Context: an optimization exercise on an open-source flow, tuned for small area and a short achievable clock period. The choices shown serve that exercise and are no tape-out recipe.
At most, simulation tests tie the RTL to the original design; equivalence was not proved.
Some runs may be left out. An edit can pass the tests and still lose a function that they never use.
For runs 11 and 12, only the layout was checked, not whether the RTL still works.

--- flow/run.sh ---
#!/bin/bash
# synth_recipe.tcl (not shown) runs the flow's synth.tcl, then flattens the netlist and writes it again
# the make line also repeats each setting of config.mk as NAME=value (left out here)
make -C /OpenROAD-flow-scripts/flow DESIGN_CONFIG=/design/flow/config.mk WORK_HOME=/design/flow/orfs CLKGATE_MAP_FILE= SYNTH_SCRIPT=/design/flow/synth_recipe.tcl finish
--- flow/config.mk ---
export PLATFORM = sky130hd
export DESIGN_NAME = bubble_sort
export DESIGN_NICKNAME = bubble_sort
export VERILOG_FILES = /design/flow/design.v
export SDC_FILE = /design/flow/constraint.sdc
export NUM_CORES = 4
export LEC_CHECK = 0
export CAP_MARGIN = 20
export CORE_MARGIN = 2
export CORE_UTILIZATION = 50
export SLEW_MARGIN = 20
export SYNTH_HIERARCHICAL = 1
export SYNTH_MINIMUM_KEEP_SIZE = 0
--- flow/constraint.sdc ---
create_clock -name core_clock -period 45.0 [get_ports {clk}]
set_input_delay 9.0000 -clock core_clock [delete_from_list [all_inputs] [get_ports {clk}]]
set_output_delay 9.0000 -clock core_clock [all_outputs]
set_load 0.01 [all_outputs]
--- flow/design.v ---
module bubble_sort (
    input  logic         clk,
    input  logic         rst_n,
    input  logic         in_vld,
    input  logic [255:0] data_in,
    output logic         out_vld,
    output logic [255:0] data_o
);
    logic [2:0] vld_q;
    always_ff @(posedge clk or negedge rst_n)
        if (!rst_n) vld_q <= '0;
        else vld_q <= {vld_q[1:0], in_vld};
    assign out_vld = vld_q[2];
    logic s_1_0_13;
    logic t_1_0_13;
    sort_cmp u_c_1_0_13 (.x(data_in[15:0]), .y(data_in[223:208]), .lt(s_1_0_13), .ltn(t_1_0_13));
    logic s_1_1_12;
    logic t_1_1_12;
    sort_cmp u_c_1_1_12 (.x(data_in[31:16]), .y(data_in[207:192]), .lt(s_1_1_12), .ltn(t_1_1_12));
    logic s_1_2_15;
    logic t_1_2_15;
    sort_cmp u_c_1_2_15 (.x(data_in[47:32]), .y(data_in[255:240]), .lt(s_1_2_15), .ltn(t_1_2_15));
    logic s_1_3_14;
    logic t_1_3_14;
    sort_cmp u_c_1_3_14 (.x(data_in[63:48]), .y(data_in[239:224]), .lt(s_1_3_14), .ltn(t_1_3_14));
    logic s_1_4_8;
    logic t_1_4_8;
    sort_cmp u_c_1_4_8 (.x(data_in[79:64]), .y(data_in[143:128]), .lt(s_1_4_8), .ltn(t_1_4_8));
    logic s_1_5_6;
    logic t_1_5_6;
    sort_cmp u_c_1_5_6 (.x(data_in[95:80]), .y(data_in[111:96]), .lt(s_1_5_6), .ltn(t_1_5_6));
    logic s_1_7_11;
    logic t_1_7_11;
    sort_cmp u_c_1_7_11 (.x(data_in[127:112]), .y(data_in[191:176]), .lt(s_1_7_11), .ltn(t_1_7_11));
    logic s_1_9_10;
    logic t_1_9_10;
    sort_cmp u_c_1_9_10 (.x(data_in[159:144]), .y(data_in[175:160]), .lt(s_1_9_10), .ltn(t_1_9_10));
    logic [15:0] r0_0;
    logic [15:0] r0_1;
    logic [15:0] r0_2;
    logic [15:0] r0_3;
    logic [15:0] r0_4;
    logic [15:0] r0_5;
    logic [15:0] r0_6;
    logic [15:0] r0_7;
    logic [15:0] r0_8;
    logic [15:0] r0_9;
    logic [15:0] r0_10;
    logic [15:0] r0_11;
    logic [15:0] r0_12;
    logic [15:0] r0_13;
    logic [15:0] r0_14;
    logic [15:0] r0_15;
    logic s_1_0_13_q;
    logic s_1_1_12_q;
    logic s_1_2_15_q;
    logic s_1_3_14_q;
    logic s_1_4_8_q;
    logic s_1_5_6_q;
    logic s_1_7_11_q;
    logic s_1_9_10_q;
    logic t_1_0_13_q;
    logic t_1_1_12_q;
    logic t_1_2_15_q;
    logic t_1_3_14_q;
    logic t_1_4_8_q;
    logic t_1_5_6_q;
    logic t_1_7_11_q;
    logic t_1_9_10_q;
    always_ff @(posedge clk) begin
        r0_0 <= data_in[15:0];
        r0_1 <= data_in[31:16];
        r0_2 <= data_in[47:32];
        r0_3 <= data_in[63:48];
        r0_4 <= data_in[79:64];
        r0_5 <= data_in[95:80];
        r0_6 <= data_in[111:96];
        r0_7 <= data_in[127:112];
        r0_8 <= data_in[143:128];
        r0_9 <= data_in[159:144];
        r0_10 <= data_in[175:160];
        r0_11 <= data_in[191:176];
        r0_12 <= data_in[207:192];
        r0_13 <= data_in[223:208];
        r0_14 <= data_in[239:224];
        r0_15 <= data_in[255:240];
        s_1_0_13_q <= s_1_0_13;
        s_1_1_12_q <= s_1_1_12;
        s_1_2_15_q <= s_1_2_15;
        s_1_3_14_q <= s_1_3_14;
        s_1_4_8_q <= s_1_4_8;
        s_1_5_6_q <= s_1_5_6;
        s_1_7_11_q <= s_1_7_11;
        s_1_9_10_q <= s_1_9_10;
        t_1_0_13_q <= t_1_0_13;
        t_1_1_12_q <= t_1_1_12;
        t_1_2_15_q <= t_1_2_15;
        t_1_3_14_q <= t_1_3_14;
        t_1_4_8_q <= t_1_4_8;
        t_1_5_6_q <= t_1_5_6;
        t_1_7_11_q <= t_1_7_11;
        t_1_9_10_q <= t_1_9_10;
    end
    logic [15:0] hi_1_0_13, lo_1_0_13;
    logic snh_1_0_13, snl_1_0_13, sh_1_0_13, sl_1_0_13;
    sort_inv u_ih_1_0_13 (.a(s_1_0_13_q), .y(snh_1_0_13));
    sort_inv u_il_1_0_13 (.a(s_1_0_13_q), .y(snl_1_0_13));
    sort_inv u_jh_1_0_13 (.a(t_1_0_13_q), .y(sh_1_0_13));
    sort_inv u_jl_1_0_13 (.a(t_1_0_13_q), .y(sl_1_0_13));
    sort_mux16 u_h_1_0_13 (.a(r0_13), .b(r0_0), .s(sh_1_0_13), .sn(snh_1_0_13), .y(hi_1_0_13));
    sort_mux16 u_l_1_0_13 (.a(r0_0), .b(r0_13), .s(sl_1_0_13), .sn(snl_1_0_13), .y(lo_1_0_13));
    logic [15:0] hi_1_1_12, lo_1_1_12;
    logic snh_1_1_12, snl_1_1_12, sh_1_1_12, sl_1_1_12;
    sort_inv u_ih_1_1_12 (.a(s_1_1_12_q), .y(snh_1_1_12));
    sort_inv u_il_1_1_12 (.a(s_1_1_12_q), .y(snl_1_1_12));
    sort_inv u_jh_1_1_12 (.a(t_1_1_12_q), .y(sh_1_1_12));
    sort_inv u_jl_1_1_12 (.a(t_1_1_12_q), .y(sl_1_1_12));
    sort_mux16 u_h_1_1_12 (.a(r0_12), .b(r0_1), .s(sh_1_1_12), .sn(snh_1_1_12), .y(hi_1_1_12));
    sort_mux16 u_l_1_1_12 (.a(r0_1), .b(r0_12), .s(sl_1_1_12), .sn(snl_1_1_12), .y(lo_1_1_12));
    logic [15:0] hi_1_2_15, lo_1_2_15;
    logic snh_1_2_15, snl_1_2_15, sh_1_2_15, sl_1_2_15;
    sort_inv u_ih_1_2_15 (.a(s_1_2_15_q), .y(snh_1_2_15));
    sort_inv u_il_1_2_15 (.a(s_1_2_15_q), .y(snl_1_2_15));
    sort_inv u_jh_1_2_15 (.a(t_1_2_15_q), .y(sh_1_2_15));
    sort_inv u_jl_1_2_15 (.a(t_1_2_15_q), .y(sl_1_2_15));
    sort_mux16 u_h_1_2_15 (.a(r0_15), .b(r0_2), .s(sh_1_2_15), .sn(snh_1_2_15), .y(hi_1_2_15));
    sort_mux16 u_l_1_2_15 (.a(r0_2), .b(r0_15), .s(sl_1_2_15), .sn(snl_1_2_15), .y(lo_1_2_15));
    logic [15:0] hi_1_3_14, lo_1_3_14;
    logic snh_1_3_14, snl_1_3_14, sh_1_3_14, sl_1_3_14;
    sort_inv u_ih_1_3_14 (.a(s_1_3_14_q), .y(snh_1_3_14));
    sort_inv u_il_1_3_14 (.a(s_1_3_14_q), .y(snl_1_3_14));
    sort_inv u_jh_1_3_14 (.a(t_1_3_14_q), .y(sh_1_3_14));
    sort_inv u_jl_1_3_14 (.a(t_1_3_14_q), .y(sl_1_3_14));
    sort_mux16 u_h_1_3_14 (.a(r0_14), .b(r0_3), .s(sh_1_3_14), .sn(snh_1_3_14), .y(hi_1_3_14));
    sort_mux16 u_l_1_3_14 (.a(r0_3), .b(r0_14), .s(sl_1_3_14), .sn(snl_1_3_14), .y(lo_1_3_14));
    logic [15:0] hi_1_4_8, lo_1_4_8;
    logic snh_1_4_8, snl_1_4_8, sh_1_4_8, sl_1_4_8;
    sort_inv u_ih_1_4_8 (.a(s_1_4_8_q), .y(snh_1_4_8));
    sort_inv u_il_1_4_8 (.a(s_1_4_8_q), .y(snl_1_4_8));
    sort_inv u_jh_1_4_8 (.a(t_1_4_8_q), .y(sh_1_4_8));
    sort_inv u_jl_1_4_8 (.a(t_1_4_8_q), .y(sl_1_4_8));
    sort_mux16 u_h_1_4_8 (.a(r0_8), .b(r0_4), .s(sh_1_4_8), .sn(snh_1_4_8), .y(hi_1_4_8));
    sort_mux16 u_l_1_4_8 (.a(r0_4), .b(r0_8), .s(sl_1_4_8), .sn(snl_1_4_8), .y(lo_1_4_8));
    logic [15:0] hi_1_5_6, lo_1_5_6;
    logic snh_1_5_6, snl_1_5_6, sh_1_5_6, sl_1_5_6;
    sort_inv u_ih_1_5_6 (.a(s_1_5_6_q), .y(snh_1_5_6));
    sort_inv u_il_1_5_6 (.a(s_1_5_6_q), .y(snl_1_5_6));
    sort_inv u_jh_1_5_6 (.a(t_1_5_6_q), .y(sh_1_5_6));
    sort_inv u_jl_1_5_6 (.a(t_1_5_6_q), .y(sl_1_5_6));
    sort_mux16 u_h_1_5_6 (.a(r0_6), .b(r0_5), .s(sh_1_5_6), .sn(snh_1_5_6), .y(hi_1_5_6));
    sort_mux16 u_l_1_5_6 (.a(r0_5), .b(r0_6), .s(sl_1_5_6), .sn(snl_1_5_6), .y(lo_1_5_6));
    logic [15:0] hi_1_7_11, lo_1_7_11;
    logic snh_1_7_11, snl_1_7_11, sh_1_7_11, sl_1_7_11;
    sort_inv u_ih_1_7_11 (.a(s_1_7_11_q), .y(snh_1_7_11));
    sort_inv u_il_1_7_11 (.a(s_1_7_11_q), .y(snl_1_7_11));
    sort_inv u_jh_1_7_11 (.a(t_1_7_11_q), .y(sh_1_7_11));
    sort_inv u_jl_1_7_11 (.a(t_1_7_11_q), .y(sl_1_7_11));
    sort_mux16 u_h_1_7_11 (.a(r0_11), .b(r0_7), .s(sh_1_7_11), .sn(snh_1_7_11), .y(hi_1_7_11));
    sort_mux16 u_l_1_7_11 (.a(r0_7), .b(r0_11), .s(sl_1_7_11), .sn(snl_1_7_11), .y(lo_1_7_11));
    logic [15:0] hi_1_9_10, lo_1_9_10;
    logic snh_1_9_10, snl_1_9_10, sh_1_9_10, sl_1_9_10;
    sort_inv u_ih_1_9_10 (.a(s_1_9_10_q), .y(snh_1_9_10));
    sort_inv u_il_1_9_10 (.a(s_1_9_10_q), .y(snl_1_9_10));
    sort_inv u_jh_1_9_10 (.a(t_1_9_10_q), .y(sh_1_9_10));
    sort_inv u_jl_1_9_10 (.a(t_1_9_10_q), .y(sl_1_9_10));
    sort_mux16 u_h_1_9_10 (.a(r0_10), .b(r0_9), .s(sh_1_9_10), .sn(snh_1_9_10), .y(hi_1_9_10));
    sort_mux16 u_l_1_9_10 (.a(r0_9), .b(r0_10), .s(sl_1_9_10), .sn(snl_1_9_10), .y(lo_1_9_10));
    logic s_2_0_5;
    logic t_2_0_5;
    sort_cmp u_c_2_0_5 (.x(hi_1_5_6), .y(hi_1_0_13), .lt(s_2_0_5), .ltn(t_2_0_5));
    logic s_2_1_7;
    logic t_2_1_7;
    sort_cmp u_c_2_1_7 (.x(hi_1_7_11), .y(hi_1_1_12), .lt(s_2_1_7), .ltn(t_2_1_7));
    logic s_2_2_9;
    logic t_2_2_9;
    sort_cmp u_c_2_2_9 (.x(hi_1_9_10), .y(hi_1_2_15), .lt(s_2_2_9), .ltn(t_2_2_9));
    logic s_2_3_4;
    logic t_2_3_4;
    sort_cmp u_c_2_3_4 (.x(hi_1_4_8), .y(hi_1_3_14), .lt(s_2_3_4), .ltn(t_2_3_4));
    logic s_2_6_13;
    logic t_2_6_13;
    sort_cmp u_c_2_6_13 (.x(lo_1_0_13), .y(lo_1_5_6), .lt(s_2_6_13), .ltn(t_2_6_13));
    logic s_2_8_14;
    logic t_2_8_14;
    sort_cmp u_c_2_8_14 (.x(lo_1_3_14), .y(lo_1_4_8), .lt(s_2_8_14), .ltn(t_2_8_14));
    logic s_2_10_15;
    logic t_2_10_15;
    sort_cmp u_c_2_10_15 (.x(lo_1_2_15), .y(lo_1_9_10), .lt(s_2_10_15), .ltn(t_2_10_15));
    logic s_2_11_12;
    logic t_2_11_12;
    sort_cmp u_c_2_11_12 (.x(lo_1_1_12), .y(lo_1_7_11), .lt(s_2_11_12), .ltn(t_2_11_12));
    logic [15:0] hi_2_0_5, lo_2_0_5;
    logic snh_2_0_5, snl_2_0_5, sh_2_0_5, sl_2_0_5;
    sort_inv u_ih_2_0_5 (.a(s_2_0_5), .y(snh_2_0_5));
    sort_inv u_il_2_0_5 (.a(s_2_0_5), .y(snl_2_0_5));
    sort_inv u_jh_2_0_5 (.a(t_2_0_5), .y(sh_2_0_5));
    sort_inv u_jl_2_0_5 (.a(t_2_0_5), .y(sl_2_0_5));
    sort_mux16 u_h_2_0_5 (.a(hi_1_5_6), .b(hi_1_0_13), .s(sh_2_0_5), .sn(snh_2_0_5), .y(hi_2_0_5));
    sort_mux16 u_l_2_0_5 (.a(hi_1_0_13), .b(hi_1_5_6), .s(sl_2_0_5), .sn(snl_2_0_5), .y(lo_2_0_5));
    logic [15:0] hi_2_1_7, lo_2_1_7;
    logic snh_2_1_7, snl_2_1_7, sh_2_1_7, sl_2_1_7;
    sort_inv u_ih_2_1_7 (.a(s_2_1_7), .y(snh_2_1_7));
    sort_inv u_il_2_1_7 (.a(s_2_1_7), .y(snl_2_1_7));
    sort_inv u_jh_2_1_7 (.a(t_2_1_7), .y(sh_2_1_7));
    sort_inv u_jl_2_1_7 (.a(t_2_1_7), .y(sl_2_1_7));
    sort_mux16 u_h_2_1_7 (.a(hi_1_7_11), .b(hi_1_1_12), .s(sh_2_1_7), .sn(snh_2_1_7), .y(hi_2_1_7));
    sort_mux16 u_l_2_1_7 (.a(hi_1_1_12), .b(hi_1_7_11), .s(sl_2_1_7), .sn(snl_2_1_7), .y(lo_2_1_7));
    logic [15:0] hi_2_2_9, lo_2_2_9;
    logic snh_2_2_9, snl_2_2_9, sh_2_2_9, sl_2_2_9;
    sort_inv u_ih_2_2_9 (.a(s_2_2_9), .y(snh_2_2_9));
    sort_inv u_il_2_2_9 (.a(s_2_2_9), .y(snl_2_2_9));
    sort_inv u_jh_2_2_9 (.a(t_2_2_9), .y(sh_2_2_9));
    sort_inv u_jl_2_2_9 (.a(t_2_2_9), .y(sl_2_2_9));
    sort_mux16 u_h_2_2_9 (.a(hi_1_9_10), .b(hi_1_2_15), .s(sh_2_2_9), .sn(snh_2_2_9), .y(hi_2_2_9));
    sort_mux16 u_l_2_2_9 (.a(hi_1_2_15), .b(hi_1_9_10), .s(sl_2_2_9), .sn(snl_2_2_9), .y(lo_2_2_9));
    logic [15:0] hi_2_3_4, lo_2_3_4;
    logic snh_2_3_4, snl_2_3_4, sh_2_3_4, sl_2_3_4;
    sort_inv u_ih_2_3_4 (.a(s_2_3_4), .y(snh_2_3_4));
    sort_inv u_il_2_3_4 (.a(s_2_3_4), .y(snl_2_3_4));
    sort_inv u_jh_2_3_4 (.a(t_2_3_4), .y(sh_2_3_4));
    sort_inv u_jl_2_3_4 (.a(t_2_3_4), .y(sl_2_3_4));
    sort_mux16 u_h_2_3_4 (.a(hi_1_4_8), .b(hi_1_3_14), .s(sh_2_3_4), .sn(snh_2_3_4), .y(hi_2_3_4));
    sort_mux16 u_l_2_3_4 (.a(hi_1_3_14), .b(hi_1_4_8), .s(sl_2_3_4), .sn(snl_2_3_4), .y(lo_2_3_4));
    logic [15:0] hi_2_6_13, lo_2_6_13;
    logic snh_2_6_13, snl_2_6_13, sh_2_6_13, sl_2_6_13;
    sort_inv u_ih_2_6_13 (.a(s_2_6_13), .y(snh_2_6_13));
    sort_inv u_il_2_6_13 (.a(s_2_6_13), .y(snl_2_6_13));
    sort_inv u_jh_2_6_13 (.a(t_2_6_13), .y(sh_2_6_13));
    sort_inv u_jl_2_6_13 (.a(t_2_6_13), .y(sl_2_6_13));
    sort_mux16 u_h_2_6_13 (.a(lo_1_0_13), .b(lo_1_5_6), .s(sh_2_6_13), .sn(snh_2_6_13), .y(hi_2_6_13));
    sort_mux16 u_l_2_6_13 (.a(lo_1_5_6), .b(lo_1_0_13), .s(sl_2_6_13), .sn(snl_2_6_13), .y(lo_2_6_13));
    logic [15:0] hi_2_8_14, lo_2_8_14;
    logic snh_2_8_14, snl_2_8_14, sh_2_8_14, sl_2_8_14;
    sort_inv u_ih_2_8_14 (.a(s_2_8_14), .y(snh_2_8_14));
    sort_inv u_il_2_8_14 (.a(s_2_8_14), .y(snl_2_8_14));
    sort_inv u_jh_2_8_14 (.a(t_2_8_14), .y(sh_2_8_14));
    sort_inv u_jl_2_8_14 (.a(t_2_8_14), .y(sl_2_8_14));
    sort_mux16 u_h_2_8_14 (.a(lo_1_3_14), .b(lo_1_4_8), .s(sh_2_8_14), .sn(snh_2_8_14), .y(hi_2_8_14));
    sort_mux16 u_l_2_8_14 (.a(lo_1_4_8), .b(lo_1_3_14), .s(sl_2_8_14), .sn(snl_2_8_14), .y(lo_2_8_14));
    logic [15:0] hi_2_10_15, lo_2_10_15;
    logic snh_2_10_15, snl_2_10_15, sh_2_10_15, sl_2_10_15;
    sort_inv u_ih_2_10_15 (.a(s_2_10_15), .y(snh_2_10_15));
    sort_inv u_il_2_10_15 (.a(s_2_10_15), .y(snl_2_10_15));
    sort_inv u_jh_2_10_15 (.a(t_2_10_15), .y(sh_2_10_15));
    sort_inv u_jl_2_10_15 (.a(t_2_10_15), .y(sl_2_10_15));
    sort_mux16 u_h_2_10_15 (.a(lo_1_2_15), .b(lo_1_9_10), .s(sh_2_10_15), .sn(snh_2_10_15), .y(hi_2_10_15));
    sort_mux16 u_l_2_10_15 (.a(lo_1_9_10), .b(lo_1_2_15), .s(sl_2_10_15), .sn(snl_2_10_15), .y(lo_2_10_15));
    logic [15:0] hi_2_11_12, lo_2_11_12;
    logic snh_2_11_12, snl_2_11_12, sh_2_11_12, sl_2_11_12;
    sort_inv u_ih_2_11_12 (.a(s_2_11_12), .y(snh_2_11_12));
    sort_inv u_il_2_11_12 (.a(s_2_11_12), .y(snl_2_11_12));
    sort_inv u_jh_2_11_12 (.a(t_2_11_12), .y(sh_2_11_12));
    sort_inv u_jl_2_11_12 (.a(t_2_11_12), .y(sl_2_11_12));
    sort_mux16 u_h_2_11_12 (.a(lo_1_1_12), .b(lo_1_7_11), .s(sh_2_11_12), .sn(snh_2_11_12), .y(hi_2_11_12));
    sort_mux16 u_l_2_11_12 (.a(lo_1_7_11), .b(lo_1_1_12), .s(sl_2_11_12), .sn(snl_2_11_12), .y(lo_2_11_12));
    logic s_3_0_1;
    logic t_3_0_1;
    sort_cmp u_c_3_0_1 (.x(hi_2_0_5), .y(hi_2_1_7), .lt(s_3_0_1), .ltn(t_3_0_1));
    logic s_3_2_3;
    logic t_3_2_3;
    sort_cmp u_c_3_2_3 (.x(hi_2_2_9), .y(hi_2_3_4), .lt(s_3_2_3), .ltn(t_3_2_3));
    logic s_3_4_5;
    logic t_3_4_5;
    sort_cmp u_c_3_4_5 (.x(lo_2_3_4), .y(lo_2_0_5), .lt(s_3_4_5), .ltn(t_3_4_5));
    logic s_3_6_8;
    logic t_3_6_8;
    sort_cmp u_c_3_6_8 (.x(hi_2_6_13), .y(hi_2_8_14), .lt(s_3_6_8), .ltn(t_3_6_8));
    logic s_3_7_9;
    logic t_3_7_9;
    sort_cmp u_c_3_7_9 (.x(lo_2_1_7), .y(lo_2_2_9), .lt(s_3_7_9), .ltn(t_3_7_9));
    logic s_3_10_11;
    logic t_3_10_11;
    sort_cmp u_c_3_10_11 (.x(hi_2_10_15), .y(hi_2_11_12), .lt(s_3_10_11), .ltn(t_3_10_11));
    logic s_3_12_13;
    logic t_3_12_13;
    sort_cmp u_c_3_12_13 (.x(lo_2_11_12), .y(lo_2_6_13), .lt(s_3_12_13), .ltn(t_3_12_13));
    logic s_3_14_15;
    logic t_3_14_15;
    sort_cmp u_c_3_14_15 (.x(lo_2_8_14), .y(lo_2_10_15), .lt(s_3_14_15), .ltn(t_3_14_15));
    logic [15:0] hi_3_0_1, lo_3_0_1;
    logic snh_3_0_1, snl_3_0_1, sh_3_0_1, sl_3_0_1;
    sort_inv u_ih_3_0_1 (.a(s_3_0_1), .y(snh_3_0_1));
    sort_inv u_il_3_0_1 (.a(s_3_0_1), .y(snl_3_0_1));
    sort_inv u_jh_3_0_1 (.a(t_3_0_1), .y(sh_3_0_1));
    sort_inv u_jl_3_0_1 (.a(t_3_0_1), .y(sl_3_0_1));
    sort_mux16 u_h_3_0_1 (.a(hi_2_1_7), .b(hi_2_0_5), .s(sh_3_0_1), .sn(snh_3_0_1), .y(hi_3_0_1));
    sort_mux16 u_l_3_0_1 (.a(hi_2_0_5), .b(hi_2_1_7), .s(sl_3_0_1), .sn(snl_3_0_1), .y(lo_3_0_1));
    logic [15:0] hi_3_2_3, lo_3_2_3;
    logic snh_3_2_3, snl_3_2_3, sh_3_2_3, sl_3_2_3;
    sort_inv u_ih_3_2_3 (.a(s_3_2_3), .y(snh_3_2_3));
    sort_inv u_il_3_2_3 (.a(s_3_2_3), .y(snl_3_2_3));
    sort_inv u_jh_3_2_3 (.a(t_3_2_3), .y(sh_3_2_3));
    sort_inv u_jl_3_2_3 (.a(t_3_2_3), .y(sl_3_2_3));
    sort_mux16 u_h_3_2_3 (.a(hi_2_3_4), .b(hi_2_2_9), .s(sh_3_2_3), .sn(snh_3_2_3), .y(hi_3_2_3));
    sort_mux16 u_l_3_2_3 (.a(hi_2_2_9), .b(hi_2_3_4), .s(sl_3_2_3), .sn(snl_3_2_3), .y(lo_3_2_3));
    logic [15:0] hi_3_4_5, lo_3_4_5;
    logic snh_3_4_5, snl_3_4_5, sh_3_4_5, sl_3_4_5;
    sort_inv u_ih_3_4_5 (.a(s_3_4_5), .y(snh_3_4_5));
    sort_inv u_il_3_4_5 (.a(s_3_4_5), .y(snl_3_4_5));
    sort_inv u_jh_3_4_5 (.a(t_3_4_5), .y(sh_3_4_5));
    sort_inv u_jl_3_4_5 (.a(t_3_4_5), .y(sl_3_4_5));
    sort_mux16 u_h_3_4_5 (.a(lo_2_0_5), .b(lo_2_3_4), .s(sh_3_4_5), .sn(snh_3_4_5), .y(hi_3_4_5));
    sort_mux16 u_l_3_4_5 (.a(lo_2_3_4), .b(lo_2_0_5), .s(sl_3_4_5), .sn(snl_3_4_5), .y(lo_3_4_5));
    logic [15:0] hi_3_6_8, lo_3_6_8;
    logic snh_3_6_8, snl_3_6_8, sh_3_6_8, sl_3_6_8;
    sort_inv u_ih_3_6_8 (.a(s_3_6_8), .y(snh_3_6_8));
    sort_inv u_il_3_6_8 (.a(s_3_6_8), .y(snl_3_6_8));
    sort_inv u_jh_3_6_8 (.a(t_3_6_8), .y(sh_3_6_8));
    sort_inv u_jl_3_6_8 (.a(t_3_6_8), .y(sl_3_6_8));
    sort_mux16 u_h_3_6_8 (.a(hi_2_8_14), .b(hi_2_6_13), .s(sh_3_6_8), .sn(snh_3_6_8), .y(hi_3_6_8));
    sort_mux16 u_l_3_6_8 (.a(hi_2_6_13), .b(hi_2_8_14), .s(sl_3_6_8), .sn(snl_3_6_8), .y(lo_3_6_8));
    logic [15:0] hi_3_7_9, lo_3_7_9;
    logic snh_3_7_9, snl_3_7_9, sh_3_7_9, sl_3_7_9;
    sort_inv u_ih_3_7_9 (.a(s_3_7_9), .y(snh_3_7_9));
    sort_inv u_il_3_7_9 (.a(s_3_7_9), .y(snl_3_7_9));
    sort_inv u_jh_3_7_9 (.a(t_3_7_9), .y(sh_3_7_9));
    sort_inv u_jl_3_7_9 (.a(t_3_7_9), .y(sl_3_7_9));
    sort_mux16 u_h_3_7_9 (.a(lo_2_2_9), .b(lo_2_1_7), .s(sh_3_7_9), .sn(snh_3_7_9), .y(hi_3_7_9));
    sort_mux16 u_l_3_7_9 (.a(lo_2_1_7), .b(lo_2_2_9), .s(sl_3_7_9), .sn(snl_3_7_9), .y(lo_3_7_9));
    logic [15:0] hi_3_10_11, lo_3_10_11;
    logic snh_3_10_11, snl_3_10_11, sh_3_10_11, sl_3_10_11;
    sort_inv u_ih_3_10_11 (.a(s_3_10_11), .y(snh_3_10_11));
    sort_inv u_il_3_10_11 (.a(s_3_10_11), .y(snl_3_10_11));
    sort_inv u_jh_3_10_11 (.a(t_3_10_11), .y(sh_3_10_11));
    sort_inv u_jl_3_10_11 (.a(t_3_10_11), .y(sl_3_10_11));
    sort_mux16 u_h_3_10_11 (.a(hi_2_11_12), .b(hi_2_10_15), .s(sh_3_10_11), .sn(snh_3_10_11), .y(hi_3_10_11));
    sort_mux16 u_l_3_10_11 (.a(hi_2_10_15), .b(hi_2_11_12), .s(sl_3_10_11), .sn(snl_3_10_11), .y(lo_3_10_11));
    logic [15:0] hi_3_12_13, lo_3_12_13;
    logic snh_3_12_13, snl_3_12_13, sh_3_12_13, sl_3_12_13;
    sort_inv u_ih_3_12_13 (.a(s_3_12_13), .y(snh_3_12_13));
    sort_inv u_il_3_12_13 (.a(s_3_12_13), .y(snl_3_12_13));
    sort_inv u_jh_3_12_13 (.a(t_3_12_13), .y(sh_3_12_13));
    sort_inv u_jl_3_12_13 (.a(t_3_12_13), .y(sl_3_12_13));
    sort_mux16 u_h_3_12_13 (.a(lo_2_6_13), .b(lo_2_11_12), .s(sh_3_12_13), .sn(snh_3_12_13), .y(hi_3_12_13));
    sort_mux16 u_l_3_12_13 (.a(lo_2_11_12), .b(lo_2_6_13), .s(sl_3_12_13), .sn(snl_3_12_13), .y(lo_3_12_13));
    logic [15:0] hi_3_14_15, lo_3_14_15;
    logic snh_3_14_15, snl_3_14_15, sh_3_14_15, sl_3_14_15;
    sort_inv u_ih_3_14_15 (.a(s_3_14_15), .y(snh_3_14_15));
    sort_inv u_il_3_14_15 (.a(s_3_14_15), .y(snl_3_14_15));
    sort_inv u_jh_3_14_15 (.a(t_3_14_15), .y(sh_3_14_15));
    sort_inv u_jl_3_14_15 (.a(t_3_14_15), .y(sl_3_14_15));
    sort_mux16 u_h_3_14_15 (.a(lo_2_10_15), .b(lo_2_8_14), .s(sh_3_14_15), .sn(snh_3_14_15), .y(hi_3_14_15));
    sort_mux16 u_l_3_14_15 (.a(lo_2_8_14), .b(lo_2_10_15), .s(sl_3_14_15), .sn(snl_3_14_15), .y(lo_3_14_15));
    logic s_4_0_2;
    logic t_4_0_2;
    sort_cmp u_c_4_0_2 (.x(hi_3_2_3), .y(hi_3_0_1), .lt(s_4_0_2), .ltn(t_4_0_2));
    logic s_4_1_3;
    logic t_4_1_3;
    sort_cmp u_c_4_1_3 (.x(lo_3_2_3), .y(lo_3_0_1), .lt(s_4_1_3), .ltn(t_4_1_3));
    logic s_4_4_10;
    logic t_4_4_10;
    sort_cmp u_c_4_4_10 (.x(hi_3_10_11), .y(hi_3_4_5), .lt(s_4_4_10), .ltn(t_4_4_10));
    logic s_4_5_11;
    logic t_4_5_11;
    sort_cmp u_c_4_5_11 (.x(lo_3_10_11), .y(lo_3_4_5), .lt(s_4_5_11), .ltn(t_4_5_11));
    logic s_4_6_7;
    logic t_4_6_7;
    sort_cmp u_c_4_6_7 (.x(hi_3_7_9), .y(hi_3_6_8), .lt(s_4_6_7), .ltn(t_4_6_7));
    logic s_4_8_9;
    logic t_4_8_9;
    sort_cmp u_c_4_8_9 (.x(lo_3_7_9), .y(lo_3_6_8), .lt(s_4_8_9), .ltn(t_4_8_9));
    logic s_4_12_14;
    logic t_4_12_14;
    sort_cmp u_c_4_12_14 (.x(hi_3_14_15), .y(hi_3_12_13), .lt(s_4_12_14), .ltn(t_4_12_14));
    logic s_4_13_15;
    logic t_4_13_15;
    sort_cmp u_c_4_13_15 (.x(lo_3_14_15), .y(lo_3_12_13), .lt(s_4_13_15), .ltn(t_4_13_15));
    logic [15:0] hi_4_0_2, lo_4_0_2;
    logic snh_4_0_2, snl_4_0_2, sh_4_0_2, sl_4_0_2;
    sort_inv u_ih_4_0_2 (.a(s_4_0_2), .y(snh_4_0_2));
    sort_inv u_il_4_0_2 (.a(s_4_0_2), .y(snl_4_0_2));
    sort_inv u_jh_4_0_2 (.a(t_4_0_2), .y(sh_4_0_2));
    sort_inv u_jl_4_0_2 (.a(t_4_0_2), .y(sl_4_0_2));
    sort_mux16 u_h_4_0_2 (.a(hi_3_2_3), .b(hi_3_0_1), .s(sh_4_0_2), .sn(snh_4_0_2), .y(hi_4_0_2));
    sort_mux16 u_l_4_0_2 (.a(hi_3_0_1), .b(hi_3_2_3), .s(sl_4_0_2), .sn(snl_4_0_2), .y(lo_4_0_2));
    logic [15:0] hi_4_1_3, lo_4_1_3;
    logic snh_4_1_3, snl_4_1_3, sh_4_1_3, sl_4_1_3;
    sort_inv u_ih_4_1_3 (.a(s_4_1_3), .y(snh_4_1_3));
    sort_inv u_il_4_1_3 (.a(s_4_1_3), .y(snl_4_1_3));
    sort_inv u_jh_4_1_3 (.a(t_4_1_3), .y(sh_4_1_3));
    sort_inv u_jl_4_1_3 (.a(t_4_1_3), .y(sl_4_1_3));
    sort_mux16 u_h_4_1_3 (.a(lo_3_2_3), .b(lo_3_0_1), .s(sh_4_1_3), .sn(snh_4_1_3), .y(hi_4_1_3));
    sort_mux16 u_l_4_1_3 (.a(lo_3_0_1), .b(lo_3_2_3), .s(sl_4_1_3), .sn(snl_4_1_3), .y(lo_4_1_3));
    logic [15:0] hi_4_4_10, lo_4_4_10;
    logic snh_4_4_10, snl_4_4_10, sh_4_4_10, sl_4_4_10;
    sort_inv u_ih_4_4_10 (.a(s_4_4_10), .y(snh_4_4_10));
    sort_inv u_il_4_4_10 (.a(s_4_4_10), .y(snl_4_4_10));
    sort_inv u_jh_4_4_10 (.a(t_4_4_10), .y(sh_4_4_10));
    sort_inv u_jl_4_4_10 (.a(t_4_4_10), .y(sl_4_4_10));
    sort_mux16 u_h_4_4_10 (.a(hi_3_10_11), .b(hi_3_4_5), .s(sh_4_4_10), .sn(snh_4_4_10), .y(hi_4_4_10));
    sort_mux16 u_l_4_4_10 (.a(hi_3_4_5), .b(hi_3_10_11), .s(sl_4_4_10), .sn(snl_4_4_10), .y(lo_4_4_10));
    logic [15:0] hi_4_5_11, lo_4_5_11;
    logic snh_4_5_11, snl_4_5_11, sh_4_5_11, sl_4_5_11;
    sort_inv u_ih_4_5_11 (.a(s_4_5_11), .y(snh_4_5_11));
    sort_inv u_il_4_5_11 (.a(s_4_5_11), .y(snl_4_5_11));
    sort_inv u_jh_4_5_11 (.a(t_4_5_11), .y(sh_4_5_11));
    sort_inv u_jl_4_5_11 (.a(t_4_5_11), .y(sl_4_5_11));
    sort_mux16 u_h_4_5_11 (.a(lo_3_10_11), .b(lo_3_4_5), .s(sh_4_5_11), .sn(snh_4_5_11), .y(hi_4_5_11));
    sort_mux16 u_l_4_5_11 (.a(lo_3_4_5), .b(lo_3_10_11), .s(sl_4_5_11), .sn(snl_4_5_11), .y(lo_4_5_11));
    logic [15:0] hi_4_6_7, lo_4_6_7;
    logic snh_4_6_7, snl_4_6_7, sh_4_6_7, sl_4_6_7;
    sort_inv u_ih_4_6_7 (.a(s_4_6_7), .y(snh_4_6_7));
    sort_inv u_il_4_6_7 (.a(s_4_6_7), .y(snl_4_6_7));
    sort_inv u_jh_4_6_7 (.a(t_4_6_7), .y(sh_4_6_7));
    sort_inv u_jl_4_6_7 (.a(t_4_6_7), .y(sl_4_6_7));
    sort_mux16 u_h_4_6_7 (.a(hi_3_7_9), .b(hi_3_6_8), .s(sh_4_6_7), .sn(snh_4_6_7), .y(hi_4_6_7));
    sort_mux16 u_l_4_6_7 (.a(hi_3_6_8), .b(hi_3_7_9), .s(sl_4_6_7), .sn(snl_4_6_7), .y(lo_4_6_7));
    logic [15:0] hi_4_8_9, lo_4_8_9;
    logic snh_4_8_9, snl_4_8_9, sh_4_8_9, sl_4_8_9;
    sort_inv u_ih_4_8_9 (.a(s_4_8_9), .y(snh_4_8_9));
    sort_inv u_il_4_8_9 (.a(s_4_8_9), .y(snl_4_8_9));
    sort_inv u_jh_4_8_9 (.a(t_4_8_9), .y(sh_4_8_9));
    sort_inv u_jl_4_8_9 (.a(t_4_8_9), .y(sl_4_8_9));
    sort_mux16 u_h_4_8_9 (.a(lo_3_7_9), .b(lo_3_6_8), .s(sh_4_8_9), .sn(snh_4_8_9), .y(hi_4_8_9));
    sort_mux16 u_l_4_8_9 (.a(lo_3_6_8), .b(lo_3_7_9), .s(sl_4_8_9), .sn(snl_4_8_9), .y(lo_4_8_9));
    logic [15:0] hi_4_12_14, lo_4_12_14;
    logic snh_4_12_14, snl_4_12_14, sh_4_12_14, sl_4_12_14;
    sort_inv u_ih_4_12_14 (.a(s_4_12_14), .y(snh_4_12_14));
    sort_inv u_il_4_12_14 (.a(s_4_12_14), .y(snl_4_12_14));
    sort_inv u_jh_4_12_14 (.a(t_4_12_14), .y(sh_4_12_14));
    sort_inv u_jl_4_12_14 (.a(t_4_12_14), .y(sl_4_12_14));
    sort_mux16 u_h_4_12_14 (.a(hi_3_14_15), .b(hi_3_12_13), .s(sh_4_12_14), .sn(snh_4_12_14), .y(hi_4_12_14));
    sort_mux16 u_l_4_12_14 (.a(hi_3_12_13), .b(hi_3_14_15), .s(sl_4_12_14), .sn(snl_4_12_14), .y(lo_4_12_14));
    logic [15:0] hi_4_13_15, lo_4_13_15;
    logic snh_4_13_15, snl_4_13_15, sh_4_13_15, sl_4_13_15;
    sort_inv u_ih_4_13_15 (.a(s_4_13_15), .y(snh_4_13_15));
    sort_inv u_il_4_13_15 (.a(s_4_13_15), .y(snl_4_13_15));
    sort_inv u_jh_4_13_15 (.a(t_4_13_15), .y(sh_4_13_15));
    sort_inv u_jl_4_13_15 (.a(t_4_13_15), .y(sl_4_13_15));
    sort_mux16 u_h_4_13_15 (.a(lo_3_14_15), .b(lo_3_12_13), .s(sh_4_13_15), .sn(snh_4_13_15), .y(hi_4_13_15));
    sort_mux16 u_l_4_13_15 (.a(lo_3_12_13), .b(lo_3_14_15), .s(sl_4_13_15), .sn(snl_4_13_15), .y(lo_4_13_15));
    logic s_5_1_2;
    logic t_5_1_2;
    sort_cmp u_c_5_1_2 (.x(hi_4_1_3), .y(lo_4_0_2), .lt(s_5_1_2), .ltn(t_5_1_2));
    logic s_5_3_12;
    logic t_5_3_12;
    sort_cmp u_c_5_3_12 (.x(lo_4_1_3), .y(hi_4_12_14), .lt(s_5_3_12), .ltn(t_5_3_12));
    logic s_5_4_6;
    logic t_5_4_6;
    sort_cmp u_c_5_4_6 (.x(hi_4_4_10), .y(hi_4_6_7), .lt(s_5_4_6), .ltn(t_5_4_6));
    logic s_5_5_7;
    logic t_5_5_7;
    sort_cmp u_c_5_5_7 (.x(hi_4_5_11), .y(lo_4_6_7), .lt(s_5_5_7), .ltn(t_5_5_7));
    logic s_5_8_10;
    logic t_5_8_10;
    sort_cmp u_c_5_8_10 (.x(hi_4_8_9), .y(lo_4_4_10), .lt(s_5_8_10), .ltn(t_5_8_10));
    logic s_5_9_11;
    logic t_5_9_11;
    sort_cmp u_c_5_9_11 (.x(lo_4_8_9), .y(lo_4_5_11), .lt(s_5_9_11), .ltn(t_5_9_11));
    logic s_5_13_14;
    logic t_5_13_14;
    sort_cmp u_c_5_13_14 (.x(hi_4_13_15), .y(lo_4_12_14), .lt(s_5_13_14), .ltn(t_5_13_14));
    logic [15:0] hi_5_1_2, lo_5_1_2;
    logic snh_5_1_2, snl_5_1_2, sh_5_1_2, sl_5_1_2;
    sort_inv u_ih_5_1_2 (.a(s_5_1_2), .y(snh_5_1_2));
    sort_inv u_il_5_1_2 (.a(s_5_1_2), .y(snl_5_1_2));
    sort_inv u_jh_5_1_2 (.a(t_5_1_2), .y(sh_5_1_2));
    sort_inv u_jl_5_1_2 (.a(t_5_1_2), .y(sl_5_1_2));
    sort_mux16 u_h_5_1_2 (.a(lo_4_0_2), .b(hi_4_1_3), .s(sh_5_1_2), .sn(snh_5_1_2), .y(hi_5_1_2));
    sort_mux16 u_l_5_1_2 (.a(hi_4_1_3), .b(lo_4_0_2), .s(sl_5_1_2), .sn(snl_5_1_2), .y(lo_5_1_2));
    logic [15:0] hi_5_3_12, lo_5_3_12;
    logic snh_5_3_12, snl_5_3_12, sh_5_3_12, sl_5_3_12;
    sort_inv u_ih_5_3_12 (.a(s_5_3_12), .y(snh_5_3_12));
    sort_inv u_il_5_3_12 (.a(s_5_3_12), .y(snl_5_3_12));
    sort_inv u_jh_5_3_12 (.a(t_5_3_12), .y(sh_5_3_12));
    sort_inv u_jl_5_3_12 (.a(t_5_3_12), .y(sl_5_3_12));
    sort_mux16 u_h_5_3_12 (.a(hi_4_12_14), .b(lo_4_1_3), .s(sh_5_3_12), .sn(snh_5_3_12), .y(hi_5_3_12));
    sort_mux16 u_l_5_3_12 (.a(lo_4_1_3), .b(hi_4_12_14), .s(sl_5_3_12), .sn(snl_5_3_12), .y(lo_5_3_12));
    logic [15:0] hi_5_4_6, lo_5_4_6;
    logic snh_5_4_6, snl_5_4_6, sh_5_4_6, sl_5_4_6;
    sort_inv u_ih_5_4_6 (.a(s_5_4_6), .y(snh_5_4_6));
    sort_inv u_il_5_4_6 (.a(s_5_4_6), .y(snl_5_4_6));
    sort_inv u_jh_5_4_6 (.a(t_5_4_6), .y(sh_5_4_6));
    sort_inv u_jl_5_4_6 (.a(t_5_4_6), .y(sl_5_4_6));
    sort_mux16 u_h_5_4_6 (.a(hi_4_6_7), .b(hi_4_4_10), .s(sh_5_4_6), .sn(snh_5_4_6), .y(hi_5_4_6));
    sort_mux16 u_l_5_4_6 (.a(hi_4_4_10), .b(hi_4_6_7), .s(sl_5_4_6), .sn(snl_5_4_6), .y(lo_5_4_6));
    logic [15:0] hi_5_5_7, lo_5_5_7;
    logic snh_5_5_7, snl_5_5_7, sh_5_5_7, sl_5_5_7;
    sort_inv u_ih_5_5_7 (.a(s_5_5_7), .y(snh_5_5_7));
    sort_inv u_il_5_5_7 (.a(s_5_5_7), .y(snl_5_5_7));
    sort_inv u_jh_5_5_7 (.a(t_5_5_7), .y(sh_5_5_7));
    sort_inv u_jl_5_5_7 (.a(t_5_5_7), .y(sl_5_5_7));
    sort_mux16 u_h_5_5_7 (.a(lo_4_6_7), .b(hi_4_5_11), .s(sh_5_5_7), .sn(snh_5_5_7), .y(hi_5_5_7));
    sort_mux16 u_l_5_5_7 (.a(hi_4_5_11), .b(lo_4_6_7), .s(sl_5_5_7), .sn(snl_5_5_7), .y(lo_5_5_7));
    logic [15:0] hi_5_8_10, lo_5_8_10;
    logic snh_5_8_10, snl_5_8_10, sh_5_8_10, sl_5_8_10;
    sort_inv u_ih_5_8_10 (.a(s_5_8_10), .y(snh_5_8_10));
    sort_inv u_il_5_8_10 (.a(s_5_8_10), .y(snl_5_8_10));
    sort_inv u_jh_5_8_10 (.a(t_5_8_10), .y(sh_5_8_10));
    sort_inv u_jl_5_8_10 (.a(t_5_8_10), .y(sl_5_8_10));
    sort_mux16 u_h_5_8_10 (.a(lo_4_4_10), .b(hi_4_8_9), .s(sh_5_8_10), .sn(snh_5_8_10), .y(hi_5_8_10));
    sort_mux16 u_l_5_8_10 (.a(hi_4_8_9), .b(lo_4_4_10), .s(sl_5_8_10), .sn(snl_5_8_10), .y(lo_5_8_10));
    logic [15:0] hi_5_9_11, lo_5_9_11;
    logic snh_5_9_11, snl_5_9_11, sh_5_9_11, sl_5_9_11;
    sort_inv u_ih_5_9_11 (.a(s_5_9_11), .y(snh_5_9_11));
    sort_inv u_il_5_9_11 (.a(s_5_9_11), .y(snl_5_9_11));
    sort_inv u_jh_5_9_11 (.a(t_5_9_11), .y(sh_5_9_11));
    sort_inv u_jl_5_9_11 (.a(t_5_9_11), .y(sl_5_9_11));
    sort_mux16 u_h_5_9_11 (.a(lo_4_5_11), .b(lo_4_8_9), .s(sh_5_9_11), .sn(snh_5_9_11), .y(hi_5_9_11));
    sort_mux16 u_l_5_9_11 (.a(lo_4_8_9), .b(lo_4_5_11), .s(sl_5_9_11), .sn(snl_5_9_11), .y(lo_5_9_11));
    logic [15:0] hi_5_13_14, lo_5_13_14;
    logic snh_5_13_14, snl_5_13_14, sh_5_13_14, sl_5_13_14;
    sort_inv u_ih_5_13_14 (.a(s_5_13_14), .y(snh_5_13_14));
    sort_inv u_il_5_13_14 (.a(s_5_13_14), .y(snl_5_13_14));
    sort_inv u_jh_5_13_14 (.a(t_5_13_14), .y(sh_5_13_14));
    sort_inv u_jl_5_13_14 (.a(t_5_13_14), .y(sl_5_13_14));
    sort_mux16 u_h_5_13_14 (.a(lo_4_12_14), .b(hi_4_13_15), .s(sh_5_13_14), .sn(snh_5_13_14), .y(hi_5_13_14));
    sort_mux16 u_l_5_13_14 (.a(hi_4_13_15), .b(lo_4_12_14), .s(sl_5_13_14), .sn(snl_5_13_14), .y(lo_5_13_14));
    logic s_6_1_4;
    logic t_6_1_4;
    sort_cmp u_c_6_1_4 (.x(hi_5_4_6), .y(hi_5_1_2), .lt(s_6_1_4), .ltn(t_6_1_4));
    logic s_6_2_6;
    logic t_6_2_6;
    sort_cmp u_c_6_2_6 (.x(lo_5_4_6), .y(lo_5_1_2), .lt(s_6_2_6), .ltn(t_6_2_6));
    logic s_6_5_8;
    logic t_6_5_8;
    sort_cmp u_c_6_5_8 (.x(hi_5_8_10), .y(hi_5_5_7), .lt(s_6_5_8), .ltn(t_6_5_8));
    logic s_6_7_10;
    logic t_6_7_10;
    sort_cmp u_c_6_7_10 (.x(lo_5_8_10), .y(lo_5_5_7), .lt(s_6_7_10), .ltn(t_6_7_10));
    logic s_6_9_13;
    logic t_6_9_13;
    sort_cmp u_c_6_9_13 (.x(hi_5_13_14), .y(hi_5_9_11), .lt(s_6_9_13), .ltn(t_6_9_13));
    logic s_6_11_14;
    logic t_6_11_14;
    sort_cmp u_c_6_11_14 (.x(lo_5_13_14), .y(lo_5_9_11), .lt(s_6_11_14), .ltn(t_6_11_14));
    logic [15:0] r1_0;
    logic [15:0] r1_1;
    logic [15:0] r1_2;
    logic [15:0] r1_3;
    logic [15:0] r1_4;
    logic [15:0] r1_5;
    logic [15:0] r1_6;
    logic [15:0] r1_7;
    logic [15:0] r1_8;
    logic [15:0] r1_9;
    logic [15:0] r1_10;
    logic [15:0] r1_11;
    logic [15:0] r1_12;
    logic [15:0] r1_13;
    logic [15:0] r1_14;
    logic [15:0] r1_15;
    logic s_6_1_4_q;
    logic s_6_2_6_q;
    logic s_6_5_8_q;
    logic s_6_7_10_q;
    logic s_6_9_13_q;
    logic s_6_11_14_q;
    logic t_6_1_4_q;
    logic t_6_2_6_q;
    logic t_6_5_8_q;
    logic t_6_7_10_q;
    logic t_6_9_13_q;
    logic t_6_11_14_q;
    always_ff @(posedge clk) begin
        r1_0 <= hi_4_0_2;
        r1_1 <= hi_5_1_2;
        r1_2 <= lo_5_1_2;
        r1_3 <= hi_5_3_12;
        r1_4 <= hi_5_4_6;
        r1_5 <= hi_5_5_7;
        r1_6 <= lo_5_4_6;
        r1_7 <= lo_5_5_7;
        r1_8 <= hi_5_8_10;
        r1_9 <= hi_5_9_11;
        r1_10 <= lo_5_8_10;
        r1_11 <= lo_5_9_11;
        r1_12 <= lo_5_3_12;
        r1_13 <= hi_5_13_14;
        r1_14 <= lo_5_13_14;
        r1_15 <= lo_4_13_15;
        s_6_1_4_q <= s_6_1_4;
        s_6_2_6_q <= s_6_2_6;
        s_6_5_8_q <= s_6_5_8;
        s_6_7_10_q <= s_6_7_10;
        s_6_9_13_q <= s_6_9_13;
        s_6_11_14_q <= s_6_11_14;
        t_6_1_4_q <= t_6_1_4;
        t_6_2_6_q <= t_6_2_6;
        t_6_5_8_q <= t_6_5_8;
        t_6_7_10_q <= t_6_7_10;
        t_6_9_13_q <= t_6_9_13;
        t_6_11_14_q <= t_6_11_14;
    end
    logic [15:0] hi_6_1_4, lo_6_1_4;
    logic snh_6_1_4, snl_6_1_4, sh_6_1_4, sl_6_1_4;
    sort_inv u_ih_6_1_4 (.a(s_6_1_4_q), .y(snh_6_1_4));
    sort_inv u_il_6_1_4 (.a(s_6_1_4_q), .y(snl_6_1_4));
    sort_inv u_jh_6_1_4 (.a(t_6_1_4_q), .y(sh_6_1_4));
    sort_inv u_jl_6_1_4 (.a(t_6_1_4_q), .y(sl_6_1_4));
    sort_mux16 u_h_6_1_4 (.a(r1_4), .b(r1_1), .s(sh_6_1_4), .sn(snh_6_1_4), .y(hi_6_1_4));
    sort_mux16 u_l_6_1_4 (.a(r1_1), .b(r1_4), .s(sl_6_1_4), .sn(snl_6_1_4), .y(lo_6_1_4));
    logic [15:0] hi_6_2_6, lo_6_2_6;
    logic snh_6_2_6, snl_6_2_6, sh_6_2_6, sl_6_2_6;
    sort_inv u_ih_6_2_6 (.a(s_6_2_6_q), .y(snh_6_2_6));
    sort_inv u_il_6_2_6 (.a(s_6_2_6_q), .y(snl_6_2_6));
    sort_inv u_jh_6_2_6 (.a(t_6_2_6_q), .y(sh_6_2_6));
    sort_inv u_jl_6_2_6 (.a(t_6_2_6_q), .y(sl_6_2_6));
    sort_mux16 u_h_6_2_6 (.a(r1_6), .b(r1_2), .s(sh_6_2_6), .sn(snh_6_2_6), .y(hi_6_2_6));
    sort_mux16 u_l_6_2_6 (.a(r1_2), .b(r1_6), .s(sl_6_2_6), .sn(snl_6_2_6), .y(lo_6_2_6));
    logic [15:0] hi_6_5_8, lo_6_5_8;
    logic snh_6_5_8, snl_6_5_8, sh_6_5_8, sl_6_5_8;
    sort_inv u_ih_6_5_8 (.a(s_6_5_8_q), .y(snh_6_5_8));
    sort_inv u_il_6_5_8 (.a(s_6_5_8_q), .y(snl_6_5_8));
    sort_inv u_jh_6_5_8 (.a(t_6_5_8_q), .y(sh_6_5_8));
    sort_inv u_jl_6_5_8 (.a(t_6_5_8_q), .y(sl_6_5_8));
    sort_mux16 u_h_6_5_8 (.a(r1_8), .b(r1_5), .s(sh_6_5_8), .sn(snh_6_5_8), .y(hi_6_5_8));
    sort_mux16 u_l_6_5_8 (.a(r1_5), .b(r1_8), .s(sl_6_5_8), .sn(snl_6_5_8), .y(lo_6_5_8));
    logic [15:0] hi_6_7_10, lo_6_7_10;
    logic snh_6_7_10, snl_6_7_10, sh_6_7_10, sl_6_7_10;
    sort_inv u_ih_6_7_10 (.a(s_6_7_10_q), .y(snh_6_7_10));
    sort_inv u_il_6_7_10 (.a(s_6_7_10_q), .y(snl_6_7_10));
    sort_inv u_jh_6_7_10 (.a(t_6_7_10_q), .y(sh_6_7_10));
    sort_inv u_jl_6_7_10 (.a(t_6_7_10_q), .y(sl_6_7_10));
    sort_mux16 u_h_6_7_10 (.a(r1_10), .b(r1_7), .s(sh_6_7_10), .sn(snh_6_7_10), .y(hi_6_7_10));
    sort_mux16 u_l_6_7_10 (.a(r1_7), .b(r1_10), .s(sl_6_7_10), .sn(snl_6_7_10), .y(lo_6_7_10));
    logic [15:0] hi_6_9_13, lo_6_9_13;
    logic snh_6_9_13, snl_6_9_13, sh_6_9_13, sl_6_9_13;
    sort_inv u_ih_6_9_13 (.a(s_6_9_13_q), .y(snh_6_9_13));
    sort_inv u_il_6_9_13 (.a(s_6_9_13_q), .y(snl_6_9_13));
    sort_inv u_jh_6_9_13 (.a(t_6_9_13_q), .y(sh_6_9_13));
    sort_inv u_jl_6_9_13 (.a(t_6_9_13_q), .y(sl_6_9_13));
    sort_mux16 u_h_6_9_13 (.a(r1_13), .b(r1_9), .s(sh_6_9_13), .sn(snh_6_9_13), .y(hi_6_9_13));
    sort_mux16 u_l_6_9_13 (.a(r1_9), .b(r1_13), .s(sl_6_9_13), .sn(snl_6_9_13), .y(lo_6_9_13));
    logic [15:0] hi_6_11_14, lo_6_11_14;
    logic snh_6_11_14, snl_6_11_14, sh_6_11_14, sl_6_11_14;
    sort_inv u_ih_6_11_14 (.a(s_6_11_14_q), .y(snh_6_11_14));
    sort_inv u_il_6_11_14 (.a(s_6_11_14_q), .y(snl_6_11_14));
    sort_inv u_jh_6_11_14 (.a(t_6_11_14_q), .y(sh_6_11_14));
    sort_inv u_jl_6_11_14 (.a(t_6_11_14_q), .y(sl_6_11_14));
    sort_mux16 u_h_6_11_14 (.a(r1_14), .b(r1_11), .s(sh_6_11_14), .sn(snh_6_11_14), .y(hi_6_11_14));
    sort_mux16 u_l_6_11_14 (.a(r1_11), .b(r1_14), .s(sl_6_11_14), .sn(snl_6_11_14), .y(lo_6_11_14));
    logic s_7_2_4;
    logic t_7_2_4;
    sort_cmp u_c_7_2_4 (.x(hi_6_2_6), .y(lo_6_1_4), .lt(s_7_2_4), .ltn(t_7_2_4));
    logic [15:0] iv0;
    sort_inv16 u_iv0 (.a(lo_6_2_6), .y(iv0));
    logic s_7_3_6;
    logic t_7_3_6;
    sort_cmp u_c_7_3_6 (.x(iv0), .y(r1_3), .lt(s_7_3_6), .ltn(t_7_3_6));
    logic [15:0] iv1;
    sort_inv16 u_iv1 (.a(r1_12), .y(iv1));
    logic s_7_9_12;
    logic t_7_9_12;
    sort_cmp u_c_7_9_12 (.x(hi_6_9_13), .y(iv1), .lt(s_7_9_12), .ltn(t_7_9_12));
    logic s_7_11_13;
    logic t_7_11_13;
    sort_cmp u_c_7_11_13 (.x(hi_6_11_14), .y(lo_6_9_13), .lt(s_7_11_13), .ltn(t_7_11_13));
    logic [15:0] hi_7_2_4, lo_7_2_4;
    logic snh_7_2_4, snl_7_2_4, sh_7_2_4, sl_7_2_4;
    sort_inv u_ih_7_2_4 (.a(s_7_2_4), .y(snh_7_2_4));
    sort_inv u_il_7_2_4 (.a(s_7_2_4), .y(snl_7_2_4));
    sort_inv u_jh_7_2_4 (.a(t_7_2_4), .y(sh_7_2_4));
    sort_inv u_jl_7_2_4 (.a(t_7_2_4), .y(sl_7_2_4));
    sort_mux16 u_h_7_2_4 (.a(lo_6_1_4), .b(hi_6_2_6), .s(sh_7_2_4), .sn(snh_7_2_4), .y(hi_7_2_4));
    sort_mux16 u_l_7_2_4 (.a(hi_6_2_6), .b(lo_6_1_4), .s(sl_7_2_4), .sn(snl_7_2_4), .y(lo_7_2_4));
    logic [15:0] hi_7_3_6, lo_7_3_6;
    logic snh_7_3_6, snl_7_3_6, sh_7_3_6, sl_7_3_6;
    sort_inv u_ih_7_3_6 (.a(s_7_3_6), .y(snh_7_3_6));
    sort_inv u_il_7_3_6 (.a(s_7_3_6), .y(snl_7_3_6));
    sort_inv u_jh_7_3_6 (.a(t_7_3_6), .y(sh_7_3_6));
    sort_inv u_jl_7_3_6 (.a(t_7_3_6), .y(sl_7_3_6));
    sort_mux16 u_h_7_3_6 (.a(iv0), .b(r1_3), .s(sh_7_3_6), .sn(snh_7_3_6), .y(hi_7_3_6));
    sort_mux16 u_l_7_3_6 (.a(r1_3), .b(iv0), .s(sl_7_3_6), .sn(snl_7_3_6), .y(lo_7_3_6));
    logic [15:0] hi_7_9_12, lo_7_9_12;
    logic snh_7_9_12, snl_7_9_12, sh_7_9_12, sl_7_9_12;
    sort_inv u_ih_7_9_12 (.a(s_7_9_12), .y(snh_7_9_12));
    sort_inv u_il_7_9_12 (.a(s_7_9_12), .y(snl_7_9_12));
    sort_inv u_jh_7_9_12 (.a(t_7_9_12), .y(sh_7_9_12));
    sort_inv u_jl_7_9_12 (.a(t_7_9_12), .y(sl_7_9_12));
    sort_mux16 u_h_7_9_12 (.a(iv1), .b(hi_6_9_13), .s(sh_7_9_12), .sn(snh_7_9_12), .y(hi_7_9_12));
    sort_mux16 u_l_7_9_12 (.a(hi_6_9_13), .b(iv1), .s(sl_7_9_12), .sn(snl_7_9_12), .y(lo_7_9_12));
    logic [15:0] hi_7_11_13, lo_7_11_13;
    logic snh_7_11_13, snl_7_11_13, sh_7_11_13, sl_7_11_13;
    sort_inv u_ih_7_11_13 (.a(s_7_11_13), .y(snh_7_11_13));
    sort_inv u_il_7_11_13 (.a(s_7_11_13), .y(snl_7_11_13));
    sort_inv u_jh_7_11_13 (.a(t_7_11_13), .y(sh_7_11_13));
    sort_inv u_jl_7_11_13 (.a(t_7_11_13), .y(sl_7_11_13));
    sort_mux16 u_h_7_11_13 (.a(lo_6_9_13), .b(hi_6_11_14), .s(sh_7_11_13), .sn(snh_7_11_13), .y(hi_7_11_13));
    sort_mux16 u_l_7_11_13 (.a(hi_6_11_14), .b(lo_6_9_13), .s(sl_7_11_13), .sn(snl_7_11_13), .y(lo_7_11_13));
    logic s_8_3_5;
    logic t_8_3_5;
    sort_cmp u_c_8_3_5 (.x(hi_7_3_6), .y(hi_6_5_8), .lt(s_8_3_5), .ltn(t_8_3_5));
    logic s_8_6_8;
    logic t_8_6_8;
    sort_cmp u_c_8_6_8 (.x(lo_7_3_6), .y(lo_6_5_8), .lt(s_8_6_8), .ltn(t_8_6_8));
    logic [15:0] iv2;
    sort_inv16 u_iv2 (.a(hi_7_9_12), .y(iv2));
    logic s_8_7_9;
    logic t_8_7_9;
    sort_cmp u_c_8_7_9 (.x(hi_6_7_10), .y(iv2), .lt(s_8_7_9), .ltn(t_8_7_9));
    logic [15:0] iv3;
    sort_inv16 u_iv3 (.a(lo_7_9_12), .y(iv3));
    logic s_8_10_12;
    logic t_8_10_12;
    sort_cmp u_c_8_10_12 (.x(lo_6_7_10), .y(iv3), .lt(s_8_10_12), .ltn(t_8_10_12));
    logic [15:0] hi_8_3_5, lo_8_3_5;
    logic snh_8_3_5, snl_8_3_5, sh_8_3_5, sl_8_3_5;
    sort_inv u_ih_8_3_5 (.a(s_8_3_5), .y(snh_8_3_5));
    sort_inv u_il_8_3_5 (.a(s_8_3_5), .y(snl_8_3_5));
    sort_inv u_jh_8_3_5 (.a(t_8_3_5), .y(sh_8_3_5));
    sort_inv u_jl_8_3_5 (.a(t_8_3_5), .y(sl_8_3_5));
    sort_mux16 u_h_8_3_5 (.a(hi_6_5_8), .b(hi_7_3_6), .s(sh_8_3_5), .sn(snh_8_3_5), .y(hi_8_3_5));
    sort_mux16 u_l_8_3_5 (.a(hi_7_3_6), .b(hi_6_5_8), .s(sl_8_3_5), .sn(snl_8_3_5), .y(lo_8_3_5));
    logic [15:0] hi_8_6_8, lo_8_6_8;
    logic snh_8_6_8, snl_8_6_8, sh_8_6_8, sl_8_6_8;
    sort_inv u_ih_8_6_8 (.a(s_8_6_8), .y(snh_8_6_8));
    sort_inv u_il_8_6_8 (.a(s_8_6_8), .y(snl_8_6_8));
    sort_inv u_jh_8_6_8 (.a(t_8_6_8), .y(sh_8_6_8));
    sort_inv u_jl_8_6_8 (.a(t_8_6_8), .y(sl_8_6_8));
    sort_mux16 u_h_8_6_8 (.a(lo_6_5_8), .b(lo_7_3_6), .s(sh_8_6_8), .sn(snh_8_6_8), .y(hi_8_6_8));
    sort_mux16 u_l_8_6_8 (.a(lo_7_3_6), .b(lo_6_5_8), .s(sl_8_6_8), .sn(snl_8_6_8), .y(lo_8_6_8));
    logic [15:0] hi_8_7_9, lo_8_7_9;
    logic snh_8_7_9, snl_8_7_9, sh_8_7_9, sl_8_7_9;
    sort_inv u_ih_8_7_9 (.a(s_8_7_9), .y(snh_8_7_9));
    sort_inv u_il_8_7_9 (.a(s_8_7_9), .y(snl_8_7_9));
    sort_inv u_jh_8_7_9 (.a(t_8_7_9), .y(sh_8_7_9));
    sort_inv u_jl_8_7_9 (.a(t_8_7_9), .y(sl_8_7_9));
    sort_mux16 u_h_8_7_9 (.a(iv2), .b(hi_6_7_10), .s(sh_8_7_9), .sn(snh_8_7_9), .y(hi_8_7_9));
    sort_mux16 u_l_8_7_9 (.a(hi_6_7_10), .b(iv2), .s(sl_8_7_9), .sn(snl_8_7_9), .y(lo_8_7_9));
    logic [15:0] hi_8_10_12, lo_8_10_12;
    logic snh_8_10_12, snl_8_10_12, sh_8_10_12, sl_8_10_12;
    sort_inv u_ih_8_10_12 (.a(s_8_10_12), .y(snh_8_10_12));
    sort_inv u_il_8_10_12 (.a(s_8_10_12), .y(snl_8_10_12));
    sort_inv u_jh_8_10_12 (.a(t_8_10_12), .y(sh_8_10_12));
    sort_inv u_jl_8_10_12 (.a(t_8_10_12), .y(sl_8_10_12));
    sort_mux16 u_h_8_10_12 (.a(iv3), .b(lo_6_7_10), .s(sh_8_10_12), .sn(snh_8_10_12), .y(hi_8_10_12));
    sort_mux16 u_l_8_10_12 (.a(lo_6_7_10), .b(iv3), .s(sl_8_10_12), .sn(snl_8_10_12), .y(lo_8_10_12));
    logic s_9_3_4;
    logic t_9_3_4;
    sort_cmp u_c_9_3_4 (.x(lo_7_2_4), .y(hi_8_3_5), .lt(s_9_3_4), .ltn(t_9_3_4));
    logic s_9_5_6;
    logic t_9_5_6;
    sort_cmp u_c_9_5_6 (.x(hi_8_6_8), .y(lo_8_3_5), .lt(s_9_5_6), .ltn(t_9_5_6));
    logic s_9_7_8;
    logic t_9_7_8;
    sort_cmp u_c_9_7_8 (.x(lo_8_6_8), .y(hi_8_7_9), .lt(s_9_7_8), .ltn(t_9_7_8));
    logic s_9_9_10;
    logic t_9_9_10;
    sort_cmp u_c_9_9_10 (.x(hi_8_10_12), .y(lo_8_7_9), .lt(s_9_9_10), .ltn(t_9_9_10));
    logic s_9_11_12;
    logic t_9_11_12;
    sort_cmp u_c_9_11_12 (.x(lo_8_10_12), .y(hi_7_11_13), .lt(s_9_11_12), .ltn(t_9_11_12));
    logic [15:0] hi_9_3_4, lo_9_3_4;
    logic snh_9_3_4, snl_9_3_4, sh_9_3_4, sl_9_3_4;
    sort_inv u_ih_9_3_4 (.a(s_9_3_4), .y(snh_9_3_4));
    sort_inv u_il_9_3_4 (.a(s_9_3_4), .y(snl_9_3_4));
    sort_inv u_jh_9_3_4 (.a(t_9_3_4), .y(sh_9_3_4));
    sort_inv u_jl_9_3_4 (.a(t_9_3_4), .y(sl_9_3_4));
    sort_mux16 u_h_9_3_4 (.a(lo_7_2_4), .b(hi_8_3_5), .s(sh_9_3_4), .sn(snh_9_3_4), .y(hi_9_3_4));
    sort_mux16 u_l_9_3_4 (.a(hi_8_3_5), .b(lo_7_2_4), .s(sl_9_3_4), .sn(snl_9_3_4), .y(lo_9_3_4));
    logic [15:0] hi_9_5_6, lo_9_5_6;
    logic snh_9_5_6, snl_9_5_6, sh_9_5_6, sl_9_5_6;
    sort_inv u_ih_9_5_6 (.a(s_9_5_6), .y(snh_9_5_6));
    sort_inv u_il_9_5_6 (.a(s_9_5_6), .y(snl_9_5_6));
    sort_inv u_jh_9_5_6 (.a(t_9_5_6), .y(sh_9_5_6));
    sort_inv u_jl_9_5_6 (.a(t_9_5_6), .y(sl_9_5_6));
    sort_mux16 u_h_9_5_6 (.a(hi_8_6_8), .b(lo_8_3_5), .s(sh_9_5_6), .sn(snh_9_5_6), .y(hi_9_5_6));
    sort_mux16 u_l_9_5_6 (.a(lo_8_3_5), .b(hi_8_6_8), .s(sl_9_5_6), .sn(snl_9_5_6), .y(lo_9_5_6));
    logic [15:0] hi_9_7_8, lo_9_7_8;
    logic snh_9_7_8, snl_9_7_8, sh_9_7_8, sl_9_7_8;
    sort_inv u_ih_9_7_8 (.a(s_9_7_8), .y(snh_9_7_8));
    sort_inv u_il_9_7_8 (.a(s_9_7_8), .y(snl_9_7_8));
    sort_inv u_jh_9_7_8 (.a(t_9_7_8), .y(sh_9_7_8));
    sort_inv u_jl_9_7_8 (.a(t_9_7_8), .y(sl_9_7_8));
    sort_mux16 u_h_9_7_8 (.a(lo_8_6_8), .b(hi_8_7_9), .s(sh_9_7_8), .sn(snh_9_7_8), .y(hi_9_7_8));
    sort_mux16 u_l_9_7_8 (.a(hi_8_7_9), .b(lo_8_6_8), .s(sl_9_7_8), .sn(snl_9_7_8), .y(lo_9_7_8));
    logic [15:0] hi_9_9_10, lo_9_9_10;
    logic snh_9_9_10, snl_9_9_10, sh_9_9_10, sl_9_9_10;
    sort_inv u_ih_9_9_10 (.a(s_9_9_10), .y(snh_9_9_10));
    sort_inv u_il_9_9_10 (.a(s_9_9_10), .y(snl_9_9_10));
    sort_inv u_jh_9_9_10 (.a(t_9_9_10), .y(sh_9_9_10));
    sort_inv u_jl_9_9_10 (.a(t_9_9_10), .y(sl_9_9_10));
    sort_mux16 u_h_9_9_10 (.a(hi_8_10_12), .b(lo_8_7_9), .s(sh_9_9_10), .sn(snh_9_9_10), .y(hi_9_9_10));
    sort_mux16 u_l_9_9_10 (.a(lo_8_7_9), .b(hi_8_10_12), .s(sl_9_9_10), .sn(snl_9_9_10), .y(lo_9_9_10));
    logic [15:0] hi_9_11_12, lo_9_11_12;
    logic snh_9_11_12, snl_9_11_12, sh_9_11_12, sl_9_11_12;
    sort_inv u_ih_9_11_12 (.a(s_9_11_12), .y(snh_9_11_12));
    sort_inv u_il_9_11_12 (.a(s_9_11_12), .y(snl_9_11_12));
    sort_inv u_jh_9_11_12 (.a(t_9_11_12), .y(sh_9_11_12));
    sort_inv u_jl_9_11_12 (.a(t_9_11_12), .y(sl_9_11_12));
    sort_mux16 u_h_9_11_12 (.a(lo_8_10_12), .b(hi_7_11_13), .s(sh_9_11_12), .sn(snh_9_11_12), .y(hi_9_11_12));
    sort_mux16 u_l_9_11_12 (.a(hi_7_11_13), .b(lo_8_10_12), .s(sl_9_11_12), .sn(snl_9_11_12), .y(lo_9_11_12));
    logic s_10_6_7;
    logic t_10_6_7;
    sort_cmp u_c_10_6_7 (.x(lo_9_5_6), .y(hi_9_7_8), .lt(s_10_6_7), .ltn(t_10_6_7));
    logic s_10_8_9;
    logic t_10_8_9;
    sort_cmp u_c_10_8_9 (.x(lo_9_7_8), .y(hi_9_9_10), .lt(s_10_8_9), .ltn(t_10_8_9));
    logic [15:0] hi_10_6_7, lo_10_6_7;
    logic snh_10_6_7, snl_10_6_7, sh_10_6_7, sl_10_6_7;
    sort_inv u_ih_10_6_7 (.a(s_10_6_7), .y(snh_10_6_7));
    sort_inv u_il_10_6_7 (.a(s_10_6_7), .y(snl_10_6_7));
    sort_inv u_jh_10_6_7 (.a(t_10_6_7), .y(sh_10_6_7));
    sort_inv u_jl_10_6_7 (.a(t_10_6_7), .y(sl_10_6_7));
    sort_mux16 u_h_10_6_7 (.a(hi_9_7_8), .b(lo_9_5_6), .s(sh_10_6_7), .sn(snh_10_6_7), .y(hi_10_6_7));
    sort_mux16 u_l_10_6_7 (.a(lo_9_5_6), .b(hi_9_7_8), .s(sl_10_6_7), .sn(snl_10_6_7), .y(lo_10_6_7));
    logic [15:0] hi_10_8_9, lo_10_8_9;
    logic snh_10_8_9, snl_10_8_9, sh_10_8_9, sl_10_8_9;
    sort_inv u_ih_10_8_9 (.a(s_10_8_9), .y(snh_10_8_9));
    sort_inv u_il_10_8_9 (.a(s_10_8_9), .y(snl_10_8_9));
    sort_inv u_jh_10_8_9 (.a(t_10_8_9), .y(sh_10_8_9));
    sort_inv u_jl_10_8_9 (.a(t_10_8_9), .y(sl_10_8_9));
    sort_mux16 u_h_10_8_9 (.a(hi_9_9_10), .b(lo_9_7_8), .s(sh_10_8_9), .sn(snh_10_8_9), .y(hi_10_8_9));
    sort_mux16 u_l_10_8_9 (.a(lo_9_7_8), .b(hi_9_9_10), .s(sl_10_8_9), .sn(snl_10_8_9), .y(lo_10_8_9));
    logic [15:0] iv4;
    sort_inv16 u_iv4 (.a(hi_7_2_4), .y(iv4));
    logic [15:0] iv5;
    sort_inv16 u_iv5 (.a(hi_10_6_7), .y(iv5));
    logic [15:0] iv6;
    sort_inv16 u_iv6 (.a(lo_10_6_7), .y(iv6));
    logic [15:0] iv7;
    sort_inv16 u_iv7 (.a(hi_10_8_9), .y(iv7));
    logic [15:0] iv8;
    sort_inv16 u_iv8 (.a(lo_10_8_9), .y(iv8));
    logic [15:0] iv9;
    sort_inv16 u_iv9 (.a(lo_7_11_13), .y(iv9));
    logic [15:0] r2_0;
    logic [15:0] r2_1;
    logic [15:0] r2_2;
    logic [15:0] r2_3;
    logic [15:0] r2_4;
    logic [15:0] r2_5;
    logic [15:0] r2_6;
    logic [15:0] r2_7;
    logic [15:0] r2_8;
    logic [15:0] r2_9;
    logic [15:0] r2_10;
    logic [15:0] r2_11;
    logic [15:0] r2_12;
    logic [15:0] r2_13;
    logic [15:0] r2_14;
    logic [15:0] r2_15;
    always_ff @(posedge clk) begin
        r2_0 <= r1_0;
        r2_1 <= hi_6_1_4;
        r2_2 <= iv4;
        r2_3 <= hi_9_3_4;
        r2_4 <= lo_9_3_4;
        r2_5 <= hi_9_5_6;
        r2_6 <= iv5;
        r2_7 <= iv6;
        r2_8 <= iv7;
        r2_9 <= iv8;
        r2_10 <= lo_9_9_10;
        r2_11 <= hi_9_11_12;
        r2_12 <= lo_9_11_12;
        r2_13 <= iv9;
        r2_14 <= lo_6_11_14;
        r2_15 <= r1_15;
    end
    assign data_o[15:0] = r2_0;
    assign data_o[31:16] = r2_1;
    assign data_o[47:32] = r2_2;
    assign data_o[63:48] = r2_3;
    assign data_o[79:64] = r2_4;
    assign data_o[95:80] = r2_5;
    assign data_o[111:96] = r2_6;
    assign data_o[127:112] = r2_7;
    assign data_o[143:128] = r2_8;
    assign data_o[159:144] = r2_9;
    assign data_o[175:160] = r2_10;
    assign data_o[191:176] = r2_11;
    assign data_o[207:192] = r2_12;
    assign data_o[223:208] = r2_13;
    assign data_o[239:224] = r2_14;
    assign data_o[255:240] = r2_15;
endmodule
module sort_mux16 (input logic [15:0] a, b, input logic s, sn, output logic [15:0] y);
    for (genvar k = 0; k < 16; k++) begin : g
        sort_mux1 u (.a(a[k]), .b(b[k]), .s(s), .sn(sn), .y(y[k]));
    end
endmodule
module sort_mux1 (input logic a, b, s, sn, output logic y);
    assign y = ~((a | sn) & (b | s));
endmodule
module sort_inv (input logic a, output logic y);
    assign y = ~a;
endmodule
module sort_inv16 (input logic [15:0] a, output logic [15:0] y);
    assign y = ~a;
endmodule
module sort_cmp (input logic [15:0] x, y, output logic lt, ltn);
    logic [15:1] e;
    logic [7:0] g1n, e1n;
    logic [3:0] g2, e2;
    logic [1:0] g3n, e3n;
    for (genvar i = 1; i < 16; i++) begin : l0
        sort_xnor u (.a(x[i]), .b(y[i]), .y(e[i]));
    end
    for (genvar i = 0; i < 8; i++) begin : l1
        sort_mux2i um (.s(e[2*i+1]), .a(y[2*i]), .b(y[2*i+1]), .y(g1n[i]));
        if (i > 0) begin : ge
            sort_nand2 ua (.a(e[2*i+1]), .b(e[2*i]), .y(e1n[i]));
        end else begin : gz
            assign e1n[i] = 1'b0;
        end
    end
    for (genvar i = 0; i < 4; i++) begin : l2
        sort_mux2i um (.s(e1n[2*i+1]), .a(g1n[2*i+1]), .b(g1n[2*i]), .y(g2[i]));
        sort_nor2 ua (.a(e1n[2*i+1]), .b(e1n[2*i]), .y(e2[i]));
    end
    for (genvar i = 0; i < 2; i++) begin : l3
        sort_mux2i um (.s(e2[2*i+1]), .a(g2[2*i]), .b(g2[2*i+1]), .y(g3n[i]));
        sort_nand2 ua (.a(e2[2*i+1]), .b(e2[2*i]), .y(e3n[i]));
    end
    sort_mux2i ur (.s(e3n[1]), .a(g3n[1]), .b(g3n[0]), .y(lt));
    sort_mux2 urn (.s(e3n[1]), .a(g3n[1]), .b(g3n[0]), .y(ltn));
endmodule
module sort_xnor (input logic a, b, output logic y);
    assign y = ~(a ^ b);
endmodule
module sort_mux2i (input logic s, a, b, output logic y);
    assign y = ~(s ? a : b);
endmodule
module sort_mux2 (input logic s, a, b, output logic y);
    assign y = s ? a : b;
endmodule
module sort_nand2 (input logic a, b, output logic y);
    assign y = ~(a & b);
endmodule
module sort_nor2 (input logic a, b, output logic y);
    assign y = ~(a | b);
endmodule
Fig. 1: run 1, power grid
Drawn at 1.5 px/µm. Pins as bars on the die edge.
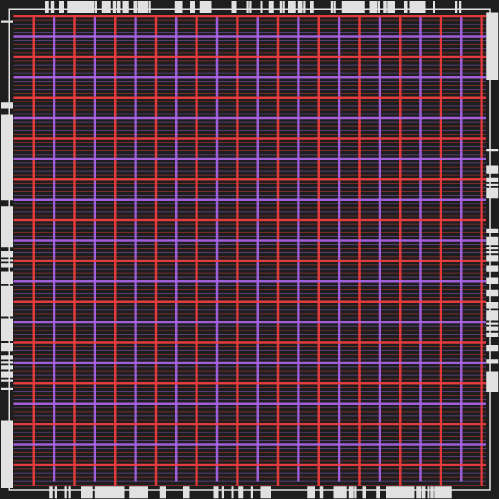
VDD -> purple
VSS -> red
signal pins = 516
met4 straps = 23
met1 rails = 116
rows = 115
met5 straps = 23
Die X: 319.6 µm

Fig. 2: run 1, wiring by layer
Drawn at 2 px/µm. Two of the layers only.
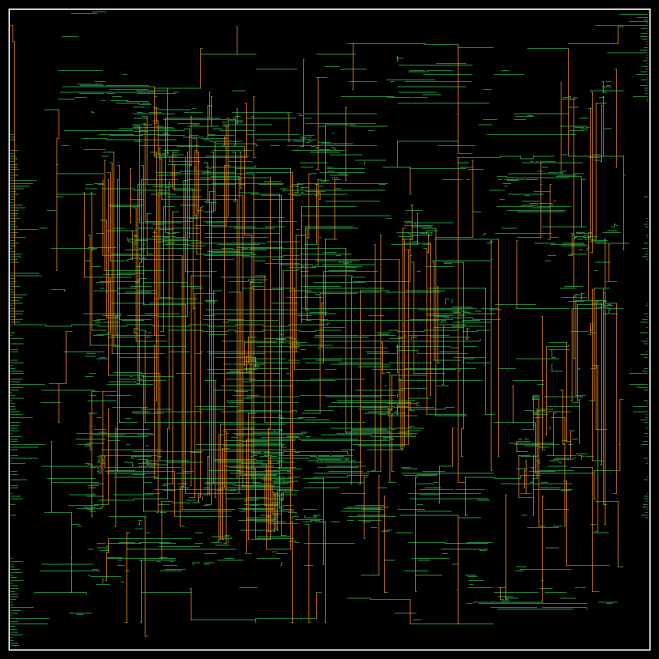
met3 -> green  # wire length 17400 µm
met4 -> orange  # wire length 14100 µm
GRT Util Overall: 0.3671
vias post-DR: 50010

==> qor.yml, run 1 <==
coreArea_um2: 98560
synth_nets: 5898
drc: 0
ys_seq_area_frac: 0.3215
die_area_um2: 102100
final_cell_mix: "o22ai_1 (1920), xnor2_1 (900), mux2i_1 (900)"
synthAdderAreaFrac: 0
synth_top_family_by_area: "compound AO/OA/AOI/OAI gates"
path_class: "reg -> out"
crit_chain: "clkdlybuf4s50_1"
worstPathMaxFanout: 1
syn_inst: 5639
synth_xor_area_frac: 0.1583
hold_class: "reg -> reg"
ys_types: 9
cts-root-buf: "clkbuf_16"
setup-tns-final_ns: 0
period_minus_slack_ns: 10.58
ys_warn_count: 7
cp_num_buf_inv: 1
start_util: 0.5052
cts_buffers: 79
post-cts-setup-buffer-count: 0
ys_ff_latch: 799
syn_avg_cell_area_um2: 8.830
grt_first_pass_wirelength_um: 285700
worst_pin_slew_ns: 1.302
setup_viol: 0
cp_slowest_cell: "clkdlybuf4s50_1"
regArea_um2: 16010
synth_compound_gate_area_share: 0.2412
crit_family: "buffers and inverters"
area_delta_synth_final_pct: 19.13
syn_area_um2: 49790
first_global_vias: 45160
met2_wirelength_um: 88400
ctsHoldBuffers: 0
hold_viol: 0
clk_latency_ns: 0.68
cts_resized: 0
dr.pass1.iters: 7
cts.clk_slew.worst_paths_ns: 0.06
cts_tree: "done"
drv_slew: 0
clockBufferDepth: 3
r2r_slack_ns: 35.18
maxCapViolations: 0
synth-simple-area-share: 0.04975
layout.cells.most_common: "o22ai_1"
antenna_found_initial: 0
routed_wl_um: 198800
place_area_um2: 56630
wl_met3_um: 17400
design_area_um2: 59320
min_period_over_period: 0.2351
dp_hpwl_um: 162200
drt_iter0_drc: 6417
multi_input_area_um2: 32280
muxShareOfSynthArea: 0.1990
highest_layer: "met4"
routed_via_density: 6.586
skew_ns: 0.03320
grt_max_degree: 17
nFillCells: 8817
max_freq_mhz: 94.51
outcome: "finished clean"
cts.sinks: 799
grt_overflow_total: 0
ant_nets: 0
cp_slowest_stage_delay_ns: 0.57
slew_headroom: 0.1322
required_ns: 36.00
wl_per_cell_um: 26.18
endpoint_kind: "output pin"
htreeDepth: 3
wl_met1_um: 78900
critical_path_arrival_ns: 1.58
routabilityCongestion: 1.112
critPathLaunchType: "flip-flop"
rsz0062_at_grt: "false"
layout-drive-gt1-share: 0.03157
nets: 6505
Fig. 3: run 1, cell classes on the final placement
Drawn at 1.5 px/µm.
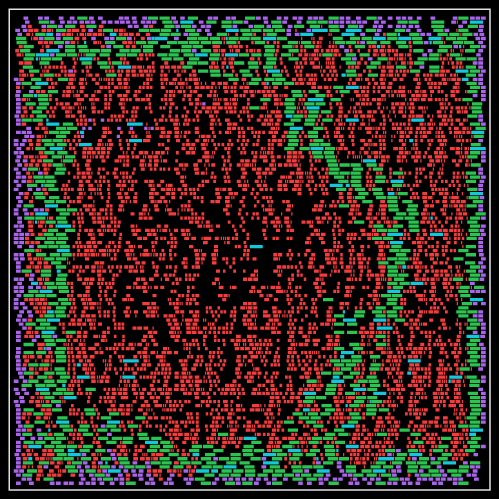
all other logic -> red  # cells 4840, share of their area 59%
flip-flops -> green  # cells 799, share of their area 28%
clock drivers and dummy loads -> cyan  # cells 139, share of their area 4.6%
other buffers and delay cells -> purple  # cells 526, share of their area 9.1%
sequential share of cell area: 0.2699
Layout Utilization: 0.6018
# rows: 115

Fig. 4: run 1, port wiring
Drawn at 1.5 px/µm.
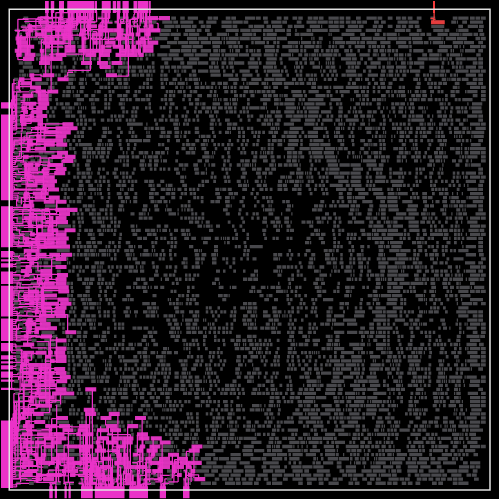
data_in -> magenta  # direction input, edge 150 left, 55 bottom, 51 top, end cells 440, buffers 256, wire 9620 µm
in_vld -> red  # direction input, edge top, end cells 1, buffers 1, wire 10.3 µm
Boundary Pins: 516
I/O Buffers: 515

-- run 1: layer usage --
layer | vias to the layer above | track usage
met5 | - | 0
met3 | 603 | 0.05769
met1 | 23580 | 0.4649
met4 | 0 | 0.2341
li1 | 22830 | -
met2 | 2996 | 0.5825
-- run 1: modules after synthesis (local to each module, per instance), a selection --
module / cells / times used / area, µm² / flip-flops and latches
sort_inv: 1 / 240 / 3.754 / 0
bubble_sort: 799 / 1 / 16010 / 799
sort_inv16: 16 / 10 / 60.06 / 0
sort_xnor: 1 / 900 / 8.758 / 0
sort_mux2i: 1 / 900 / 10.01 / 0
sort_mux1: 1 / 1920 / 6.256 / 0
-- run 1: cell families (layout without fill, tap and decap cells) --
logic type,count (synthesis),count (layout)
flops,799,799
simple gates,660,660
compound gates,1920,1920
mux,960,960
xor+xnor,900,900
other cells,0,2
buf+inv,400,1065
-- run 1: Yosys cell counts (all sizes together) --
cell type	count	area (µm²)
mux2i	900	9009
mux2	60	900.9
o22ai	1920	12010
dfrtp	3	75.07
inv	400	1501
nand2	480	1802
nor2	180	675.7
dfxtp	796	15940
xnor2	900	7883
-- run 1: final timing paths --
kind                                    start            endpoint  cells after the start
max in group asynchronous               rst_n  vld_q[2]$_DFF_PN0_                      1
max reg2reg                s_1_7_11_q$_DFF_P_   t_6_2_6_q$_DFF_P_                     35
min reg2reg                  r1_15[6]$_DFF_P_    r2_15[6]$_DFF_P_                      0
min in group asynchronous               rst_n  vld_q[0]$_DFF_PN0_                      1
min                          r1_15[6]$_DFF_P_    r2_15[6]$_DFF_P_                      0
max                           r2_4[3]$_DFF_P_          data_o[67]                      1
-- run 1: metrics by stage --
stage	hold slack (ns)	cells	setup WS (ns)
after floorplan	0.3096	5639	35.02
after global placement	0.3124	7450	34.35
after detailed placement	0.3121	7451	34.33
after CTS	0.3239	7590	34.36
after global routing	0.3250	7591	34.40
final	0.3244	7593	34.42
-- run 1: layout make-up --
type | instances | area share
Inverter | 400 | 0.02531
Sequential cell | 799 | 0.2699
Clock buffer | 103 | 0.03704
Timing Repair Buffer | 526 | 0.08830
Clock inverter | 36 | 0.008015
Tap cell | 1287 | 0.02715
Antenna cell | 2 | 0.00008437
Multi-Input combinational cell | 4440 | 0.5442
==> inputs of run 2 (changes only) <==
--- a/flow/config.mk
+++ b/flow/config.mk
@@ -9,3 +9,3 @@
 export CORE_MARGIN = 2
-export CORE_UTILIZATION = 50
+export CORE_UTILIZATION = 40
 export SLEW_MARGIN = 20
==> run 2 against run 1 <==
Effect of this change:
- still clean
- first-iteration DRC count shrank 15%
- non-clock buffer count shrank 3
- utilization shrank 12 points
- count of clock-buffer cells in the layout grew 9
- cell count grew 4.7%
- sequential share of layout area shrank 0.33 points
- critical path type unchanged
- critical endpoint is now data_o[179]
- largest cell class unchanged
- highest routed layer is now met5
==> qor.yml, run 2 <==
hold_class: "reg -> reg"
antenna_found_initial: 2
cts-root-buf: "clkbuf_16"
coreArea_um2: 123600
worst_pin_slew_ns: 1.181
hold_ws_ns: 0.3248
setup-tns-final_ns: 0
rr_endpoint: "t_6_2_6_q$_DFF_P_"
synth_top_area_frac: 0.3200
rsz0062_at_grt: "false"
synth_nets: 5898
cp_slowest_cell: "clkdlybuf4s50_1"
wl_per_cell_um: 25.41
outcome: "finished clean"
ys_async_sr_fraction: 0.003755
synthTopCellsByCount: "o22ai_1 (1920), mux2i_1 (900), xnor2_1 (900)"
gr-usage-all-layers: 0.3006
routabilityCongestion: 1.066
critical_path_arrival_ns: 1.61
setup_viol: 0
routed_via_density: 6.206
cts_tree: "done"
drv_slew: 0
yosysMostFrequentCell: "o22ai_1"
cts_resized: 0
skew_ns: 0.02964
area_delta_synth_final_pct: 20.59
multi_input_area_um2: 32280
regArea_um2: 16010
ys_ff_latch: 799
htreeDepth: 3
ys_seq_area_frac: 0.3215
crit_chain: "clkdlybuf4s50_1"
layout-drive-gt1-share: 0.03247
syn_area_um2: 49790
cp_slowest_stage_delay_ns: 0.55
routed_wl_um: 202100
port_buffers: 515
min_period_over_period: 0.2357
worstPathMaxFanout: 1
max_freq_mhz: 94.27
chipWidth_um: 356.8
endpoint_kind: "output pin"
cts_buffers: 83
reg2reg_depth: 35
first_global_vias: 45470
period_minus_slack_ns: 10.61
die_area_um2: 127300
clk_latency_ns: 0.69
r2r_slack_ns: 35.29
ant_nets: 0
critPathLaunchType: "flip-flop"
nFillCells: 11960
post-cts-setup-buffer-count: 0
drt_iter0_drc: 5440
grt_first_pass_wirelength_um: 290000
clockBufferDepth: 3
yosysTopAreaCell: "dfxtp_1"
ys_warn_count: 7
dr.pass1.iters: 6
path_class: "reg -> out"
syn_avg_cell_area_um2: 8.830
grt_overflow_total: 0
worstReg2RegStart: "t_1_4_8_q$_DFF_P_"
synth.area.top_cells: "dfxtp_1 (32%), o22ai_1 (24%), mux2i_1 (18%)"
ys_types: 9
crit_family: "buffers and inverters"
maxCapViolations: 0
nets: 6506
start_util: 0.4027
vias: 49360
cts.clk_slew.worst_paths_ns: 0.06
[run 2: changes by cell type in the layout (fill, tap and decap cells not counted), sizes merged]
cell	change
buf	-3
bufinv	+6
clkbuf	+9
clkinv	-4
clkinvlp	+4
inv	-2
[run 2: worst max-delay path by stage]
stage | startpoint | end | depth (start not counted)
floorplan | data_in[223] | t_1_0_13_q$_DFF_P_ | 5
global placement | data_in[239] | t_1_3_14_q$_DFF_P_ | 6
detailed placement | data_in[111] | t_1_5_6_q$_DFF_P_ | 6
CTS | r2_11[3]$_DFF_P_ | data_o[179] | 1
global route | r2_10[8]$_DFF_P_ | data_o[168] | 1
finish | r2_11[3]$_DFF_P_ | data_o[179] | 1
[run 2: logic make-up (layout without fill, tap and decap cells)]
kind of cell	Yosys count	count (layout)	synth area share
AND/OR/NAND/NOR	660	660	0.04975
other	0	2	0
XOR/XNOR	900	900	0.1583
AO/OA/AOI/OAI	1920	1920	0.2412
multiplexers	960	960	0.1990
flip-flops	799	799	0.3215
buffers and inverters	400	1075	0.03015
[run 2: cell type report]
cell class                 count  area share
antenna                        2  0.00008335
timing repair buffer         523     0.08685
inverter                     400     0.02501
tap                         1637     0.03411
clock inverter                40     0.01054
multi-input combinational   4440      0.5376
clock buffer                 112     0.03911
sequential                   799      0.2667
[run 2: per-stage QoR]
step | area [µm²] | setup WS (ns) | utilization | instances
floorplan | 49790 | 35.02 | - | 5639
global placement | 57050 | 34.37 | 0.4614 | 7798
detailed placement | 57050 | 34.39 | 0.4614 | 7798
CTS | 60030 | 34.33 | 0.4855 | 7950
global route | 60040 | 34.35 | 0.4856 | 7951
finish | 60040 | 34.39 | 0.4856 | 7953
[run 2: per-module statistics from Yosys (local to each module, per instance), excerpt]
| module | flip-flops and latches | area [µm²] |
|---|---|---|
| sort_mux2i | 0 | 10.01 |
| sort_mux1 | 0 | 6.256 |
| sort_inv | 0 | 3.754 |
| sort_nor2 | 0 | 3.754 |
| sort_nand2 | 0 | 3.754 |
| sort_inv16 | 0 | 60.06 |
[run 2: per-layer routing]
metal / GRT usage / wire length, µm / part of all wire / vias up
li1: - / - / - / 22830
met1: 0.3728 / 81150 / 0.40 / 23380
met2: 0.4967 / 92890 / 0.46 / 2607
met3: 0.04444 / 15380 / 0.076 / 541
met4: 0.1734 / 12610 / 0.062 / 4
met5: 0.003333 / 71 / 0.00035 / -
Fig. 5: run 2, port wiring
Drawn at 1.5 px/µm.
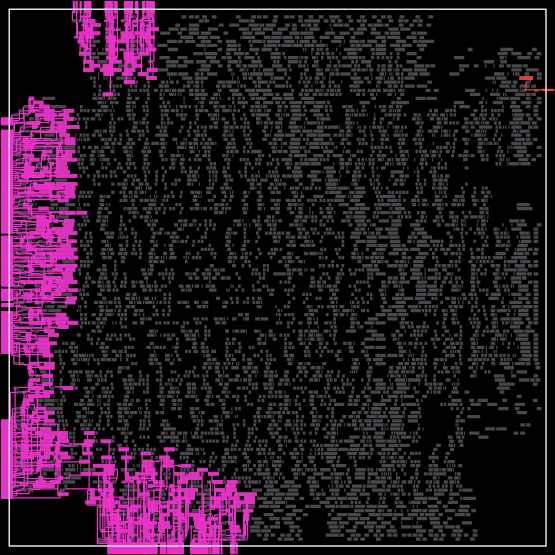
in_vld -> red  # direction input, edge right, end cells 1, buffers 1, wire 25.3 µm
data_in -> magenta  # direction input, edge 148 left, 76 bottom, 32 top, end cells 440, buffers 256, wire 10300 µm

Fig. 6: run 2, cell classes on the final placement
Drawn at 1.5 px/µm.
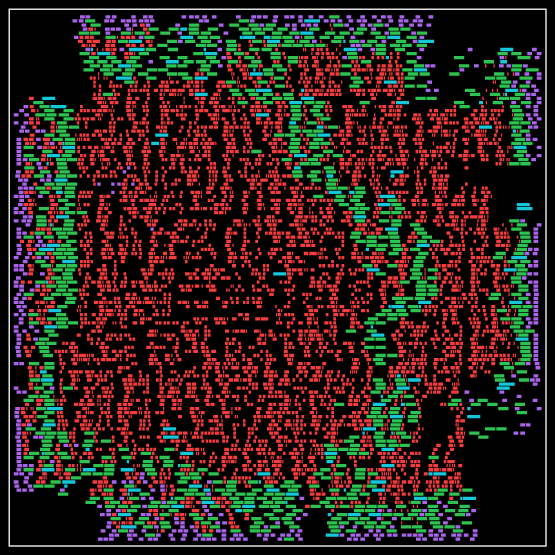
all other logic -> red  # cells 4840, share of their area 58%
clock drivers and dummy loads -> cyan  # cells 152, share of their area 5.1%
flip-flops -> green  # cells 799, share of their area 28%
other buffers and delay cells -> purple  # cells 523, share of their area 9.0%
Layout Utilization: 0.4856
# rows: 129

Fig. 7: run 2, finished layout with every layer on
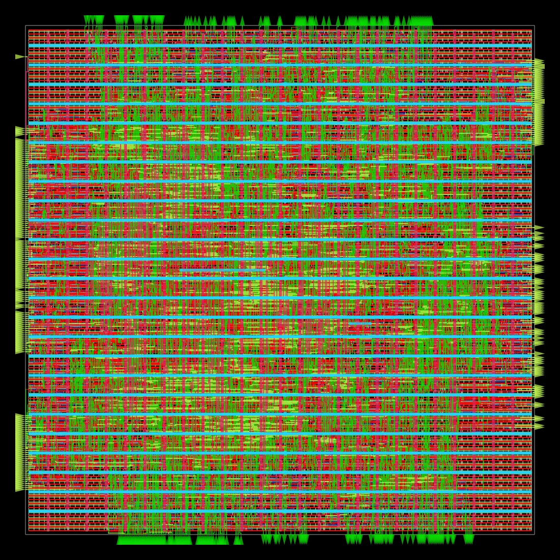

==> inputs of run 3 (changes only) <==
--- a/flow/config.mk
+++ b/flow/config.mk
@@ -9,3 +9,4 @@
 export CORE_MARGIN = 2
-export CORE_UTILIZATION = 40
+export CORE_UTILIZATION = 50
+export CTS_BUF_LIST = sky130_fd_sc_hd__clkbuf_2 sky130_fd_sc_hd__clkbuf_4 sky130_fd_sc_hd__clkbuf_8
 export SLEW_MARGIN = 20
Fig. 8: run 3, finished layout with every layer on
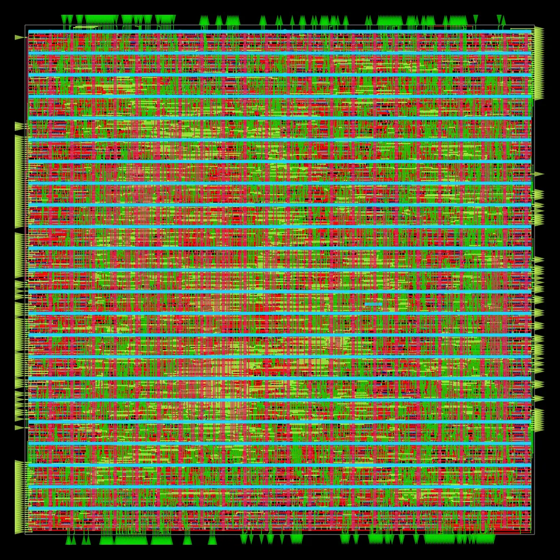
die area: 102100 µm²
Die Height: 319.6 µm
cell area after layout: 59530 µm²
Layout Utilization: 0.6040

Fig. 9: run 3, port wiring
Drawn at 1.5 px/µm.
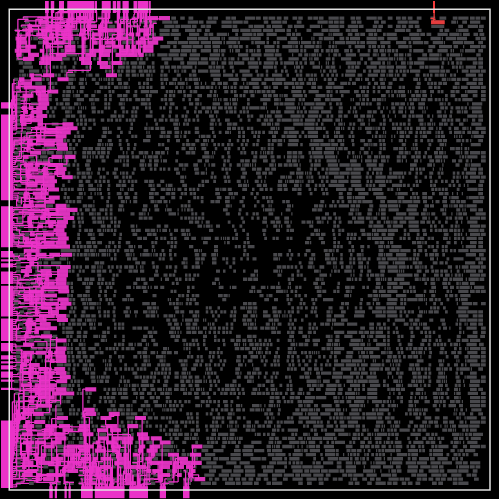
data_in -> magenta  # direction input, edge 150 left, 55 bottom, 51 top, end cells 440, buffers 256, wire 9530 µm
in_vld -> red  # direction input, edge top, end cells 1, buffers 1, wire 10.3 µm

==> run 3 against run 2 <==
Effect of this change:
- sequential share of layout area grew 0.23 points
- highest routed layer unchanged
- global-route usage up 6.8 points
- critical path type unchanged
==> qor.yml, run 3 <==
final_cells: 7685
chipWidth_um: 319.6
place_inst: 7451
synth_top_family_by_area: "compound AO/OA/AOI/OAI gates"
worstReg2RegStart: "s_1_7_11_q$_DFF_P_"
drt_iter0_drc: 6603
muxShareOfSynthArea: 0.1990
cp_slowest_cell: "clkdlybuf4s50_1"
crit_chain: "clkdlybuf4s50_1"
drc: 0
critical_path_arrival_ns: 1.75
skew_ns: 0.05068
nets: 6556
rows: 115
ys_warn_count: 7
setup_viol: 0
grt_max_degree: 17
dr.pass1.iters: 9
place_ws_ns: 34.33
critPathLaunchType: "flip-flop"
pin_count: 516
cp_num_cells: 1
vias: 50170
first_global_vias: 45640
max_freq_mhz: 93.03
layout-drive-gt1-share: 0.04693
syn_avg_cell_area_um2: 8.830
cts.sinks: 799
outcome: "finished clean"
routed_wl_um: 199600
ys_seq_area_frac: 0.3215
ant_nets: 0
final_cell_mix: "o22ai_1 (1919), xnor2_1 (900), mux2i_1 (900)"
hold_viol: 0
hold_depth: 0
place_area_um2: 56630
min_period_over_period: 0.2389
synth_compound_gate_area_share: 0.2412
antenna_found_initial: 3
cts_buffers: 131
rsz0062_at_grt: "false"
port_buffers: 515
synth_edf_count: 0
syn_inst: 5639
ys_async_sr_fraction: 0.003755
cts_tree: "done"
required_ns: 36.00
cp_slowest_stage_delay_ns: 0.55
synth_nets: 5898
clk_latency_ns: 0.86
routed_via_density: 6.528
clockBufferDepth: 3
synth-simple-area-share: 0.04975
path_class: "reg -> out"
ys_types: 9
yosysMostFrequentCell: "o22ai_1"
area_delta_synth_final_pct: 19.56
layout.cells.most_common: "o22ai_1"
ys_ff_latch: 799
wl_per_cell_um: 25.97
syn_area_um2: 49790
synth_top_area_frac: 0.3200
cp_num_buf_inv: 1
hold_class: "reg -> reg"
ctsHoldBuffers: 0
postLayoutSetupSlackWorst_ns: 34.25
synthAdderAreaFrac: 0
cts.clk_slew.worst_paths_ns: 0.06
synth.area.top_cells: "dfxtp_1 (32%), o22ai_1 (24%), mux2i_1 (18%)"
dp_hpwl_um: 162200
cts_resized: 0
grt_overflow_total: 0
reg2reg_depth: 35
start_util: 0.5052
worst_pin_slew_ns: 1.352
maxCapViolations: 0
coreArea_um2: 98560
gr-usage-all-layers: 0.3688
yosysTopAreaCell: "dfxtp_1"
slew_headroom: 0.09880
synthTopCellsByCount: "o22ai_1 (1920), mux2i_1 (900), xnor2_1 (900)"
routabilityCongestion: 1.112
drv_slew: 0
crit_family: "buffers and inverters"
endpoint_kind: "output pin"
cts-root-buf: "clkbuf_8"
setup-tns-final_ns: 0
worstPathMaxFanout: 1
min_from: "r1_0[3]$_DFF_P_"
crit_start: "r2_3[14]$_DFF_P_"
ys.flop_type: "dfxtp_1"
grt_first_pass_wirelength_um: 286400
htreeDepth: 4
period_minus_slack_ns: 10.75
post-cts-setup-buffer-count: 0
synth_xor_area_frac: 0.1583
[run 3: changes by cell type in the layout (fill, tap and decap cells not counted), sizes merged]
cell,previous run,this run
buf,7,10
bufinv,14,5
clkbuf,113,195
clkinv,13,16
clkinvlp,7,1
diode,2,5
inv,406,412
[run 3: path summary, 6_finish.rpt]
path	endpoint	slack, ns
min in group asynchronous	vld_q[0]$_DFF_PN0_	8.33
hold / removal	r2_0[3]$_DFF_P_	0.31
max in group asynchronous	vld_q[2]$_DFF_PN0_	36.52
hold reg to reg	r2_0[3]$_DFF_P_	0.31
setup reg to reg	s_6_2_6_q$_DFF_P_	35.09
setup / recovery	data_o[62]	34.25
[run 3: routing by layer]
layer	global-route usage	part of all wire
met1	0.4609	0.40
met2	0.5835	0.44
met3	0.06788	0.087
met4	0.2392	0.070
met5	0	0.000045
[run 3: per-stage QoR]
stage / util / hold WS (ns)
floorplan: - / 0.3096
global placement: 0.5745 / 0.3124
detailed placement: 0.5746 / 0.3121
CTS: 0.6038 / 0.3047
global route: 0.6040 / 0.3162
finish: 0.6040 / 0.3128
[run 3: final cells by class]
class | count | area (µm²)
clock buffer | 195 | 2465
tap | 1287 | 1610
fill | 8841 | 39030
clock inverter | 34 | 416.7
timing repair buffer | 525 | 5230
sequential | 799 | 16010
antenna | 5 | 12.51
inverter | 400 | 1501
multi-input combinational | 4440 | 32290
[run 3: logic make-up after synthesis]
kind of cell,count (synthesis)
compound gates,1920
xor+xnor,900
buf+inv,400
flops,799
mux,960
simple gates,660
[run 3: per-module statistics from Yosys (local to each module, per instance), excerpt]
module | flip-flops and latches | cells | area, µm² | times used
bubble_sort | 799 | 799 | 16010 | 1
sort_inv | 0 | 1 | 3.754 | 240
sort_inv16 | 0 | 16 | 60.06 | 10
sort_mux1 | 0 | 1 | 6.256 | 1920
sort_mux2 | 0 | 1 | 15.01 | 60
sort_mux2i | 0 | 1 | 10.01 | 900
sort_nand2 | 0 | 1 | 3.754 | 480
sort_nor2 | 0 | 1 | 3.754 | 180
sort_xnor | 0 | 1 | 8.758 | 900
--- run 4 (changed files replaced; the others as in run 3) ---
==> flow/design.v <==
module bubble_sort (
    input  logic         clk,
    input  logic         rst_n,
    input  logic         in_vld,
    input  logic [255:0] data_in,
    output logic         out_vld,
    output logic [255:0] data_o
);
    logic [2:0] vld_q;
    always_ff @(posedge clk or negedge rst_n)
        if (!rst_n) vld_q <= '0;
        else vld_q <= {vld_q[1:0], in_vld};
    assign out_vld = vld_q[2];
    logic s_1_0_13;
    sort_cmp u_c_1_0_13 (.x(data_in[15:0]), .y(data_in[223:208]), .lt(s_1_0_13));
    logic s_1_1_12;
    sort_cmp u_c_1_1_12 (.x(data_in[31:16]), .y(data_in[207:192]), .lt(s_1_1_12));
    logic s_1_2_15;
    sort_cmp u_c_1_2_15 (.x(data_in[47:32]), .y(data_in[255:240]), .lt(s_1_2_15));
    logic s_1_3_14;
    sort_cmp u_c_1_3_14 (.x(data_in[63:48]), .y(data_in[239:224]), .lt(s_1_3_14));
    logic s_1_4_8;
    sort_cmp u_c_1_4_8 (.x(data_in[79:64]), .y(data_in[143:128]), .lt(s_1_4_8));
    logic s_1_5_6;
    sort_cmp u_c_1_5_6 (.x(data_in[95:80]), .y(data_in[111:96]), .lt(s_1_5_6));
    logic s_1_7_11;
    sort_cmp u_c_1_7_11 (.x(data_in[127:112]), .y(data_in[191:176]), .lt(s_1_7_11));
    logic s_1_9_10;
    sort_cmp u_c_1_9_10 (.x(data_in[159:144]), .y(data_in[175:160]), .lt(s_1_9_10));
    logic [15:0] r0_0;
    logic [15:0] r0_1;
    logic [15:0] r0_2;
    logic [15:0] r0_3;
    logic [15:0] r0_4;
    logic [15:0] r0_5;
    logic [15:0] r0_6;
    logic [15:0] r0_7;
    logic [15:0] r0_8;
    logic [15:0] r0_9;
    logic [15:0] r0_10;
    logic [15:0] r0_11;
    logic [15:0] r0_12;
    logic [15:0] r0_13;
    logic [15:0] r0_14;
    logic [15:0] r0_15;
    logic s_1_0_13_q;
    logic s_1_1_12_q;
    logic s_1_2_15_q;
    logic s_1_3_14_q;
    logic s_1_4_8_q;
    logic s_1_5_6_q;
    logic s_1_7_11_q;
    logic s_1_9_10_q;
    always_ff @(posedge clk) begin
        r0_0 <= data_in[15:0];
        r0_1 <= data_in[31:16];
        r0_2 <= data_in[47:32];
        r0_3 <= data_in[63:48];
        r0_4 <= data_in[79:64];
        r0_5 <= data_in[95:80];
        r0_6 <= data_in[111:96];
        r0_7 <= data_in[127:112];
        r0_8 <= data_in[143:128];
        r0_9 <= data_in[159:144];
        r0_10 <= data_in[175:160];
        r0_11 <= data_in[191:176];
        r0_12 <= data_in[207:192];
        r0_13 <= data_in[223:208];
        r0_14 <= data_in[239:224];
        r0_15 <= data_in[255:240];
        s_1_0_13_q <= s_1_0_13;
        s_1_1_12_q <= s_1_1_12;
        s_1_2_15_q <= s_1_2_15;
        s_1_3_14_q <= s_1_3_14;
        s_1_4_8_q <= s_1_4_8;
        s_1_5_6_q <= s_1_5_6;
        s_1_7_11_q <= s_1_7_11;
        s_1_9_10_q <= s_1_9_10;
    end
    logic [15:0] hi_1_0_13, lo_1_0_13;
    logic t_1_0_13;
    sort_inv u_it_1_0_13 (.a(s_1_0_13_q), .y(t_1_0_13));
    logic snh_1_0_13, snl_1_0_13, sh_1_0_13, sl_1_0_13;
    sort_inv u_ih_1_0_13 (.a(s_1_0_13_q), .y(snh_1_0_13));
    sort_inv u_il_1_0_13 (.a(s_1_0_13_q), .y(snl_1_0_13));
    sort_inv u_jh_1_0_13 (.a(t_1_0_13), .y(sh_1_0_13));
    sort_inv u_jl_1_0_13 (.a(t_1_0_13), .y(sl_1_0_13));
    sort_mux16 u_h_1_0_13 (.a(r0_13), .b(r0_0), .s(sh_1_0_13), .sn(snh_1_0_13), .y(hi_1_0_13));
    sort_mux16 u_l_1_0_13 (.a(r0_0), .b(r0_13), .s(sl_1_0_13), .sn(snl_1_0_13), .y(lo_1_0_13));
    logic [15:0] hi_1_1_12, lo_1_1_12;
    logic t_1_1_12;
    sort_inv u_it_1_1_12 (.a(s_1_1_12_q), .y(t_1_1_12));
    logic snh_1_1_12, snl_1_1_12, sh_1_1_12, sl_1_1_12;
    sort_inv u_ih_1_1_12 (.a(s_1_1_12_q), .y(snh_1_1_12));
    sort_inv u_il_1_1_12 (.a(s_1_1_12_q), .y(snl_1_1_12));
    sort_inv u_jh_1_1_12 (.a(t_1_1_12), .y(sh_1_1_12));
    sort_inv u_jl_1_1_12 (.a(t_1_1_12), .y(sl_1_1_12));
    sort_mux16 u_h_1_1_12 (.a(r0_12), .b(r0_1), .s(sh_1_1_12), .sn(snh_1_1_12), .y(hi_1_1_12));
    sort_mux16 u_l_1_1_12 (.a(r0_1), .b(r0_12), .s(sl_1_1_12), .sn(snl_1_1_12), .y(lo_1_1_12));
    logic [15:0] hi_1_2_15, lo_1_2_15;
    logic t_1_2_15;
    sort_inv u_it_1_2_15 (.a(s_1_2_15_q), .y(t_1_2_15));
    logic snh_1_2_15, snl_1_2_15, sh_1_2_15, sl_1_2_15;
    sort_inv u_ih_1_2_15 (.a(s_1_2_15_q), .y(snh_1_2_15));
    sort_inv u_il_1_2_15 (.a(s_1_2_15_q), .y(snl_1_2_15));
    sort_inv u_jh_1_2_15 (.a(t_1_2_15), .y(sh_1_2_15));
    sort_inv u_jl_1_2_15 (.a(t_1_2_15), .y(sl_1_2_15));
    sort_mux16 u_h_1_2_15 (.a(r0_15), .b(r0_2), .s(sh_1_2_15), .sn(snh_1_2_15), .y(hi_1_2_15));
    sort_mux16 u_l_1_2_15 (.a(r0_2), .b(r0_15), .s(sl_1_2_15), .sn(snl_1_2_15), .y(lo_1_2_15));
    logic [15:0] hi_1_3_14, lo_1_3_14;
    logic t_1_3_14;
    sort_inv u_it_1_3_14 (.a(s_1_3_14_q), .y(t_1_3_14));
    logic snh_1_3_14, snl_1_3_14, sh_1_3_14, sl_1_3_14;
    sort_inv u_ih_1_3_14 (.a(s_1_3_14_q), .y(snh_1_3_14));
    sort_inv u_il_1_3_14 (.a(s_1_3_14_q), .y(snl_1_3_14));
    sort_inv u_jh_1_3_14 (.a(t_1_3_14), .y(sh_1_3_14));
    sort_inv u_jl_1_3_14 (.a(t_1_3_14), .y(sl_1_3_14));
    sort_mux16 u_h_1_3_14 (.a(r0_14), .b(r0_3), .s(sh_1_3_14), .sn(snh_1_3_14), .y(hi_1_3_14));
    sort_mux16 u_l_1_3_14 (.a(r0_3), .b(r0_14), .s(sl_1_3_14), .sn(snl_1_3_14), .y(lo_1_3_14));
    logic [15:0] hi_1_4_8, lo_1_4_8;
    logic t_1_4_8;
    sort_inv u_it_1_4_8 (.a(s_1_4_8_q), .y(t_1_4_8));
    logic snh_1_4_8, snl_1_4_8, sh_1_4_8, sl_1_4_8;
    sort_inv u_ih_1_4_8 (.a(s_1_4_8_q), .y(snh_1_4_8));
    sort_inv u_il_1_4_8 (.a(s_1_4_8_q), .y(snl_1_4_8));
    sort_inv u_jh_1_4_8 (.a(t_1_4_8), .y(sh_1_4_8));
    sort_inv u_jl_1_4_8 (.a(t_1_4_8), .y(sl_1_4_8));
    sort_mux16 u_h_1_4_8 (.a(r0_8), .b(r0_4), .s(sh_1_4_8), .sn(snh_1_4_8), .y(hi_1_4_8));
    sort_mux16 u_l_1_4_8 (.a(r0_4), .b(r0_8), .s(sl_1_4_8), .sn(snl_1_4_8), .y(lo_1_4_8));
    logic [15:0] hi_1_5_6, lo_1_5_6;
    logic t_1_5_6;
    sort_inv u_it_1_5_6 (.a(s_1_5_6_q), .y(t_1_5_6));
    logic snh_1_5_6, snl_1_5_6, sh_1_5_6, sl_1_5_6;
    sort_inv u_ih_1_5_6 (.a(s_1_5_6_q), .y(snh_1_5_6));
    sort_inv u_il_1_5_6 (.a(s_1_5_6_q), .y(snl_1_5_6));
    sort_inv u_jh_1_5_6 (.a(t_1_5_6), .y(sh_1_5_6));
    sort_inv u_jl_1_5_6 (.a(t_1_5_6), .y(sl_1_5_6));
    sort_mux16 u_h_1_5_6 (.a(r0_6), .b(r0_5), .s(sh_1_5_6), .sn(snh_1_5_6), .y(hi_1_5_6));
    sort_mux16 u_l_1_5_6 (.a(r0_5), .b(r0_6), .s(sl_1_5_6), .sn(snl_1_5_6), .y(lo_1_5_6));
    logic [15:0] hi_1_7_11, lo_1_7_11;
    logic t_1_7_11;
    sort_inv u_it_1_7_11 (.a(s_1_7_11_q), .y(t_1_7_11));
    logic snh_1_7_11, snl_1_7_11, sh_1_7_11, sl_1_7_11;
    sort_inv u_ih_1_7_11 (.a(s_1_7_11_q), .y(snh_1_7_11));
    sort_inv u_il_1_7_11 (.a(s_1_7_11_q), .y(snl_1_7_11));
    sort_inv u_jh_1_7_11 (.a(t_1_7_11), .y(sh_1_7_11));
    sort_inv u_jl_1_7_11 (.a(t_1_7_11), .y(sl_1_7_11));
    sort_mux16 u_h_1_7_11 (.a(r0_11), .b(r0_7), .s(sh_1_7_11), .sn(snh_1_7_11), .y(hi_1_7_11));
    sort_mux16 u_l_1_7_11 (.a(r0_7), .b(r0_11), .s(sl_1_7_11), .sn(snl_1_7_11), .y(lo_1_7_11));
    logic [15:0] hi_1_9_10, lo_1_9_10;
    logic t_1_9_10;
    sort_inv u_it_1_9_10 (.a(s_1_9_10_q), .y(t_1_9_10));
    logic snh_1_9_10, snl_1_9_10, sh_1_9_10, sl_1_9_10;
    sort_inv u_ih_1_9_10 (.a(s_1_9_10_q), .y(snh_1_9_10));
    sort_inv u_il_1_9_10 (.a(s_1_9_10_q), .y(snl_1_9_10));
    sort_inv u_jh_1_9_10 (.a(t_1_9_10), .y(sh_1_9_10));
    sort_inv u_jl_1_9_10 (.a(t_1_9_10), .y(sl_1_9_10));
    sort_mux16 u_h_1_9_10 (.a(r0_10), .b(r0_9), .s(sh_1_9_10), .sn(snh_1_9_10), .y(hi_1_9_10));
    sort_mux16 u_l_1_9_10 (.a(r0_9), .b(r0_10), .s(sl_1_9_10), .sn(snl_1_9_10), .y(lo_1_9_10));
    logic s_2_0_5;
    sort_cmp u_c_2_0_5 (.x(hi_1_5_6), .y(hi_1_0_13), .lt(s_2_0_5));
    logic s_2_1_7;
    sort_cmp u_c_2_1_7 (.x(hi_1_7_11), .y(hi_1_1_12), .lt(s_2_1_7));
    logic s_2_2_9;
    sort_cmp u_c_2_2_9 (.x(hi_1_9_10), .y(hi_1_2_15), .lt(s_2_2_9));
    logic s_2_3_4;
    sort_cmp u_c_2_3_4 (.x(hi_1_4_8), .y(hi_1_3_14), .lt(s_2_3_4));
    logic s_2_6_13;
    sort_cmp u_c_2_6_13 (.x(lo_1_0_13), .y(lo_1_5_6), .lt(s_2_6_13));
    logic s_2_8_14;
    sort_cmp u_c_2_8_14 (.x(lo_1_3_14), .y(lo_1_4_8), .lt(s_2_8_14));
    logic s_2_10_15;
    sort_cmp u_c_2_10_15 (.x(lo_1_2_15), .y(lo_1_9_10), .lt(s_2_10_15));
    logic s_2_11_12;
    sort_cmp u_c_2_11_12 (.x(lo_1_1_12), .y(lo_1_7_11), .lt(s_2_11_12));
    logic [15:0] hi_2_0_5, lo_2_0_5;
    logic t_2_0_5;
    sort_inv u_it_2_0_5 (.a(s_2_0_5), .y(t_2_0_5));
    logic snh_2_0_5, snl_2_0_5, sh_2_0_5, sl_2_0_5;
    sort_inv u_ih_2_0_5 (.a(s_2_0_5), .y(snh_2_0_5));
    sort_inv u_il_2_0_5 (.a(s_2_0_5), .y(snl_2_0_5));
    sort_inv u_jh_2_0_5 (.a(t_2_0_5), .y(sh_2_0_5));
    sort_inv u_jl_2_0_5 (.a(t_2_0_5), .y(sl_2_0_5));
    sort_mux16 u_h_2_0_5 (.a(hi_1_5_6), .b(hi_1_0_13), .s(sh_2_0_5), .sn(snh_2_0_5), .y(hi_2_0_5));
    sort_mux16 u_l_2_0_5 (.a(hi_1_0_13), .b(hi_1_5_6), .s(sl_2_0_5), .sn(snl_2_0_5), .y(lo_2_0_5));
    logic [15:0] hi_2_1_7, lo_2_1_7;
    logic t_2_1_7;
    sort_inv u_it_2_1_7 (.a(s_2_1_7), .y(t_2_1_7));
    logic snh_2_1_7, snl_2_1_7, sh_2_1_7, sl_2_1_7;
    sort_inv u_ih_2_1_7 (.a(s_2_1_7), .y(snh_2_1_7));
    sort_inv u_il_2_1_7 (.a(s_2_1_7), .y(snl_2_1_7));
    sort_inv u_jh_2_1_7 (.a(t_2_1_7), .y(sh_2_1_7));
    sort_inv u_jl_2_1_7 (.a(t_2_1_7), .y(sl_2_1_7));
    sort_mux16 u_h_2_1_7 (.a(hi_1_7_11), .b(hi_1_1_12), .s(sh_2_1_7), .sn(snh_2_1_7), .y(hi_2_1_7));
    sort_mux16 u_l_2_1_7 (.a(hi_1_1_12), .b(hi_1_7_11), .s(sl_2_1_7), .sn(snl_2_1_7), .y(lo_2_1_7));
    logic [15:0] hi_2_2_9, lo_2_2_9;
    logic t_2_2_9;
    sort_inv u_it_2_2_9 (.a(s_2_2_9), .y(t_2_2_9));
    logic snh_2_2_9, snl_2_2_9, sh_2_2_9, sl_2_2_9;
    sort_inv u_ih_2_2_9 (.a(s_2_2_9), .y(snh_2_2_9));
    sort_inv u_il_2_2_9 (.a(s_2_2_9), .y(snl_2_2_9));
    sort_inv u_jh_2_2_9 (.a(t_2_2_9), .y(sh_2_2_9));
    sort_inv u_jl_2_2_9 (.a(t_2_2_9), .y(sl_2_2_9));
    sort_mux16 u_h_2_2_9 (.a(hi_1_9_10), .b(hi_1_2_15), .s(sh_2_2_9), .sn(snh_2_2_9), .y(hi_2_2_9));
    sort_mux16 u_l_2_2_9 (.a(hi_1_2_15), .b(hi_1_9_10), .s(sl_2_2_9), .sn(snl_2_2_9), .y(lo_2_2_9));
    logic [15:0] hi_2_3_4, lo_2_3_4;
    logic t_2_3_4;
    sort_inv u_it_2_3_4 (.a(s_2_3_4), .y(t_2_3_4));
    logic snh_2_3_4, snl_2_3_4, sh_2_3_4, sl_2_3_4;
    sort_inv u_ih_2_3_4 (.a(s_2_3_4), .y(snh_2_3_4));
    sort_inv u_il_2_3_4 (.a(s_2_3_4), .y(snl_2_3_4));
    sort_inv u_jh_2_3_4 (.a(t_2_3_4), .y(sh_2_3_4));
    sort_inv u_jl_2_3_4 (.a(t_2_3_4), .y(sl_2_3_4));
    sort_mux16 u_h_2_3_4 (.a(hi_1_4_8), .b(hi_1_3_14), .s(sh_2_3_4), .sn(snh_2_3_4), .y(hi_2_3_4));
    sort_mux16 u_l_2_3_4 (.a(hi_1_3_14), .b(hi_1_4_8), .s(sl_2_3_4), .sn(snl_2_3_4), .y(lo_2_3_4));
    logic [15:0] hi_2_6_13, lo_2_6_13;
    logic t_2_6_13;
    sort_inv u_it_2_6_13 (.a(s_2_6_13), .y(t_2_6_13));
    logic snh_2_6_13, snl_2_6_13, sh_2_6_13, sl_2_6_13;
    sort_inv u_ih_2_6_13 (.a(s_2_6_13), .y(snh_2_6_13));
    sort_inv u_il_2_6_13 (.a(s_2_6_13), .y(snl_2_6_13));
    sort_inv u_jh_2_6_13 (.a(t_2_6_13), .y(sh_2_6_13));
    sort_inv u_jl_2_6_13 (.a(t_2_6_13), .y(sl_2_6_13));
    sort_mux16 u_h_2_6_13 (.a(lo_1_0_13), .b(lo_1_5_6), .s(sh_2_6_13), .sn(snh_2_6_13), .y(hi_2_6_13));
    sort_mux16 u_l_2_6_13 (.a(lo_1_5_6), .b(lo_1_0_13), .s(sl_2_6_13), .sn(snl_2_6_13), .y(lo_2_6_13));
    logic [15:0] hi_2_8_14, lo_2_8_14;
    logic t_2_8_14;
    sort_inv u_it_2_8_14 (.a(s_2_8_14), .y(t_2_8_14));
    logic snh_2_8_14, snl_2_8_14, sh_2_8_14, sl_2_8_14;
    sort_inv u_ih_2_8_14 (.a(s_2_8_14), .y(snh_2_8_14));
    sort_inv u_il_2_8_14 (.a(s_2_8_14), .y(snl_2_8_14));
    sort_inv u_jh_2_8_14 (.a(t_2_8_14), .y(sh_2_8_14));
    sort_inv u_jl_2_8_14 (.a(t_2_8_14), .y(sl_2_8_14));
    sort_mux16 u_h_2_8_14 (.a(lo_1_3_14), .b(lo_1_4_8), .s(sh_2_8_14), .sn(snh_2_8_14), .y(hi_2_8_14));
    sort_mux16 u_l_2_8_14 (.a(lo_1_4_8), .b(lo_1_3_14), .s(sl_2_8_14), .sn(snl_2_8_14), .y(lo_2_8_14));
    logic [15:0] hi_2_10_15, lo_2_10_15;
    logic t_2_10_15;
    sort_inv u_it_2_10_15 (.a(s_2_10_15), .y(t_2_10_15));
    logic snh_2_10_15, snl_2_10_15, sh_2_10_15, sl_2_10_15;
    sort_inv u_ih_2_10_15 (.a(s_2_10_15), .y(snh_2_10_15));
    sort_inv u_il_2_10_15 (.a(s_2_10_15), .y(snl_2_10_15));
    sort_inv u_jh_2_10_15 (.a(t_2_10_15), .y(sh_2_10_15));
    sort_inv u_jl_2_10_15 (.a(t_2_10_15), .y(sl_2_10_15));
    sort_mux16 u_h_2_10_15 (.a(lo_1_2_15), .b(lo_1_9_10), .s(sh_2_10_15), .sn(snh_2_10_15), .y(hi_2_10_15));
    sort_mux16 u_l_2_10_15 (.a(lo_1_9_10), .b(lo_1_2_15), .s(sl_2_10_15), .sn(snl_2_10_15), .y(lo_2_10_15));
    logic [15:0] hi_2_11_12, lo_2_11_12;
    logic t_2_11_12;
    sort_inv u_it_2_11_12 (.a(s_2_11_12), .y(t_2_11_12));
    logic snh_2_11_12, snl_2_11_12, sh_2_11_12, sl_2_11_12;
    sort_inv u_ih_2_11_12 (.a(s_2_11_12), .y(snh_2_11_12));
    sort_inv u_il_2_11_12 (.a(s_2_11_12), .y(snl_2_11_12));
    sort_inv u_jh_2_11_12 (.a(t_2_11_12), .y(sh_2_11_12));
    sort_inv u_jl_2_11_12 (.a(t_2_11_12), .y(sl_2_11_12));
    sort_mux16 u_h_2_11_12 (.a(lo_1_1_12), .b(lo_1_7_11), .s(sh_2_11_12), .sn(snh_2_11_12), .y(hi_2_11_12));
    sort_mux16 u_l_2_11_12 (.a(lo_1_7_11), .b(lo_1_1_12), .s(sl_2_11_12), .sn(snl_2_11_12), .y(lo_2_11_12));
    logic s_3_0_1;
    sort_cmp u_c_3_0_1 (.x(hi_2_0_5), .y(hi_2_1_7), .lt(s_3_0_1));
    logic s_3_2_3;
    sort_cmp u_c_3_2_3 (.x(hi_2_2_9), .y(hi_2_3_4), .lt(s_3_2_3));
    logic s_3_4_5;
    sort_cmp u_c_3_4_5 (.x(lo_2_3_4), .y(lo_2_0_5), .lt(s_3_4_5));
    logic s_3_6_8;
    sort_cmp u_c_3_6_8 (.x(hi_2_6_13), .y(hi_2_8_14), .lt(s_3_6_8));
    logic s_3_7_9;
    sort_cmp u_c_3_7_9 (.x(lo_2_1_7), .y(lo_2_2_9), .lt(s_3_7_9));
    logic s_3_10_11;
    sort_cmp u_c_3_10_11 (.x(hi_2_10_15), .y(hi_2_11_12), .lt(s_3_10_11));
    logic s_3_12_13;
    sort_cmp u_c_3_12_13 (.x(lo_2_11_12), .y(lo_2_6_13), .lt(s_3_12_13));
    logic s_3_14_15;
    sort_cmp u_c_3_14_15 (.x(lo_2_8_14), .y(lo_2_10_15), .lt(s_3_14_15));
    logic [15:0] hi_3_0_1, lo_3_0_1;
    logic t_3_0_1;
    sort_inv u_it_3_0_1 (.a(s_3_0_1), .y(t_3_0_1));
    logic snh_3_0_1, snl_3_0_1, sh_3_0_1, sl_3_0_1;
    sort_inv u_ih_3_0_1 (.a(s_3_0_1), .y(snh_3_0_1));
    sort_inv u_il_3_0_1 (.a(s_3_0_1), .y(snl_3_0_1));
    sort_inv u_jh_3_0_1 (.a(t_3_0_1), .y(sh_3_0_1));
    sort_inv u_jl_3_0_1 (.a(t_3_0_1), .y(sl_3_0_1));
    sort_mux16 u_h_3_0_1 (.a(hi_2_1_7), .b(hi_2_0_5), .s(sh_3_0_1), .sn(snh_3_0_1), .y(hi_3_0_1));
    sort_mux16 u_l_3_0_1 (.a(hi_2_0_5), .b(hi_2_1_7), .s(sl_3_0_1), .sn(snl_3_0_1), .y(lo_3_0_1));
    logic [15:0] hi_3_2_3, lo_3_2_3;
    logic t_3_2_3;
    sort_inv u_it_3_2_3 (.a(s_3_2_3), .y(t_3_2_3));
    logic snh_3_2_3, snl_3_2_3, sh_3_2_3, sl_3_2_3;
    sort_inv u_ih_3_2_3 (.a(s_3_2_3), .y(snh_3_2_3));
    sort_inv u_il_3_2_3 (.a(s_3_2_3), .y(snl_3_2_3));
    sort_inv u_jh_3_2_3 (.a(t_3_2_3), .y(sh_3_2_3));
    sort_inv u_jl_3_2_3 (.a(t_3_2_3), .y(sl_3_2_3));
    sort_mux16 u_h_3_2_3 (.a(hi_2_3_4), .b(hi_2_2_9), .s(sh_3_2_3), .sn(snh_3_2_3), .y(hi_3_2_3));
    sort_mux16 u_l_3_2_3 (.a(hi_2_2_9), .b(hi_2_3_4), .s(sl_3_2_3), .sn(snl_3_2_3), .y(lo_3_2_3));
    logic [15:0] hi_3_4_5, lo_3_4_5;
    logic t_3_4_5;
    sort_inv u_it_3_4_5 (.a(s_3_4_5), .y(t_3_4_5));
    logic snh_3_4_5, snl_3_4_5, sh_3_4_5, sl_3_4_5;
    sort_inv u_ih_3_4_5 (.a(s_3_4_5), .y(snh_3_4_5));
    sort_inv u_il_3_4_5 (.a(s_3_4_5), .y(snl_3_4_5));
    sort_inv u_jh_3_4_5 (.a(t_3_4_5), .y(sh_3_4_5));
    sort_inv u_jl_3_4_5 (.a(t_3_4_5), .y(sl_3_4_5));
    sort_mux16 u_h_3_4_5 (.a(lo_2_0_5), .b(lo_2_3_4), .s(sh_3_4_5), .sn(snh_3_4_5), .y(hi_3_4_5));
    sort_mux16 u_l_3_4_5 (.a(lo_2_3_4), .b(lo_2_0_5), .s(sl_3_4_5), .sn(snl_3_4_5), .y(lo_3_4_5));
    logic [15:0] hi_3_6_8, lo_3_6_8;
    logic t_3_6_8;
    sort_inv u_it_3_6_8 (.a(s_3_6_8), .y(t_3_6_8));
    logic snh_3_6_8, snl_3_6_8, sh_3_6_8, sl_3_6_8;
    sort_inv u_ih_3_6_8 (.a(s_3_6_8), .y(snh_3_6_8));
    sort_inv u_il_3_6_8 (.a(s_3_6_8), .y(snl_3_6_8));
    sort_inv u_jh_3_6_8 (.a(t_3_6_8), .y(sh_3_6_8));
    sort_inv u_jl_3_6_8 (.a(t_3_6_8), .y(sl_3_6_8));
    sort_mux16 u_h_3_6_8 (.a(hi_2_8_14), .b(hi_2_6_13), .s(sh_3_6_8), .sn(snh_3_6_8), .y(hi_3_6_8));
    sort_mux16 u_l_3_6_8 (.a(hi_2_6_13), .b(hi_2_8_14), .s(sl_3_6_8), .sn(snl_3_6_8), .y(lo_3_6_8));
    logic [15:0] hi_3_7_9, lo_3_7_9;
    logic t_3_7_9;
    sort_inv u_it_3_7_9 (.a(s_3_7_9), .y(t_3_7_9));
    logic snh_3_7_9, snl_3_7_9, sh_3_7_9, sl_3_7_9;
    sort_inv u_ih_3_7_9 (.a(s_3_7_9), .y(snh_3_7_9));
    sort_inv u_il_3_7_9 (.a(s_3_7_9), .y(snl_3_7_9));
    sort_inv u_jh_3_7_9 (.a(t_3_7_9), .y(sh_3_7_9));
    sort_inv u_jl_3_7_9 (.a(t_3_7_9), .y(sl_3_7_9));
    sort_mux16 u_h_3_7_9 (.a(lo_2_2_9), .b(lo_2_1_7), .s(sh_3_7_9), .sn(snh_3_7_9), .y(hi_3_7_9));
    sort_mux16 u_l_3_7_9 (.a(lo_2_1_7), .b(lo_2_2_9), .s(sl_3_7_9), .sn(snl_3_7_9), .y(lo_3_7_9));
    logic [15:0] hi_3_10_11, lo_3_10_11;
    logic t_3_10_11;
    sort_inv u_it_3_10_11 (.a(s_3_10_11), .y(t_3_10_11));
    logic snh_3_10_11, snl_3_10_11, sh_3_10_11, sl_3_10_11;
    sort_inv u_ih_3_10_11 (.a(s_3_10_11), .y(snh_3_10_11));
    sort_inv u_il_3_10_11 (.a(s_3_10_11), .y(snl_3_10_11));
    sort_inv u_jh_3_10_11 (.a(t_3_10_11), .y(sh_3_10_11));
    sort_inv u_jl_3_10_11 (.a(t_3_10_11), .y(sl_3_10_11));
    sort_mux16 u_h_3_10_11 (.a(hi_2_11_12), .b(hi_2_10_15), .s(sh_3_10_11), .sn(snh_3_10_11), .y(hi_3_10_11));
    sort_mux16 u_l_3_10_11 (.a(hi_2_10_15), .b(hi_2_11_12), .s(sl_3_10_11), .sn(snl_3_10_11), .y(lo_3_10_11));
    logic [15:0] hi_3_12_13, lo_3_12_13;
    logic t_3_12_13;
    sort_inv u_it_3_12_13 (.a(s_3_12_13), .y(t_3_12_13));
    logic snh_3_12_13, snl_3_12_13, sh_3_12_13, sl_3_12_13;
    sort_inv u_ih_3_12_13 (.a(s_3_12_13), .y(snh_3_12_13));
    sort_inv u_il_3_12_13 (.a(s_3_12_13), .y(snl_3_12_13));
    sort_inv u_jh_3_12_13 (.a(t_3_12_13), .y(sh_3_12_13));
    sort_inv u_jl_3_12_13 (.a(t_3_12_13), .y(sl_3_12_13));
    sort_mux16 u_h_3_12_13 (.a(lo_2_6_13), .b(lo_2_11_12), .s(sh_3_12_13), .sn(snh_3_12_13), .y(hi_3_12_13));
    sort_mux16 u_l_3_12_13 (.a(lo_2_11_12), .b(lo_2_6_13), .s(sl_3_12_13), .sn(snl_3_12_13), .y(lo_3_12_13));
    logic [15:0] hi_3_14_15, lo_3_14_15;
    logic t_3_14_15;
    sort_inv u_it_3_14_15 (.a(s_3_14_15), .y(t_3_14_15));
    logic snh_3_14_15, snl_3_14_15, sh_3_14_15, sl_3_14_15;
    sort_inv u_ih_3_14_15 (.a(s_3_14_15), .y(snh_3_14_15));
    sort_inv u_il_3_14_15 (.a(s_3_14_15), .y(snl_3_14_15));
    sort_inv u_jh_3_14_15 (.a(t_3_14_15), .y(sh_3_14_15));
    sort_inv u_jl_3_14_15 (.a(t_3_14_15), .y(sl_3_14_15));
    sort_mux16 u_h_3_14_15 (.a(lo_2_10_15), .b(lo_2_8_14), .s(sh_3_14_15), .sn(snh_3_14_15), .y(hi_3_14_15));
    sort_mux16 u_l_3_14_15 (.a(lo_2_8_14), .b(lo_2_10_15), .s(sl_3_14_15), .sn(snl_3_14_15), .y(lo_3_14_15));
    logic s_4_0_2;
    sort_cmp u_c_4_0_2 (.x(hi_3_2_3), .y(hi_3_0_1), .lt(s_4_0_2));
    logic s_4_1_3;
    sort_cmp u_c_4_1_3 (.x(lo_3_2_3), .y(lo_3_0_1), .lt(s_4_1_3));
    logic s_4_4_10;
    sort_cmp u_c_4_4_10 (.x(hi_3_10_11), .y(hi_3_4_5), .lt(s_4_4_10));
    logic s_4_5_11;
    sort_cmp u_c_4_5_11 (.x(lo_3_10_11), .y(lo_3_4_5), .lt(s_4_5_11));
    logic s_4_6_7;
    sort_cmp u_c_4_6_7 (.x(hi_3_7_9), .y(hi_3_6_8), .lt(s_4_6_7));
    logic s_4_8_9;
    sort_cmp u_c_4_8_9 (.x(lo_3_7_9), .y(lo_3_6_8), .lt(s_4_8_9));
    logic s_4_12_14;
    sort_cmp u_c_4_12_14 (.x(hi_3_14_15), .y(hi_3_12_13), .lt(s_4_12_14));
    logic s_4_13_15;
    sort_cmp u_c_4_13_15 (.x(lo_3_14_15), .y(lo_3_12_13), .lt(s_4_13_15));
    logic [15:0] hi_4_0_2, lo_4_0_2;
    logic t_4_0_2;
    sort_inv u_it_4_0_2 (.a(s_4_0_2), .y(t_4_0_2));
    logic snh_4_0_2, snl_4_0_2, sh_4_0_2, sl_4_0_2;
    sort_inv u_ih_4_0_2 (.a(s_4_0_2), .y(snh_4_0_2));
    sort_inv u_il_4_0_2 (.a(s_4_0_2), .y(snl_4_0_2));
    sort_inv u_jh_4_0_2 (.a(t_4_0_2), .y(sh_4_0_2));
    sort_inv u_jl_4_0_2 (.a(t_4_0_2), .y(sl_4_0_2));
    sort_mux16 u_h_4_0_2 (.a(hi_3_2_3), .b(hi_3_0_1), .s(sh_4_0_2), .sn(snh_4_0_2), .y(hi_4_0_2));
    sort_mux16 u_l_4_0_2 (.a(hi_3_0_1), .b(hi_3_2_3), .s(sl_4_0_2), .sn(snl_4_0_2), .y(lo_4_0_2));
    logic [15:0] hi_4_1_3, lo_4_1_3;
    logic t_4_1_3;
    sort_inv u_it_4_1_3 (.a(s_4_1_3), .y(t_4_1_3));
    logic snh_4_1_3, snl_4_1_3, sh_4_1_3, sl_4_1_3;
    sort_inv u_ih_4_1_3 (.a(s_4_1_3), .y(snh_4_1_3));
    sort_inv u_il_4_1_3 (.a(s_4_1_3), .y(snl_4_1_3));
    sort_inv u_jh_4_1_3 (.a(t_4_1_3), .y(sh_4_1_3));
    sort_inv u_jl_4_1_3 (.a(t_4_1_3), .y(sl_4_1_3));
    sort_mux16 u_h_4_1_3 (.a(lo_3_2_3), .b(lo_3_0_1), .s(sh_4_1_3), .sn(snh_4_1_3), .y(hi_4_1_3));
    sort_mux16 u_l_4_1_3 (.a(lo_3_0_1), .b(lo_3_2_3), .s(sl_4_1_3), .sn(snl_4_1_3), .y(lo_4_1_3));
    logic [15:0] hi_4_4_10, lo_4_4_10;
    logic t_4_4_10;
    sort_inv u_it_4_4_10 (.a(s_4_4_10), .y(t_4_4_10));
    logic snh_4_4_10, snl_4_4_10, sh_4_4_10, sl_4_4_10;
    sort_inv u_ih_4_4_10 (.a(s_4_4_10), .y(snh_4_4_10));
    sort_inv u_il_4_4_10 (.a(s_4_4_10), .y(snl_4_4_10));
    sort_inv u_jh_4_4_10 (.a(t_4_4_10), .y(sh_4_4_10));
    sort_inv u_jl_4_4_10 (.a(t_4_4_10), .y(sl_4_4_10));
    sort_mux16 u_h_4_4_10 (.a(hi_3_10_11), .b(hi_3_4_5), .s(sh_4_4_10), .sn(snh_4_4_10), .y(hi_4_4_10));
    sort_mux16 u_l_4_4_10 (.a(hi_3_4_5), .b(hi_3_10_11), .s(sl_4_4_10), .sn(snl_4_4_10), .y(lo_4_4_10));
    logic [15:0] hi_4_5_11, lo_4_5_11;
    logic t_4_5_11;
    sort_inv u_it_4_5_11 (.a(s_4_5_11), .y(t_4_5_11));
    logic snh_4_5_11, snl_4_5_11, sh_4_5_11, sl_4_5_11;
    sort_inv u_ih_4_5_11 (.a(s_4_5_11), .y(snh_4_5_11));
    sort_inv u_il_4_5_11 (.a(s_4_5_11), .y(snl_4_5_11));
    sort_inv u_jh_4_5_11 (.a(t_4_5_11), .y(sh_4_5_11));
    sort_inv u_jl_4_5_11 (.a(t_4_5_11), .y(sl_4_5_11));
    sort_mux16 u_h_4_5_11 (.a(lo_3_10_11), .b(lo_3_4_5), .s(sh_4_5_11), .sn(snh_4_5_11), .y(hi_4_5_11));
    sort_mux16 u_l_4_5_11 (.a(lo_3_4_5), .b(lo_3_10_11), .s(sl_4_5_11), .sn(snl_4_5_11), .y(lo_4_5_11));
    logic [15:0] hi_4_6_7, lo_4_6_7;
    logic t_4_6_7;
    sort_inv u_it_4_6_7 (.a(s_4_6_7), .y(t_4_6_7));
    logic snh_4_6_7, snl_4_6_7, sh_4_6_7, sl_4_6_7;
    sort_inv u_ih_4_6_7 (.a(s_4_6_7), .y(snh_4_6_7));
    sort_inv u_il_4_6_7 (.a(s_4_6_7), .y(snl_4_6_7));
    sort_inv u_jh_4_6_7 (.a(t_4_6_7), .y(sh_4_6_7));
    sort_inv u_jl_4_6_7 (.a(t_4_6_7), .y(sl_4_6_7));
    sort_mux16 u_h_4_6_7 (.a(hi_3_7_9), .b(hi_3_6_8), .s(sh_4_6_7), .sn(snh_4_6_7), .y(hi_4_6_7));
    sort_mux16 u_l_4_6_7 (.a(hi_3_6_8), .b(hi_3_7_9), .s(sl_4_6_7), .sn(snl_4_6_7), .y(lo_4_6_7));
    logic [15:0] hi_4_8_9, lo_4_8_9;
    logic t_4_8_9;
    sort_inv u_it_4_8_9 (.a(s_4_8_9), .y(t_4_8_9));
    logic snh_4_8_9, snl_4_8_9, sh_4_8_9, sl_4_8_9;
    sort_inv u_ih_4_8_9 (.a(s_4_8_9), .y(snh_4_8_9));
    sort_inv u_il_4_8_9 (.a(s_4_8_9), .y(snl_4_8_9));
    sort_inv u_jh_4_8_9 (.a(t_4_8_9), .y(sh_4_8_9));
    sort_inv u_jl_4_8_9 (.a(t_4_8_9), .y(sl_4_8_9));
    sort_mux16 u_h_4_8_9 (.a(lo_3_7_9), .b(lo_3_6_8), .s(sh_4_8_9), .sn(snh_4_8_9), .y(hi_4_8_9));
    sort_mux16 u_l_4_8_9 (.a(lo_3_6_8), .b(lo_3_7_9), .s(sl_4_8_9), .sn(snl_4_8_9), .y(lo_4_8_9));
    logic [15:0] hi_4_12_14, lo_4_12_14;
    logic t_4_12_14;
    sort_inv u_it_4_12_14 (.a(s_4_12_14), .y(t_4_12_14));
    logic snh_4_12_14, snl_4_12_14, sh_4_12_14, sl_4_12_14;
    sort_inv u_ih_4_12_14 (.a(s_4_12_14), .y(snh_4_12_14));
    sort_inv u_il_4_12_14 (.a(s_4_12_14), .y(snl_4_12_14));
    sort_inv u_jh_4_12_14 (.a(t_4_12_14), .y(sh_4_12_14));
    sort_inv u_jl_4_12_14 (.a(t_4_12_14), .y(sl_4_12_14));
    sort_mux16 u_h_4_12_14 (.a(hi_3_14_15), .b(hi_3_12_13), .s(sh_4_12_14), .sn(snh_4_12_14), .y(hi_4_12_14));
    sort_mux16 u_l_4_12_14 (.a(hi_3_12_13), .b(hi_3_14_15), .s(sl_4_12_14), .sn(snl_4_12_14), .y(lo_4_12_14));
    logic [15:0] hi_4_13_15, lo_4_13_15;
    logic t_4_13_15;
    sort_inv u_it_4_13_15 (.a(s_4_13_15), .y(t_4_13_15));
    logic snh_4_13_15, snl_4_13_15, sh_4_13_15, sl_4_13_15;
    sort_inv u_ih_4_13_15 (.a(s_4_13_15), .y(snh_4_13_15));
    sort_inv u_il_4_13_15 (.a(s_4_13_15), .y(snl_4_13_15));
    sort_inv u_jh_4_13_15 (.a(t_4_13_15), .y(sh_4_13_15));
    sort_inv u_jl_4_13_15 (.a(t_4_13_15), .y(sl_4_13_15));
    sort_mux16 u_h_4_13_15 (.a(lo_3_14_15), .b(lo_3_12_13), .s(sh_4_13_15), .sn(snh_4_13_15), .y(hi_4_13_15));
    sort_mux16 u_l_4_13_15 (.a(lo_3_12_13), .b(lo_3_14_15), .s(sl_4_13_15), .sn(snl_4_13_15), .y(lo_4_13_15));
    logic s_5_1_2;
    sort_cmp u_c_5_1_2 (.x(hi_4_1_3), .y(lo_4_0_2), .lt(s_5_1_2));
    logic s_5_3_12;
    sort_cmp u_c_5_3_12 (.x(lo_4_1_3), .y(hi_4_12_14), .lt(s_5_3_12));
    logic s_5_4_6;
    sort_cmp u_c_5_4_6 (.x(hi_4_4_10), .y(hi_4_6_7), .lt(s_5_4_6));
    logic s_5_5_7;
    sort_cmp u_c_5_5_7 (.x(hi_4_5_11), .y(lo_4_6_7), .lt(s_5_5_7));
    logic s_5_8_10;
    sort_cmp u_c_5_8_10 (.x(hi_4_8_9), .y(lo_4_4_10), .lt(s_5_8_10));
    logic s_5_9_11;
    sort_cmp u_c_5_9_11 (.x(lo_4_8_9), .y(lo_4_5_11), .lt(s_5_9_11));
    logic s_5_13_14;
    sort_cmp u_c_5_13_14 (.x(hi_4_13_15), .y(lo_4_12_14), .lt(s_5_13_14));
    logic [15:0] hi_5_1_2, lo_5_1_2;
    logic t_5_1_2;
    sort_inv u_it_5_1_2 (.a(s_5_1_2), .y(t_5_1_2));
    logic snh_5_1_2, snl_5_1_2, sh_5_1_2, sl_5_1_2;
    sort_inv u_ih_5_1_2 (.a(s_5_1_2), .y(snh_5_1_2));
    sort_inv u_il_5_1_2 (.a(s_5_1_2), .y(snl_5_1_2));
    sort_inv u_jh_5_1_2 (.a(t_5_1_2), .y(sh_5_1_2));
    sort_inv u_jl_5_1_2 (.a(t_5_1_2), .y(sl_5_1_2));
    sort_mux16 u_h_5_1_2 (.a(lo_4_0_2), .b(hi_4_1_3), .s(sh_5_1_2), .sn(snh_5_1_2), .y(hi_5_1_2));
    sort_mux16 u_l_5_1_2 (.a(hi_4_1_3), .b(lo_4_0_2), .s(sl_5_1_2), .sn(snl_5_1_2), .y(lo_5_1_2));
    logic [15:0] hi_5_3_12, lo_5_3_12;
    logic t_5_3_12;
    sort_inv u_it_5_3_12 (.a(s_5_3_12), .y(t_5_3_12));
    logic snh_5_3_12, snl_5_3_12, sh_5_3_12, sl_5_3_12;
    sort_inv u_ih_5_3_12 (.a(s_5_3_12), .y(snh_5_3_12));
    sort_inv u_il_5_3_12 (.a(s_5_3_12), .y(snl_5_3_12));
    sort_inv u_jh_5_3_12 (.a(t_5_3_12), .y(sh_5_3_12));
    sort_inv u_jl_5_3_12 (.a(t_5_3_12), .y(sl_5_3_12));
    sort_mux16 u_h_5_3_12 (.a(hi_4_12_14), .b(lo_4_1_3), .s(sh_5_3_12), .sn(snh_5_3_12), .y(hi_5_3_12));
    sort_mux16 u_l_5_3_12 (.a(lo_4_1_3), .b(hi_4_12_14), .s(sl_5_3_12), .sn(snl_5_3_12), .y(lo_5_3_12));
    logic [15:0] hi_5_4_6, lo_5_4_6;
    logic t_5_4_6;
    sort_inv u_it_5_4_6 (.a(s_5_4_6), .y(t_5_4_6));
    logic snh_5_4_6, snl_5_4_6, sh_5_4_6, sl_5_4_6;
    sort_inv u_ih_5_4_6 (.a(s_5_4_6), .y(snh_5_4_6));
    sort_inv u_il_5_4_6 (.a(s_5_4_6), .y(snl_5_4_6));
    sort_inv u_jh_5_4_6 (.a(t_5_4_6), .y(sh_5_4_6));
    sort_inv u_jl_5_4_6 (.a(t_5_4_6), .y(sl_5_4_6));
    sort_mux16 u_h_5_4_6 (.a(hi_4_6_7), .b(hi_4_4_10), .s(sh_5_4_6), .sn(snh_5_4_6), .y(hi_5_4_6));
    sort_mux16 u_l_5_4_6 (.a(hi_4_4_10), .b(hi_4_6_7), .s(sl_5_4_6), .sn(snl_5_4_6), .y(lo_5_4_6));
    logic [15:0] hi_5_5_7, lo_5_5_7;
    logic t_5_5_7;
    sort_inv u_it_5_5_7 (.a(s_5_5_7), .y(t_5_5_7));
    logic snh_5_5_7, snl_5_5_7, sh_5_5_7, sl_5_5_7;
    sort_inv u_ih_5_5_7 (.a(s_5_5_7), .y(snh_5_5_7));
    sort_inv u_il_5_5_7 (.a(s_5_5_7), .y(snl_5_5_7));
    sort_inv u_jh_5_5_7 (.a(t_5_5_7), .y(sh_5_5_7));
    sort_inv u_jl_5_5_7 (.a(t_5_5_7), .y(sl_5_5_7));
    sort_mux16 u_h_5_5_7 (.a(lo_4_6_7), .b(hi_4_5_11), .s(sh_5_5_7), .sn(snh_5_5_7), .y(hi_5_5_7));
    sort_mux16 u_l_5_5_7 (.a(hi_4_5_11), .b(lo_4_6_7), .s(sl_5_5_7), .sn(snl_5_5_7), .y(lo_5_5_7));
    logic [15:0] hi_5_8_10, lo_5_8_10;
    logic t_5_8_10;
    sort_inv u_it_5_8_10 (.a(s_5_8_10), .y(t_5_8_10));
    logic snh_5_8_10, snl_5_8_10, sh_5_8_10, sl_5_8_10;
    sort_inv u_ih_5_8_10 (.a(s_5_8_10), .y(snh_5_8_10));
    sort_inv u_il_5_8_10 (.a(s_5_8_10), .y(snl_5_8_10));
    sort_inv u_jh_5_8_10 (.a(t_5_8_10), .y(sh_5_8_10));
    sort_inv u_jl_5_8_10 (.a(t_5_8_10), .y(sl_5_8_10));
    sort_mux16 u_h_5_8_10 (.a(lo_4_4_10), .b(hi_4_8_9), .s(sh_5_8_10), .sn(snh_5_8_10), .y(hi_5_8_10));
    sort_mux16 u_l_5_8_10 (.a(hi_4_8_9), .b(lo_4_4_10), .s(sl_5_8_10), .sn(snl_5_8_10), .y(lo_5_8_10));
    logic [15:0] hi_5_9_11, lo_5_9_11;
    logic t_5_9_11;
    sort_inv u_it_5_9_11 (.a(s_5_9_11), .y(t_5_9_11));
    logic snh_5_9_11, snl_5_9_11, sh_5_9_11, sl_5_9_11;
    sort_inv u_ih_5_9_11 (.a(s_5_9_11), .y(snh_5_9_11));
    sort_inv u_il_5_9_11 (.a(s_5_9_11), .y(snl_5_9_11));
    sort_inv u_jh_5_9_11 (.a(t_5_9_11), .y(sh_5_9_11));
    sort_inv u_jl_5_9_11 (.a(t_5_9_11), .y(sl_5_9_11));
    sort_mux16 u_h_5_9_11 (.a(lo_4_5_11), .b(lo_4_8_9), .s(sh_5_9_11), .sn(snh_5_9_11), .y(hi_5_9_11));
    sort_mux16 u_l_5_9_11 (.a(lo_4_8_9), .b(lo_4_5_11), .s(sl_5_9_11), .sn(snl_5_9_11), .y(lo_5_9_11));
    logic [15:0] hi_5_13_14, lo_5_13_14;
    logic t_5_13_14;
    sort_inv u_it_5_13_14 (.a(s_5_13_14), .y(t_5_13_14));
    logic snh_5_13_14, snl_5_13_14, sh_5_13_14, sl_5_13_14;
    sort_inv u_ih_5_13_14 (.a(s_5_13_14), .y(snh_5_13_14));
    sort_inv u_il_5_13_14 (.a(s_5_13_14), .y(snl_5_13_14));
    sort_inv u_jh_5_13_14 (.a(t_5_13_14), .y(sh_5_13_14));
    sort_inv u_jl_5_13_14 (.a(t_5_13_14), .y(sl_5_13_14));
    sort_mux16 u_h_5_13_14 (.a(lo_4_12_14), .b(hi_4_13_15), .s(sh_5_13_14), .sn(snh_5_13_14), .y(hi_5_13_14));
    sort_mux16 u_l_5_13_14 (.a(hi_4_13_15), .b(lo_4_12_14), .s(sl_5_13_14), .sn(snl_5_13_14), .y(lo_5_13_14));
    logic s_6_1_4;
    sort_cmp u_c_6_1_4 (.x(hi_5_4_6), .y(hi_5_1_2), .lt(s_6_1_4));
    logic s_6_2_6;
    sort_cmp u_c_6_2_6 (.x(lo_5_4_6), .y(lo_5_1_2), .lt(s_6_2_6));
    logic s_6_5_8;
    sort_cmp u_c_6_5_8 (.x(hi_5_8_10), .y(hi_5_5_7), .lt(s_6_5_8));
    logic s_6_7_10;
    sort_cmp u_c_6_7_10 (.x(lo_5_8_10), .y(lo_5_5_7), .lt(s_6_7_10));
    logic s_6_9_13;
    sort_cmp u_c_6_9_13 (.x(hi_5_13_14), .y(hi_5_9_11), .lt(s_6_9_13));
    logic s_6_11_14;
    sort_cmp u_c_6_11_14 (.x(lo_5_13_14), .y(lo_5_9_11), .lt(s_6_11_14));
    logic [15:0] r1_0;
    logic [15:0] r1_1;
    logic [15:0] r1_2;
    logic [15:0] r1_3;
    logic [15:0] r1_4;
    logic [15:0] r1_5;
    logic [15:0] r1_6;
    logic [15:0] r1_7;
    logic [15:0] r1_8;
    logic [15:0] r1_9;
    logic [15:0] r1_10;
    logic [15:0] r1_11;
    logic [15:0] r1_12;
    logic [15:0] r1_13;
    logic [15:0] r1_14;
    logic [15:0] r1_15;
    logic s_6_1_4_q;
    logic s_6_2_6_q;
    logic s_6_5_8_q;
    logic s_6_7_10_q;
    logic s_6_9_13_q;
    logic s_6_11_14_q;
    always_ff @(posedge clk) begin
        r1_0 <= hi_4_0_2;
        r1_1 <= hi_5_1_2;
        r1_2 <= lo_5_1_2;
        r1_3 <= hi_5_3_12;
        r1_4 <= hi_5_4_6;
        r1_5 <= hi_5_5_7;
        r1_6 <= lo_5_4_6;
        r1_7 <= lo_5_5_7;
        r1_8 <= hi_5_8_10;
        r1_9 <= hi_5_9_11;
        r1_10 <= lo_5_8_10;
        r1_11 <= lo_5_9_11;
        r1_12 <= lo_5_3_12;
        r1_13 <= hi_5_13_14;
        r1_14 <= lo_5_13_14;
        r1_15 <= lo_4_13_15;
        s_6_1_4_q <= s_6_1_4;
        s_6_2_6_q <= s_6_2_6;
        s_6_5_8_q <= s_6_5_8;
        s_6_7_10_q <= s_6_7_10;
        s_6_9_13_q <= s_6_9_13;
        s_6_11_14_q <= s_6_11_14;
    end
    logic [15:0] hi_6_1_4, lo_6_1_4;
    logic t_6_1_4;
    sort_inv u_it_6_1_4 (.a(s_6_1_4_q), .y(t_6_1_4));
    logic snh_6_1_4, snl_6_1_4, sh_6_1_4, sl_6_1_4;
    sort_inv u_ih_6_1_4 (.a(s_6_1_4_q), .y(snh_6_1_4));
    sort_inv u_il_6_1_4 (.a(s_6_1_4_q), .y(snl_6_1_4));
    sort_inv u_jh_6_1_4 (.a(t_6_1_4), .y(sh_6_1_4));
    sort_inv u_jl_6_1_4 (.a(t_6_1_4), .y(sl_6_1_4));
    sort_mux16 u_h_6_1_4 (.a(r1_4), .b(r1_1), .s(sh_6_1_4), .sn(snh_6_1_4), .y(hi_6_1_4));
    sort_mux16 u_l_6_1_4 (.a(r1_1), .b(r1_4), .s(sl_6_1_4), .sn(snl_6_1_4), .y(lo_6_1_4));
    logic [15:0] hi_6_2_6, lo_6_2_6;
    logic t_6_2_6;
    sort_inv u_it_6_2_6 (.a(s_6_2_6_q), .y(t_6_2_6));
    logic snh_6_2_6, snl_6_2_6, sh_6_2_6, sl_6_2_6;
    sort_inv u_ih_6_2_6 (.a(s_6_2_6_q), .y(snh_6_2_6));
    sort_inv u_il_6_2_6 (.a(s_6_2_6_q), .y(snl_6_2_6));
    sort_inv u_jh_6_2_6 (.a(t_6_2_6), .y(sh_6_2_6));
    sort_inv u_jl_6_2_6 (.a(t_6_2_6), .y(sl_6_2_6));
    sort_mux16 u_h_6_2_6 (.a(r1_6), .b(r1_2), .s(sh_6_2_6), .sn(snh_6_2_6), .y(hi_6_2_6));
    sort_mux16 u_l_6_2_6 (.a(r1_2), .b(r1_6), .s(sl_6_2_6), .sn(snl_6_2_6), .y(lo_6_2_6));
    logic [15:0] hi_6_5_8, lo_6_5_8;
    logic t_6_5_8;
    sort_inv u_it_6_5_8 (.a(s_6_5_8_q), .y(t_6_5_8));
    logic snh_6_5_8, snl_6_5_8, sh_6_5_8, sl_6_5_8;
    sort_inv u_ih_6_5_8 (.a(s_6_5_8_q), .y(snh_6_5_8));
    sort_inv u_il_6_5_8 (.a(s_6_5_8_q), .y(snl_6_5_8));
    sort_inv u_jh_6_5_8 (.a(t_6_5_8), .y(sh_6_5_8));
    sort_inv u_jl_6_5_8 (.a(t_6_5_8), .y(sl_6_5_8));
    sort_mux16 u_h_6_5_8 (.a(r1_8), .b(r1_5), .s(sh_6_5_8), .sn(snh_6_5_8), .y(hi_6_5_8));
    sort_mux16 u_l_6_5_8 (.a(r1_5), .b(r1_8), .s(sl_6_5_8), .sn(snl_6_5_8), .y(lo_6_5_8));
    logic [15:0] hi_6_7_10, lo_6_7_10;
    logic t_6_7_10;
    sort_inv u_it_6_7_10 (.a(s_6_7_10_q), .y(t_6_7_10));
    logic snh_6_7_10, snl_6_7_10, sh_6_7_10, sl_6_7_10;
    sort_inv u_ih_6_7_10 (.a(s_6_7_10_q), .y(snh_6_7_10));
    sort_inv u_il_6_7_10 (.a(s_6_7_10_q), .y(snl_6_7_10));
    sort_inv u_jh_6_7_10 (.a(t_6_7_10), .y(sh_6_7_10));
    sort_inv u_jl_6_7_10 (.a(t_6_7_10), .y(sl_6_7_10));
    sort_mux16 u_h_6_7_10 (.a(r1_10), .b(r1_7), .s(sh_6_7_10), .sn(snh_6_7_10), .y(hi_6_7_10));
    sort_mux16 u_l_6_7_10 (.a(r1_7), .b(r1_10), .s(sl_6_7_10), .sn(snl_6_7_10), .y(lo_6_7_10));
    logic [15:0] hi_6_9_13, lo_6_9_13;
    logic t_6_9_13;
    sort_inv u_it_6_9_13 (.a(s_6_9_13_q), .y(t_6_9_13));
    logic snh_6_9_13, snl_6_9_13, sh_6_9_13, sl_6_9_13;
    sort_inv u_ih_6_9_13 (.a(s_6_9_13_q), .y(snh_6_9_13));
    sort_inv u_il_6_9_13 (.a(s_6_9_13_q), .y(snl_6_9_13));
    sort_inv u_jh_6_9_13 (.a(t_6_9_13), .y(sh_6_9_13));
    sort_inv u_jl_6_9_13 (.a(t_6_9_13), .y(sl_6_9_13));
    sort_mux16 u_h_6_9_13 (.a(r1_13), .b(r1_9), .s(sh_6_9_13), .sn(snh_6_9_13), .y(hi_6_9_13));
    sort_mux16 u_l_6_9_13 (.a(r1_9), .b(r1_13), .s(sl_6_9_13), .sn(snl_6_9_13), .y(lo_6_9_13));
    logic [15:0] hi_6_11_14, lo_6_11_14;
    logic t_6_11_14;
    sort_inv u_it_6_11_14 (.a(s_6_11_14_q), .y(t_6_11_14));
    logic snh_6_11_14, snl_6_11_14, sh_6_11_14, sl_6_11_14;
    sort_inv u_ih_6_11_14 (.a(s_6_11_14_q), .y(snh_6_11_14));
    sort_inv u_il_6_11_14 (.a(s_6_11_14_q), .y(snl_6_11_14));
    sort_inv u_jh_6_11_14 (.a(t_6_11_14), .y(sh_6_11_14));
    sort_inv u_jl_6_11_14 (.a(t_6_11_14), .y(sl_6_11_14));
    sort_mux16 u_h_6_11_14 (.a(r1_14), .b(r1_11), .s(sh_6_11_14), .sn(snh_6_11_14), .y(hi_6_11_14));
    sort_mux16 u_l_6_11_14 (.a(r1_11), .b(r1_14), .s(sl_6_11_14), .sn(snl_6_11_14), .y(lo_6_11_14));
    logic s_7_2_4;
    sort_cmp u_c_7_2_4 (.x(hi_6_2_6), .y(lo_6_1_4), .lt(s_7_2_4));
    logic [15:0] iv0;
    sort_inv16 u_iv0 (.a(lo_6_2_6), .y(iv0));
    logic s_7_3_6;
    sort_cmp u_c_7_3_6 (.x(iv0), .y(r1_3), .lt(s_7_3_6));
    logic [15:0] iv1;
    sort_inv16 u_iv1 (.a(r1_12), .y(iv1));
    logic s_7_9_12;
    sort_cmp u_c_7_9_12 (.x(hi_6_9_13), .y(iv1), .lt(s_7_9_12));
    logic s_7_11_13;
    sort_cmp u_c_7_11_13 (.x(hi_6_11_14), .y(lo_6_9_13), .lt(s_7_11_13));
    logic [15:0] hi_7_2_4, lo_7_2_4;
    logic t_7_2_4;
    sort_inv u_it_7_2_4 (.a(s_7_2_4), .y(t_7_2_4));
    logic snh_7_2_4, snl_7_2_4, sh_7_2_4, sl_7_2_4;
    sort_inv u_ih_7_2_4 (.a(s_7_2_4), .y(snh_7_2_4));
    sort_inv u_il_7_2_4 (.a(s_7_2_4), .y(snl_7_2_4));
    sort_inv u_jh_7_2_4 (.a(t_7_2_4), .y(sh_7_2_4));
    sort_inv u_jl_7_2_4 (.a(t_7_2_4), .y(sl_7_2_4));
    sort_mux16 u_h_7_2_4 (.a(lo_6_1_4), .b(hi_6_2_6), .s(sh_7_2_4), .sn(snh_7_2_4), .y(hi_7_2_4));
    sort_mux16 u_l_7_2_4 (.a(hi_6_2_6), .b(lo_6_1_4), .s(sl_7_2_4), .sn(snl_7_2_4), .y(lo_7_2_4));
    logic [15:0] hi_7_3_6, lo_7_3_6;
    logic t_7_3_6;
    sort_inv u_it_7_3_6 (.a(s_7_3_6), .y(t_7_3_6));
    logic snh_7_3_6, snl_7_3_6, sh_7_3_6, sl_7_3_6;
    sort_inv u_ih_7_3_6 (.a(s_7_3_6), .y(snh_7_3_6));
    sort_inv u_il_7_3_6 (.a(s_7_3_6), .y(snl_7_3_6));
    sort_inv u_jh_7_3_6 (.a(t_7_3_6), .y(sh_7_3_6));
    sort_inv u_jl_7_3_6 (.a(t_7_3_6), .y(sl_7_3_6));
    sort_mux16 u_h_7_3_6 (.a(iv0), .b(r1_3), .s(sh_7_3_6), .sn(snh_7_3_6), .y(hi_7_3_6));
    sort_mux16 u_l_7_3_6 (.a(r1_3), .b(iv0), .s(sl_7_3_6), .sn(snl_7_3_6), .y(lo_7_3_6));
    logic [15:0] hi_7_9_12, lo_7_9_12;
    logic t_7_9_12;
    sort_inv u_it_7_9_12 (.a(s_7_9_12), .y(t_7_9_12));
    logic snh_7_9_12, snl_7_9_12, sh_7_9_12, sl_7_9_12;
    sort_inv u_ih_7_9_12 (.a(s_7_9_12), .y(snh_7_9_12));
    sort_inv u_il_7_9_12 (.a(s_7_9_12), .y(snl_7_9_12));
    sort_inv u_jh_7_9_12 (.a(t_7_9_12), .y(sh_7_9_12));
    sort_inv u_jl_7_9_12 (.a(t_7_9_12), .y(sl_7_9_12));
    sort_mux16 u_h_7_9_12 (.a(iv1), .b(hi_6_9_13), .s(sh_7_9_12), .sn(snh_7_9_12), .y(hi_7_9_12));
    sort_mux16 u_l_7_9_12 (.a(hi_6_9_13), .b(iv1), .s(sl_7_9_12), .sn(snl_7_9_12), .y(lo_7_9_12));
    logic [15:0] hi_7_11_13, lo_7_11_13;
    logic t_7_11_13;
    sort_inv u_it_7_11_13 (.a(s_7_11_13), .y(t_7_11_13));
    logic snh_7_11_13, snl_7_11_13, sh_7_11_13, sl_7_11_13;
    sort_inv u_ih_7_11_13 (.a(s_7_11_13), .y(snh_7_11_13));
    sort_inv u_il_7_11_13 (.a(s_7_11_13), .y(snl_7_11_13));
    sort_inv u_jh_7_11_13 (.a(t_7_11_13), .y(sh_7_11_13));
    sort_inv u_jl_7_11_13 (.a(t_7_11_13), .y(sl_7_11_13));
    sort_mux16 u_h_7_11_13 (.a(lo_6_9_13), .b(hi_6_11_14), .s(sh_7_11_13), .sn(snh_7_11_13), .y(hi_7_11_13));
    sort_mux16 u_l_7_11_13 (.a(hi_6_11_14), .b(lo_6_9_13), .s(sl_7_11_13), .sn(snl_7_11_13), .y(lo_7_11_13));
    logic s_8_3_5;
    sort_cmp u_c_8_3_5 (.x(hi_7_3_6), .y(hi_6_5_8), .lt(s_8_3_5));
    logic s_8_6_8;
    sort_cmp u_c_8_6_8 (.x(lo_7_3_6), .y(lo_6_5_8), .lt(s_8_6_8));
    logic [15:0] iv2;
    sort_inv16 u_iv2 (.a(hi_7_9_12), .y(iv2));
    logic s_8_7_9;
    sort_cmp u_c_8_7_9 (.x(hi_6_7_10), .y(iv2), .lt(s_8_7_9));
    logic [15:0] iv3;
    sort_inv16 u_iv3 (.a(lo_7_9_12), .y(iv3));
    logic s_8_10_12;
    sort_cmp u_c_8_10_12 (.x(lo_6_7_10), .y(iv3), .lt(s_8_10_12));
    logic [15:0] hi_8_3_5, lo_8_3_5;
    logic t_8_3_5;
    sort_inv u_it_8_3_5 (.a(s_8_3_5), .y(t_8_3_5));
    logic snh_8_3_5, snl_8_3_5, sh_8_3_5, sl_8_3_5;
    sort_inv u_ih_8_3_5 (.a(s_8_3_5), .y(snh_8_3_5));
    sort_inv u_il_8_3_5 (.a(s_8_3_5), .y(snl_8_3_5));
    sort_inv u_jh_8_3_5 (.a(t_8_3_5), .y(sh_8_3_5));
    sort_inv u_jl_8_3_5 (.a(t_8_3_5), .y(sl_8_3_5));
    sort_mux16 u_h_8_3_5 (.a(hi_6_5_8), .b(hi_7_3_6), .s(sh_8_3_5), .sn(snh_8_3_5), .y(hi_8_3_5));
    sort_mux16 u_l_8_3_5 (.a(hi_7_3_6), .b(hi_6_5_8), .s(sl_8_3_5), .sn(snl_8_3_5), .y(lo_8_3_5));
    logic [15:0] hi_8_6_8, lo_8_6_8;
    logic t_8_6_8;
    sort_inv u_it_8_6_8 (.a(s_8_6_8), .y(t_8_6_8));
    logic snh_8_6_8, snl_8_6_8, sh_8_6_8, sl_8_6_8;
    sort_inv u_ih_8_6_8 (.a(s_8_6_8), .y(snh_8_6_8));
    sort_inv u_il_8_6_8 (.a(s_8_6_8), .y(snl_8_6_8));
    sort_inv u_jh_8_6_8 (.a(t_8_6_8), .y(sh_8_6_8));
    sort_inv u_jl_8_6_8 (.a(t_8_6_8), .y(sl_8_6_8));
    sort_mux16 u_h_8_6_8 (.a(lo_6_5_8), .b(lo_7_3_6), .s(sh_8_6_8), .sn(snh_8_6_8), .y(hi_8_6_8));
    sort_mux16 u_l_8_6_8 (.a(lo_7_3_6), .b(lo_6_5_8), .s(sl_8_6_8), .sn(snl_8_6_8), .y(lo_8_6_8));
    logic [15:0] hi_8_7_9, lo_8_7_9;
    logic t_8_7_9;
    sort_inv u_it_8_7_9 (.a(s_8_7_9), .y(t_8_7_9));
    logic snh_8_7_9, snl_8_7_9, sh_8_7_9, sl_8_7_9;
    sort_inv u_ih_8_7_9 (.a(s_8_7_9), .y(snh_8_7_9));
    sort_inv u_il_8_7_9 (.a(s_8_7_9), .y(snl_8_7_9));
    sort_inv u_jh_8_7_9 (.a(t_8_7_9), .y(sh_8_7_9));
    sort_inv u_jl_8_7_9 (.a(t_8_7_9), .y(sl_8_7_9));
    sort_mux16 u_h_8_7_9 (.a(iv2), .b(hi_6_7_10), .s(sh_8_7_9), .sn(snh_8_7_9), .y(hi_8_7_9));
    sort_mux16 u_l_8_7_9 (.a(hi_6_7_10), .b(iv2), .s(sl_8_7_9), .sn(snl_8_7_9), .y(lo_8_7_9));
    logic [15:0] hi_8_10_12, lo_8_10_12;
    logic t_8_10_12;
    sort_inv u_it_8_10_12 (.a(s_8_10_12), .y(t_8_10_12));
    logic snh_8_10_12, snl_8_10_12, sh_8_10_12, sl_8_10_12;
    sort_inv u_ih_8_10_12 (.a(s_8_10_12), .y(snh_8_10_12));
    sort_inv u_il_8_10_12 (.a(s_8_10_12), .y(snl_8_10_12));
    sort_inv u_jh_8_10_12 (.a(t_8_10_12), .y(sh_8_10_12));
    sort_inv u_jl_8_10_12 (.a(t_8_10_12), .y(sl_8_10_12));
    sort_mux16 u_h_8_10_12 (.a(iv3), .b(lo_6_7_10), .s(sh_8_10_12), .sn(snh_8_10_12), .y(hi_8_10_12));
    sort_mux16 u_l_8_10_12 (.a(lo_6_7_10), .b(iv3), .s(sl_8_10_12), .sn(snl_8_10_12), .y(lo_8_10_12));
    logic s_9_3_4;
    sort_cmp u_c_9_3_4 (.x(lo_7_2_4), .y(hi_8_3_5), .lt(s_9_3_4));
    logic s_9_5_6;
    sort_cmp u_c_9_5_6 (.x(hi_8_6_8), .y(lo_8_3_5), .lt(s_9_5_6));
    logic s_9_7_8;
    sort_cmp u_c_9_7_8 (.x(lo_8_6_8), .y(hi_8_7_9), .lt(s_9_7_8));
    logic s_9_9_10;
    sort_cmp u_c_9_9_10 (.x(hi_8_10_12), .y(lo_8_7_9), .lt(s_9_9_10));
    logic s_9_11_12;
    sort_cmp u_c_9_11_12 (.x(lo_8_10_12), .y(hi_7_11_13), .lt(s_9_11_12));
    logic [15:0] hi_9_3_4, lo_9_3_4;
    logic t_9_3_4;
    sort_inv u_it_9_3_4 (.a(s_9_3_4), .y(t_9_3_4));
    logic snh_9_3_4, snl_9_3_4, sh_9_3_4, sl_9_3_4;
    sort_inv u_ih_9_3_4 (.a(s_9_3_4), .y(snh_9_3_4));
    sort_inv u_il_9_3_4 (.a(s_9_3_4), .y(snl_9_3_4));
    sort_inv u_jh_9_3_4 (.a(t_9_3_4), .y(sh_9_3_4));
    sort_inv u_jl_9_3_4 (.a(t_9_3_4), .y(sl_9_3_4));
    sort_mux16 u_h_9_3_4 (.a(lo_7_2_4), .b(hi_8_3_5), .s(sh_9_3_4), .sn(snh_9_3_4), .y(hi_9_3_4));
    sort_mux16 u_l_9_3_4 (.a(hi_8_3_5), .b(lo_7_2_4), .s(sl_9_3_4), .sn(snl_9_3_4), .y(lo_9_3_4));
    logic [15:0] hi_9_5_6, lo_9_5_6;
    logic t_9_5_6;
    sort_inv u_it_9_5_6 (.a(s_9_5_6), .y(t_9_5_6));
    logic snh_9_5_6, snl_9_5_6, sh_9_5_6, sl_9_5_6;
    sort_inv u_ih_9_5_6 (.a(s_9_5_6), .y(snh_9_5_6));
    sort_inv u_il_9_5_6 (.a(s_9_5_6), .y(snl_9_5_6));
    sort_inv u_jh_9_5_6 (.a(t_9_5_6), .y(sh_9_5_6));
    sort_inv u_jl_9_5_6 (.a(t_9_5_6), .y(sl_9_5_6));
    sort_mux16 u_h_9_5_6 (.a(hi_8_6_8), .b(lo_8_3_5), .s(sh_9_5_6), .sn(snh_9_5_6), .y(hi_9_5_6));
    sort_mux16 u_l_9_5_6 (.a(lo_8_3_5), .b(hi_8_6_8), .s(sl_9_5_6), .sn(snl_9_5_6), .y(lo_9_5_6));
    logic [15:0] hi_9_7_8, lo_9_7_8;
    logic t_9_7_8;
    sort_inv u_it_9_7_8 (.a(s_9_7_8), .y(t_9_7_8));
    logic snh_9_7_8, snl_9_7_8, sh_9_7_8, sl_9_7_8;
    sort_inv u_ih_9_7_8 (.a(s_9_7_8), .y(snh_9_7_8));
    sort_inv u_il_9_7_8 (.a(s_9_7_8), .y(snl_9_7_8));
    sort_inv u_jh_9_7_8 (.a(t_9_7_8), .y(sh_9_7_8));
    sort_inv u_jl_9_7_8 (.a(t_9_7_8), .y(sl_9_7_8));
    sort_mux16 u_h_9_7_8 (.a(lo_8_6_8), .b(hi_8_7_9), .s(sh_9_7_8), .sn(snh_9_7_8), .y(hi_9_7_8));
    sort_mux16 u_l_9_7_8 (.a(hi_8_7_9), .b(lo_8_6_8), .s(sl_9_7_8), .sn(snl_9_7_8), .y(lo_9_7_8));
    logic [15:0] hi_9_9_10, lo_9_9_10;
    logic t_9_9_10;
    sort_inv u_it_9_9_10 (.a(s_9_9_10), .y(t_9_9_10));
    logic snh_9_9_10, snl_9_9_10, sh_9_9_10, sl_9_9_10;
    sort_inv u_ih_9_9_10 (.a(s_9_9_10), .y(snh_9_9_10));
    sort_inv u_il_9_9_10 (.a(s_9_9_10), .y(snl_9_9_10));
    sort_inv u_jh_9_9_10 (.a(t_9_9_10), .y(sh_9_9_10));
    sort_inv u_jl_9_9_10 (.a(t_9_9_10), .y(sl_9_9_10));
    sort_mux16 u_h_9_9_10 (.a(hi_8_10_12), .b(lo_8_7_9), .s(sh_9_9_10), .sn(snh_9_9_10), .y(hi_9_9_10));
    sort_mux16 u_l_9_9_10 (.a(lo_8_7_9), .b(hi_8_10_12), .s(sl_9_9_10), .sn(snl_9_9_10), .y(lo_9_9_10));
    logic [15:0] hi_9_11_12, lo_9_11_12;
    logic t_9_11_12;
    sort_inv u_it_9_11_12 (.a(s_9_11_12), .y(t_9_11_12));
    logic snh_9_11_12, snl_9_11_12, sh_9_11_12, sl_9_11_12;
    sort_inv u_ih_9_11_12 (.a(s_9_11_12), .y(snh_9_11_12));
    sort_inv u_il_9_11_12 (.a(s_9_11_12), .y(snl_9_11_12));
    sort_inv u_jh_9_11_12 (.a(t_9_11_12), .y(sh_9_11_12));
    sort_inv u_jl_9_11_12 (.a(t_9_11_12), .y(sl_9_11_12));
    sort_mux16 u_h_9_11_12 (.a(lo_8_10_12), .b(hi_7_11_13), .s(sh_9_11_12), .sn(snh_9_11_12), .y(hi_9_11_12));
    sort_mux16 u_l_9_11_12 (.a(hi_7_11_13), .b(lo_8_10_12), .s(sl_9_11_12), .sn(snl_9_11_12), .y(lo_9_11_12));
    logic s_10_6_7;
    sort_cmp u_c_10_6_7 (.x(lo_9_5_6), .y(hi_9_7_8), .lt(s_10_6_7));
    logic s_10_8_9;
    sort_cmp u_c_10_8_9 (.x(lo_9_7_8), .y(hi_9_9_10), .lt(s_10_8_9));
    logic [15:0] hi_10_6_7, lo_10_6_7;
    logic t_10_6_7;
    sort_inv u_it_10_6_7 (.a(s_10_6_7), .y(t_10_6_7));
    logic snh_10_6_7, snl_10_6_7, sh_10_6_7, sl_10_6_7;
    sort_inv u_ih_10_6_7 (.a(s_10_6_7), .y(snh_10_6_7));
    sort_inv u_il_10_6_7 (.a(s_10_6_7), .y(snl_10_6_7));
    sort_inv u_jh_10_6_7 (.a(t_10_6_7), .y(sh_10_6_7));
    sort_inv u_jl_10_6_7 (.a(t_10_6_7), .y(sl_10_6_7));
    sort_mux16 u_h_10_6_7 (.a(hi_9_7_8), .b(lo_9_5_6), .s(sh_10_6_7), .sn(snh_10_6_7), .y(hi_10_6_7));
    sort_mux16 u_l_10_6_7 (.a(lo_9_5_6), .b(hi_9_7_8), .s(sl_10_6_7), .sn(snl_10_6_7), .y(lo_10_6_7));
    logic [15:0] hi_10_8_9, lo_10_8_9;
    logic t_10_8_9;
    sort_inv u_it_10_8_9 (.a(s_10_8_9), .y(t_10_8_9));
    logic snh_10_8_9, snl_10_8_9, sh_10_8_9, sl_10_8_9;
    sort_inv u_ih_10_8_9 (.a(s_10_8_9), .y(snh_10_8_9));
    sort_inv u_il_10_8_9 (.a(s_10_8_9), .y(snl_10_8_9));
    sort_inv u_jh_10_8_9 (.a(t_10_8_9), .y(sh_10_8_9));
    sort_inv u_jl_10_8_9 (.a(t_10_8_9), .y(sl_10_8_9));
    sort_mux16 u_h_10_8_9 (.a(hi_9_9_10), .b(lo_9_7_8), .s(sh_10_8_9), .sn(snh_10_8_9), .y(hi_10_8_9));
    sort_mux16 u_l_10_8_9 (.a(lo_9_7_8), .b(hi_9_9_10), .s(sl_10_8_9), .sn(snl_10_8_9), .y(lo_10_8_9));
    logic [15:0] iv4;
    sort_inv16 u_iv4 (.a(hi_7_2_4), .y(iv4));
    logic [15:0] iv5;
    sort_inv16 u_iv5 (.a(hi_10_6_7), .y(iv5));
    logic [15:0] iv6;
    sort_inv16 u_iv6 (.a(lo_10_6_7), .y(iv6));
    logic [15:0] iv7;
    sort_inv16 u_iv7 (.a(hi_10_8_9), .y(iv7));
    logic [15:0] iv8;
    sort_inv16 u_iv8 (.a(lo_10_8_9), .y(iv8));
    logic [15:0] iv9;
    sort_inv16 u_iv9 (.a(lo_7_11_13), .y(iv9));
    logic [15:0] r2_0;
    logic [15:0] r2_1;
    logic [15:0] r2_2;
    logic [15:0] r2_3;
    logic [15:0] r2_4;
    logic [15:0] r2_5;
    logic [15:0] r2_6;
    logic [15:0] r2_7;
    logic [15:0] r2_8;
    logic [15:0] r2_9;
    logic [15:0] r2_10;
    logic [15:0] r2_11;
    logic [15:0] r2_12;
    logic [15:0] r2_13;
    logic [15:0] r2_14;
    logic [15:0] r2_15;
    always_ff @(posedge clk) begin
        r2_0 <= r1_0;
        r2_1 <= hi_6_1_4;
        r2_2 <= iv4;
        r2_3 <= hi_9_3_4;
        r2_4 <= lo_9_3_4;
        r2_5 <= hi_9_5_6;
        r2_6 <= iv5;
        r2_7 <= iv6;
        r2_8 <= iv7;
        r2_9 <= iv8;
        r2_10 <= lo_9_9_10;
        r2_11 <= hi_9_11_12;
        r2_12 <= lo_9_11_12;
        r2_13 <= iv9;
        r2_14 <= lo_6_11_14;
        r2_15 <= r1_15;
    end
    assign data_o[15:0] = r2_0;
    assign data_o[31:16] = r2_1;
    assign data_o[47:32] = r2_2;
    assign data_o[63:48] = r2_3;
    assign data_o[79:64] = r2_4;
    assign data_o[95:80] = r2_5;
    assign data_o[111:96] = r2_6;
    assign data_o[127:112] = r2_7;
    assign data_o[143:128] = r2_8;
    assign data_o[159:144] = r2_9;
    assign data_o[175:160] = r2_10;
    assign data_o[191:176] = r2_11;
    assign data_o[207:192] = r2_12;
    assign data_o[223:208] = r2_13;
    assign data_o[239:224] = r2_14;
    assign data_o[255:240] = r2_15;
endmodule
module sort_mux16 (input logic [15:0] a, b, input logic s, sn, output logic [15:0] y);
    for (genvar k = 0; k < 16; k++) begin : g
        sort_mux1 u (.a(a[k]), .b(b[k]), .s(s), .sn(sn), .y(y[k]));
    end
endmodule
module sort_mux1 (input logic a, b, s, sn, output logic y);
    assign y = ~((a | sn) & (b | s));
endmodule
module sort_inv (input logic a, output logic y);
    assign y = ~a;
endmodule
module sort_inv16 (input logic [15:0] a, output logic [15:0] y);
    assign y = ~a;
endmodule
module sort_cmp (input logic [15:0] x, y, output logic lt);
    logic [15:1] e;
    logic [7:0] g1n, e1n;
    logic [3:0] g2, e2;
    logic [1:0] g3n, e3n;
    for (genvar i = 1; i < 16; i++) begin : l0
        sort_xnor u (.a(x[i]), .b(y[i]), .y(e[i]));
    end
    for (genvar i = 0; i < 8; i++) begin : l1
        sort_mux2i um (.s(e[2*i+1]), .a(y[2*i]), .b(y[2*i+1]), .y(g1n[i]));
        if (i > 0) begin : ge
            sort_nand2 ua (.a(e[2*i+1]), .b(e[2*i]), .y(e1n[i]));
        end else begin : gz
            assign e1n[i] = 1'b0;
        end
    end
    for (genvar i = 0; i < 4; i++) begin : l2
        sort_mux2i um (.s(e1n[2*i+1]), .a(g1n[2*i+1]), .b(g1n[2*i]), .y(g2[i]));
        sort_nor2 ua (.a(e1n[2*i+1]), .b(e1n[2*i]), .y(e2[i]));
    end
    for (genvar i = 0; i < 2; i++) begin : l3
        sort_mux2i um (.s(e2[2*i+1]), .a(g2[2*i]), .b(g2[2*i+1]), .y(g3n[i]));
        sort_nand2 ua (.a(e2[2*i+1]), .b(e2[2*i]), .y(e3n[i]));
    end
    sort_mux2i ur (.s(e3n[1]), .a(g3n[1]), .b(g3n[0]), .y(lt));
endmodule
module sort_xnor (input logic a, b, output logic y);
    assign y = ~(a ^ b);
endmodule
module sort_mux2i (input logic s, a, b, output logic y);
    assign y = ~(s ? a : b);
endmodule
module sort_nand2 (input logic a, b, output logic y);
    assign y = ~(a & b);
endmodule
module sort_nor2 (input logic a, b, output logic y);
    assign y = ~(a | b);
endmodule
==> flow/config.mk <==
export PLATFORM = sky130hd
export DESIGN_NAME = bubble_sort
export DESIGN_NICKNAME = bubble_sort
export VERILOG_FILES = /design/flow/design.v
export SDC_FILE = /design/flow/constraint.sdc
export NUM_CORES = 4
export LEC_CHECK = 0
export CAP_MARGIN = 20
export CORE_MARGIN = 2
export CORE_UTILIZATION = 50
export SLEW_MARGIN = 20
export SYNTH_HIERARCHICAL = 1
export SYNTH_MINIMUM_KEEP_SIZE = 0
Fig. 10: run 4, port wiring
Drawn at 1.5 px/µm.
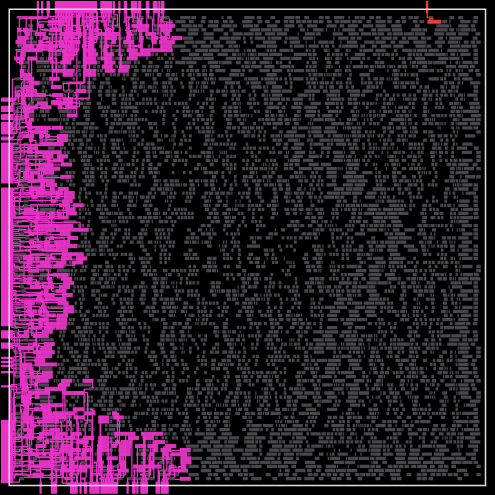
data_in -> magenta  # direction input, edge 147 left, 60 top, 49 bottom, end cells 440, buffers 256, wire 10200 µm
in_vld -> red  # direction input, edge top, end cells 1, buffers 1, wire 9.60 µm

Fig. 11: run 4, wiring by layer
Drawn at 2 px/µm. Two of the layers only.
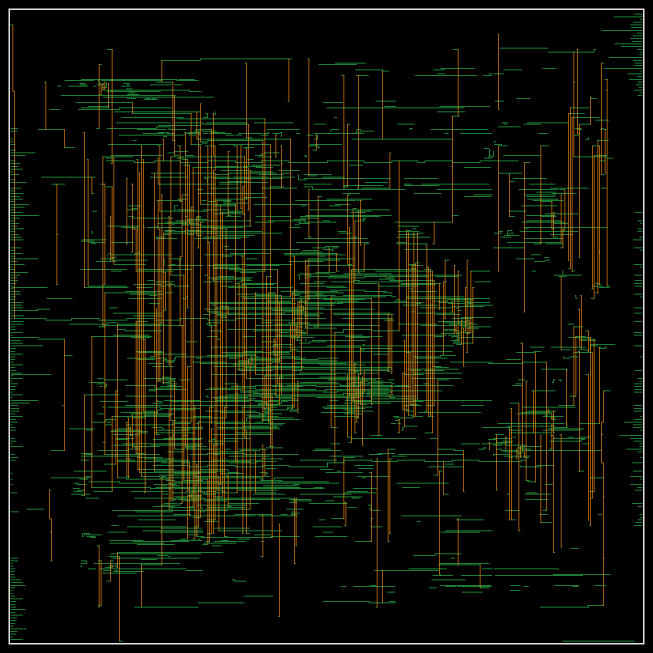
met3 -> green  # wire length 18700 µm
met4 -> orange  # wire length 14100 µm
wire per inst: 25.74 µm
GRT Util Overall: 0.3699

==> run 4 against run 3 <==
Effect of this change:
- cell count fell by 1.5%
- fmax increased by 1.6%
- clock skew is 0.015 ns lower
- cell area decreased by 1.8%
- first-iteration DRC count shrank 2.9%
- die area down 1.9%
- count of clock-buffer cells in the layout is 92 lower
- utilization hardly changed
- critical path type unchanged
- critical endpoint is now data_o[71]
==> qor.yml, run 4 <==
cp_num_buf_inv: 1
period_minus_slack_ns: 10.58
antenna_found_initial: 0
setup_viol: 0
clockBufferDepth: 3
dr.pass1.iters: 7
required_ns: 36.00
rows: 114
worstPathMaxFanout: 1
clk_latency_ns: 0.68
min_from: "r1_15[4]$_DFF_P_"
path_class: "reg -> out"
outcome: "finished clean"
pin_count: 516
grt_first_pass_wirelength_um: 280700
min_period_over_period: 0.2350
cp_slowest_cell: "clkdlybuf4s50_1"
maxCapViolations: 0
synth.area.top_cells: "dfxtp_1 (32%), o22ai_1 (25%), mux2i_1 (18%)"
setup-tns-final_ns: 0
ys_ff_latch: 785
crit_family: "buffers and inverters"
worst_pin_slew_ns: 1.291
syn_inst: 5625
slew_headroom: 0.1396
skew_ns: 0.03537
layout-drive-gt1-share: 0.02366
place_area_um2: 55700
syn_area_um2: 48840
critPathLaunchType: "flip-flop"
rsz0062_at_grt: "false"
synth_top_area_frac: 0.3206
first_global_vias: 44840
hold_viol: 0
ctsHoldBuffers: 0
drt_iter0_drc: 6414
cts.sinks: 785
routed_via_density: 6.568
ys_types: 8
max_freq_mhz: 94.56
dp_hpwl_um: 157600
port_buffers: 515
post-cts-setup-buffer-count: 0
ys.flop_type: "dfxtp_1"
cts_buffers: 78
chipWidth_um: 316.5
area_delta_synth_final_pct: 19.67
vias: 49740
yosysMostFrequentCell: "o22ai_1"
routed_wl_um: 194900
cp_slowest_stage_delay_ns: 0.56
grt_max_degree: 17
die_area_um2: 100200
routabilityCongestion: 1.176
syn_avg_cell_area_um2: 8.682
ys_async_sr_fraction: 0.003822
ys_seq_area_frac: 0.3221
ant_nets: 0
drc: 0
antennaDiodeCount: 0
yosysTopAreaCell: "dfxtp_1"
synth_nets: 5884
start_util: 0.5050
grt_overflow_total: 0
endpoint_kind: "output pin"
coreArea_um2: 96710
synthTopCellsByCount: "o22ai_1 (1920), mux2i_1 (900), xnor2_1 (900)"
synth_edf_count: 0
cts-root-buf: "clkbuf_16"
ys_warn_count: 7
critical_path_arrival_ns: 1.58
cts.clk_slew.worst_paths_ns: 0.06
design_area_um2: 58440
htreeDepth: 3
nets: 6495
nFillCells: 8699
final_cell_mix: "o22ai_1 (1916), xnor2_1 (900), mux2i_1 (900)"
hold_class: "reg -> reg"
crit_chain: "clkdlybuf4s50_1"
worstReg2RegStart: "s_1_7_11_q$_DFF_P_"
die_height_um: 316.5
crit_start: "r2_4[7]$_DFF_P_"
cts_resized: 0
cts_tree: "done"
layout.cells.most_common: "o22ai_1"
drv_slew: 0
-- run 4: changes by cell type in the layout (fill, tap and decap cells not counted), sizes merged --
cell | before | now
bufinv | 5 | 10
inv | 412 | 466
diode | 5 | 0
clkinv | 16 | 20
clkbuf | 195 | 104
clkinvlp | 1 | 2
dfxtp | 796 | 782
buf | 10 | 15
mux2 | 60 | 0
-- run 4: cell families (layout without fill, tap and decap cells) --
kind of cell	after synthesis	count (layout)	share of synthesized area
AOI/OAI and AO/OA	1920	1920	0.2460
xor gates and xnor gates	900	900	0.1614
buffers and inverters	460	1132	0.03536
DFF	785	785	0.3221
muxes	900	900	0.1845
and+or+nand+nor	660	660	0.05073
-- run 4: layout make-up --
| cell class | instances | area, µm² | share of cell area |
|---|---|---|---|
| Tap cell | 1276 | 1597 | 0.02732 |
| Inverter | 460 | 1727 | 0.02954 |
| Clock buffer | 103 | 2176 | 0.03723 |
| Sequential cell | 785 | 15730 | 0.2692 |
| Multi-Input combinational cell | 4380 | 31410 | 0.5374 |
| Timing Repair Buffer | 531 | 5275 | 0.09026 |
| Clock inverter | 38 | 533.0 | 0.009120 |
-- run 4: path summary, 6_finish.rpt --
check                                          end  slack (ns)  cells after the start
worst max-delay path                    data_o[71]       34.42                      1
min in group asynchronous       vld_q[0]$_DFF_PN0_        8.49                      1
worst min register to register    r2_15[4]$_DFF_P_        0.32                      0
worst max register to register   s_6_2_6_q$_DFF_P_       35.22                     40
worst min-delay path              r2_15[4]$_DFF_P_        0.32                      0
max in group asynchronous       vld_q[1]$_DFF_PN0_       36.37                      1
-- run 4: layer usage --
layer  vias to the layer above  routed length [µm]  GRT usage
met4                         0               14100     0.2295
met5                         -                   0          0
li1                      22660                   -          -
met2                      2990               85900     0.5806
met1                     23420               76240     0.4672
met3                       667               18660    0.07312
-- run 4: through the flow --
step / utilization / hold slack, ns / instances / worst slack [ns]
finish: 0.6043 / 0.3240 / 7573 / 34.42
global route: 0.6043 / 0.3291 / 7573 / 34.38
CTS: 0.6040 / 0.3263 / 7572 / 34.39
detailed placement: 0.5760 / 0.3121 / 7431 / 34.53
global placement: 0.5760 / 0.3116 / 7431 / 34.56
floorplan: - / 0.3096 / 5625 / 35.17
-- run 4: per-module statistics from Yosys, one instance, submodules excluded, excerpt --
module | cell area [µm²] | cells inside | copies in the design | flip-flops and latches
sort_nand2 | 3.754 | 1 | 480 | 0
sort_mux1 | 6.256 | 1 | 1920 | 0
bubble_sort | 15730 | 785 | 1 | 785
sort_mux2i | 10.01 | 1 | 900 | 0
sort_xnor | 8.758 | 1 | 900 | 0
sort_inv | 3.754 | 1 | 300 | 0
sort_inv16 | 60.06 | 16 | 10 | 0
sort_nor2 | 3.754 | 1 | 180 | 0
Fig. 12: run 4, cell classes on the final placement
Drawn at 1.5 px/µm.
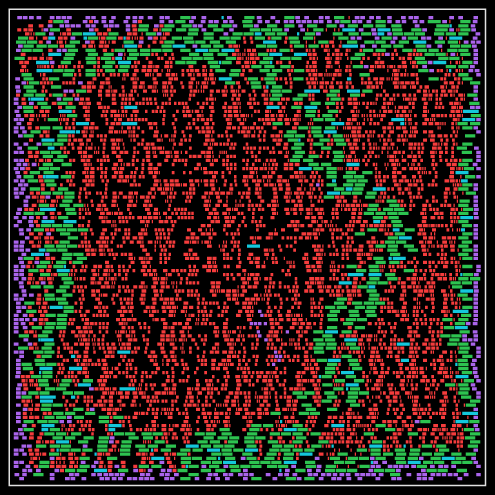

==> inputs of run 5 (changes only) <==
==> flow/flow/run.sh (new file) <==
#!/bin/bash
# The standard layout (standard.sh: the standard synthesis and ORFS steps
# unchanged), except that the buffer ORFS puts on every input and output port
# is a sky130_fd_sc_hd__buf_1 instead of the cell buffer_ports picks by default.
set -euo pipefail
bash standard.sh "BUFFER_PORTS_ARGS=-buffer_cell sky130_fd_sc_hd__buf_1" finish > standard.log 2>&1
==> flow/standard.sh (new file) <==
#!/bin/bash
# synth_recipe.tcl (not shown) runs the flow's synth.tcl, then flattens the netlist and writes it again
# the make line also repeats each setting of config.mk as NAME=value (left out here)
make -C /OpenROAD-flow-scripts/flow DESIGN_CONFIG=/design/flow/config.mk WORK_HOME=/design/flow/orfs CLKGATE_MAP_FILE= SYNTH_SCRIPT=/design/flow/synth_recipe.tcl "${@:-finish}"
removed: flow/run.sh
Fig. 13: run 5, cell classes on the final placement
Drawn at 1.5 px/µm.
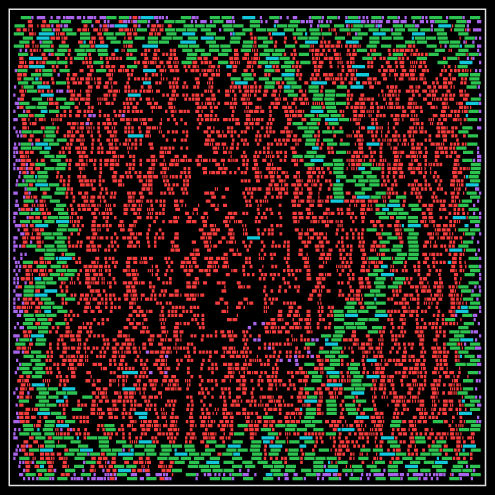
all other logic -> red  # cells 4840, share of their area 62%
flip-flops -> green  # cells 785, share of their area 29%
clock drivers and dummy loads -> cyan  # cells 147, share of their area 5.3%
other buffers and delay cells -> purple  # cells 538, share of their area 3.9%
core region area: 96710 µm²
Layout Utilization: 0.5726
sequential share of cell area: 0.2840
# rows: 114

Fig. 14: run 5, power grid
Drawn at 1.5 px/µm. Pins as bars on the die edge.
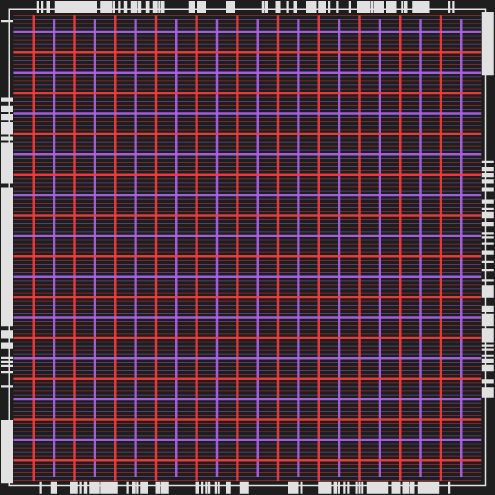
VSS -> red
VDD -> purple
rows = 114
signal pins = 516
met5 straps = 22
met1 rails = 115
Die X: 316.5 µm
Die Height: 316.5 µm

==> run 5 against run 4 <==
Effect of this change:
- still clean
- critical path depth is the same
- clock skew grew 0.0068 ns
- via count is essentially flat
- global-route usage grew 0.69 points
- register-to-register slack gained 0.06 ns
- first-iteration DRC count shrank 6.8%
- wire length grew 1.9%
- sequential share of layout area grew 1.5 points
- highest routed layer unchanged
==> qor.yml, run 5 <==
outcome: "finished clean"
rsz0062_at_grt: "false"
grt_overflow_total: 0
die_area_um2: 100200
critical_path_arrival_ns: 1.21
cp_num_buf_inv: 1
maxCapViolations: 0
use_met2: 0.5886
cp_slowest_cell: "dfxtp_1"
max_freq_mhz: 97.92
path_class: "reg -> out"
layout.cells.most_common: "o22ai_1"
post-cts-setup-buffer-count: 0
synth_nets: 5884
nFillCells: 9068
cts_tree: "done"
crit_chain: "buf_1"
drt_iter0_drc: 5981
multi_input_area_um2: 31380
place_inst: 7438
endpoint_kind: "output pin"
ant_nets: 0
drv_slew: 0
grt_first_pass_wirelength_um: 285100
hold_ws_ns: 0.3237
dr.pass1.iters: 8
layout-drive-gt1-share: 0.02552
grt_max_degree: 17
port_buffers: 515
critPathLaunchType: "flip-flop"
worstPathMaxFanout: 1
syn_area_um2: 48840
cts-root-buf: "clkbuf_16"
crit_family: "flip-flops"
clk_latency_ns: 0.69
htreeDepth: 3
required_ns: 36.00
r2r_slack_ns: 35.28
first_global_vias: 45040
## run 5: cell counts after synthesis
Identical to the previous run, type by type.
## run 5: routing by layer
| layer | part of all wire | vias to the layer above |
|---|---|---|
| met5 | 0 | - |
| met4 | 0.072 | 0 |
| met2 | 0.44 | 2888 |
| met3 | 0.090 | 601 |
| li1 | - | 22710 |
| met1 | 0.40 | 23560 |
## run 5: cells by family (layout without fill, tap and decap cells)
| group | after synthesis | after routing | synth area share |
|---|---|---|---|
| flops | 785 | 785 | 0.3221 |
| buf+inv | 460 | 1145 | 0.03536 |
| compound gates | 1920 | 1920 | 0.2460 |
| simple gates | 660 | 660 | 0.05073 |
| xor+xnor | 900 | 900 | 0.1614 |
| mux | 900 | 900 | 0.1845 |
## run 5: worst paths after layout
| check | endpoint | cells after the start | start |
|---|---|---|---|
| worst max-delay path | data_o[72] | 1 | r2_4[8]$_DFF_P_ |
| worst min-delay path | r2_15[15]$_DFF_P_ | 0 | r1_15[15]$_DFF_P_ |
| worst max register to register | s_6_2_6_q$_DFF_P_ | 40 | s_1_7_11_q$_DFF_P_ |
| worst min register to register | r2_15[15]$_DFF_P_ | 0 | r1_15[15]$_DFF_P_ |
| max in group asynchronous | vld_q[1]$_DFF_PN0_ | 1 | rst_n |
| min in group asynchronous | vld_q[2]$_DFF_PN0_ | 1 | rst_n |
## run 5: area by class of cell
cell class,count,area share
multi-input combinational,4380,0.5667
tap,1276,0.02883
sequential,785,0.2840
timing repair buffer,538,0.03803
clock buffer,104,0.04049
clock inverter,43,0.01078
inverter,460,0.03118
## run 5: stage by stage
step	setup WS (ns)	instance area [µm²]	utilization
2_1_floorplan	35.17	48840	-
3_3_place_gp	34.94	52520	0.5430
3_5_place_dp	34.88	52530	0.5432
4_1_cts	34.76	55370	0.5726
5_1_grt	34.53	55380	0.5726
6_report	34.79	55380	0.5726
## run 5: modules after synthesis, one instance, submodules excluded, excerpt
module	copies in the design	cells	cell area, µm²
bubble_sort	1	785	15730
sort_inv16	10	16	60.06
sort_mux2i	900	1	10.01
sort_xnor	900	1	8.758
sort_mux1	1920	1	6.256
sort_inv	300	1	3.754
sort_nand2	480	1	3.754
sort_nor2	180	1	3.754
==> inputs of run 6 (changes only) <==
--- a/flow/config.mk
+++ b/flow/config.mk
@@ -10,2 +10,4 @@
 export CORE_UTILIZATION = 50
+export CTS_CLUSTER_DIAMETER = 80
+export CTS_CLUSTER_SIZE = 30
 export SLEW_MARGIN = 20
==> run 6 against run 5 <==
Effect of this change:
- critical path depth unchanged
- die area unchanged
- cell count decreased by 1.2%
- synthesized area unchanged
- wire length decreased by 1.1%
- count of clock-buffer cells in the layout decreased by 64
- cell area decreased by 3.1%
- still clean on timing, DRC and antenna
- sequential cell count unchanged
- hold slack improved by 0.0065 ns
- critical path type unchanged
- fmax increased by 0.25%
==> qor.yml, run 6 <==
outcome: "finished clean"
slew_headroom: 0.1177
routed_via_density: 6.565
antenna_found_initial: 0
cts_tree: "done"
maxCapViolations: 0
ys_ff_latch: 785
synth-simple-area-share: 0.05073
die_height_um: 316.5
layout.cells.most_common: "o22ai_1"
die_area_um2: 100200
hold_depth: 0
synthAdderAreaFrac: 0
ctsHoldBuffers: 0
ys_warn_count: 7
syn_area_um2: 48840
worstPathMaxFanout: 1
postLayoutSetupSlackWorst_ns: 34.81
worstReg2RegStart: "s_1_7_11_q$_DFF_P_"
min_from: "r1_0[5]$_DFF_P_"
dr.pass1.iters: 6
critical_path_arrival_ns: 1.19
routabilityCongestion: 1.098
path_class: "reg -> out"
synth_nets: 5884
min_period_over_period: 0.2264
syn_inst: 5625
cp_slowest_cell: "dfxtp_1"
max_freq_mhz: 98.16
antennaDiodeCount: 0
drt_iter0_drc: 5960
critPathLaunchType: "flip-flop"
yosysMostFrequentCell: "o22ai_1"
clockBufferDepth: 3
ys_types: 8
synth.area.top_cells: "dfxtp_1 (32%), o22ai_1 (25%), mux2i_1 (18%)"
synth_xor_area_frac: 0.1614
grt_first_pass_wirelength_um: 281500
final_cells: 7495
place_ws_ns: 34.88
reg2reg_depth: 40
worst_pin_slew_ns: 1.323
synth_compound_gate_area_share: 0.2460
area_delta_synth_final_pct: 9.912
multi_input_area_um2: 31390
hold_ws_ns: 0.3302
cts_buffers: 36
start_util: 0.5050
chipWidth_um: 316.5
dp_hpwl_um: 161000
setup_viol: 0
skew_ns: 0.03369
drc: 0
rows: 114
port_buffers: 515
r2r_slack_ns: 35.26
crit_start: "r2_3[7]$_DFF_P_"
rsz0062_at_grt: "false"
place_inst: 7438
hold_viol: 0
required_ns: 36.00
synth_top_area_frac: 0.3206
htreeDepth: 2
crit_family: "flip-flops"
first_global_vias: 44320
yosysTopAreaCell: "dfxtp_1"
layout-drive-gt1-share: 0.01238
cp_slowest_stage_delay_ns: 0.36
nFillCells: 9256
synthTopCellsByCount: "o22ai_1 (1920), mux2i_1 (900), xnor2_1 (900)"
clk_latency_ns: 0.65
cp_num_buf_inv: 1
coreArea_um2: 96710
ys.flop_type: "dfxtp_1"
setup-tns-final_ns: 0
ys_seq_area_frac: 0.3221
grt_overflow_total: 0
syn_avg_cell_area_um2: 8.682
drv_slew: 0
crit_chain: "buf_1"
whs_endpoint: "r2_0[5]$_DFF_P_"
pin_count: 516
hold_class: "reg -> reg"
final_cell_mix: "o22ai_1 (1919), xnor2_1 (900), mux2i_1 (900)"
rr_endpoint: "s_6_2_6_q$_DFF_P_"
cts.sinks: 785
grt_max_degree: 32
nets: 6460
endpoint_kind: "output pin"
muxShareOfSynthArea: 0.1845
[run 6: cell types whose count changed in the layout (fill, tap and decap cells not counted), sizes merged]
cell / before / now
bufinv: 9 / 0
clkbuf: 104 / 40
clkinv: 24 / 5
clkinvlp: 7 / 2
inv: 463 / 469
[run 6: final cells by class]
type / instances / share of cell area
Multi-Input combinational cell: 4380 / 0.5847
Sequential cell: 785 / 0.2930
Timing Repair Buffer: 538 / 0.03923
Inverter: 460 / 0.03217
Tap cell: 1276 / 0.02974
Clock buffer: 40 / 0.01746
Clock inverter: 16 / 0.003636
[run 6: worst max-delay path by stage]
stage	to	slack, ns	cells past startpoint
after floorplan	s_1_0_13_q$_DFF_P_	35.17	5
after global placement	s_1_2_15_q$_DFF_P_	34.94	6
after detailed placement	s_1_2_15_q$_DFF_P_	34.88	6
after CTS	data_o[55]	34.78	1
after global routing	s_6_1_4_q$_DFF_P_	34.49	40
final	data_o[55]	34.81	1
[run 6: kinds of logic after synthesis]
group | after synthesis
XOR/XNOR | 900
AO/OA/AOI/OAI | 1920
flip-flops | 785
AND/OR/NAND/NOR | 660
multiplexers | 900
buffers and inverters | 460
[run 6: per-module statistics from Yosys (local to each module, per instance), excerpt]
| module | times used | flops+latches | cells inside | area [µm²] |
|---|---|---|---|---|
| sort_nand2 | 480 | 0 | 1 | 3.754 |
| sort_mux1 | 1920 | 0 | 1 | 6.256 |
| sort_inv | 300 | 0 | 1 | 3.754 |
| sort_nor2 | 180 | 0 | 1 | 3.754 |
| sort_inv16 | 10 | 0 | 16 | 60.06 |
| sort_mux2i | 900 | 0 | 1 | 10.01 |
| bubble_sort | 1 | 785 | 785 | 15730 |
| sort_xnor | 900 | 0 | 1 | 8.758 |
[run 6: through the flow]
stage | area, µm²
2_1_floorplan | 48840
3_3_place_gp | 52520
3_5_place_dp | 52530
4_1_cts | 53660
5_1_grt | 53680
6_report | 53680
[run 6: per-layer routing]
metal / global-route usage / routed length, µm
met5: 0 / 0
met4: 0.2415 / 14430
met3: 0.06272 / 17270
met2: 0.5807 / 86100
met1: 0.4754 / 78640
Fig. 15: run 6, wiring by layer
Drawn at 2 px/µm. Two of the layers only.
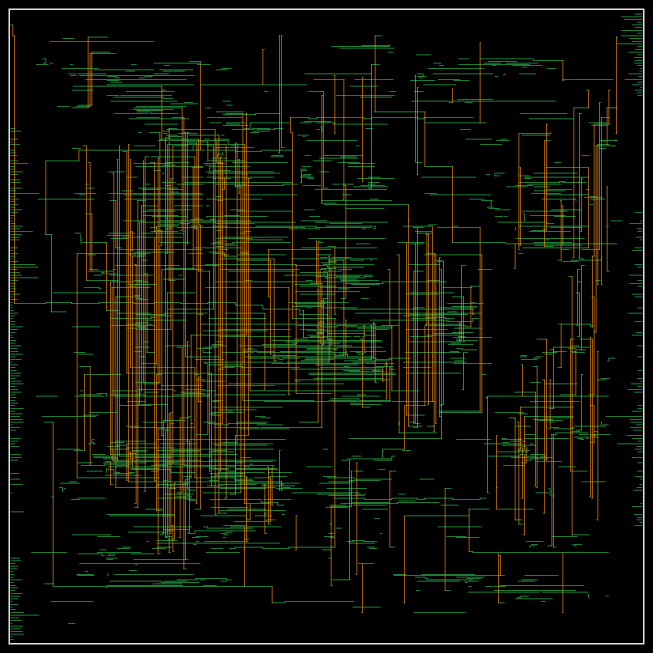
met4 -> orange  # wire length 14400 µm
met3 -> green  # wire length 17300 µm
wire per inst: 26.21 µm
final wirelength: 196400 µm
vias post-DR: 49210
GRT Util Overall: 0.3722

Fig. 16: run 6, cell classes on the final placement
Drawn at 1.5 px/µm.
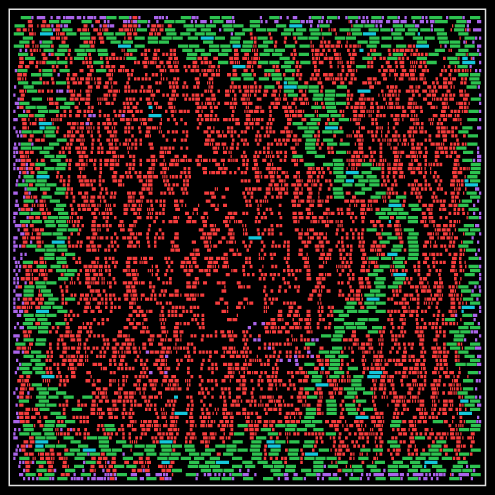
other buffers and delay cells -> purple  # cells 538, share of their area 4.0%
clock drivers and dummy loads -> cyan  # cells 56, share of their area 2.2%
all other logic -> red  # cells 4840, share of their area 64%
flip-flops -> green  # cells 785, share of their area 30%
cell area after layout: 53680 µm²
sequential share of cell area: 0.2930
Layout Utilization: 0.5551

==> inputs of run 7 (changes only) <==
--- a/flow/config.mk
+++ b/flow/config.mk
@@ -10,3 +10,3 @@
 export CORE_UTILIZATION = 50
-export CTS_CLUSTER_DIAMETER = 80
+export CTS_CLUSTER_DIAMETER = 120
 export CTS_CLUSTER_SIZE = 30
==> run 7 against run 6 <==
Effect of this change:
- clock skew is 0.0092 ns lower
- count of clock-buffer cells in the layout is 6 lower
- global-route usage is 0.22 points lower
- synthesized cell count stayed put
- critical path type unchanged
- fmax is 0.34% lower
- non-clock buffer count stayed put
==> qor.yml, run 7 <==
ys.flop_type: "dfxtp_1"
cp_num_buf_inv: 1
synth.area.top_cells: "dfxtp_1 (32%), o22ai_1 (25%), mux2i_1 (18%)"
rsz0062_at_grt: "false"
rr_endpoint: "s_6_11_14_q$_DFF_P_"
first_global_vias: 44200
skew_ns: 0.02447
critical_path_arrival_ns: 1.22
drt_iter0_drc: 5845
synth_top_area_frac: 0.3206
yosysMostFrequentCell: "o22ai_1"
pin_count: 516
grt_first_pass_wirelength_um: 281100
chipWidth_um: 316.5
htreeDepth: 1
drv_slew: 0
crit_chain: "buf_1"
gr-usage-all-layers: 0.3701
crit_family: "flip-flops"
antennaDiodeCount: 0
cts-root-buf: "clkbuf_16"
setup-tns-final_ns: 0
cp_slowest_cell: "dfxtp_1"
outcome: "finished clean"
cp_slowest_stage_delay_ns: 0.37
wl_per_cell_um: 26.24
dr.pass1.iters: 9
vias: 49180
grt_overflow_total: 0
syn_area_um2: 48840
area_delta_synth_final_pct: 9.397
reg2reg_depth: 39
ys_ff_latch: 785
antenna_found_initial: 0
syn_avg_cell_area_um2: 8.682
final_cell_mix: "o22ai_1 (1919), xnor2_1 (900), mux2i_1 (900)"
die_height_um: 316.5
maxCapViolations: 0
clockBufferDepth: 3
path_class: "reg -> out"
period_minus_slack_ns: 10.22
nets: 6455
yosysTopAreaCell: "dfxtp_1"
hold_viol: 0
coreArea_um2: 96710
cts.clk_slew.worst_paths_ns: 0.11
slew_headroom: 0.1214
ys_async_sr_fraction: 0.003822
crit_start: "r2_3[7]$_DFF_P_"
dp_hpwl_um: 161000
worstPathMaxFanout: 1
ys_seq_area_frac: 0.3221
cts.sinks: 785
ys_warn_count: 7
grt_max_degree: 32
setup_viol: 0
synth_nets: 5884
routabilityCongestion: 1.098
syn_inst: 5625
min_period_over_period: 0.2272
port_buffers: 515
clk_latency_ns: 0.67
nFillCells: 9288
ant_nets: 0
start_util: 0.5050
endpoint_kind: "output pin"
routed_via_density: 6.577
cp_num_cells: 1
r2r_slack_ns: 35.28
cts_tree: "done"
drc: 0
hold_class: "reg -> reg"
required_ns: 36.00
post-cts-setup-buffer-count: 0
cts_buffers: 31
critPathLaunchType: "flip-flop"
synth_edf_count: 0
synthTopCellsByCount: "o22ai_1 (1920), mux2i_1 (900), xnor2_1 (900)"
layout-drive-gt1-share: 0.009836
max_freq_mhz: 97.82
ctsHoldBuffers: 0
endpoint: "data_o[55]"
ys_types: 8
worstReg2RegStart: "s_1_0_13_q$_DFF_P_"
rows: 114
worst_pin_slew_ns: 1.318
cts_resized: 0
layout.cells.most_common: "o22ai_1"
## run 7: how the worst min path moves through the flow
stage,start,end,slack [ns],depth (start not counted)
3_5_place_dp,r1_0[11]$_DFF_P_,r2_0[11]$_DFF_P_,0.31,0
5_1_grt,r1_0[3]$_DFF_P_,r2_0[3]$_DFF_P_,0.34,0
6_report,r1_15[9]$_DFF_P_,r2_15[9]$_DFF_P_,0.34,0
4_1_cts,r1_0[11]$_DFF_P_,r2_0[11]$_DFF_P_,0.34,0
3_3_place_gp,r1_0[3]$_DFF_P_,r2_0[3]$_DFF_P_,0.31,0
2_1_floorplan,r1_0[0]$_DFF_P_,r2_0[0]$_DFF_P_,0.31,0
## run 7: cells by family (layout without fill, tap and decap cells)
kind of cell / Yosys count / in the layout / share of synthesized area
compound gates: 1920 / 1920 / 0.2460
xor+xnor: 900 / 900 / 0.1614
mux: 900 / 900 / 0.1845
flops: 785 / 785 / 0.3221
simple gates: 660 / 660 / 0.05073
buf+inv: 460 / 1037 / 0.03536
## run 7: through the flow
step | cell area, µm² | instances | setup slack (ns) | hold WS [ns]
floorplan | 48840 | 5625 | 35.17 | 0.3096
finish | 53430 | 7478 | 34.78 | 0.3351
CTS | 53410 | 7477 | 34.75 | 0.3372
detailed placement | 52530 | 7438 | 34.88 | 0.3121
global placement | 52520 | 7436 | 34.94 | 0.3106
global route | 53430 | 7478 | 34.49 | 0.3405
## run 7: per-module statistics from Yosys, one instance, submodules excluded, a selection
module	cell area [µm²]	cells inside
bubble_sort	15730	785
sort_inv	3.754	1
sort_inv16	60.06	16
sort_mux1	6.256	1
sort_mux2i	10.01	1
sort_nand2	3.754	1
sort_nor2	3.754	1
sort_xnor	8.758	1
## run 7: area by class of cell
type / instances / area [µm²] / share of cell area
Sequential cell: 785 / 15730 / 0.2944
Clock buffer: 34 / 797.0 / 0.01492
Inverter: 460 / 1727 / 0.03232
Timing Repair Buffer: 538 / 2106 / 0.03941
Multi-Input combinational cell: 4380 / 31390 / 0.5875
Tap cell: 1276 / 1597 / 0.02988
Clock inverter: 5 / 83.83 / 0.001569
## run 7: per-layer routing
metal	track usage	vias up	wire (µm)
met5	0	-	0
met4	0.2297	0	13930
met3	0.05422	560	17230
met1	0.4772	23300	78780
li1	-	22540	-
met2	0.5828	2784	86310
Fig. 17: run 7, port wiring
Drawn at 1.5 px/µm.
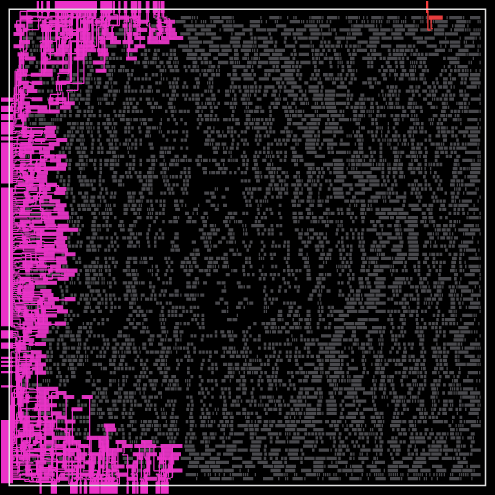
in_vld -> red  # direction input, edge top, end cells 1, buffers 1, wire 24.0 µm
data_in -> magenta  # direction input, edge 147 left, 60 top, 49 bottom, end cells 440, buffers 256, wire 9070 µm

Fig. 18: run 7, finished layout with every layer on
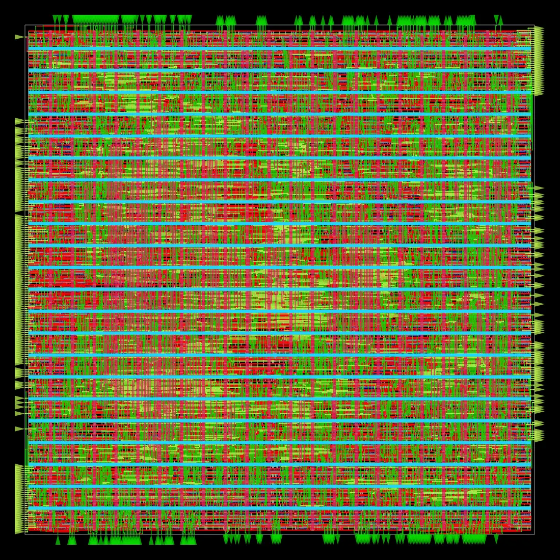
post-route insts no fill: 7478
die area: 100200 µm²
cell area after layout: 53430 µm²
final wirelength: 196200 µm
Layout Utilization: 0.5525

==> inputs of run 8 (changes only) <==
--- a/flow/design.v
+++ b/flow/design.v
@@ -531,14 +531,2 @@
     sort_mux16 u_l_5_13_14 (.a(hi_4_13_15), .b(lo_4_12_14), .s(sl_5_13_14), .sn(snl_5_13_14), .y(lo_5_13_14));
-    logic s_6_1_4;
-    sort_cmp u_c_6_1_4 (.x(hi_5_4_6), .y(hi_5_1_2), .lt(s_6_1_4));
-    logic s_6_2_6;
-    sort_cmp u_c_6_2_6 (.x(lo_5_4_6), .y(lo_5_1_2), .lt(s_6_2_6));
-    logic s_6_5_8;
-    sort_cmp u_c_6_5_8 (.x(hi_5_8_10), .y(hi_5_5_7), .lt(s_6_5_8));
-    logic s_6_7_10;
-    sort_cmp u_c_6_7_10 (.x(lo_5_8_10), .y(lo_5_5_7), .lt(s_6_7_10));
-    logic s_6_9_13;
-    sort_cmp u_c_6_9_13 (.x(hi_5_13_14), .y(hi_5_9_11), .lt(s_6_9_13));
-    logic s_6_11_14;
-    sort_cmp u_c_6_11_14 (.x(lo_5_13_14), .y(lo_5_9_11), .lt(s_6_11_14));
     logic [15:0] r1_0;
@@ -559,8 +547,2 @@
     logic [15:0] r1_15;
-    logic s_6_1_4_q;
-    logic s_6_2_6_q;
-    logic s_6_5_8_q;
-    logic s_6_7_10_q;
-    logic s_6_9_13_q;
-    logic s_6_11_14_q;
     always_ff @(posedge clk) begin
@@ -582,15 +564,21 @@
         r1_15 <= lo_4_13_15;
-        s_6_1_4_q <= s_6_1_4;
-        s_6_2_6_q <= s_6_2_6;
-        s_6_5_8_q <= s_6_5_8;
-        s_6_7_10_q <= s_6_7_10;
-        s_6_9_13_q <= s_6_9_13;
-        s_6_11_14_q <= s_6_11_14;
     end
+    logic s_6_1_4;
+    sort_cmp u_c_6_1_4 (.x(r1_4), .y(r1_1), .lt(s_6_1_4));
+    logic s_6_2_6;
+    sort_cmp u_c_6_2_6 (.x(r1_6), .y(r1_2), .lt(s_6_2_6));
+    logic s_6_5_8;
+    sort_cmp u_c_6_5_8 (.x(r1_8), .y(r1_5), .lt(s_6_5_8));
+    logic s_6_7_10;
+    sort_cmp u_c_6_7_10 (.x(r1_10), .y(r1_7), .lt(s_6_7_10));
+    logic s_6_9_13;
+    sort_cmp u_c_6_9_13 (.x(r1_13), .y(r1_9), .lt(s_6_9_13));
+    logic s_6_11_14;
+    sort_cmp u_c_6_11_14 (.x(r1_14), .y(r1_11), .lt(s_6_11_14));
     logic [15:0] hi_6_1_4, lo_6_1_4;
     logic t_6_1_4;
-    sort_inv u_it_6_1_4 (.a(s_6_1_4_q), .y(t_6_1_4));
+    sort_inv u_it_6_1_4 (.a(s_6_1_4), .y(t_6_1_4));
     logic snh_6_1_4, snl_6_1_4, sh_6_1_4, sl_6_1_4;
-    sort_inv u_ih_6_1_4 (.a(s_6_1_4_q), .y(snh_6_1_4));
-    sort_inv u_il_6_1_4 (.a(s_6_1_4_q), .y(snl_6_1_4));
+    sort_inv u_ih_6_1_4 (.a(s_6_1_4), .y(snh_6_1_4));
+    sort_inv u_il_6_1_4 (.a(s_6_1_4), .y(snl_6_1_4));
     sort_inv u_jh_6_1_4 (.a(t_6_1_4), .y(sh_6_1_4));
@@ -601,6 +589,6 @@
     logic t_6_2_6;
-    sort_inv u_it_6_2_6 (.a(s_6_2_6_q), .y(t_6_2_6));
+    sort_inv u_it_6_2_6 (.a(s_6_2_6), .y(t_6_2_6));
     logic snh_6_2_6, snl_6_2_6, sh_6_2_6, sl_6_2_6;
-    sort_inv u_ih_6_2_6 (.a(s_6_2_6_q), .y(snh_6_2_6));
-    sort_inv u_il_6_2_6 (.a(s_6_2_6_q), .y(snl_6_2_6));
+    sort_inv u_ih_6_2_6 (.a(s_6_2_6), .y(snh_6_2_6));
+    sort_inv u_il_6_2_6 (.a(s_6_2_6), .y(snl_6_2_6));
     sort_inv u_jh_6_2_6 (.a(t_6_2_6), .y(sh_6_2_6));
@@ -611,6 +599,6 @@
     logic t_6_5_8;
-    sort_inv u_it_6_5_8 (.a(s_6_5_8_q), .y(t_6_5_8));
+    sort_inv u_it_6_5_8 (.a(s_6_5_8), .y(t_6_5_8));
     logic snh_6_5_8, snl_6_5_8, sh_6_5_8, sl_6_5_8;
-    sort_inv u_ih_6_5_8 (.a(s_6_5_8_q), .y(snh_6_5_8));
-    sort_inv u_il_6_5_8 (.a(s_6_5_8_q), .y(snl_6_5_8));
+    sort_inv u_ih_6_5_8 (.a(s_6_5_8), .y(snh_6_5_8));
+    sort_inv u_il_6_5_8 (.a(s_6_5_8), .y(snl_6_5_8));
     sort_inv u_jh_6_5_8 (.a(t_6_5_8), .y(sh_6_5_8));
@@ -621,6 +609,6 @@
     logic t_6_7_10;
-    sort_inv u_it_6_7_10 (.a(s_6_7_10_q), .y(t_6_7_10));
+    sort_inv u_it_6_7_10 (.a(s_6_7_10), .y(t_6_7_10));
     logic snh_6_7_10, snl_6_7_10, sh_6_7_10, sl_6_7_10;
-    sort_inv u_ih_6_7_10 (.a(s_6_7_10_q), .y(snh_6_7_10));
-    sort_inv u_il_6_7_10 (.a(s_6_7_10_q), .y(snl_6_7_10));
+    sort_inv u_ih_6_7_10 (.a(s_6_7_10), .y(snh_6_7_10));
+    sort_inv u_il_6_7_10 (.a(s_6_7_10), .y(snl_6_7_10));
     sort_inv u_jh_6_7_10 (.a(t_6_7_10), .y(sh_6_7_10));
@@ -631,6 +619,6 @@
     logic t_6_9_13;
-    sort_inv u_it_6_9_13 (.a(s_6_9_13_q), .y(t_6_9_13));
+    sort_inv u_it_6_9_13 (.a(s_6_9_13), .y(t_6_9_13));
     logic snh_6_9_13, snl_6_9_13, sh_6_9_13, sl_6_9_13;
-    sort_inv u_ih_6_9_13 (.a(s_6_9_13_q), .y(snh_6_9_13));
-    sort_inv u_il_6_9_13 (.a(s_6_9_13_q), .y(snl_6_9_13));
+    sort_inv u_ih_6_9_13 (.a(s_6_9_13), .y(snh_6_9_13));
+    sort_inv u_il_6_9_13 (.a(s_6_9_13), .y(snl_6_9_13));
     sort_inv u_jh_6_9_13 (.a(t_6_9_13), .y(sh_6_9_13));
@@ -641,6 +629,6 @@
     logic t_6_11_14;
-    sort_inv u_it_6_11_14 (.a(s_6_11_14_q), .y(t_6_11_14));
+    sort_inv u_it_6_11_14 (.a(s_6_11_14), .y(t_6_11_14));
     logic snh_6_11_14, snl_6_11_14, sh_6_11_14, sl_6_11_14;
-    sort_inv u_ih_6_11_14 (.a(s_6_11_14_q), .y(snh_6_11_14));
-    sort_inv u_il_6_11_14 (.a(s_6_11_14_q), .y(snl_6_11_14));
+    sort_inv u_ih_6_11_14 (.a(s_6_11_14), .y(snh_6_11_14));
+    sort_inv u_il_6_11_14 (.a(s_6_11_14), .y(snl_6_11_14));
     sort_inv u_jh_6_11_14 (.a(t_6_11_14), .y(sh_6_11_14));
==> run 8 against run 7 <==
Effect of this change:
- still clean on timing, DRC and antenna
- register-to-register slack improved by 0.39 ns
- utilization fell by 0.15 points
- wire length fell by 1.7%
- sequential cell count fell by 6
- cell area fell by 0.42%
- critical endpoint is now data_o[65]
==> qor.yml, run 8 <==
hold_ws_ns: 0.3189
endpoint_kind: "output pin"
syn_inst: 5619
worstPathMaxFanout: 1
cts_tree: "done"
max_freq_mhz: 97.74
period_minus_slack_ns: 10.23
drc: 0
ys_async_sr_fraction: 0.003851
syn_area_um2: 48720
setup-tns-final_ns: 0
ant_nets: 0
ys.flop_type: "dfxtp_1"
crit_chain: "buf_1"
port_buffers: 515
cp_slowest_cell: "dfxtp_1"
whs_endpoint: "r2_0[10]$_DFF_P_"
hold_viol: 0
synth_top_area_frac: 0.3189
ys_seq_area_frac: 0.3204
grt_first_pass_wirelength_um: 275700
antenna_found_initial: 1
skew_ns: 0.03439
outcome: "finished clean"
layout-drive-gt1-share: 0.008566
cts.clk_slew.worst_paths_ns: 0.11
crit_start: "r2_4[1]$_DFF_P_"
first_global_vias: 43190
drt_iter0_drc: 6336
critical_path_arrival_ns: 1.23
syn_avg_cell_area_um2: 8.670
dr.pass1.iters: 7
critPathLaunchType: "flip-flop"
routed_via_density: 6.542
yosysMostFrequentCell: "o22ai_1"
gr-usage-all-layers: 0.3633
vias: 48820
die_area_um2: 99950
drv_slew: 0
final_cell_mix: "o22ai_1 (1919), xnor2_1 (900), mux2i_1 (900)"
regArea_um2: 15610
required_ns: 36.00
htreeDepth: 1
cts_buffers: 30
worst_pin_slew_ns: 1.354
wl_per_cell_um: 25.85
slew_headroom: 0.09721
cts-root-buf: "clkbuf_16"
multi_input_area_um2: 31390
antennaDiodeCount: 0
synth_nets: 5878
ys_types: 8
pin_count: 516
cp_num_buf_inv: 1
post-cts-setup-buffer-count: 0
rr_endpoint: "r1_12[11]$_DFF_P_"
r2r_slack_ns: 35.67
routed_wl_um: 193000
rows: 114
dp_hpwl_um: 157500
grt_overflow_total: 0
min_period_over_period: 0.2274
routabilityCongestion: 1.124
hold_class: "reg -> reg"
cp_slowest_stage_delay_ns: 0.36
clk_latency_ns: 0.70
ctsHoldBuffers: 0
setup_viol: 0
hold_depth: 0
ys_warn_count: 7
synth_edf_count: 0
worstReg2RegStart: "s_1_0_13_q$_DFF_P_"
cts_resized: 0
crit_family: "flip-flops"
-- run 8: cell types whose count changed after synthesis, sizes merged --
cell / previous run / this run
dfxtp: 782 / 776
-- run 8: worst max path at each step --
stage / to / slack [ns] / cells after the start
finish: data_o[65] / 34.77 / 1
floorplan: s_1_0_13_q$_DFF_P_ / 35.17 / 5
CTS: data_o[86] / 34.72 / 1
global placement: s_1_7_11_q$_DFF_P_ / 34.91 / 6
detailed placement: s_1_7_11_q$_DFF_P_ / 34.85 / 6
global route: data_o[147] / 34.70 / 1
-- run 8: cell families (layout without fill, tap and decap cells) --
| family | Yosys count | count (layout) | synth area share |
|---|---|---|---|
| multiplexers | 900 | 900 | 0.1849 |
| AND/OR/NAND/NOR | 660 | 660 | 0.05085 |
| buffers and inverters | 460 | 1028 | 0.03544 |
| XOR/XNOR | 900 | 900 | 0.1618 |
| flip-flops | 779 | 779 | 0.3204 |
| AO/OA/AOI/OAI | 1920 | 1920 | 0.2466 |
-- run 8: per-module statistics from Yosys, one instance, submodules excluded, a selection --
module | copies in the design | area, µm² | cells
bubble_sort | 1 | 15610 | 779
sort_inv16 | 10 | 60.06 | 16
sort_mux2i | 900 | 10.01 | 1
sort_xnor | 900 | 8.758 | 1
sort_mux1 | 1920 | 6.256 | 1
sort_inv | 300 | 3.754 | 1
sort_nand2 | 480 | 3.754 | 1
sort_nor2 | 180 | 3.754 | 1
-- run 8: cell type report --
| cell class | count | area share |
|---|---|---|
| tap | 1276 | 0.03001 |
| multi-input combinational | 4380 | 0.5899 |
| timing repair buffer | 533 | 0.03887 |
| clock buffer | 32 | 0.01444 |
| sequential | 779 | 0.2934 |
| clock inverter | 3 | 0.0008937 |
| inverter | 460 | 0.03245 |
-- run 8: metrics by stage --
step           instances  area [µm²]    util  worst slack (ns)
6_report            7463       53200  0.5510             34.77
5_1_grt             7463       53200  0.5510             34.70
4_1_cts             7463       53200  0.5509             34.72
3_5_place_dp        7428       52380  0.5424             34.85
3_3_place_gp        7428       52380  0.5424             34.91
2_1_floorplan       5619       48720       -             35.17
-- run 8: layer usage --
layer | global-route usage | up-vias | routed length [µm]
met5 | 0 | - | 13
met4 | 0.1989 | 2 | 12200
met3 | 0.05186 | 503 | 16590
met2 | 0.5736 | 2631 | 85750
met1 | 0.4785 | 23190 | 78400
li1 | - | 22490 | -
Fig. 19: run 8, power grid
Drawn at 1.5 px/µm. Pins as bars on the die edge.
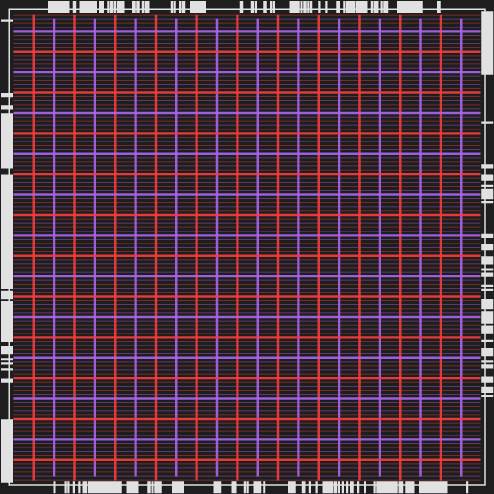
VDD -> purple
VSS -> red
met4 straps = 22
met5 straps = 22
rows = 114
met1 rails = 115
core region area: 96570 µm²
Die Height: 316.1 µm
Die X: 316.1 µm

Fig. 20: run 8, port wiring
Drawn at 1.5 px/µm.
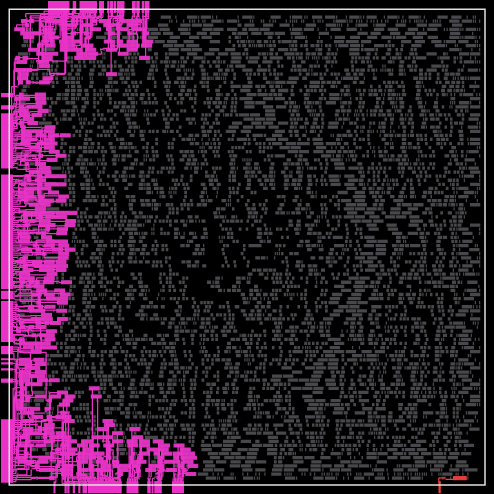
data_in -> magenta  # direction input, edge 151 left, 56 bottom, 49 top, end cells 440, buffers 256, wire 8790 µm
in_vld -> red  # direction input, edge bottom, end cells 1, buffers 1, wire 15.2 µm

==> inputs of run 9 (changes only) <==
--- a/flow/config.mk
+++ b/flow/config.mk
@@ -9,3 +9,3 @@
 export CORE_MARGIN = 2
-export CORE_UTILIZATION = 50
+export CORE_UTILIZATION = 60
 export CTS_CLUSTER_DIAMETER = 120
Fig. 21: run 9, finished layout with every layer on
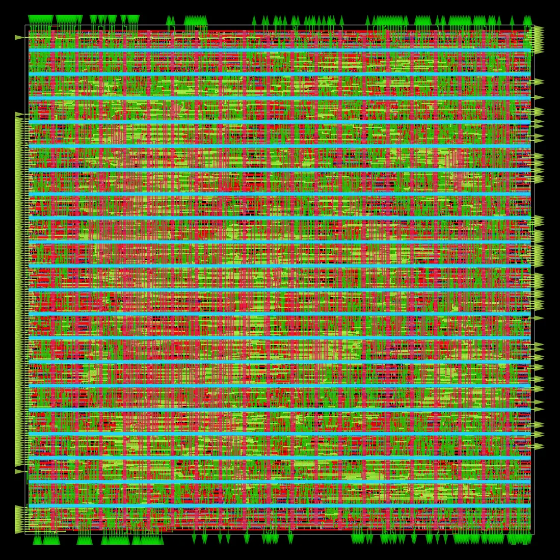
cell area after layout: 52850 µm²
# rows: 104

Fig. 22: run 9, port wiring
Drawn at 1.5 px/µm.
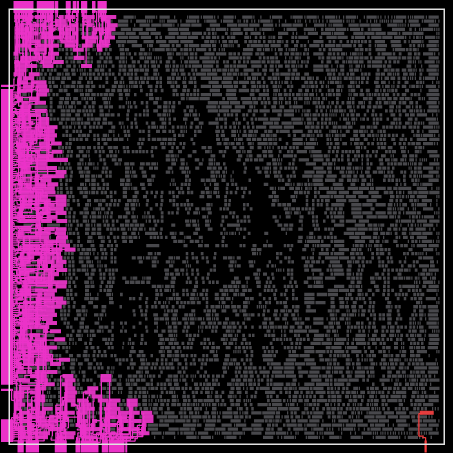
in_vld -> red  # direction input, edge bottom, end cells 1, buffers 1, wire 26.4 µm
data_in -> magenta  # direction input, edge 158 left, 52 bottom, 46 top, end cells 440, buffers 256, wire 8730 µm

==> run 9 against run 8 <==
Effect of this change:
- sequential share of layout area up 0.20 points
- still clean
- wire length down 3.0%
- cell count down 3.1%
- setup slack better by 0.022 ns
- first-iteration DRC count up 15%
==> qor.yml, run 9 <==
drv_slew: 0
grt_max_degree: 32
antennaDiodeCount: 0
cts.clk_slew.worst_paths_ns: 0.11
rsz0062_at_grt: "false"
max_freq_mhz: 97.95
critPathLaunchType: "flip-flop"
synthTopCellsByCount: "o22ai_1 (1920), mux2i_1 (900), xnor2_1 (900)"
cp_slowest_stage_delay_ns: 0.36
ys.flop_type: "dfxtp_1"
pin_count: 516
die_height_um: 288.9
place_inst: 7198
ys_warn_count: 7
yosysMostFrequentCell: "o22ai_1"
area_delta_synth_final_pct: 8.483
htreeDepth: 1
clockBufferDepth: 3
port_buffers: 515
final_cells: 7232
outcome: "finished clean"
routed_wl_um: 187200
cts_buffers: 30
die_area_um2: 83490
cts-root-buf: "clkbuf_16"
crit_chain: "buf_1"
syn_avg_cell_area_um2: 8.670
skew_ns: 0.07168
ys_async_sr_fraction: 0.003851
worstPathMaxFanout: 1
ant_nets: 0
period_minus_slack_ns: 10.21
layout-drive-gt1-share: 0.006643
crit_family: "flip-flops"
yosysTopAreaCell: "dfxtp_1"
setup_viol: 0
routabilityCongestion: 1.146
gr-usage-all-layers: 0.4210
cp_slowest_cell: "dfxtp_1"
worst_pin_slew_ns: 1.310
synth_nets: 5878
maxCapViolations: 0
nets: 6429
chipWidth_um: 288.9
dp_hpwl_um: 151700
start_util: 0.6058
setup-tns-final_ns: 0
dr.pass1.iters: 9
antenna_found_initial: 1
wl_per_cell_um: 25.89
first_global_vias: 43820
hold_viol: 0
cts.sinks: 779
hold_ws_ns: 0.2947
cts_resized: 0
critical_path_arrival_ns: 1.21
ctsHoldBuffers: 0
grt_first_pass_wirelength_um: 269900
required_ns: 36.00
ys_types: 8
hold_class: "reg -> reg"
path_class: "reg -> out"
grt_overflow_total: 0
synth.area.top_cells: "dfxtp_1 (32%), o22ai_1 (25%), mux2i_1 (18%)"
syn_area_um2: 48720
postLayoutSetupSlackWorst_ns: 34.79
layout.cells.most_common: "o22ai_1"
place_area_um2: 52010
vias: 49850
synth_top_area_frac: 0.3189
drt_iter0_drc: 7286
-- run 9: per-layer routing --
metal	routed length, µm	GRT usage
met3	20670	0.07882
met2	82260	0.6624
met5	0	0
met1	70550	0.5345
met4	13750	0.2590
-- run 9: worst paths after layout --
check                                    from            endpoint  slack [ns]  cells after the start
setup / recovery             r2_13[7]$_DFF_P_         data_o[215]       34.79                      1
hold / removal                r1_0[0]$_DFF_P_     r2_0[0]$_DFF_P_        0.29                      0
setup reg to reg           s_1_1_12_q$_DFF_P_     r1_3[8]$_DFF_P_       35.85                     33
hold reg to reg               r1_0[0]$_DFF_P_     r2_0[0]$_DFF_P_        0.29                      0
max in group asynchronous               rst_n  vld_q[0]$_DFF_PN0_       36.75                      1
min in group asynchronous               rst_n  vld_q[2]$_DFF_PN0_        8.10                      1
-- run 9: Yosys stat by module, one instance, submodules excluded, a selection --
module | area (µm²) | times used | flops+latches
sort_nand2 | 3.754 | 480 | 0
sort_inv16 | 60.06 | 10 | 0
sort_inv | 3.754 | 300 | 0
sort_xnor | 8.758 | 900 | 0
sort_mux1 | 6.256 | 1920 | 0
bubble_sort | 15610 | 1 | 779
sort_mux2i | 10.01 | 900 | 0
sort_nor2 | 3.754 | 180 | 0
-- run 9: cells by family after synthesis --
logic type / synth area share
AO/OA/AOI/OAI: 0.2466
XOR/XNOR: 0.1618
multiplexers: 0.1849
flip-flops: 0.3204
AND/OR/NAND/NOR: 0.05085
buffers and inverters: 0.03544
-- run 9: per-stage QoR --
step / utilization
after floorplan: -
after global placement: 0.6467
after detailed placement: 0.6467
after CTS: 0.6569
after global routing: 0.6572
final: 0.6572
-- run 9: cell type report --
type,instances,area [µm²]
Multi-Input combinational cell,4380,31410
Fill cell,6955,27570
Sequential cell,779,15610
Timing Repair Buffer,519,1963
Inverter,460,1727
Tap cell,1060,1326
Clock buffer,32,779.5
Clock inverter,2,38.79
==> inputs of run 10 (changes only) <==
--- a/flow/config.mk
+++ b/flow/config.mk
@@ -9,3 +9,3 @@
 export CORE_MARGIN = 2
-export CORE_UTILIZATION = 60
+export CORE_UTILIZATION = 55
 export CTS_CLUSTER_DIAMETER = 120
==> run 10 against run 9 <==
Effect of this change:
- critical endpoint is now data_o[49]
- critical path type unchanged
- sequential cell count unchanged
- synthesized area unchanged
==> qor.yml, run 10 <==
cts_resized: 0
cts.sinks: 779
grt_overflow_total: 0
ys_seq_area_frac: 0.3204
ant_nets: 0
setup_viol: 0
endpoint_kind: "output pin"
cp_num_buf_inv: 1
wl_per_cell_um: 26.14
grt_first_pass_wirelength_um: 275500
cts-root-buf: "clkbuf_16"
required_ns: 36.00
final_cell_mix: "o22ai_1 (1919), xnor2_1 (900), mux2i_1 (900)"
routabilityCongestion: 1.111
post-cts-setup-buffer-count: 0
cts_tree: "done"
routed_via_density: 6.745
syn_inst: 5619
cts_buffers: 30
layout-drive-gt1-share: 0.007764
cts.clk_slew.worst_paths_ns: 0.11
layout.cells.most_common: "o22ai_1"
dr.pass1.iters: 9
vias: 49560
yosysMostFrequentCell: "o22ai_1"
nets: 6437
crit_family: "flip-flops"
syn_avg_cell_area_um2: 8.670
synth_nets: 5878
drc: 0
crit_chain: "buf_1"
htreeDepth: 1
worst_pin_slew_ns: 1.300
drt_iter0_drc: 6737
critical_path_arrival_ns: 1.20
clk_latency_ns: 0.68
place_ws_ns: 34.79
cp_slowest_stage_delay_ns: 0.36
ys_async_sr_fraction: 0.003851
period_minus_slack_ns: 10.20
cp_slowest_cell: "dfxtp_1"
antenna_found_initial: 3
clockBufferDepth: 3
maxCapViolations: 0
ys_ff_latch: 779
dp_hpwl_um: 156700
hold_viol: 0
worstPathMaxFanout: 1
start_util: 0.5530
first_global_vias: 43900
area_delta_synth_final_pct: 8.843
design_area_um2: 53020
synth_edf_count: 0
grt_max_degree: 32
ys_types: 8
path_class: "reg -> out"
synth.area.top_cells: "dfxtp_1 (32%), o22ai_1 (25%), mux2i_1 (18%)"
outcome: "finished clean"
synth_top_area_frac: 0.3189
port_buffers: 515
setup-tns-final_ns: 0
postLayoutSetupSlackWorst_ns: 34.80
place_area_um2: 52200
place_inst: 7311
rsz0062_at_grt: "false"
gr-usage-all-layers: 0.3972
run 10: cell counts after synthesis:
Identical to the previous run, type by type.
run 10: final timing paths:
kind	to	depth (start not counted)	startpoint	slack [ns]
min in group asynchronous	vld_q[0]$_DFF_PN0_	1	rst_n	8.10
hold reg to reg	r2_15[6]$_DFF_P_	0	r1_15[6]$_DFF_P_	0.34
setup reg to reg	r1_3[12]$_DFF_P_	35	s_1_1_12_q$_DFF_P_	35.69
hold / removal	r2_15[6]$_DFF_P_	0	r1_15[6]$_DFF_P_	0.34
max in group asynchronous	vld_q[2]$_DFF_PN0_	1	rst_n	36.76
setup / recovery	data_o[49]	1	r2_3[1]$_DFF_P_	34.80
run 10: kinds of logic (layout without fill, tap and decap cells):
family                 count (synthesis)  after routing  synth area share
multiplexers                         900            900            0.1849
XOR/XNOR                             900            900            0.1618
buffers and inverters                460           1023           0.03544
flip-flops                           779            779            0.3204
AND/OR/NAND/NOR                      660            660           0.05085
AO/OA/AOI/OAI                       1920           1920            0.2466
other                                  0              1                 0
run 10: layout make-up:
cell class / instances / area (µm²)
fillers: 7950 / 35080
clock inverters: 4 / 38.79
well taps: 1165 / 1458
inverters: 460 / 1727
repair buffers: 527 / 2023
clock buffers: 32 / 779.5
diodes: 1 / 2.502
flip-flops and latches: 779 / 15610
multi-input cells: 4380 / 31390
run 10: Yosys stat by module, one instance, submodules excluded, a selection:
module	flops+latches	cells inside	times used	area, µm²
bubble_sort	779	779	1	15610
sort_nand2	0	1	480	3.754
sort_inv	0	1	300	3.754
sort_xnor	0	1	900	8.758
sort_nor2	0	1	180	3.754
sort_mux1	0	1	1920	6.256
sort_inv16	0	16	10	60.06
sort_mux2i	0	1	900	10.01
run 10: metal layers:
| metal | track usage | vias up | share of wire | wire [µm] |
|---|---|---|---|---|
| li1 | - | 22500 | - | - |
| met1 | 0.5121 | 23440 | 0.39 | 75440 |
| met2 | 0.6318 | 3080 | 0.44 | 85150 |
| met3 | 0.05331 | 545 | 0.093 | 17800 |
| met4 | 0.2405 | 0 | 0.071 | 13700 |
| met5 | 0 | - | 0 | 0 |
Fig. 23: run 10, power grid
Drawn at 1.5 px/µm. Pins as bars on the die edge.
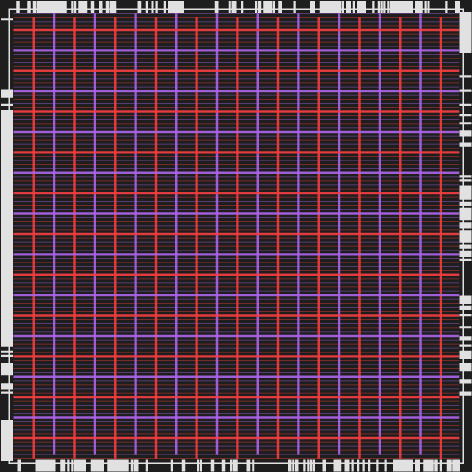
VSS -> red
VDD -> purple
signal pins = 516
rows = 109
met4 straps = 21
Die X: 301.6 µm
Die Height: 301.6 µm
core region area: 88100 µm²

Fig. 24: run 10, finished layout with every layer on
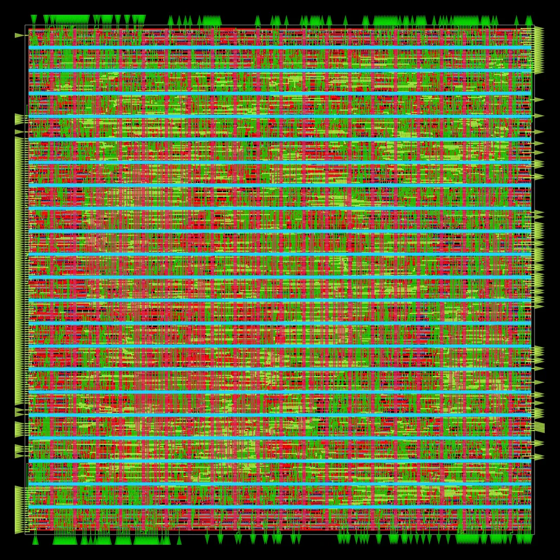
final wirelength: 192100 µm
die area: 90970 µm²
Layout Utilization: 0.6019
post-route insts no fill: 7348
# rows: 109

==> inputs of run 11 (changes only) <==
--- a/flow/design.v
+++ b/flow/design.v
@@ -644,5 +644,5 @@
     logic [15:0] iv1;
-    sort_inv16 u_iv1 (.a(r1_12), .y(iv1));
+    sort_inv16 u_iv1 (.a(hi_6_9_13), .y(iv1));
     logic s_7_9_12;
-    sort_cmp u_c_7_9_12 (.x(hi_6_9_13), .y(iv1), .lt(s_7_9_12));
+    sort_cmp u_c_7_9_12 (.x(r1_12), .y(iv1), .lt(s_7_9_12));
     logic s_7_11_13;
@@ -677,4 +677,4 @@
     sort_inv u_jl_7_9_12 (.a(t_7_9_12), .y(sl_7_9_12));
-    sort_mux16 u_h_7_9_12 (.a(iv1), .b(hi_6_9_13), .s(sh_7_9_12), .sn(snh_7_9_12), .y(hi_7_9_12));
-    sort_mux16 u_l_7_9_12 (.a(hi_6_9_13), .b(iv1), .s(sl_7_9_12), .sn(snl_7_9_12), .y(lo_7_9_12));
+    sort_mux16 u_h_7_9_12 (.a(r1_12), .b(iv1), .s(sh_7_9_12), .sn(snh_7_9_12), .y(hi_7_9_12));
+    sort_mux16 u_l_7_9_12 (.a(iv1), .b(r1_12), .s(sl_7_9_12), .sn(snl_7_9_12), .y(lo_7_9_12));
     logic [15:0] hi_7_11_13, lo_7_11_13;
@@ -693,10 +693,6 @@
     sort_cmp u_c_8_6_8 (.x(lo_7_3_6), .y(lo_6_5_8), .lt(s_8_6_8));
-    logic [15:0] iv2;
-    sort_inv16 u_iv2 (.a(hi_7_9_12), .y(iv2));
     logic s_8_7_9;
-    sort_cmp u_c_8_7_9 (.x(hi_6_7_10), .y(iv2), .lt(s_8_7_9));
-    logic [15:0] iv3;
-    sort_inv16 u_iv3 (.a(lo_7_9_12), .y(iv3));
+    sort_cmp u_c_8_7_9 (.x(hi_6_7_10), .y(hi_7_9_12), .lt(s_8_7_9));
     logic s_8_10_12;
-    sort_cmp u_c_8_10_12 (.x(lo_6_7_10), .y(iv3), .lt(s_8_10_12));
+    sort_cmp u_c_8_10_12 (.x(lo_6_7_10), .y(lo_7_9_12), .lt(s_8_10_12));
     logic [15:0] hi_8_3_5, lo_8_3_5;
@@ -729,4 +725,4 @@
     sort_inv u_jl_8_7_9 (.a(t_8_7_9), .y(sl_8_7_9));
-    sort_mux16 u_h_8_7_9 (.a(iv2), .b(hi_6_7_10), .s(sh_8_7_9), .sn(snh_8_7_9), .y(hi_8_7_9));
-    sort_mux16 u_l_8_7_9 (.a(hi_6_7_10), .b(iv2), .s(sl_8_7_9), .sn(snl_8_7_9), .y(lo_8_7_9));
+    sort_mux16 u_h_8_7_9 (.a(hi_7_9_12), .b(hi_6_7_10), .s(sh_8_7_9), .sn(snh_8_7_9), .y(hi_8_7_9));
+    sort_mux16 u_l_8_7_9 (.a(hi_6_7_10), .b(hi_7_9_12), .s(sl_8_7_9), .sn(snl_8_7_9), .y(lo_8_7_9));
     logic [15:0] hi_8_10_12, lo_8_10_12;
@@ -739,4 +735,4 @@
     sort_inv u_jl_8_10_12 (.a(t_8_10_12), .y(sl_8_10_12));
-    sort_mux16 u_h_8_10_12 (.a(iv3), .b(lo_6_7_10), .s(sh_8_10_12), .sn(snh_8_10_12), .y(hi_8_10_12));
-    sort_mux16 u_l_8_10_12 (.a(lo_6_7_10), .b(iv3), .s(sl_8_10_12), .sn(snl_8_10_12), .y(lo_8_10_12));
+    sort_mux16 u_h_8_10_12 (.a(lo_7_9_12), .b(lo_6_7_10), .s(sh_8_10_12), .sn(snh_8_10_12), .y(hi_8_10_12));
+    sort_mux16 u_l_8_10_12 (.a(lo_6_7_10), .b(lo_7_9_12), .s(sl_8_10_12), .sn(snl_8_10_12), .y(lo_8_10_12));
     logic s_9_3_4;
@@ -801,6 +797,14 @@
     sort_mux16 u_l_9_11_12 (.a(hi_7_11_13), .b(lo_8_10_12), .s(sl_9_11_12), .sn(snl_9_11_12), .y(lo_9_11_12));
+    logic [15:0] iv2;
+    sort_inv16 u_iv2 (.a(lo_9_5_6), .y(iv2));
+    logic [15:0] iv3;
+    sort_inv16 u_iv3 (.a(hi_9_7_8), .y(iv3));
     logic s_10_6_7;
-    sort_cmp u_c_10_6_7 (.x(lo_9_5_6), .y(hi_9_7_8), .lt(s_10_6_7));
+    sort_cmp u_c_10_6_7 (.x(iv3), .y(iv2), .lt(s_10_6_7));
+    logic [15:0] iv4;
+    sort_inv16 u_iv4 (.a(lo_9_7_8), .y(iv4));
+    logic [15:0] iv5;
+    sort_inv16 u_iv5 (.a(hi_9_9_10), .y(iv5));
     logic s_10_8_9;
-    sort_cmp u_c_10_8_9 (.x(lo_9_7_8), .y(hi_9_9_10), .lt(s_10_8_9));
+    sort_cmp u_c_10_8_9 (.x(iv5), .y(iv4), .lt(s_10_8_9));
     logic [15:0] hi_10_6_7, lo_10_6_7;
@@ -813,4 +817,4 @@
     sort_inv u_jl_10_6_7 (.a(t_10_6_7), .y(sl_10_6_7));
-    sort_mux16 u_h_10_6_7 (.a(hi_9_7_8), .b(lo_9_5_6), .s(sh_10_6_7), .sn(snh_10_6_7), .y(hi_10_6_7));
-    sort_mux16 u_l_10_6_7 (.a(lo_9_5_6), .b(hi_9_7_8), .s(sl_10_6_7), .sn(snl_10_6_7), .y(lo_10_6_7));
+    sort_mux16 u_h_10_6_7 (.a(iv3), .b(iv2), .s(sh_10_6_7), .sn(snh_10_6_7), .y(hi_10_6_7));
+    sort_mux16 u_l_10_6_7 (.a(iv2), .b(iv3), .s(sl_10_6_7), .sn(snl_10_6_7), .y(lo_10_6_7));
     logic [15:0] hi_10_8_9, lo_10_8_9;
@@ -823,16 +827,8 @@
     sort_inv u_jl_10_8_9 (.a(t_10_8_9), .y(sl_10_8_9));
-    sort_mux16 u_h_10_8_9 (.a(hi_9_9_10), .b(lo_9_7_8), .s(sh_10_8_9), .sn(snh_10_8_9), .y(hi_10_8_9));
-    sort_mux16 u_l_10_8_9 (.a(lo_9_7_8), .b(hi_9_9_10), .s(sl_10_8_9), .sn(snl_10_8_9), .y(lo_10_8_9));
-    logic [15:0] iv4;
-    sort_inv16 u_iv4 (.a(hi_7_2_4), .y(iv4));
-    logic [15:0] iv5;
-    sort_inv16 u_iv5 (.a(hi_10_6_7), .y(iv5));
+    sort_mux16 u_h_10_8_9 (.a(iv5), .b(iv4), .s(sh_10_8_9), .sn(snh_10_8_9), .y(hi_10_8_9));
+    sort_mux16 u_l_10_8_9 (.a(iv4), .b(iv5), .s(sl_10_8_9), .sn(snl_10_8_9), .y(lo_10_8_9));
     logic [15:0] iv6;
-    sort_inv16 u_iv6 (.a(lo_10_6_7), .y(iv6));
+    sort_inv16 u_iv6 (.a(hi_7_2_4), .y(iv6));
     logic [15:0] iv7;
-    sort_inv16 u_iv7 (.a(hi_10_8_9), .y(iv7));
-    logic [15:0] iv8;
-    sort_inv16 u_iv8 (.a(lo_10_8_9), .y(iv8));
-    logic [15:0] iv9;
-    sort_inv16 u_iv9 (.a(lo_7_11_13), .y(iv9));
+    sort_inv16 u_iv7 (.a(lo_7_11_13), .y(iv7));
     logic [15:0] r2_0;
@@ -856,3 +852,3 @@
         r2_1 <= hi_6_1_4;
-        r2_2 <= iv4;
+        r2_2 <= iv6;
         r2_3 <= hi_9_3_4;
@@ -860,6 +856,6 @@
         r2_5 <= hi_9_5_6;
-        r2_6 <= iv5;
-        r2_7 <= iv6;
-        r2_8 <= iv7;
-        r2_9 <= iv8;
+        r2_6 <= hi_10_6_7;
+        r2_7 <= lo_10_6_7;
+        r2_8 <= hi_10_8_9;
+        r2_9 <= lo_10_8_9;
         r2_10 <= lo_9_9_10;
@@ -867,3 +863,3 @@
         r2_12 <= lo_9_11_12;
-        r2_13 <= iv9;
+        r2_13 <= iv7;
         r2_14 <= lo_6_11_14;
--- a/flow/config.mk
+++ b/flow/config.mk
@@ -9,3 +9,3 @@
 export CORE_MARGIN = 2
-export CORE_UTILIZATION = 55
+export CORE_UTILIZATION = 50
 export CTS_CLUSTER_DIAMETER = 120
Fig. 25: run 11, finished layout with every layer on
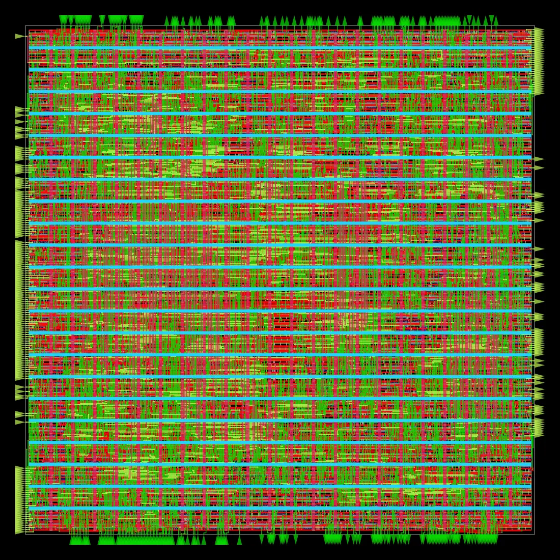
die area: 99700 µm²
Die X: 315.8 µm
# rows: 114
final wirelength: 200700 µm

==> run 11 against run 10 <==
Effect of this change:
- setup slack got worse by 0.037 ns
- sequential share of layout area fell by 0.11 points
- fmax fell by 0.37%
- hold slack got worse by 0.029 ns
- register-to-register slack got worse by 0.32 ns
- cell area rose by 0.38%
- synthesized cell count fell by 0.57%
- wire length rose by 4.5%
- highest routed layer unchanged
==> qor.yml, run 11 <==
place_ws_ns: 34.82
setup_viol: 0
synth-simple-area-share: 0.05098
endpoint_kind: "output pin"
clk_latency_ns: 0.71
worst_pin_slew_ns: 1.266
met2_wirelength_um: 91050
muxShareOfSynthArea: 0.1854
cp_slowest_cell: "dfxtp_1"
ys_warn_count: 7
postLayoutSetupSlackWorst_ns: 34.77
ctsHoldBuffers: 0
pin_count: 516
highest_layer: "met4"
max_freq_mhz: 97.71
area_delta_synth_final_pct: 9.521
hold_viol: 0
routabilityCongestion: 1.107
cp_num_cells: 1
cts_resized: 0
drv_slew: 0
ys_types: 8
antenna_found_initial: 1
critPathLaunchType: "flip-flop"
synth_edf_count: 0
vias: 49030
layout.cells.most_common: "o22ai_1"
cts_buffers: 31
clockBufferDepth: 3
endpoint: "data_o[77]"
outcome: "finished clean"
layout-drive-gt1-share: 0.01038
place_area_um2: 52310
synthTopCellsByCount: "o22ai_1 (1920), mux2i_1 (900), xnor2_1 (900)"
setup-tns-final_ns: 0
syn_inst: 5587
skew_ns: 0.04711
worstPathMaxFanout: 1
crit_family: "flip-flops"
drt_iter0_drc: 6642
first_global_vias: 43970
worstReg2RegStart: "s_1_0_13_q$_DFF_P_"
ys_seq_area_frac: 0.3212
ys_ff_latch: 779
crit_start: "r2_4[13]$_DFF_P_"
synth_xor_area_frac: 0.1622
period_minus_slack_ns: 10.23
wl_met1_um: 80240
slew_headroom: 0.1560
required_ns: 36.00
synth_top_area_frac: 0.3197
critical_path_arrival_ns: 1.23
wl_per_cell_um: 26.95
yosysTopAreaCell: "dfxtp_1"
cts-root-buf: "clkbuf_16"
port_buffers: 515
dr.pass1.iters: 12
min_from: "r1_0[11]$_DFF_P_"
nets: 6419
drc: 0
wl_met3_um: 16550
reg2reg_depth: 33
synth_nets: 5846
grt_overflow_total: 0
grt_max_degree: 32
routed_via_density: 6.585
syn_avg_cell_area_um2: 8.698
synth_top_family_by_area: "compound AO/OA/AOI/OAI gates"
cp_slowest_stage_delay_ns: 0.35
rsz0062_at_grt: "false"
hold_class: "reg -> reg"
synth.area.top_cells: "dfxtp_1 (32%), o22ai_1 (25%), mux2i_1 (19%)"
crit_chain: "buf_1"
min_period_over_period: 0.2274
path_class: "reg -> out"
post-cts-setup-buffer-count: 0
syn_area_um2: 48600
dp_hpwl_um: 164000
r2r_slack_ns: 35.37
ys.flop_type: "dfxtp_1"
htreeDepth: 1
rr_endpoint: "r1_3[1]$_DFF_P_"
synthAdderAreaFrac: 0
cts.clk_slew.worst_paths_ns: 0.11
ys_async_sr_fraction: 0.003851
final_cell_mix: "o22ai_1 (1920), xnor2_1 (900), mux2i_1 (900)"
start_util: 0.5033
maxCapViolations: 0
cts_tree: "done"
gr-usage-all-layers: 0.3795
yosysMostFrequentCell: "o22ai_1"
synth_compound_gate_area_share: 0.2472
cp_num_buf_inv: 1
ant_nets: 0
cts.sinks: 779
grt_first_pass_wirelength_um: 284700
Fig. 26: run 11, cell classes on the final placement
Drawn at 1.5 px/µm.
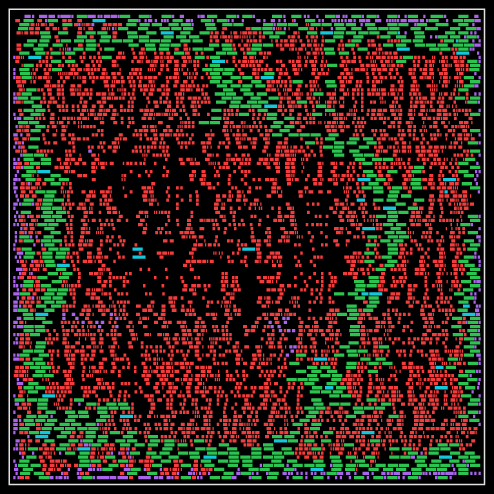
flip-flops -> green  # cells 779, share of their area 30%
all other logic -> red  # cells 4808, share of their area 64%
clock drivers and dummy loads -> cyan  # cells 41, share of their area 1.8%
other buffers and delay cells -> purple  # cells 540, share of their area 4.1%
cell area after layout: 53220 µm²
core region area: 96570 µm²

## run 11: changes by cell type in the layout (fill, tap and decap cells not counted), sizes merged
cell | previous run | this run
inv | 463 | 430
buf | 527 | 540
clkbuf | 32 | 35
clkinv | 0 | 3
## run 11: layer usage
layer  vias up  track usage
li1      22440            -
met1     23310       0.4893
met2      2745       0.6145
met3       534      0.05116
met4         0       0.2071
met5         -            0
## run 11: how the worst min path moves through the flow
stage | endpoint | slack, ns | cells after the start
floorplan | r2_0[0]$_DFF_P_ | 0.31 | 0
global placement | r2_0[5]$_DFF_P_ | 0.31 | 0
detailed placement | r2_0[3]$_DFF_P_ | 0.31 | 0
CTS | r2_0[11]$_DFF_P_ | 0.31 | 0
global route | r2_0[11]$_DFF_P_ | 0.31 | 0
finish | r2_0[11]$_DFF_P_ | 0.31 | 0
## run 11: final cells by class
class,count,area [µm²]
fill,9125,43340
multi-input combinational,4380,31380
sequential,779,15610
timing repair buffer,540,2121
inverter,428,1607
tap,1276,1597
clock buffer,35,810.8
clock inverter,6,96.34
antenna,1,2.502
## run 11: per-module statistics from Yosys, one instance, submodules excluded, excerpt
| module | cells inside | cell area [µm²] | times used | flops+latches |
|---|---|---|---|---|
| sort_xnor | 1 | 8.758 | 900 | 0 |
| sort_inv16 | 16 | 60.06 | 8 | 0 |
| sort_nand2 | 1 | 3.754 | 480 | 0 |
| sort_mux1 | 1 | 6.256 | 1920 | 0 |
| sort_inv | 1 | 3.754 | 300 | 0 |
| bubble_sort | 779 | 15610 | 1 | 779 |
| sort_mux2i | 1 | 10.01 | 900 | 0 |
| sort_nor2 | 1 | 3.754 | 180 | 0 |
## run 11: cell families after synthesis
group / count (synthesis)
buffers and inverters: 428
muxes: 900
xor gates and xnor gates: 900
DFF: 779
and+or+nand+nor: 660
AOI/OAI and AO/OA: 1920
## run 11: stage by stage
| stage | std cells | util | hold slack, ns |
|---|---|---|---|
| finish | 7445 | 0.5512 | 0.3076 |
| global route | 7444 | 0.5511 | 0.3137 |
| CTS | 7443 | 0.5511 | 0.3079 |
| detailed placement | 7402 | 0.5417 | 0.3121 |
| global placement | 7402 | 0.5417 | 0.3109 |
| floorplan | 5587 | - | 0.3096 |
Fig. 27: run 11, power grid
Drawn at 1.5 px/µm. Pins as bars on the die edge.
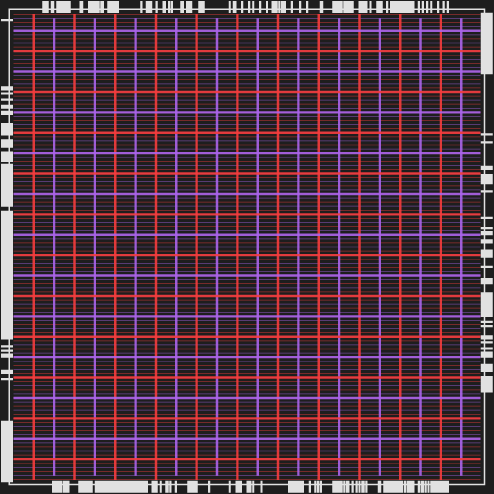

==> inputs of run 12 (changes only) <==
--- a/flow/design.v
+++ b/flow/design.v
@@ -531,2 +531,14 @@
     sort_mux16 u_l_5_13_14 (.a(hi_4_13_15), .b(lo_4_12_14), .s(sl_5_13_14), .sn(snl_5_13_14), .y(lo_5_13_14));
+    logic s_6_1_4;
+    sort_cmp u_c_6_1_4 (.x(hi_5_4_6), .y(hi_5_1_2), .lt(s_6_1_4));
+    logic s_6_2_6;
+    sort_cmp u_c_6_2_6 (.x(lo_5_4_6), .y(lo_5_1_2), .lt(s_6_2_6));
+    logic s_6_5_8;
+    sort_cmp u_c_6_5_8 (.x(hi_5_8_10), .y(hi_5_5_7), .lt(s_6_5_8));
+    logic s_6_7_10;
+    sort_cmp u_c_6_7_10 (.x(lo_5_8_10), .y(lo_5_5_7), .lt(s_6_7_10));
+    logic s_6_9_13;
+    sort_cmp u_c_6_9_13 (.x(hi_5_13_14), .y(hi_5_9_11), .lt(s_6_9_13));
+    logic s_6_11_14;
+    sort_cmp u_c_6_11_14 (.x(lo_5_13_14), .y(lo_5_9_11), .lt(s_6_11_14));
     logic [15:0] r1_0;
@@ -547,2 +559,8 @@
     logic [15:0] r1_15;
+    logic s_6_1_4_q;
+    logic s_6_2_6_q;
+    logic s_6_5_8_q;
+    logic s_6_7_10_q;
+    logic s_6_9_13_q;
+    logic s_6_11_14_q;
     always_ff @(posedge clk) begin
@@ -564,21 +582,15 @@
         r1_15 <= lo_4_13_15;
+        s_6_1_4_q <= s_6_1_4;
+        s_6_2_6_q <= s_6_2_6;
+        s_6_5_8_q <= s_6_5_8;
+        s_6_7_10_q <= s_6_7_10;
+        s_6_9_13_q <= s_6_9_13;
+        s_6_11_14_q <= s_6_11_14;
     end
-    logic s_6_1_4;
-    sort_cmp u_c_6_1_4 (.x(r1_4), .y(r1_1), .lt(s_6_1_4));
-    logic s_6_2_6;
-    sort_cmp u_c_6_2_6 (.x(r1_6), .y(r1_2), .lt(s_6_2_6));
-    logic s_6_5_8;
-    sort_cmp u_c_6_5_8 (.x(r1_8), .y(r1_5), .lt(s_6_5_8));
-    logic s_6_7_10;
-    sort_cmp u_c_6_7_10 (.x(r1_10), .y(r1_7), .lt(s_6_7_10));
-    logic s_6_9_13;
-    sort_cmp u_c_6_9_13 (.x(r1_13), .y(r1_9), .lt(s_6_9_13));
-    logic s_6_11_14;
-    sort_cmp u_c_6_11_14 (.x(r1_14), .y(r1_11), .lt(s_6_11_14));
     logic [15:0] hi_6_1_4, lo_6_1_4;
     logic t_6_1_4;
-    sort_inv u_it_6_1_4 (.a(s_6_1_4), .y(t_6_1_4));
+    sort_inv u_it_6_1_4 (.a(s_6_1_4_q), .y(t_6_1_4));
     logic snh_6_1_4, snl_6_1_4, sh_6_1_4, sl_6_1_4;
-    sort_inv u_ih_6_1_4 (.a(s_6_1_4), .y(snh_6_1_4));
-    sort_inv u_il_6_1_4 (.a(s_6_1_4), .y(snl_6_1_4));
+    sort_inv u_ih_6_1_4 (.a(s_6_1_4_q), .y(snh_6_1_4));
+    sort_inv u_il_6_1_4 (.a(s_6_1_4_q), .y(snl_6_1_4));
     sort_inv u_jh_6_1_4 (.a(t_6_1_4), .y(sh_6_1_4));
@@ -589,6 +601,6 @@
     logic t_6_2_6;
-    sort_inv u_it_6_2_6 (.a(s_6_2_6), .y(t_6_2_6));
+    sort_inv u_it_6_2_6 (.a(s_6_2_6_q), .y(t_6_2_6));
     logic snh_6_2_6, snl_6_2_6, sh_6_2_6, sl_6_2_6;
-    sort_inv u_ih_6_2_6 (.a(s_6_2_6), .y(snh_6_2_6));
-    sort_inv u_il_6_2_6 (.a(s_6_2_6), .y(snl_6_2_6));
+    sort_inv u_ih_6_2_6 (.a(s_6_2_6_q), .y(snh_6_2_6));
+    sort_inv u_il_6_2_6 (.a(s_6_2_6_q), .y(snl_6_2_6));
     sort_inv u_jh_6_2_6 (.a(t_6_2_6), .y(sh_6_2_6));
@@ -599,6 +611,6 @@
     logic t_6_5_8;
-    sort_inv u_it_6_5_8 (.a(s_6_5_8), .y(t_6_5_8));
+    sort_inv u_it_6_5_8 (.a(s_6_5_8_q), .y(t_6_5_8));
     logic snh_6_5_8, snl_6_5_8, sh_6_5_8, sl_6_5_8;
-    sort_inv u_ih_6_5_8 (.a(s_6_5_8), .y(snh_6_5_8));
-    sort_inv u_il_6_5_8 (.a(s_6_5_8), .y(snl_6_5_8));
+    sort_inv u_ih_6_5_8 (.a(s_6_5_8_q), .y(snh_6_5_8));
+    sort_inv u_il_6_5_8 (.a(s_6_5_8_q), .y(snl_6_5_8));
     sort_inv u_jh_6_5_8 (.a(t_6_5_8), .y(sh_6_5_8));
@@ -609,6 +621,6 @@
     logic t_6_7_10;
-    sort_inv u_it_6_7_10 (.a(s_6_7_10), .y(t_6_7_10));
+    sort_inv u_it_6_7_10 (.a(s_6_7_10_q), .y(t_6_7_10));
     logic snh_6_7_10, snl_6_7_10, sh_6_7_10, sl_6_7_10;
-    sort_inv u_ih_6_7_10 (.a(s_6_7_10), .y(snh_6_7_10));
-    sort_inv u_il_6_7_10 (.a(s_6_7_10), .y(snl_6_7_10));
+    sort_inv u_ih_6_7_10 (.a(s_6_7_10_q), .y(snh_6_7_10));
+    sort_inv u_il_6_7_10 (.a(s_6_7_10_q), .y(snl_6_7_10));
     sort_inv u_jh_6_7_10 (.a(t_6_7_10), .y(sh_6_7_10));
@@ -619,6 +631,6 @@
     logic t_6_9_13;
-    sort_inv u_it_6_9_13 (.a(s_6_9_13), .y(t_6_9_13));
+    sort_inv u_it_6_9_13 (.a(s_6_9_13_q), .y(t_6_9_13));
     logic snh_6_9_13, snl_6_9_13, sh_6_9_13, sl_6_9_13;
-    sort_inv u_ih_6_9_13 (.a(s_6_9_13), .y(snh_6_9_13));
-    sort_inv u_il_6_9_13 (.a(s_6_9_13), .y(snl_6_9_13));
+    sort_inv u_ih_6_9_13 (.a(s_6_9_13_q), .y(snh_6_9_13));
+    sort_inv u_il_6_9_13 (.a(s_6_9_13_q), .y(snl_6_9_13));
     sort_inv u_jh_6_9_13 (.a(t_6_9_13), .y(sh_6_9_13));
@@ -629,6 +641,6 @@
     logic t_6_11_14;
-    sort_inv u_it_6_11_14 (.a(s_6_11_14), .y(t_6_11_14));
+    sort_inv u_it_6_11_14 (.a(s_6_11_14_q), .y(t_6_11_14));
     logic snh_6_11_14, snl_6_11_14, sh_6_11_14, sl_6_11_14;
-    sort_inv u_ih_6_11_14 (.a(s_6_11_14), .y(snh_6_11_14));
-    sort_inv u_il_6_11_14 (.a(s_6_11_14), .y(snl_6_11_14));
+    sort_inv u_ih_6_11_14 (.a(s_6_11_14_q), .y(snh_6_11_14));
+    sort_inv u_il_6_11_14 (.a(s_6_11_14_q), .y(snl_6_11_14));
     sort_inv u_jh_6_11_14 (.a(t_6_11_14), .y(sh_6_11_14));
Fig. 28: run 12, power grid
Drawn at 1.5 px/µm. Pins as bars on the die edge.
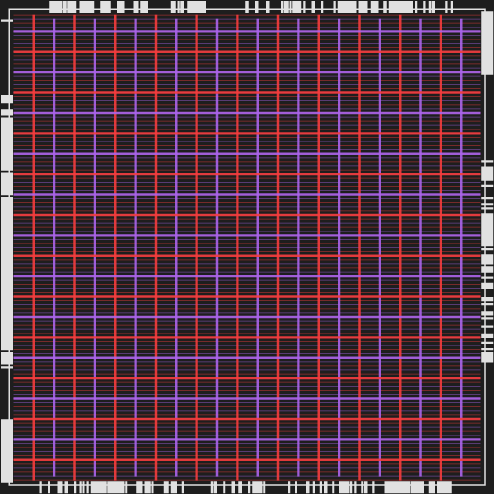
VSS -> red
VDD -> purple
signal pins = 516
rows = 114
met5 straps = 22
Die Height: 316.1 µm
Die X: 316.1 µm

==> run 12 against run 11 <==
Effect of this change:
- largest cell class unchanged
- cell area is 0.21% lower
- still clean
- hold slack better by 0.025 ns
- non-clock buffer count shrank 25
- synthesized cell count rose by 0.11%
==> qor.yml, run 12 <==
routed_wl_um: 196500
syn_avg_cell_area_um2: 8.710
routabilityCongestion: 1.062
cp_num_buf_inv: 1
ys_types: 8
yosysTopAreaCell: "dfxtp_1"
nets: 6400
coreArea_um2: 96570
ys_warn_count: 7
cts-root-buf: "clkbuf_16"
synth.area.top_cells: "dfxtp_1 (32%), o22ai_1 (25%), mux2i_1 (18%)"
slew_headroom: 0.1414
rows: 114
critPathLaunchType: "flip-flop"
drt_iter0_drc: 6598
outcome: "finished clean"
maxCapViolations: 0
crit_family: "flip-flops"
grt_first_pass_wirelength_um: 279800
path_class: "reg -> out"
layout.cells.most_common: "o22ai_1"
syn_inst: 5593
drv_slew: 0
ys_seq_area_frac: 0.3229
grt_overflow_total: 0
ctsHoldBuffers: 0
setup_viol: 0
cts_buffers: 31
start_util: 0.5045
crit_chain: "buf_1"
cts_resized: 0
yosysMostFrequentCell: "o22ai_1"
cp_slowest_cell: "dfxtp_1"
period_minus_slack_ns: 10.22
htreeDepth: 1
worst_pin_slew_ns: 1.288
ant_nets: 0
synth_top_area_frac: 0.3213
cp_slowest_stage_delay_ns: 0.33
nFillCells: 9157
rsz0062_at_grt: "false"
cts_tree: "done"
pin_count: 516
clockBufferDepth: 3
worstPathMaxFanout: 1
clk_latency_ns: 0.69
synth_nets: 5852
min_period_over_period: 0.2272
cts.sinks: 785
dr.pass1.iters: 8
post-cts-setup-buffer-count: 0
grt_max_degree: 32
skew_ns: 0.03811
port_buffers: 515
ys_ff_latch: 785
Fig. 29: run 12, finished layout with every layer on
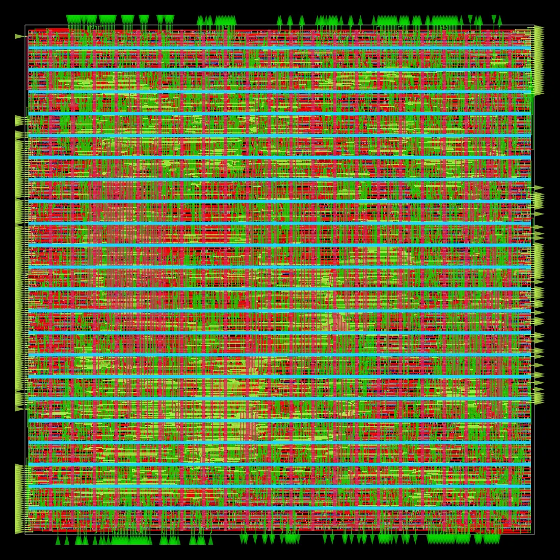
cell area after layout: 53110 µm²
post-route insts no fill: 7423

==> run 12: changes by cell type after synthesis, sizes merged <==
cell	change
dfxtp	+6
==> run 12: kinds of logic (layout without fill, tap and decap cells) <==
group | after synthesis | count (layout) | share of synthesized area
AO/OA/AOI/OAI | 1920 | 1920 | 0.2466
XOR/XNOR | 900 | 900 | 0.1618
buffers and inverters | 428 | 980 | 0.03298
flip-flops | 785 | 785 | 0.3229
multiplexers | 900 | 900 | 0.1849
other | 0 | 2 | 0
AND/OR/NAND/NOR | 660 | 660 | 0.05085
==> run 12: worst paths after layout <==
check / depth (start not counted) / slack [ns] / start / endpoint
worst min register to register: 0 / 0.33 / r1_0[5]$_DFF_P_ / r2_0[5]$_DFF_P_
worst max register to register: 39 / 34.90 / s_1_2_15_q$_DFF_P_ / s_6_1_4_q$_DFF_P_
min in group asynchronous: 1 / 8.12 / rst_n / vld_q[0]$_DFF_PN0_
max in group asynchronous: 1 / 36.74 / rst_n / vld_q[2]$_DFF_PN0_
worst max-delay path: 1 / 34.78 / r2_4[11]$_DFF_P_ / data_o[75]
worst min-delay path: 0 / 0.33 / r1_0[5]$_DFF_P_ / r2_0[5]$_DFF_P_
==> run 12: cell type report <==
class | instances | area (µm²) | share of cell area
clock inverter | 5 | 68.82 | 0.001296
antenna | 2 | 5.005 | 0.00009423
multi-input combinational | 4380 | 31390 | 0.5911
timing repair buffer | 515 | 1933 | 0.03640
inverter | 428 | 1607 | 0.03025
tap | 1276 | 1597 | 0.03006
clock buffer | 32 | 779.5 | 0.01468
sequential | 785 | 15730 | 0.2962
==> run 12: per-stage QoR <==
step,util,cell area (µm²),setup slack [ns]
2_1_floorplan,-,48720,35.17
3_3_place_gp,0.5410,52250,34.90
3_5_place_dp,0.5410,52250,34.88
4_1_cts,0.5498,53090,34.75
5_1_grt,0.5500,53110,34.24
6_report,0.5500,53110,34.78
==> run 12: modules after synthesis, one instance, submodules excluded, excerpt <==
module / times used / flops+latches / cells / area (µm²)
bubble_sort: 1 / 785 / 785 / 15730
sort_inv16: 8 / 0 / 16 / 60.06
sort_mux2i: 900 / 0 / 1 / 10.01
sort_xnor: 900 / 0 / 1 / 8.758
sort_mux1: 1920 / 0 / 1 / 6.256
sort_inv: 300 / 0 / 1 / 3.754
sort_nand2: 480 / 0 / 1 / 3.754
sort_nor2: 180 / 0 / 1 / 3.754
==> run 12: routing by layer <==
layer  part of all wire  up-vias  track usage
li1                   -    22420            -
met1               0.40    23210       0.4816
met2               0.45     2653       0.5979
met3              0.086      462      0.05193
met4              0.059        0       0.1935
met5                  0        -            0

## afterwards: timing with drivers on the ports
The results above use ideal ports. As a check the final layouts listed here were re-extracted and re-timed, cells and wires unchanged. Step 1 sets driving cells, clkbuf_16 on the clock port and buf_2 on the other inputs (assumed; they add their load-dependent delay and slew). Step 2 adds t to the input delays and takes it off the output delays; t is the mean of the earliest and latest rising clock arrival at the registers after step 1. Input paths then give back, and output paths get back, about the clock's delay inside the block. a / b / c = ideal ports / drivers / drivers and shift; a / b = the first two.
| run | shift t [ns] | setup WS [ns] | hold slack, ns | worst data-port slew with drivers (ns) |
|---|---|---|---|---|
| run 1 | 0.744 | 34.419 / 34.340 / 34.295 | 0.324 / 0.324 / 0.324 | 0.06 |
| run 2 | 0.760 | 34.392 / 34.312 / 34.331 | 0.325 / 0.325 / 0.325 | 0.06 |
| run 3 | 0.910 | 34.251 / 34.176 / 34.316 | 0.313 / 0.313 / 0.313 | 0.06 |
| run 4 | 0.740 | 34.425 / 34.348 / 34.453 | 0.324 / 0.324 / 0.324 | 0.08 |
| run 5 | 0.750 | 34.787 / 34.708 / 34.890 | 0.324 / 0.324 / 0.324 | 0.08 |
| run 6 | 0.716 | 34.812 / 34.733 / 34.842 | 0.330 / 0.330 / 0.330 | 0.09 |
| run 7 | 0.734 | 34.778 / 34.703 / 34.900 | 0.335 / 0.335 / 0.335 | 0.08 |
| run 8 | 0.764 | 34.768 / 34.692 / 34.857 | 0.319 / 0.319 / 0.319 | 0.06 |
| run 9 | 0.716 | 34.790 / 34.722 / 34.727 | 0.295 / 0.295 / 0.295 | 0.06 |
| run 10 | 0.743 | 34.803 / 34.724 / 34.764 | 0.336 / 0.336 / 0.336 | 0.06 |
| run 11 | 0.768 | 34.766 / 34.688 / 34.794 | 0.308 / 0.308 / 0.308 | 0.09 |
| run 12 | 0.748 | 34.778 / 34.701 / 34.838 | 0.333 / 0.333 / 0.333 | 0.07 |
After both steps every run listed still meets setup and hold. For run 1, which loses most, drivers alone change the setup slack by -0.079 ns; drivers and shift together by -0.124 ns.
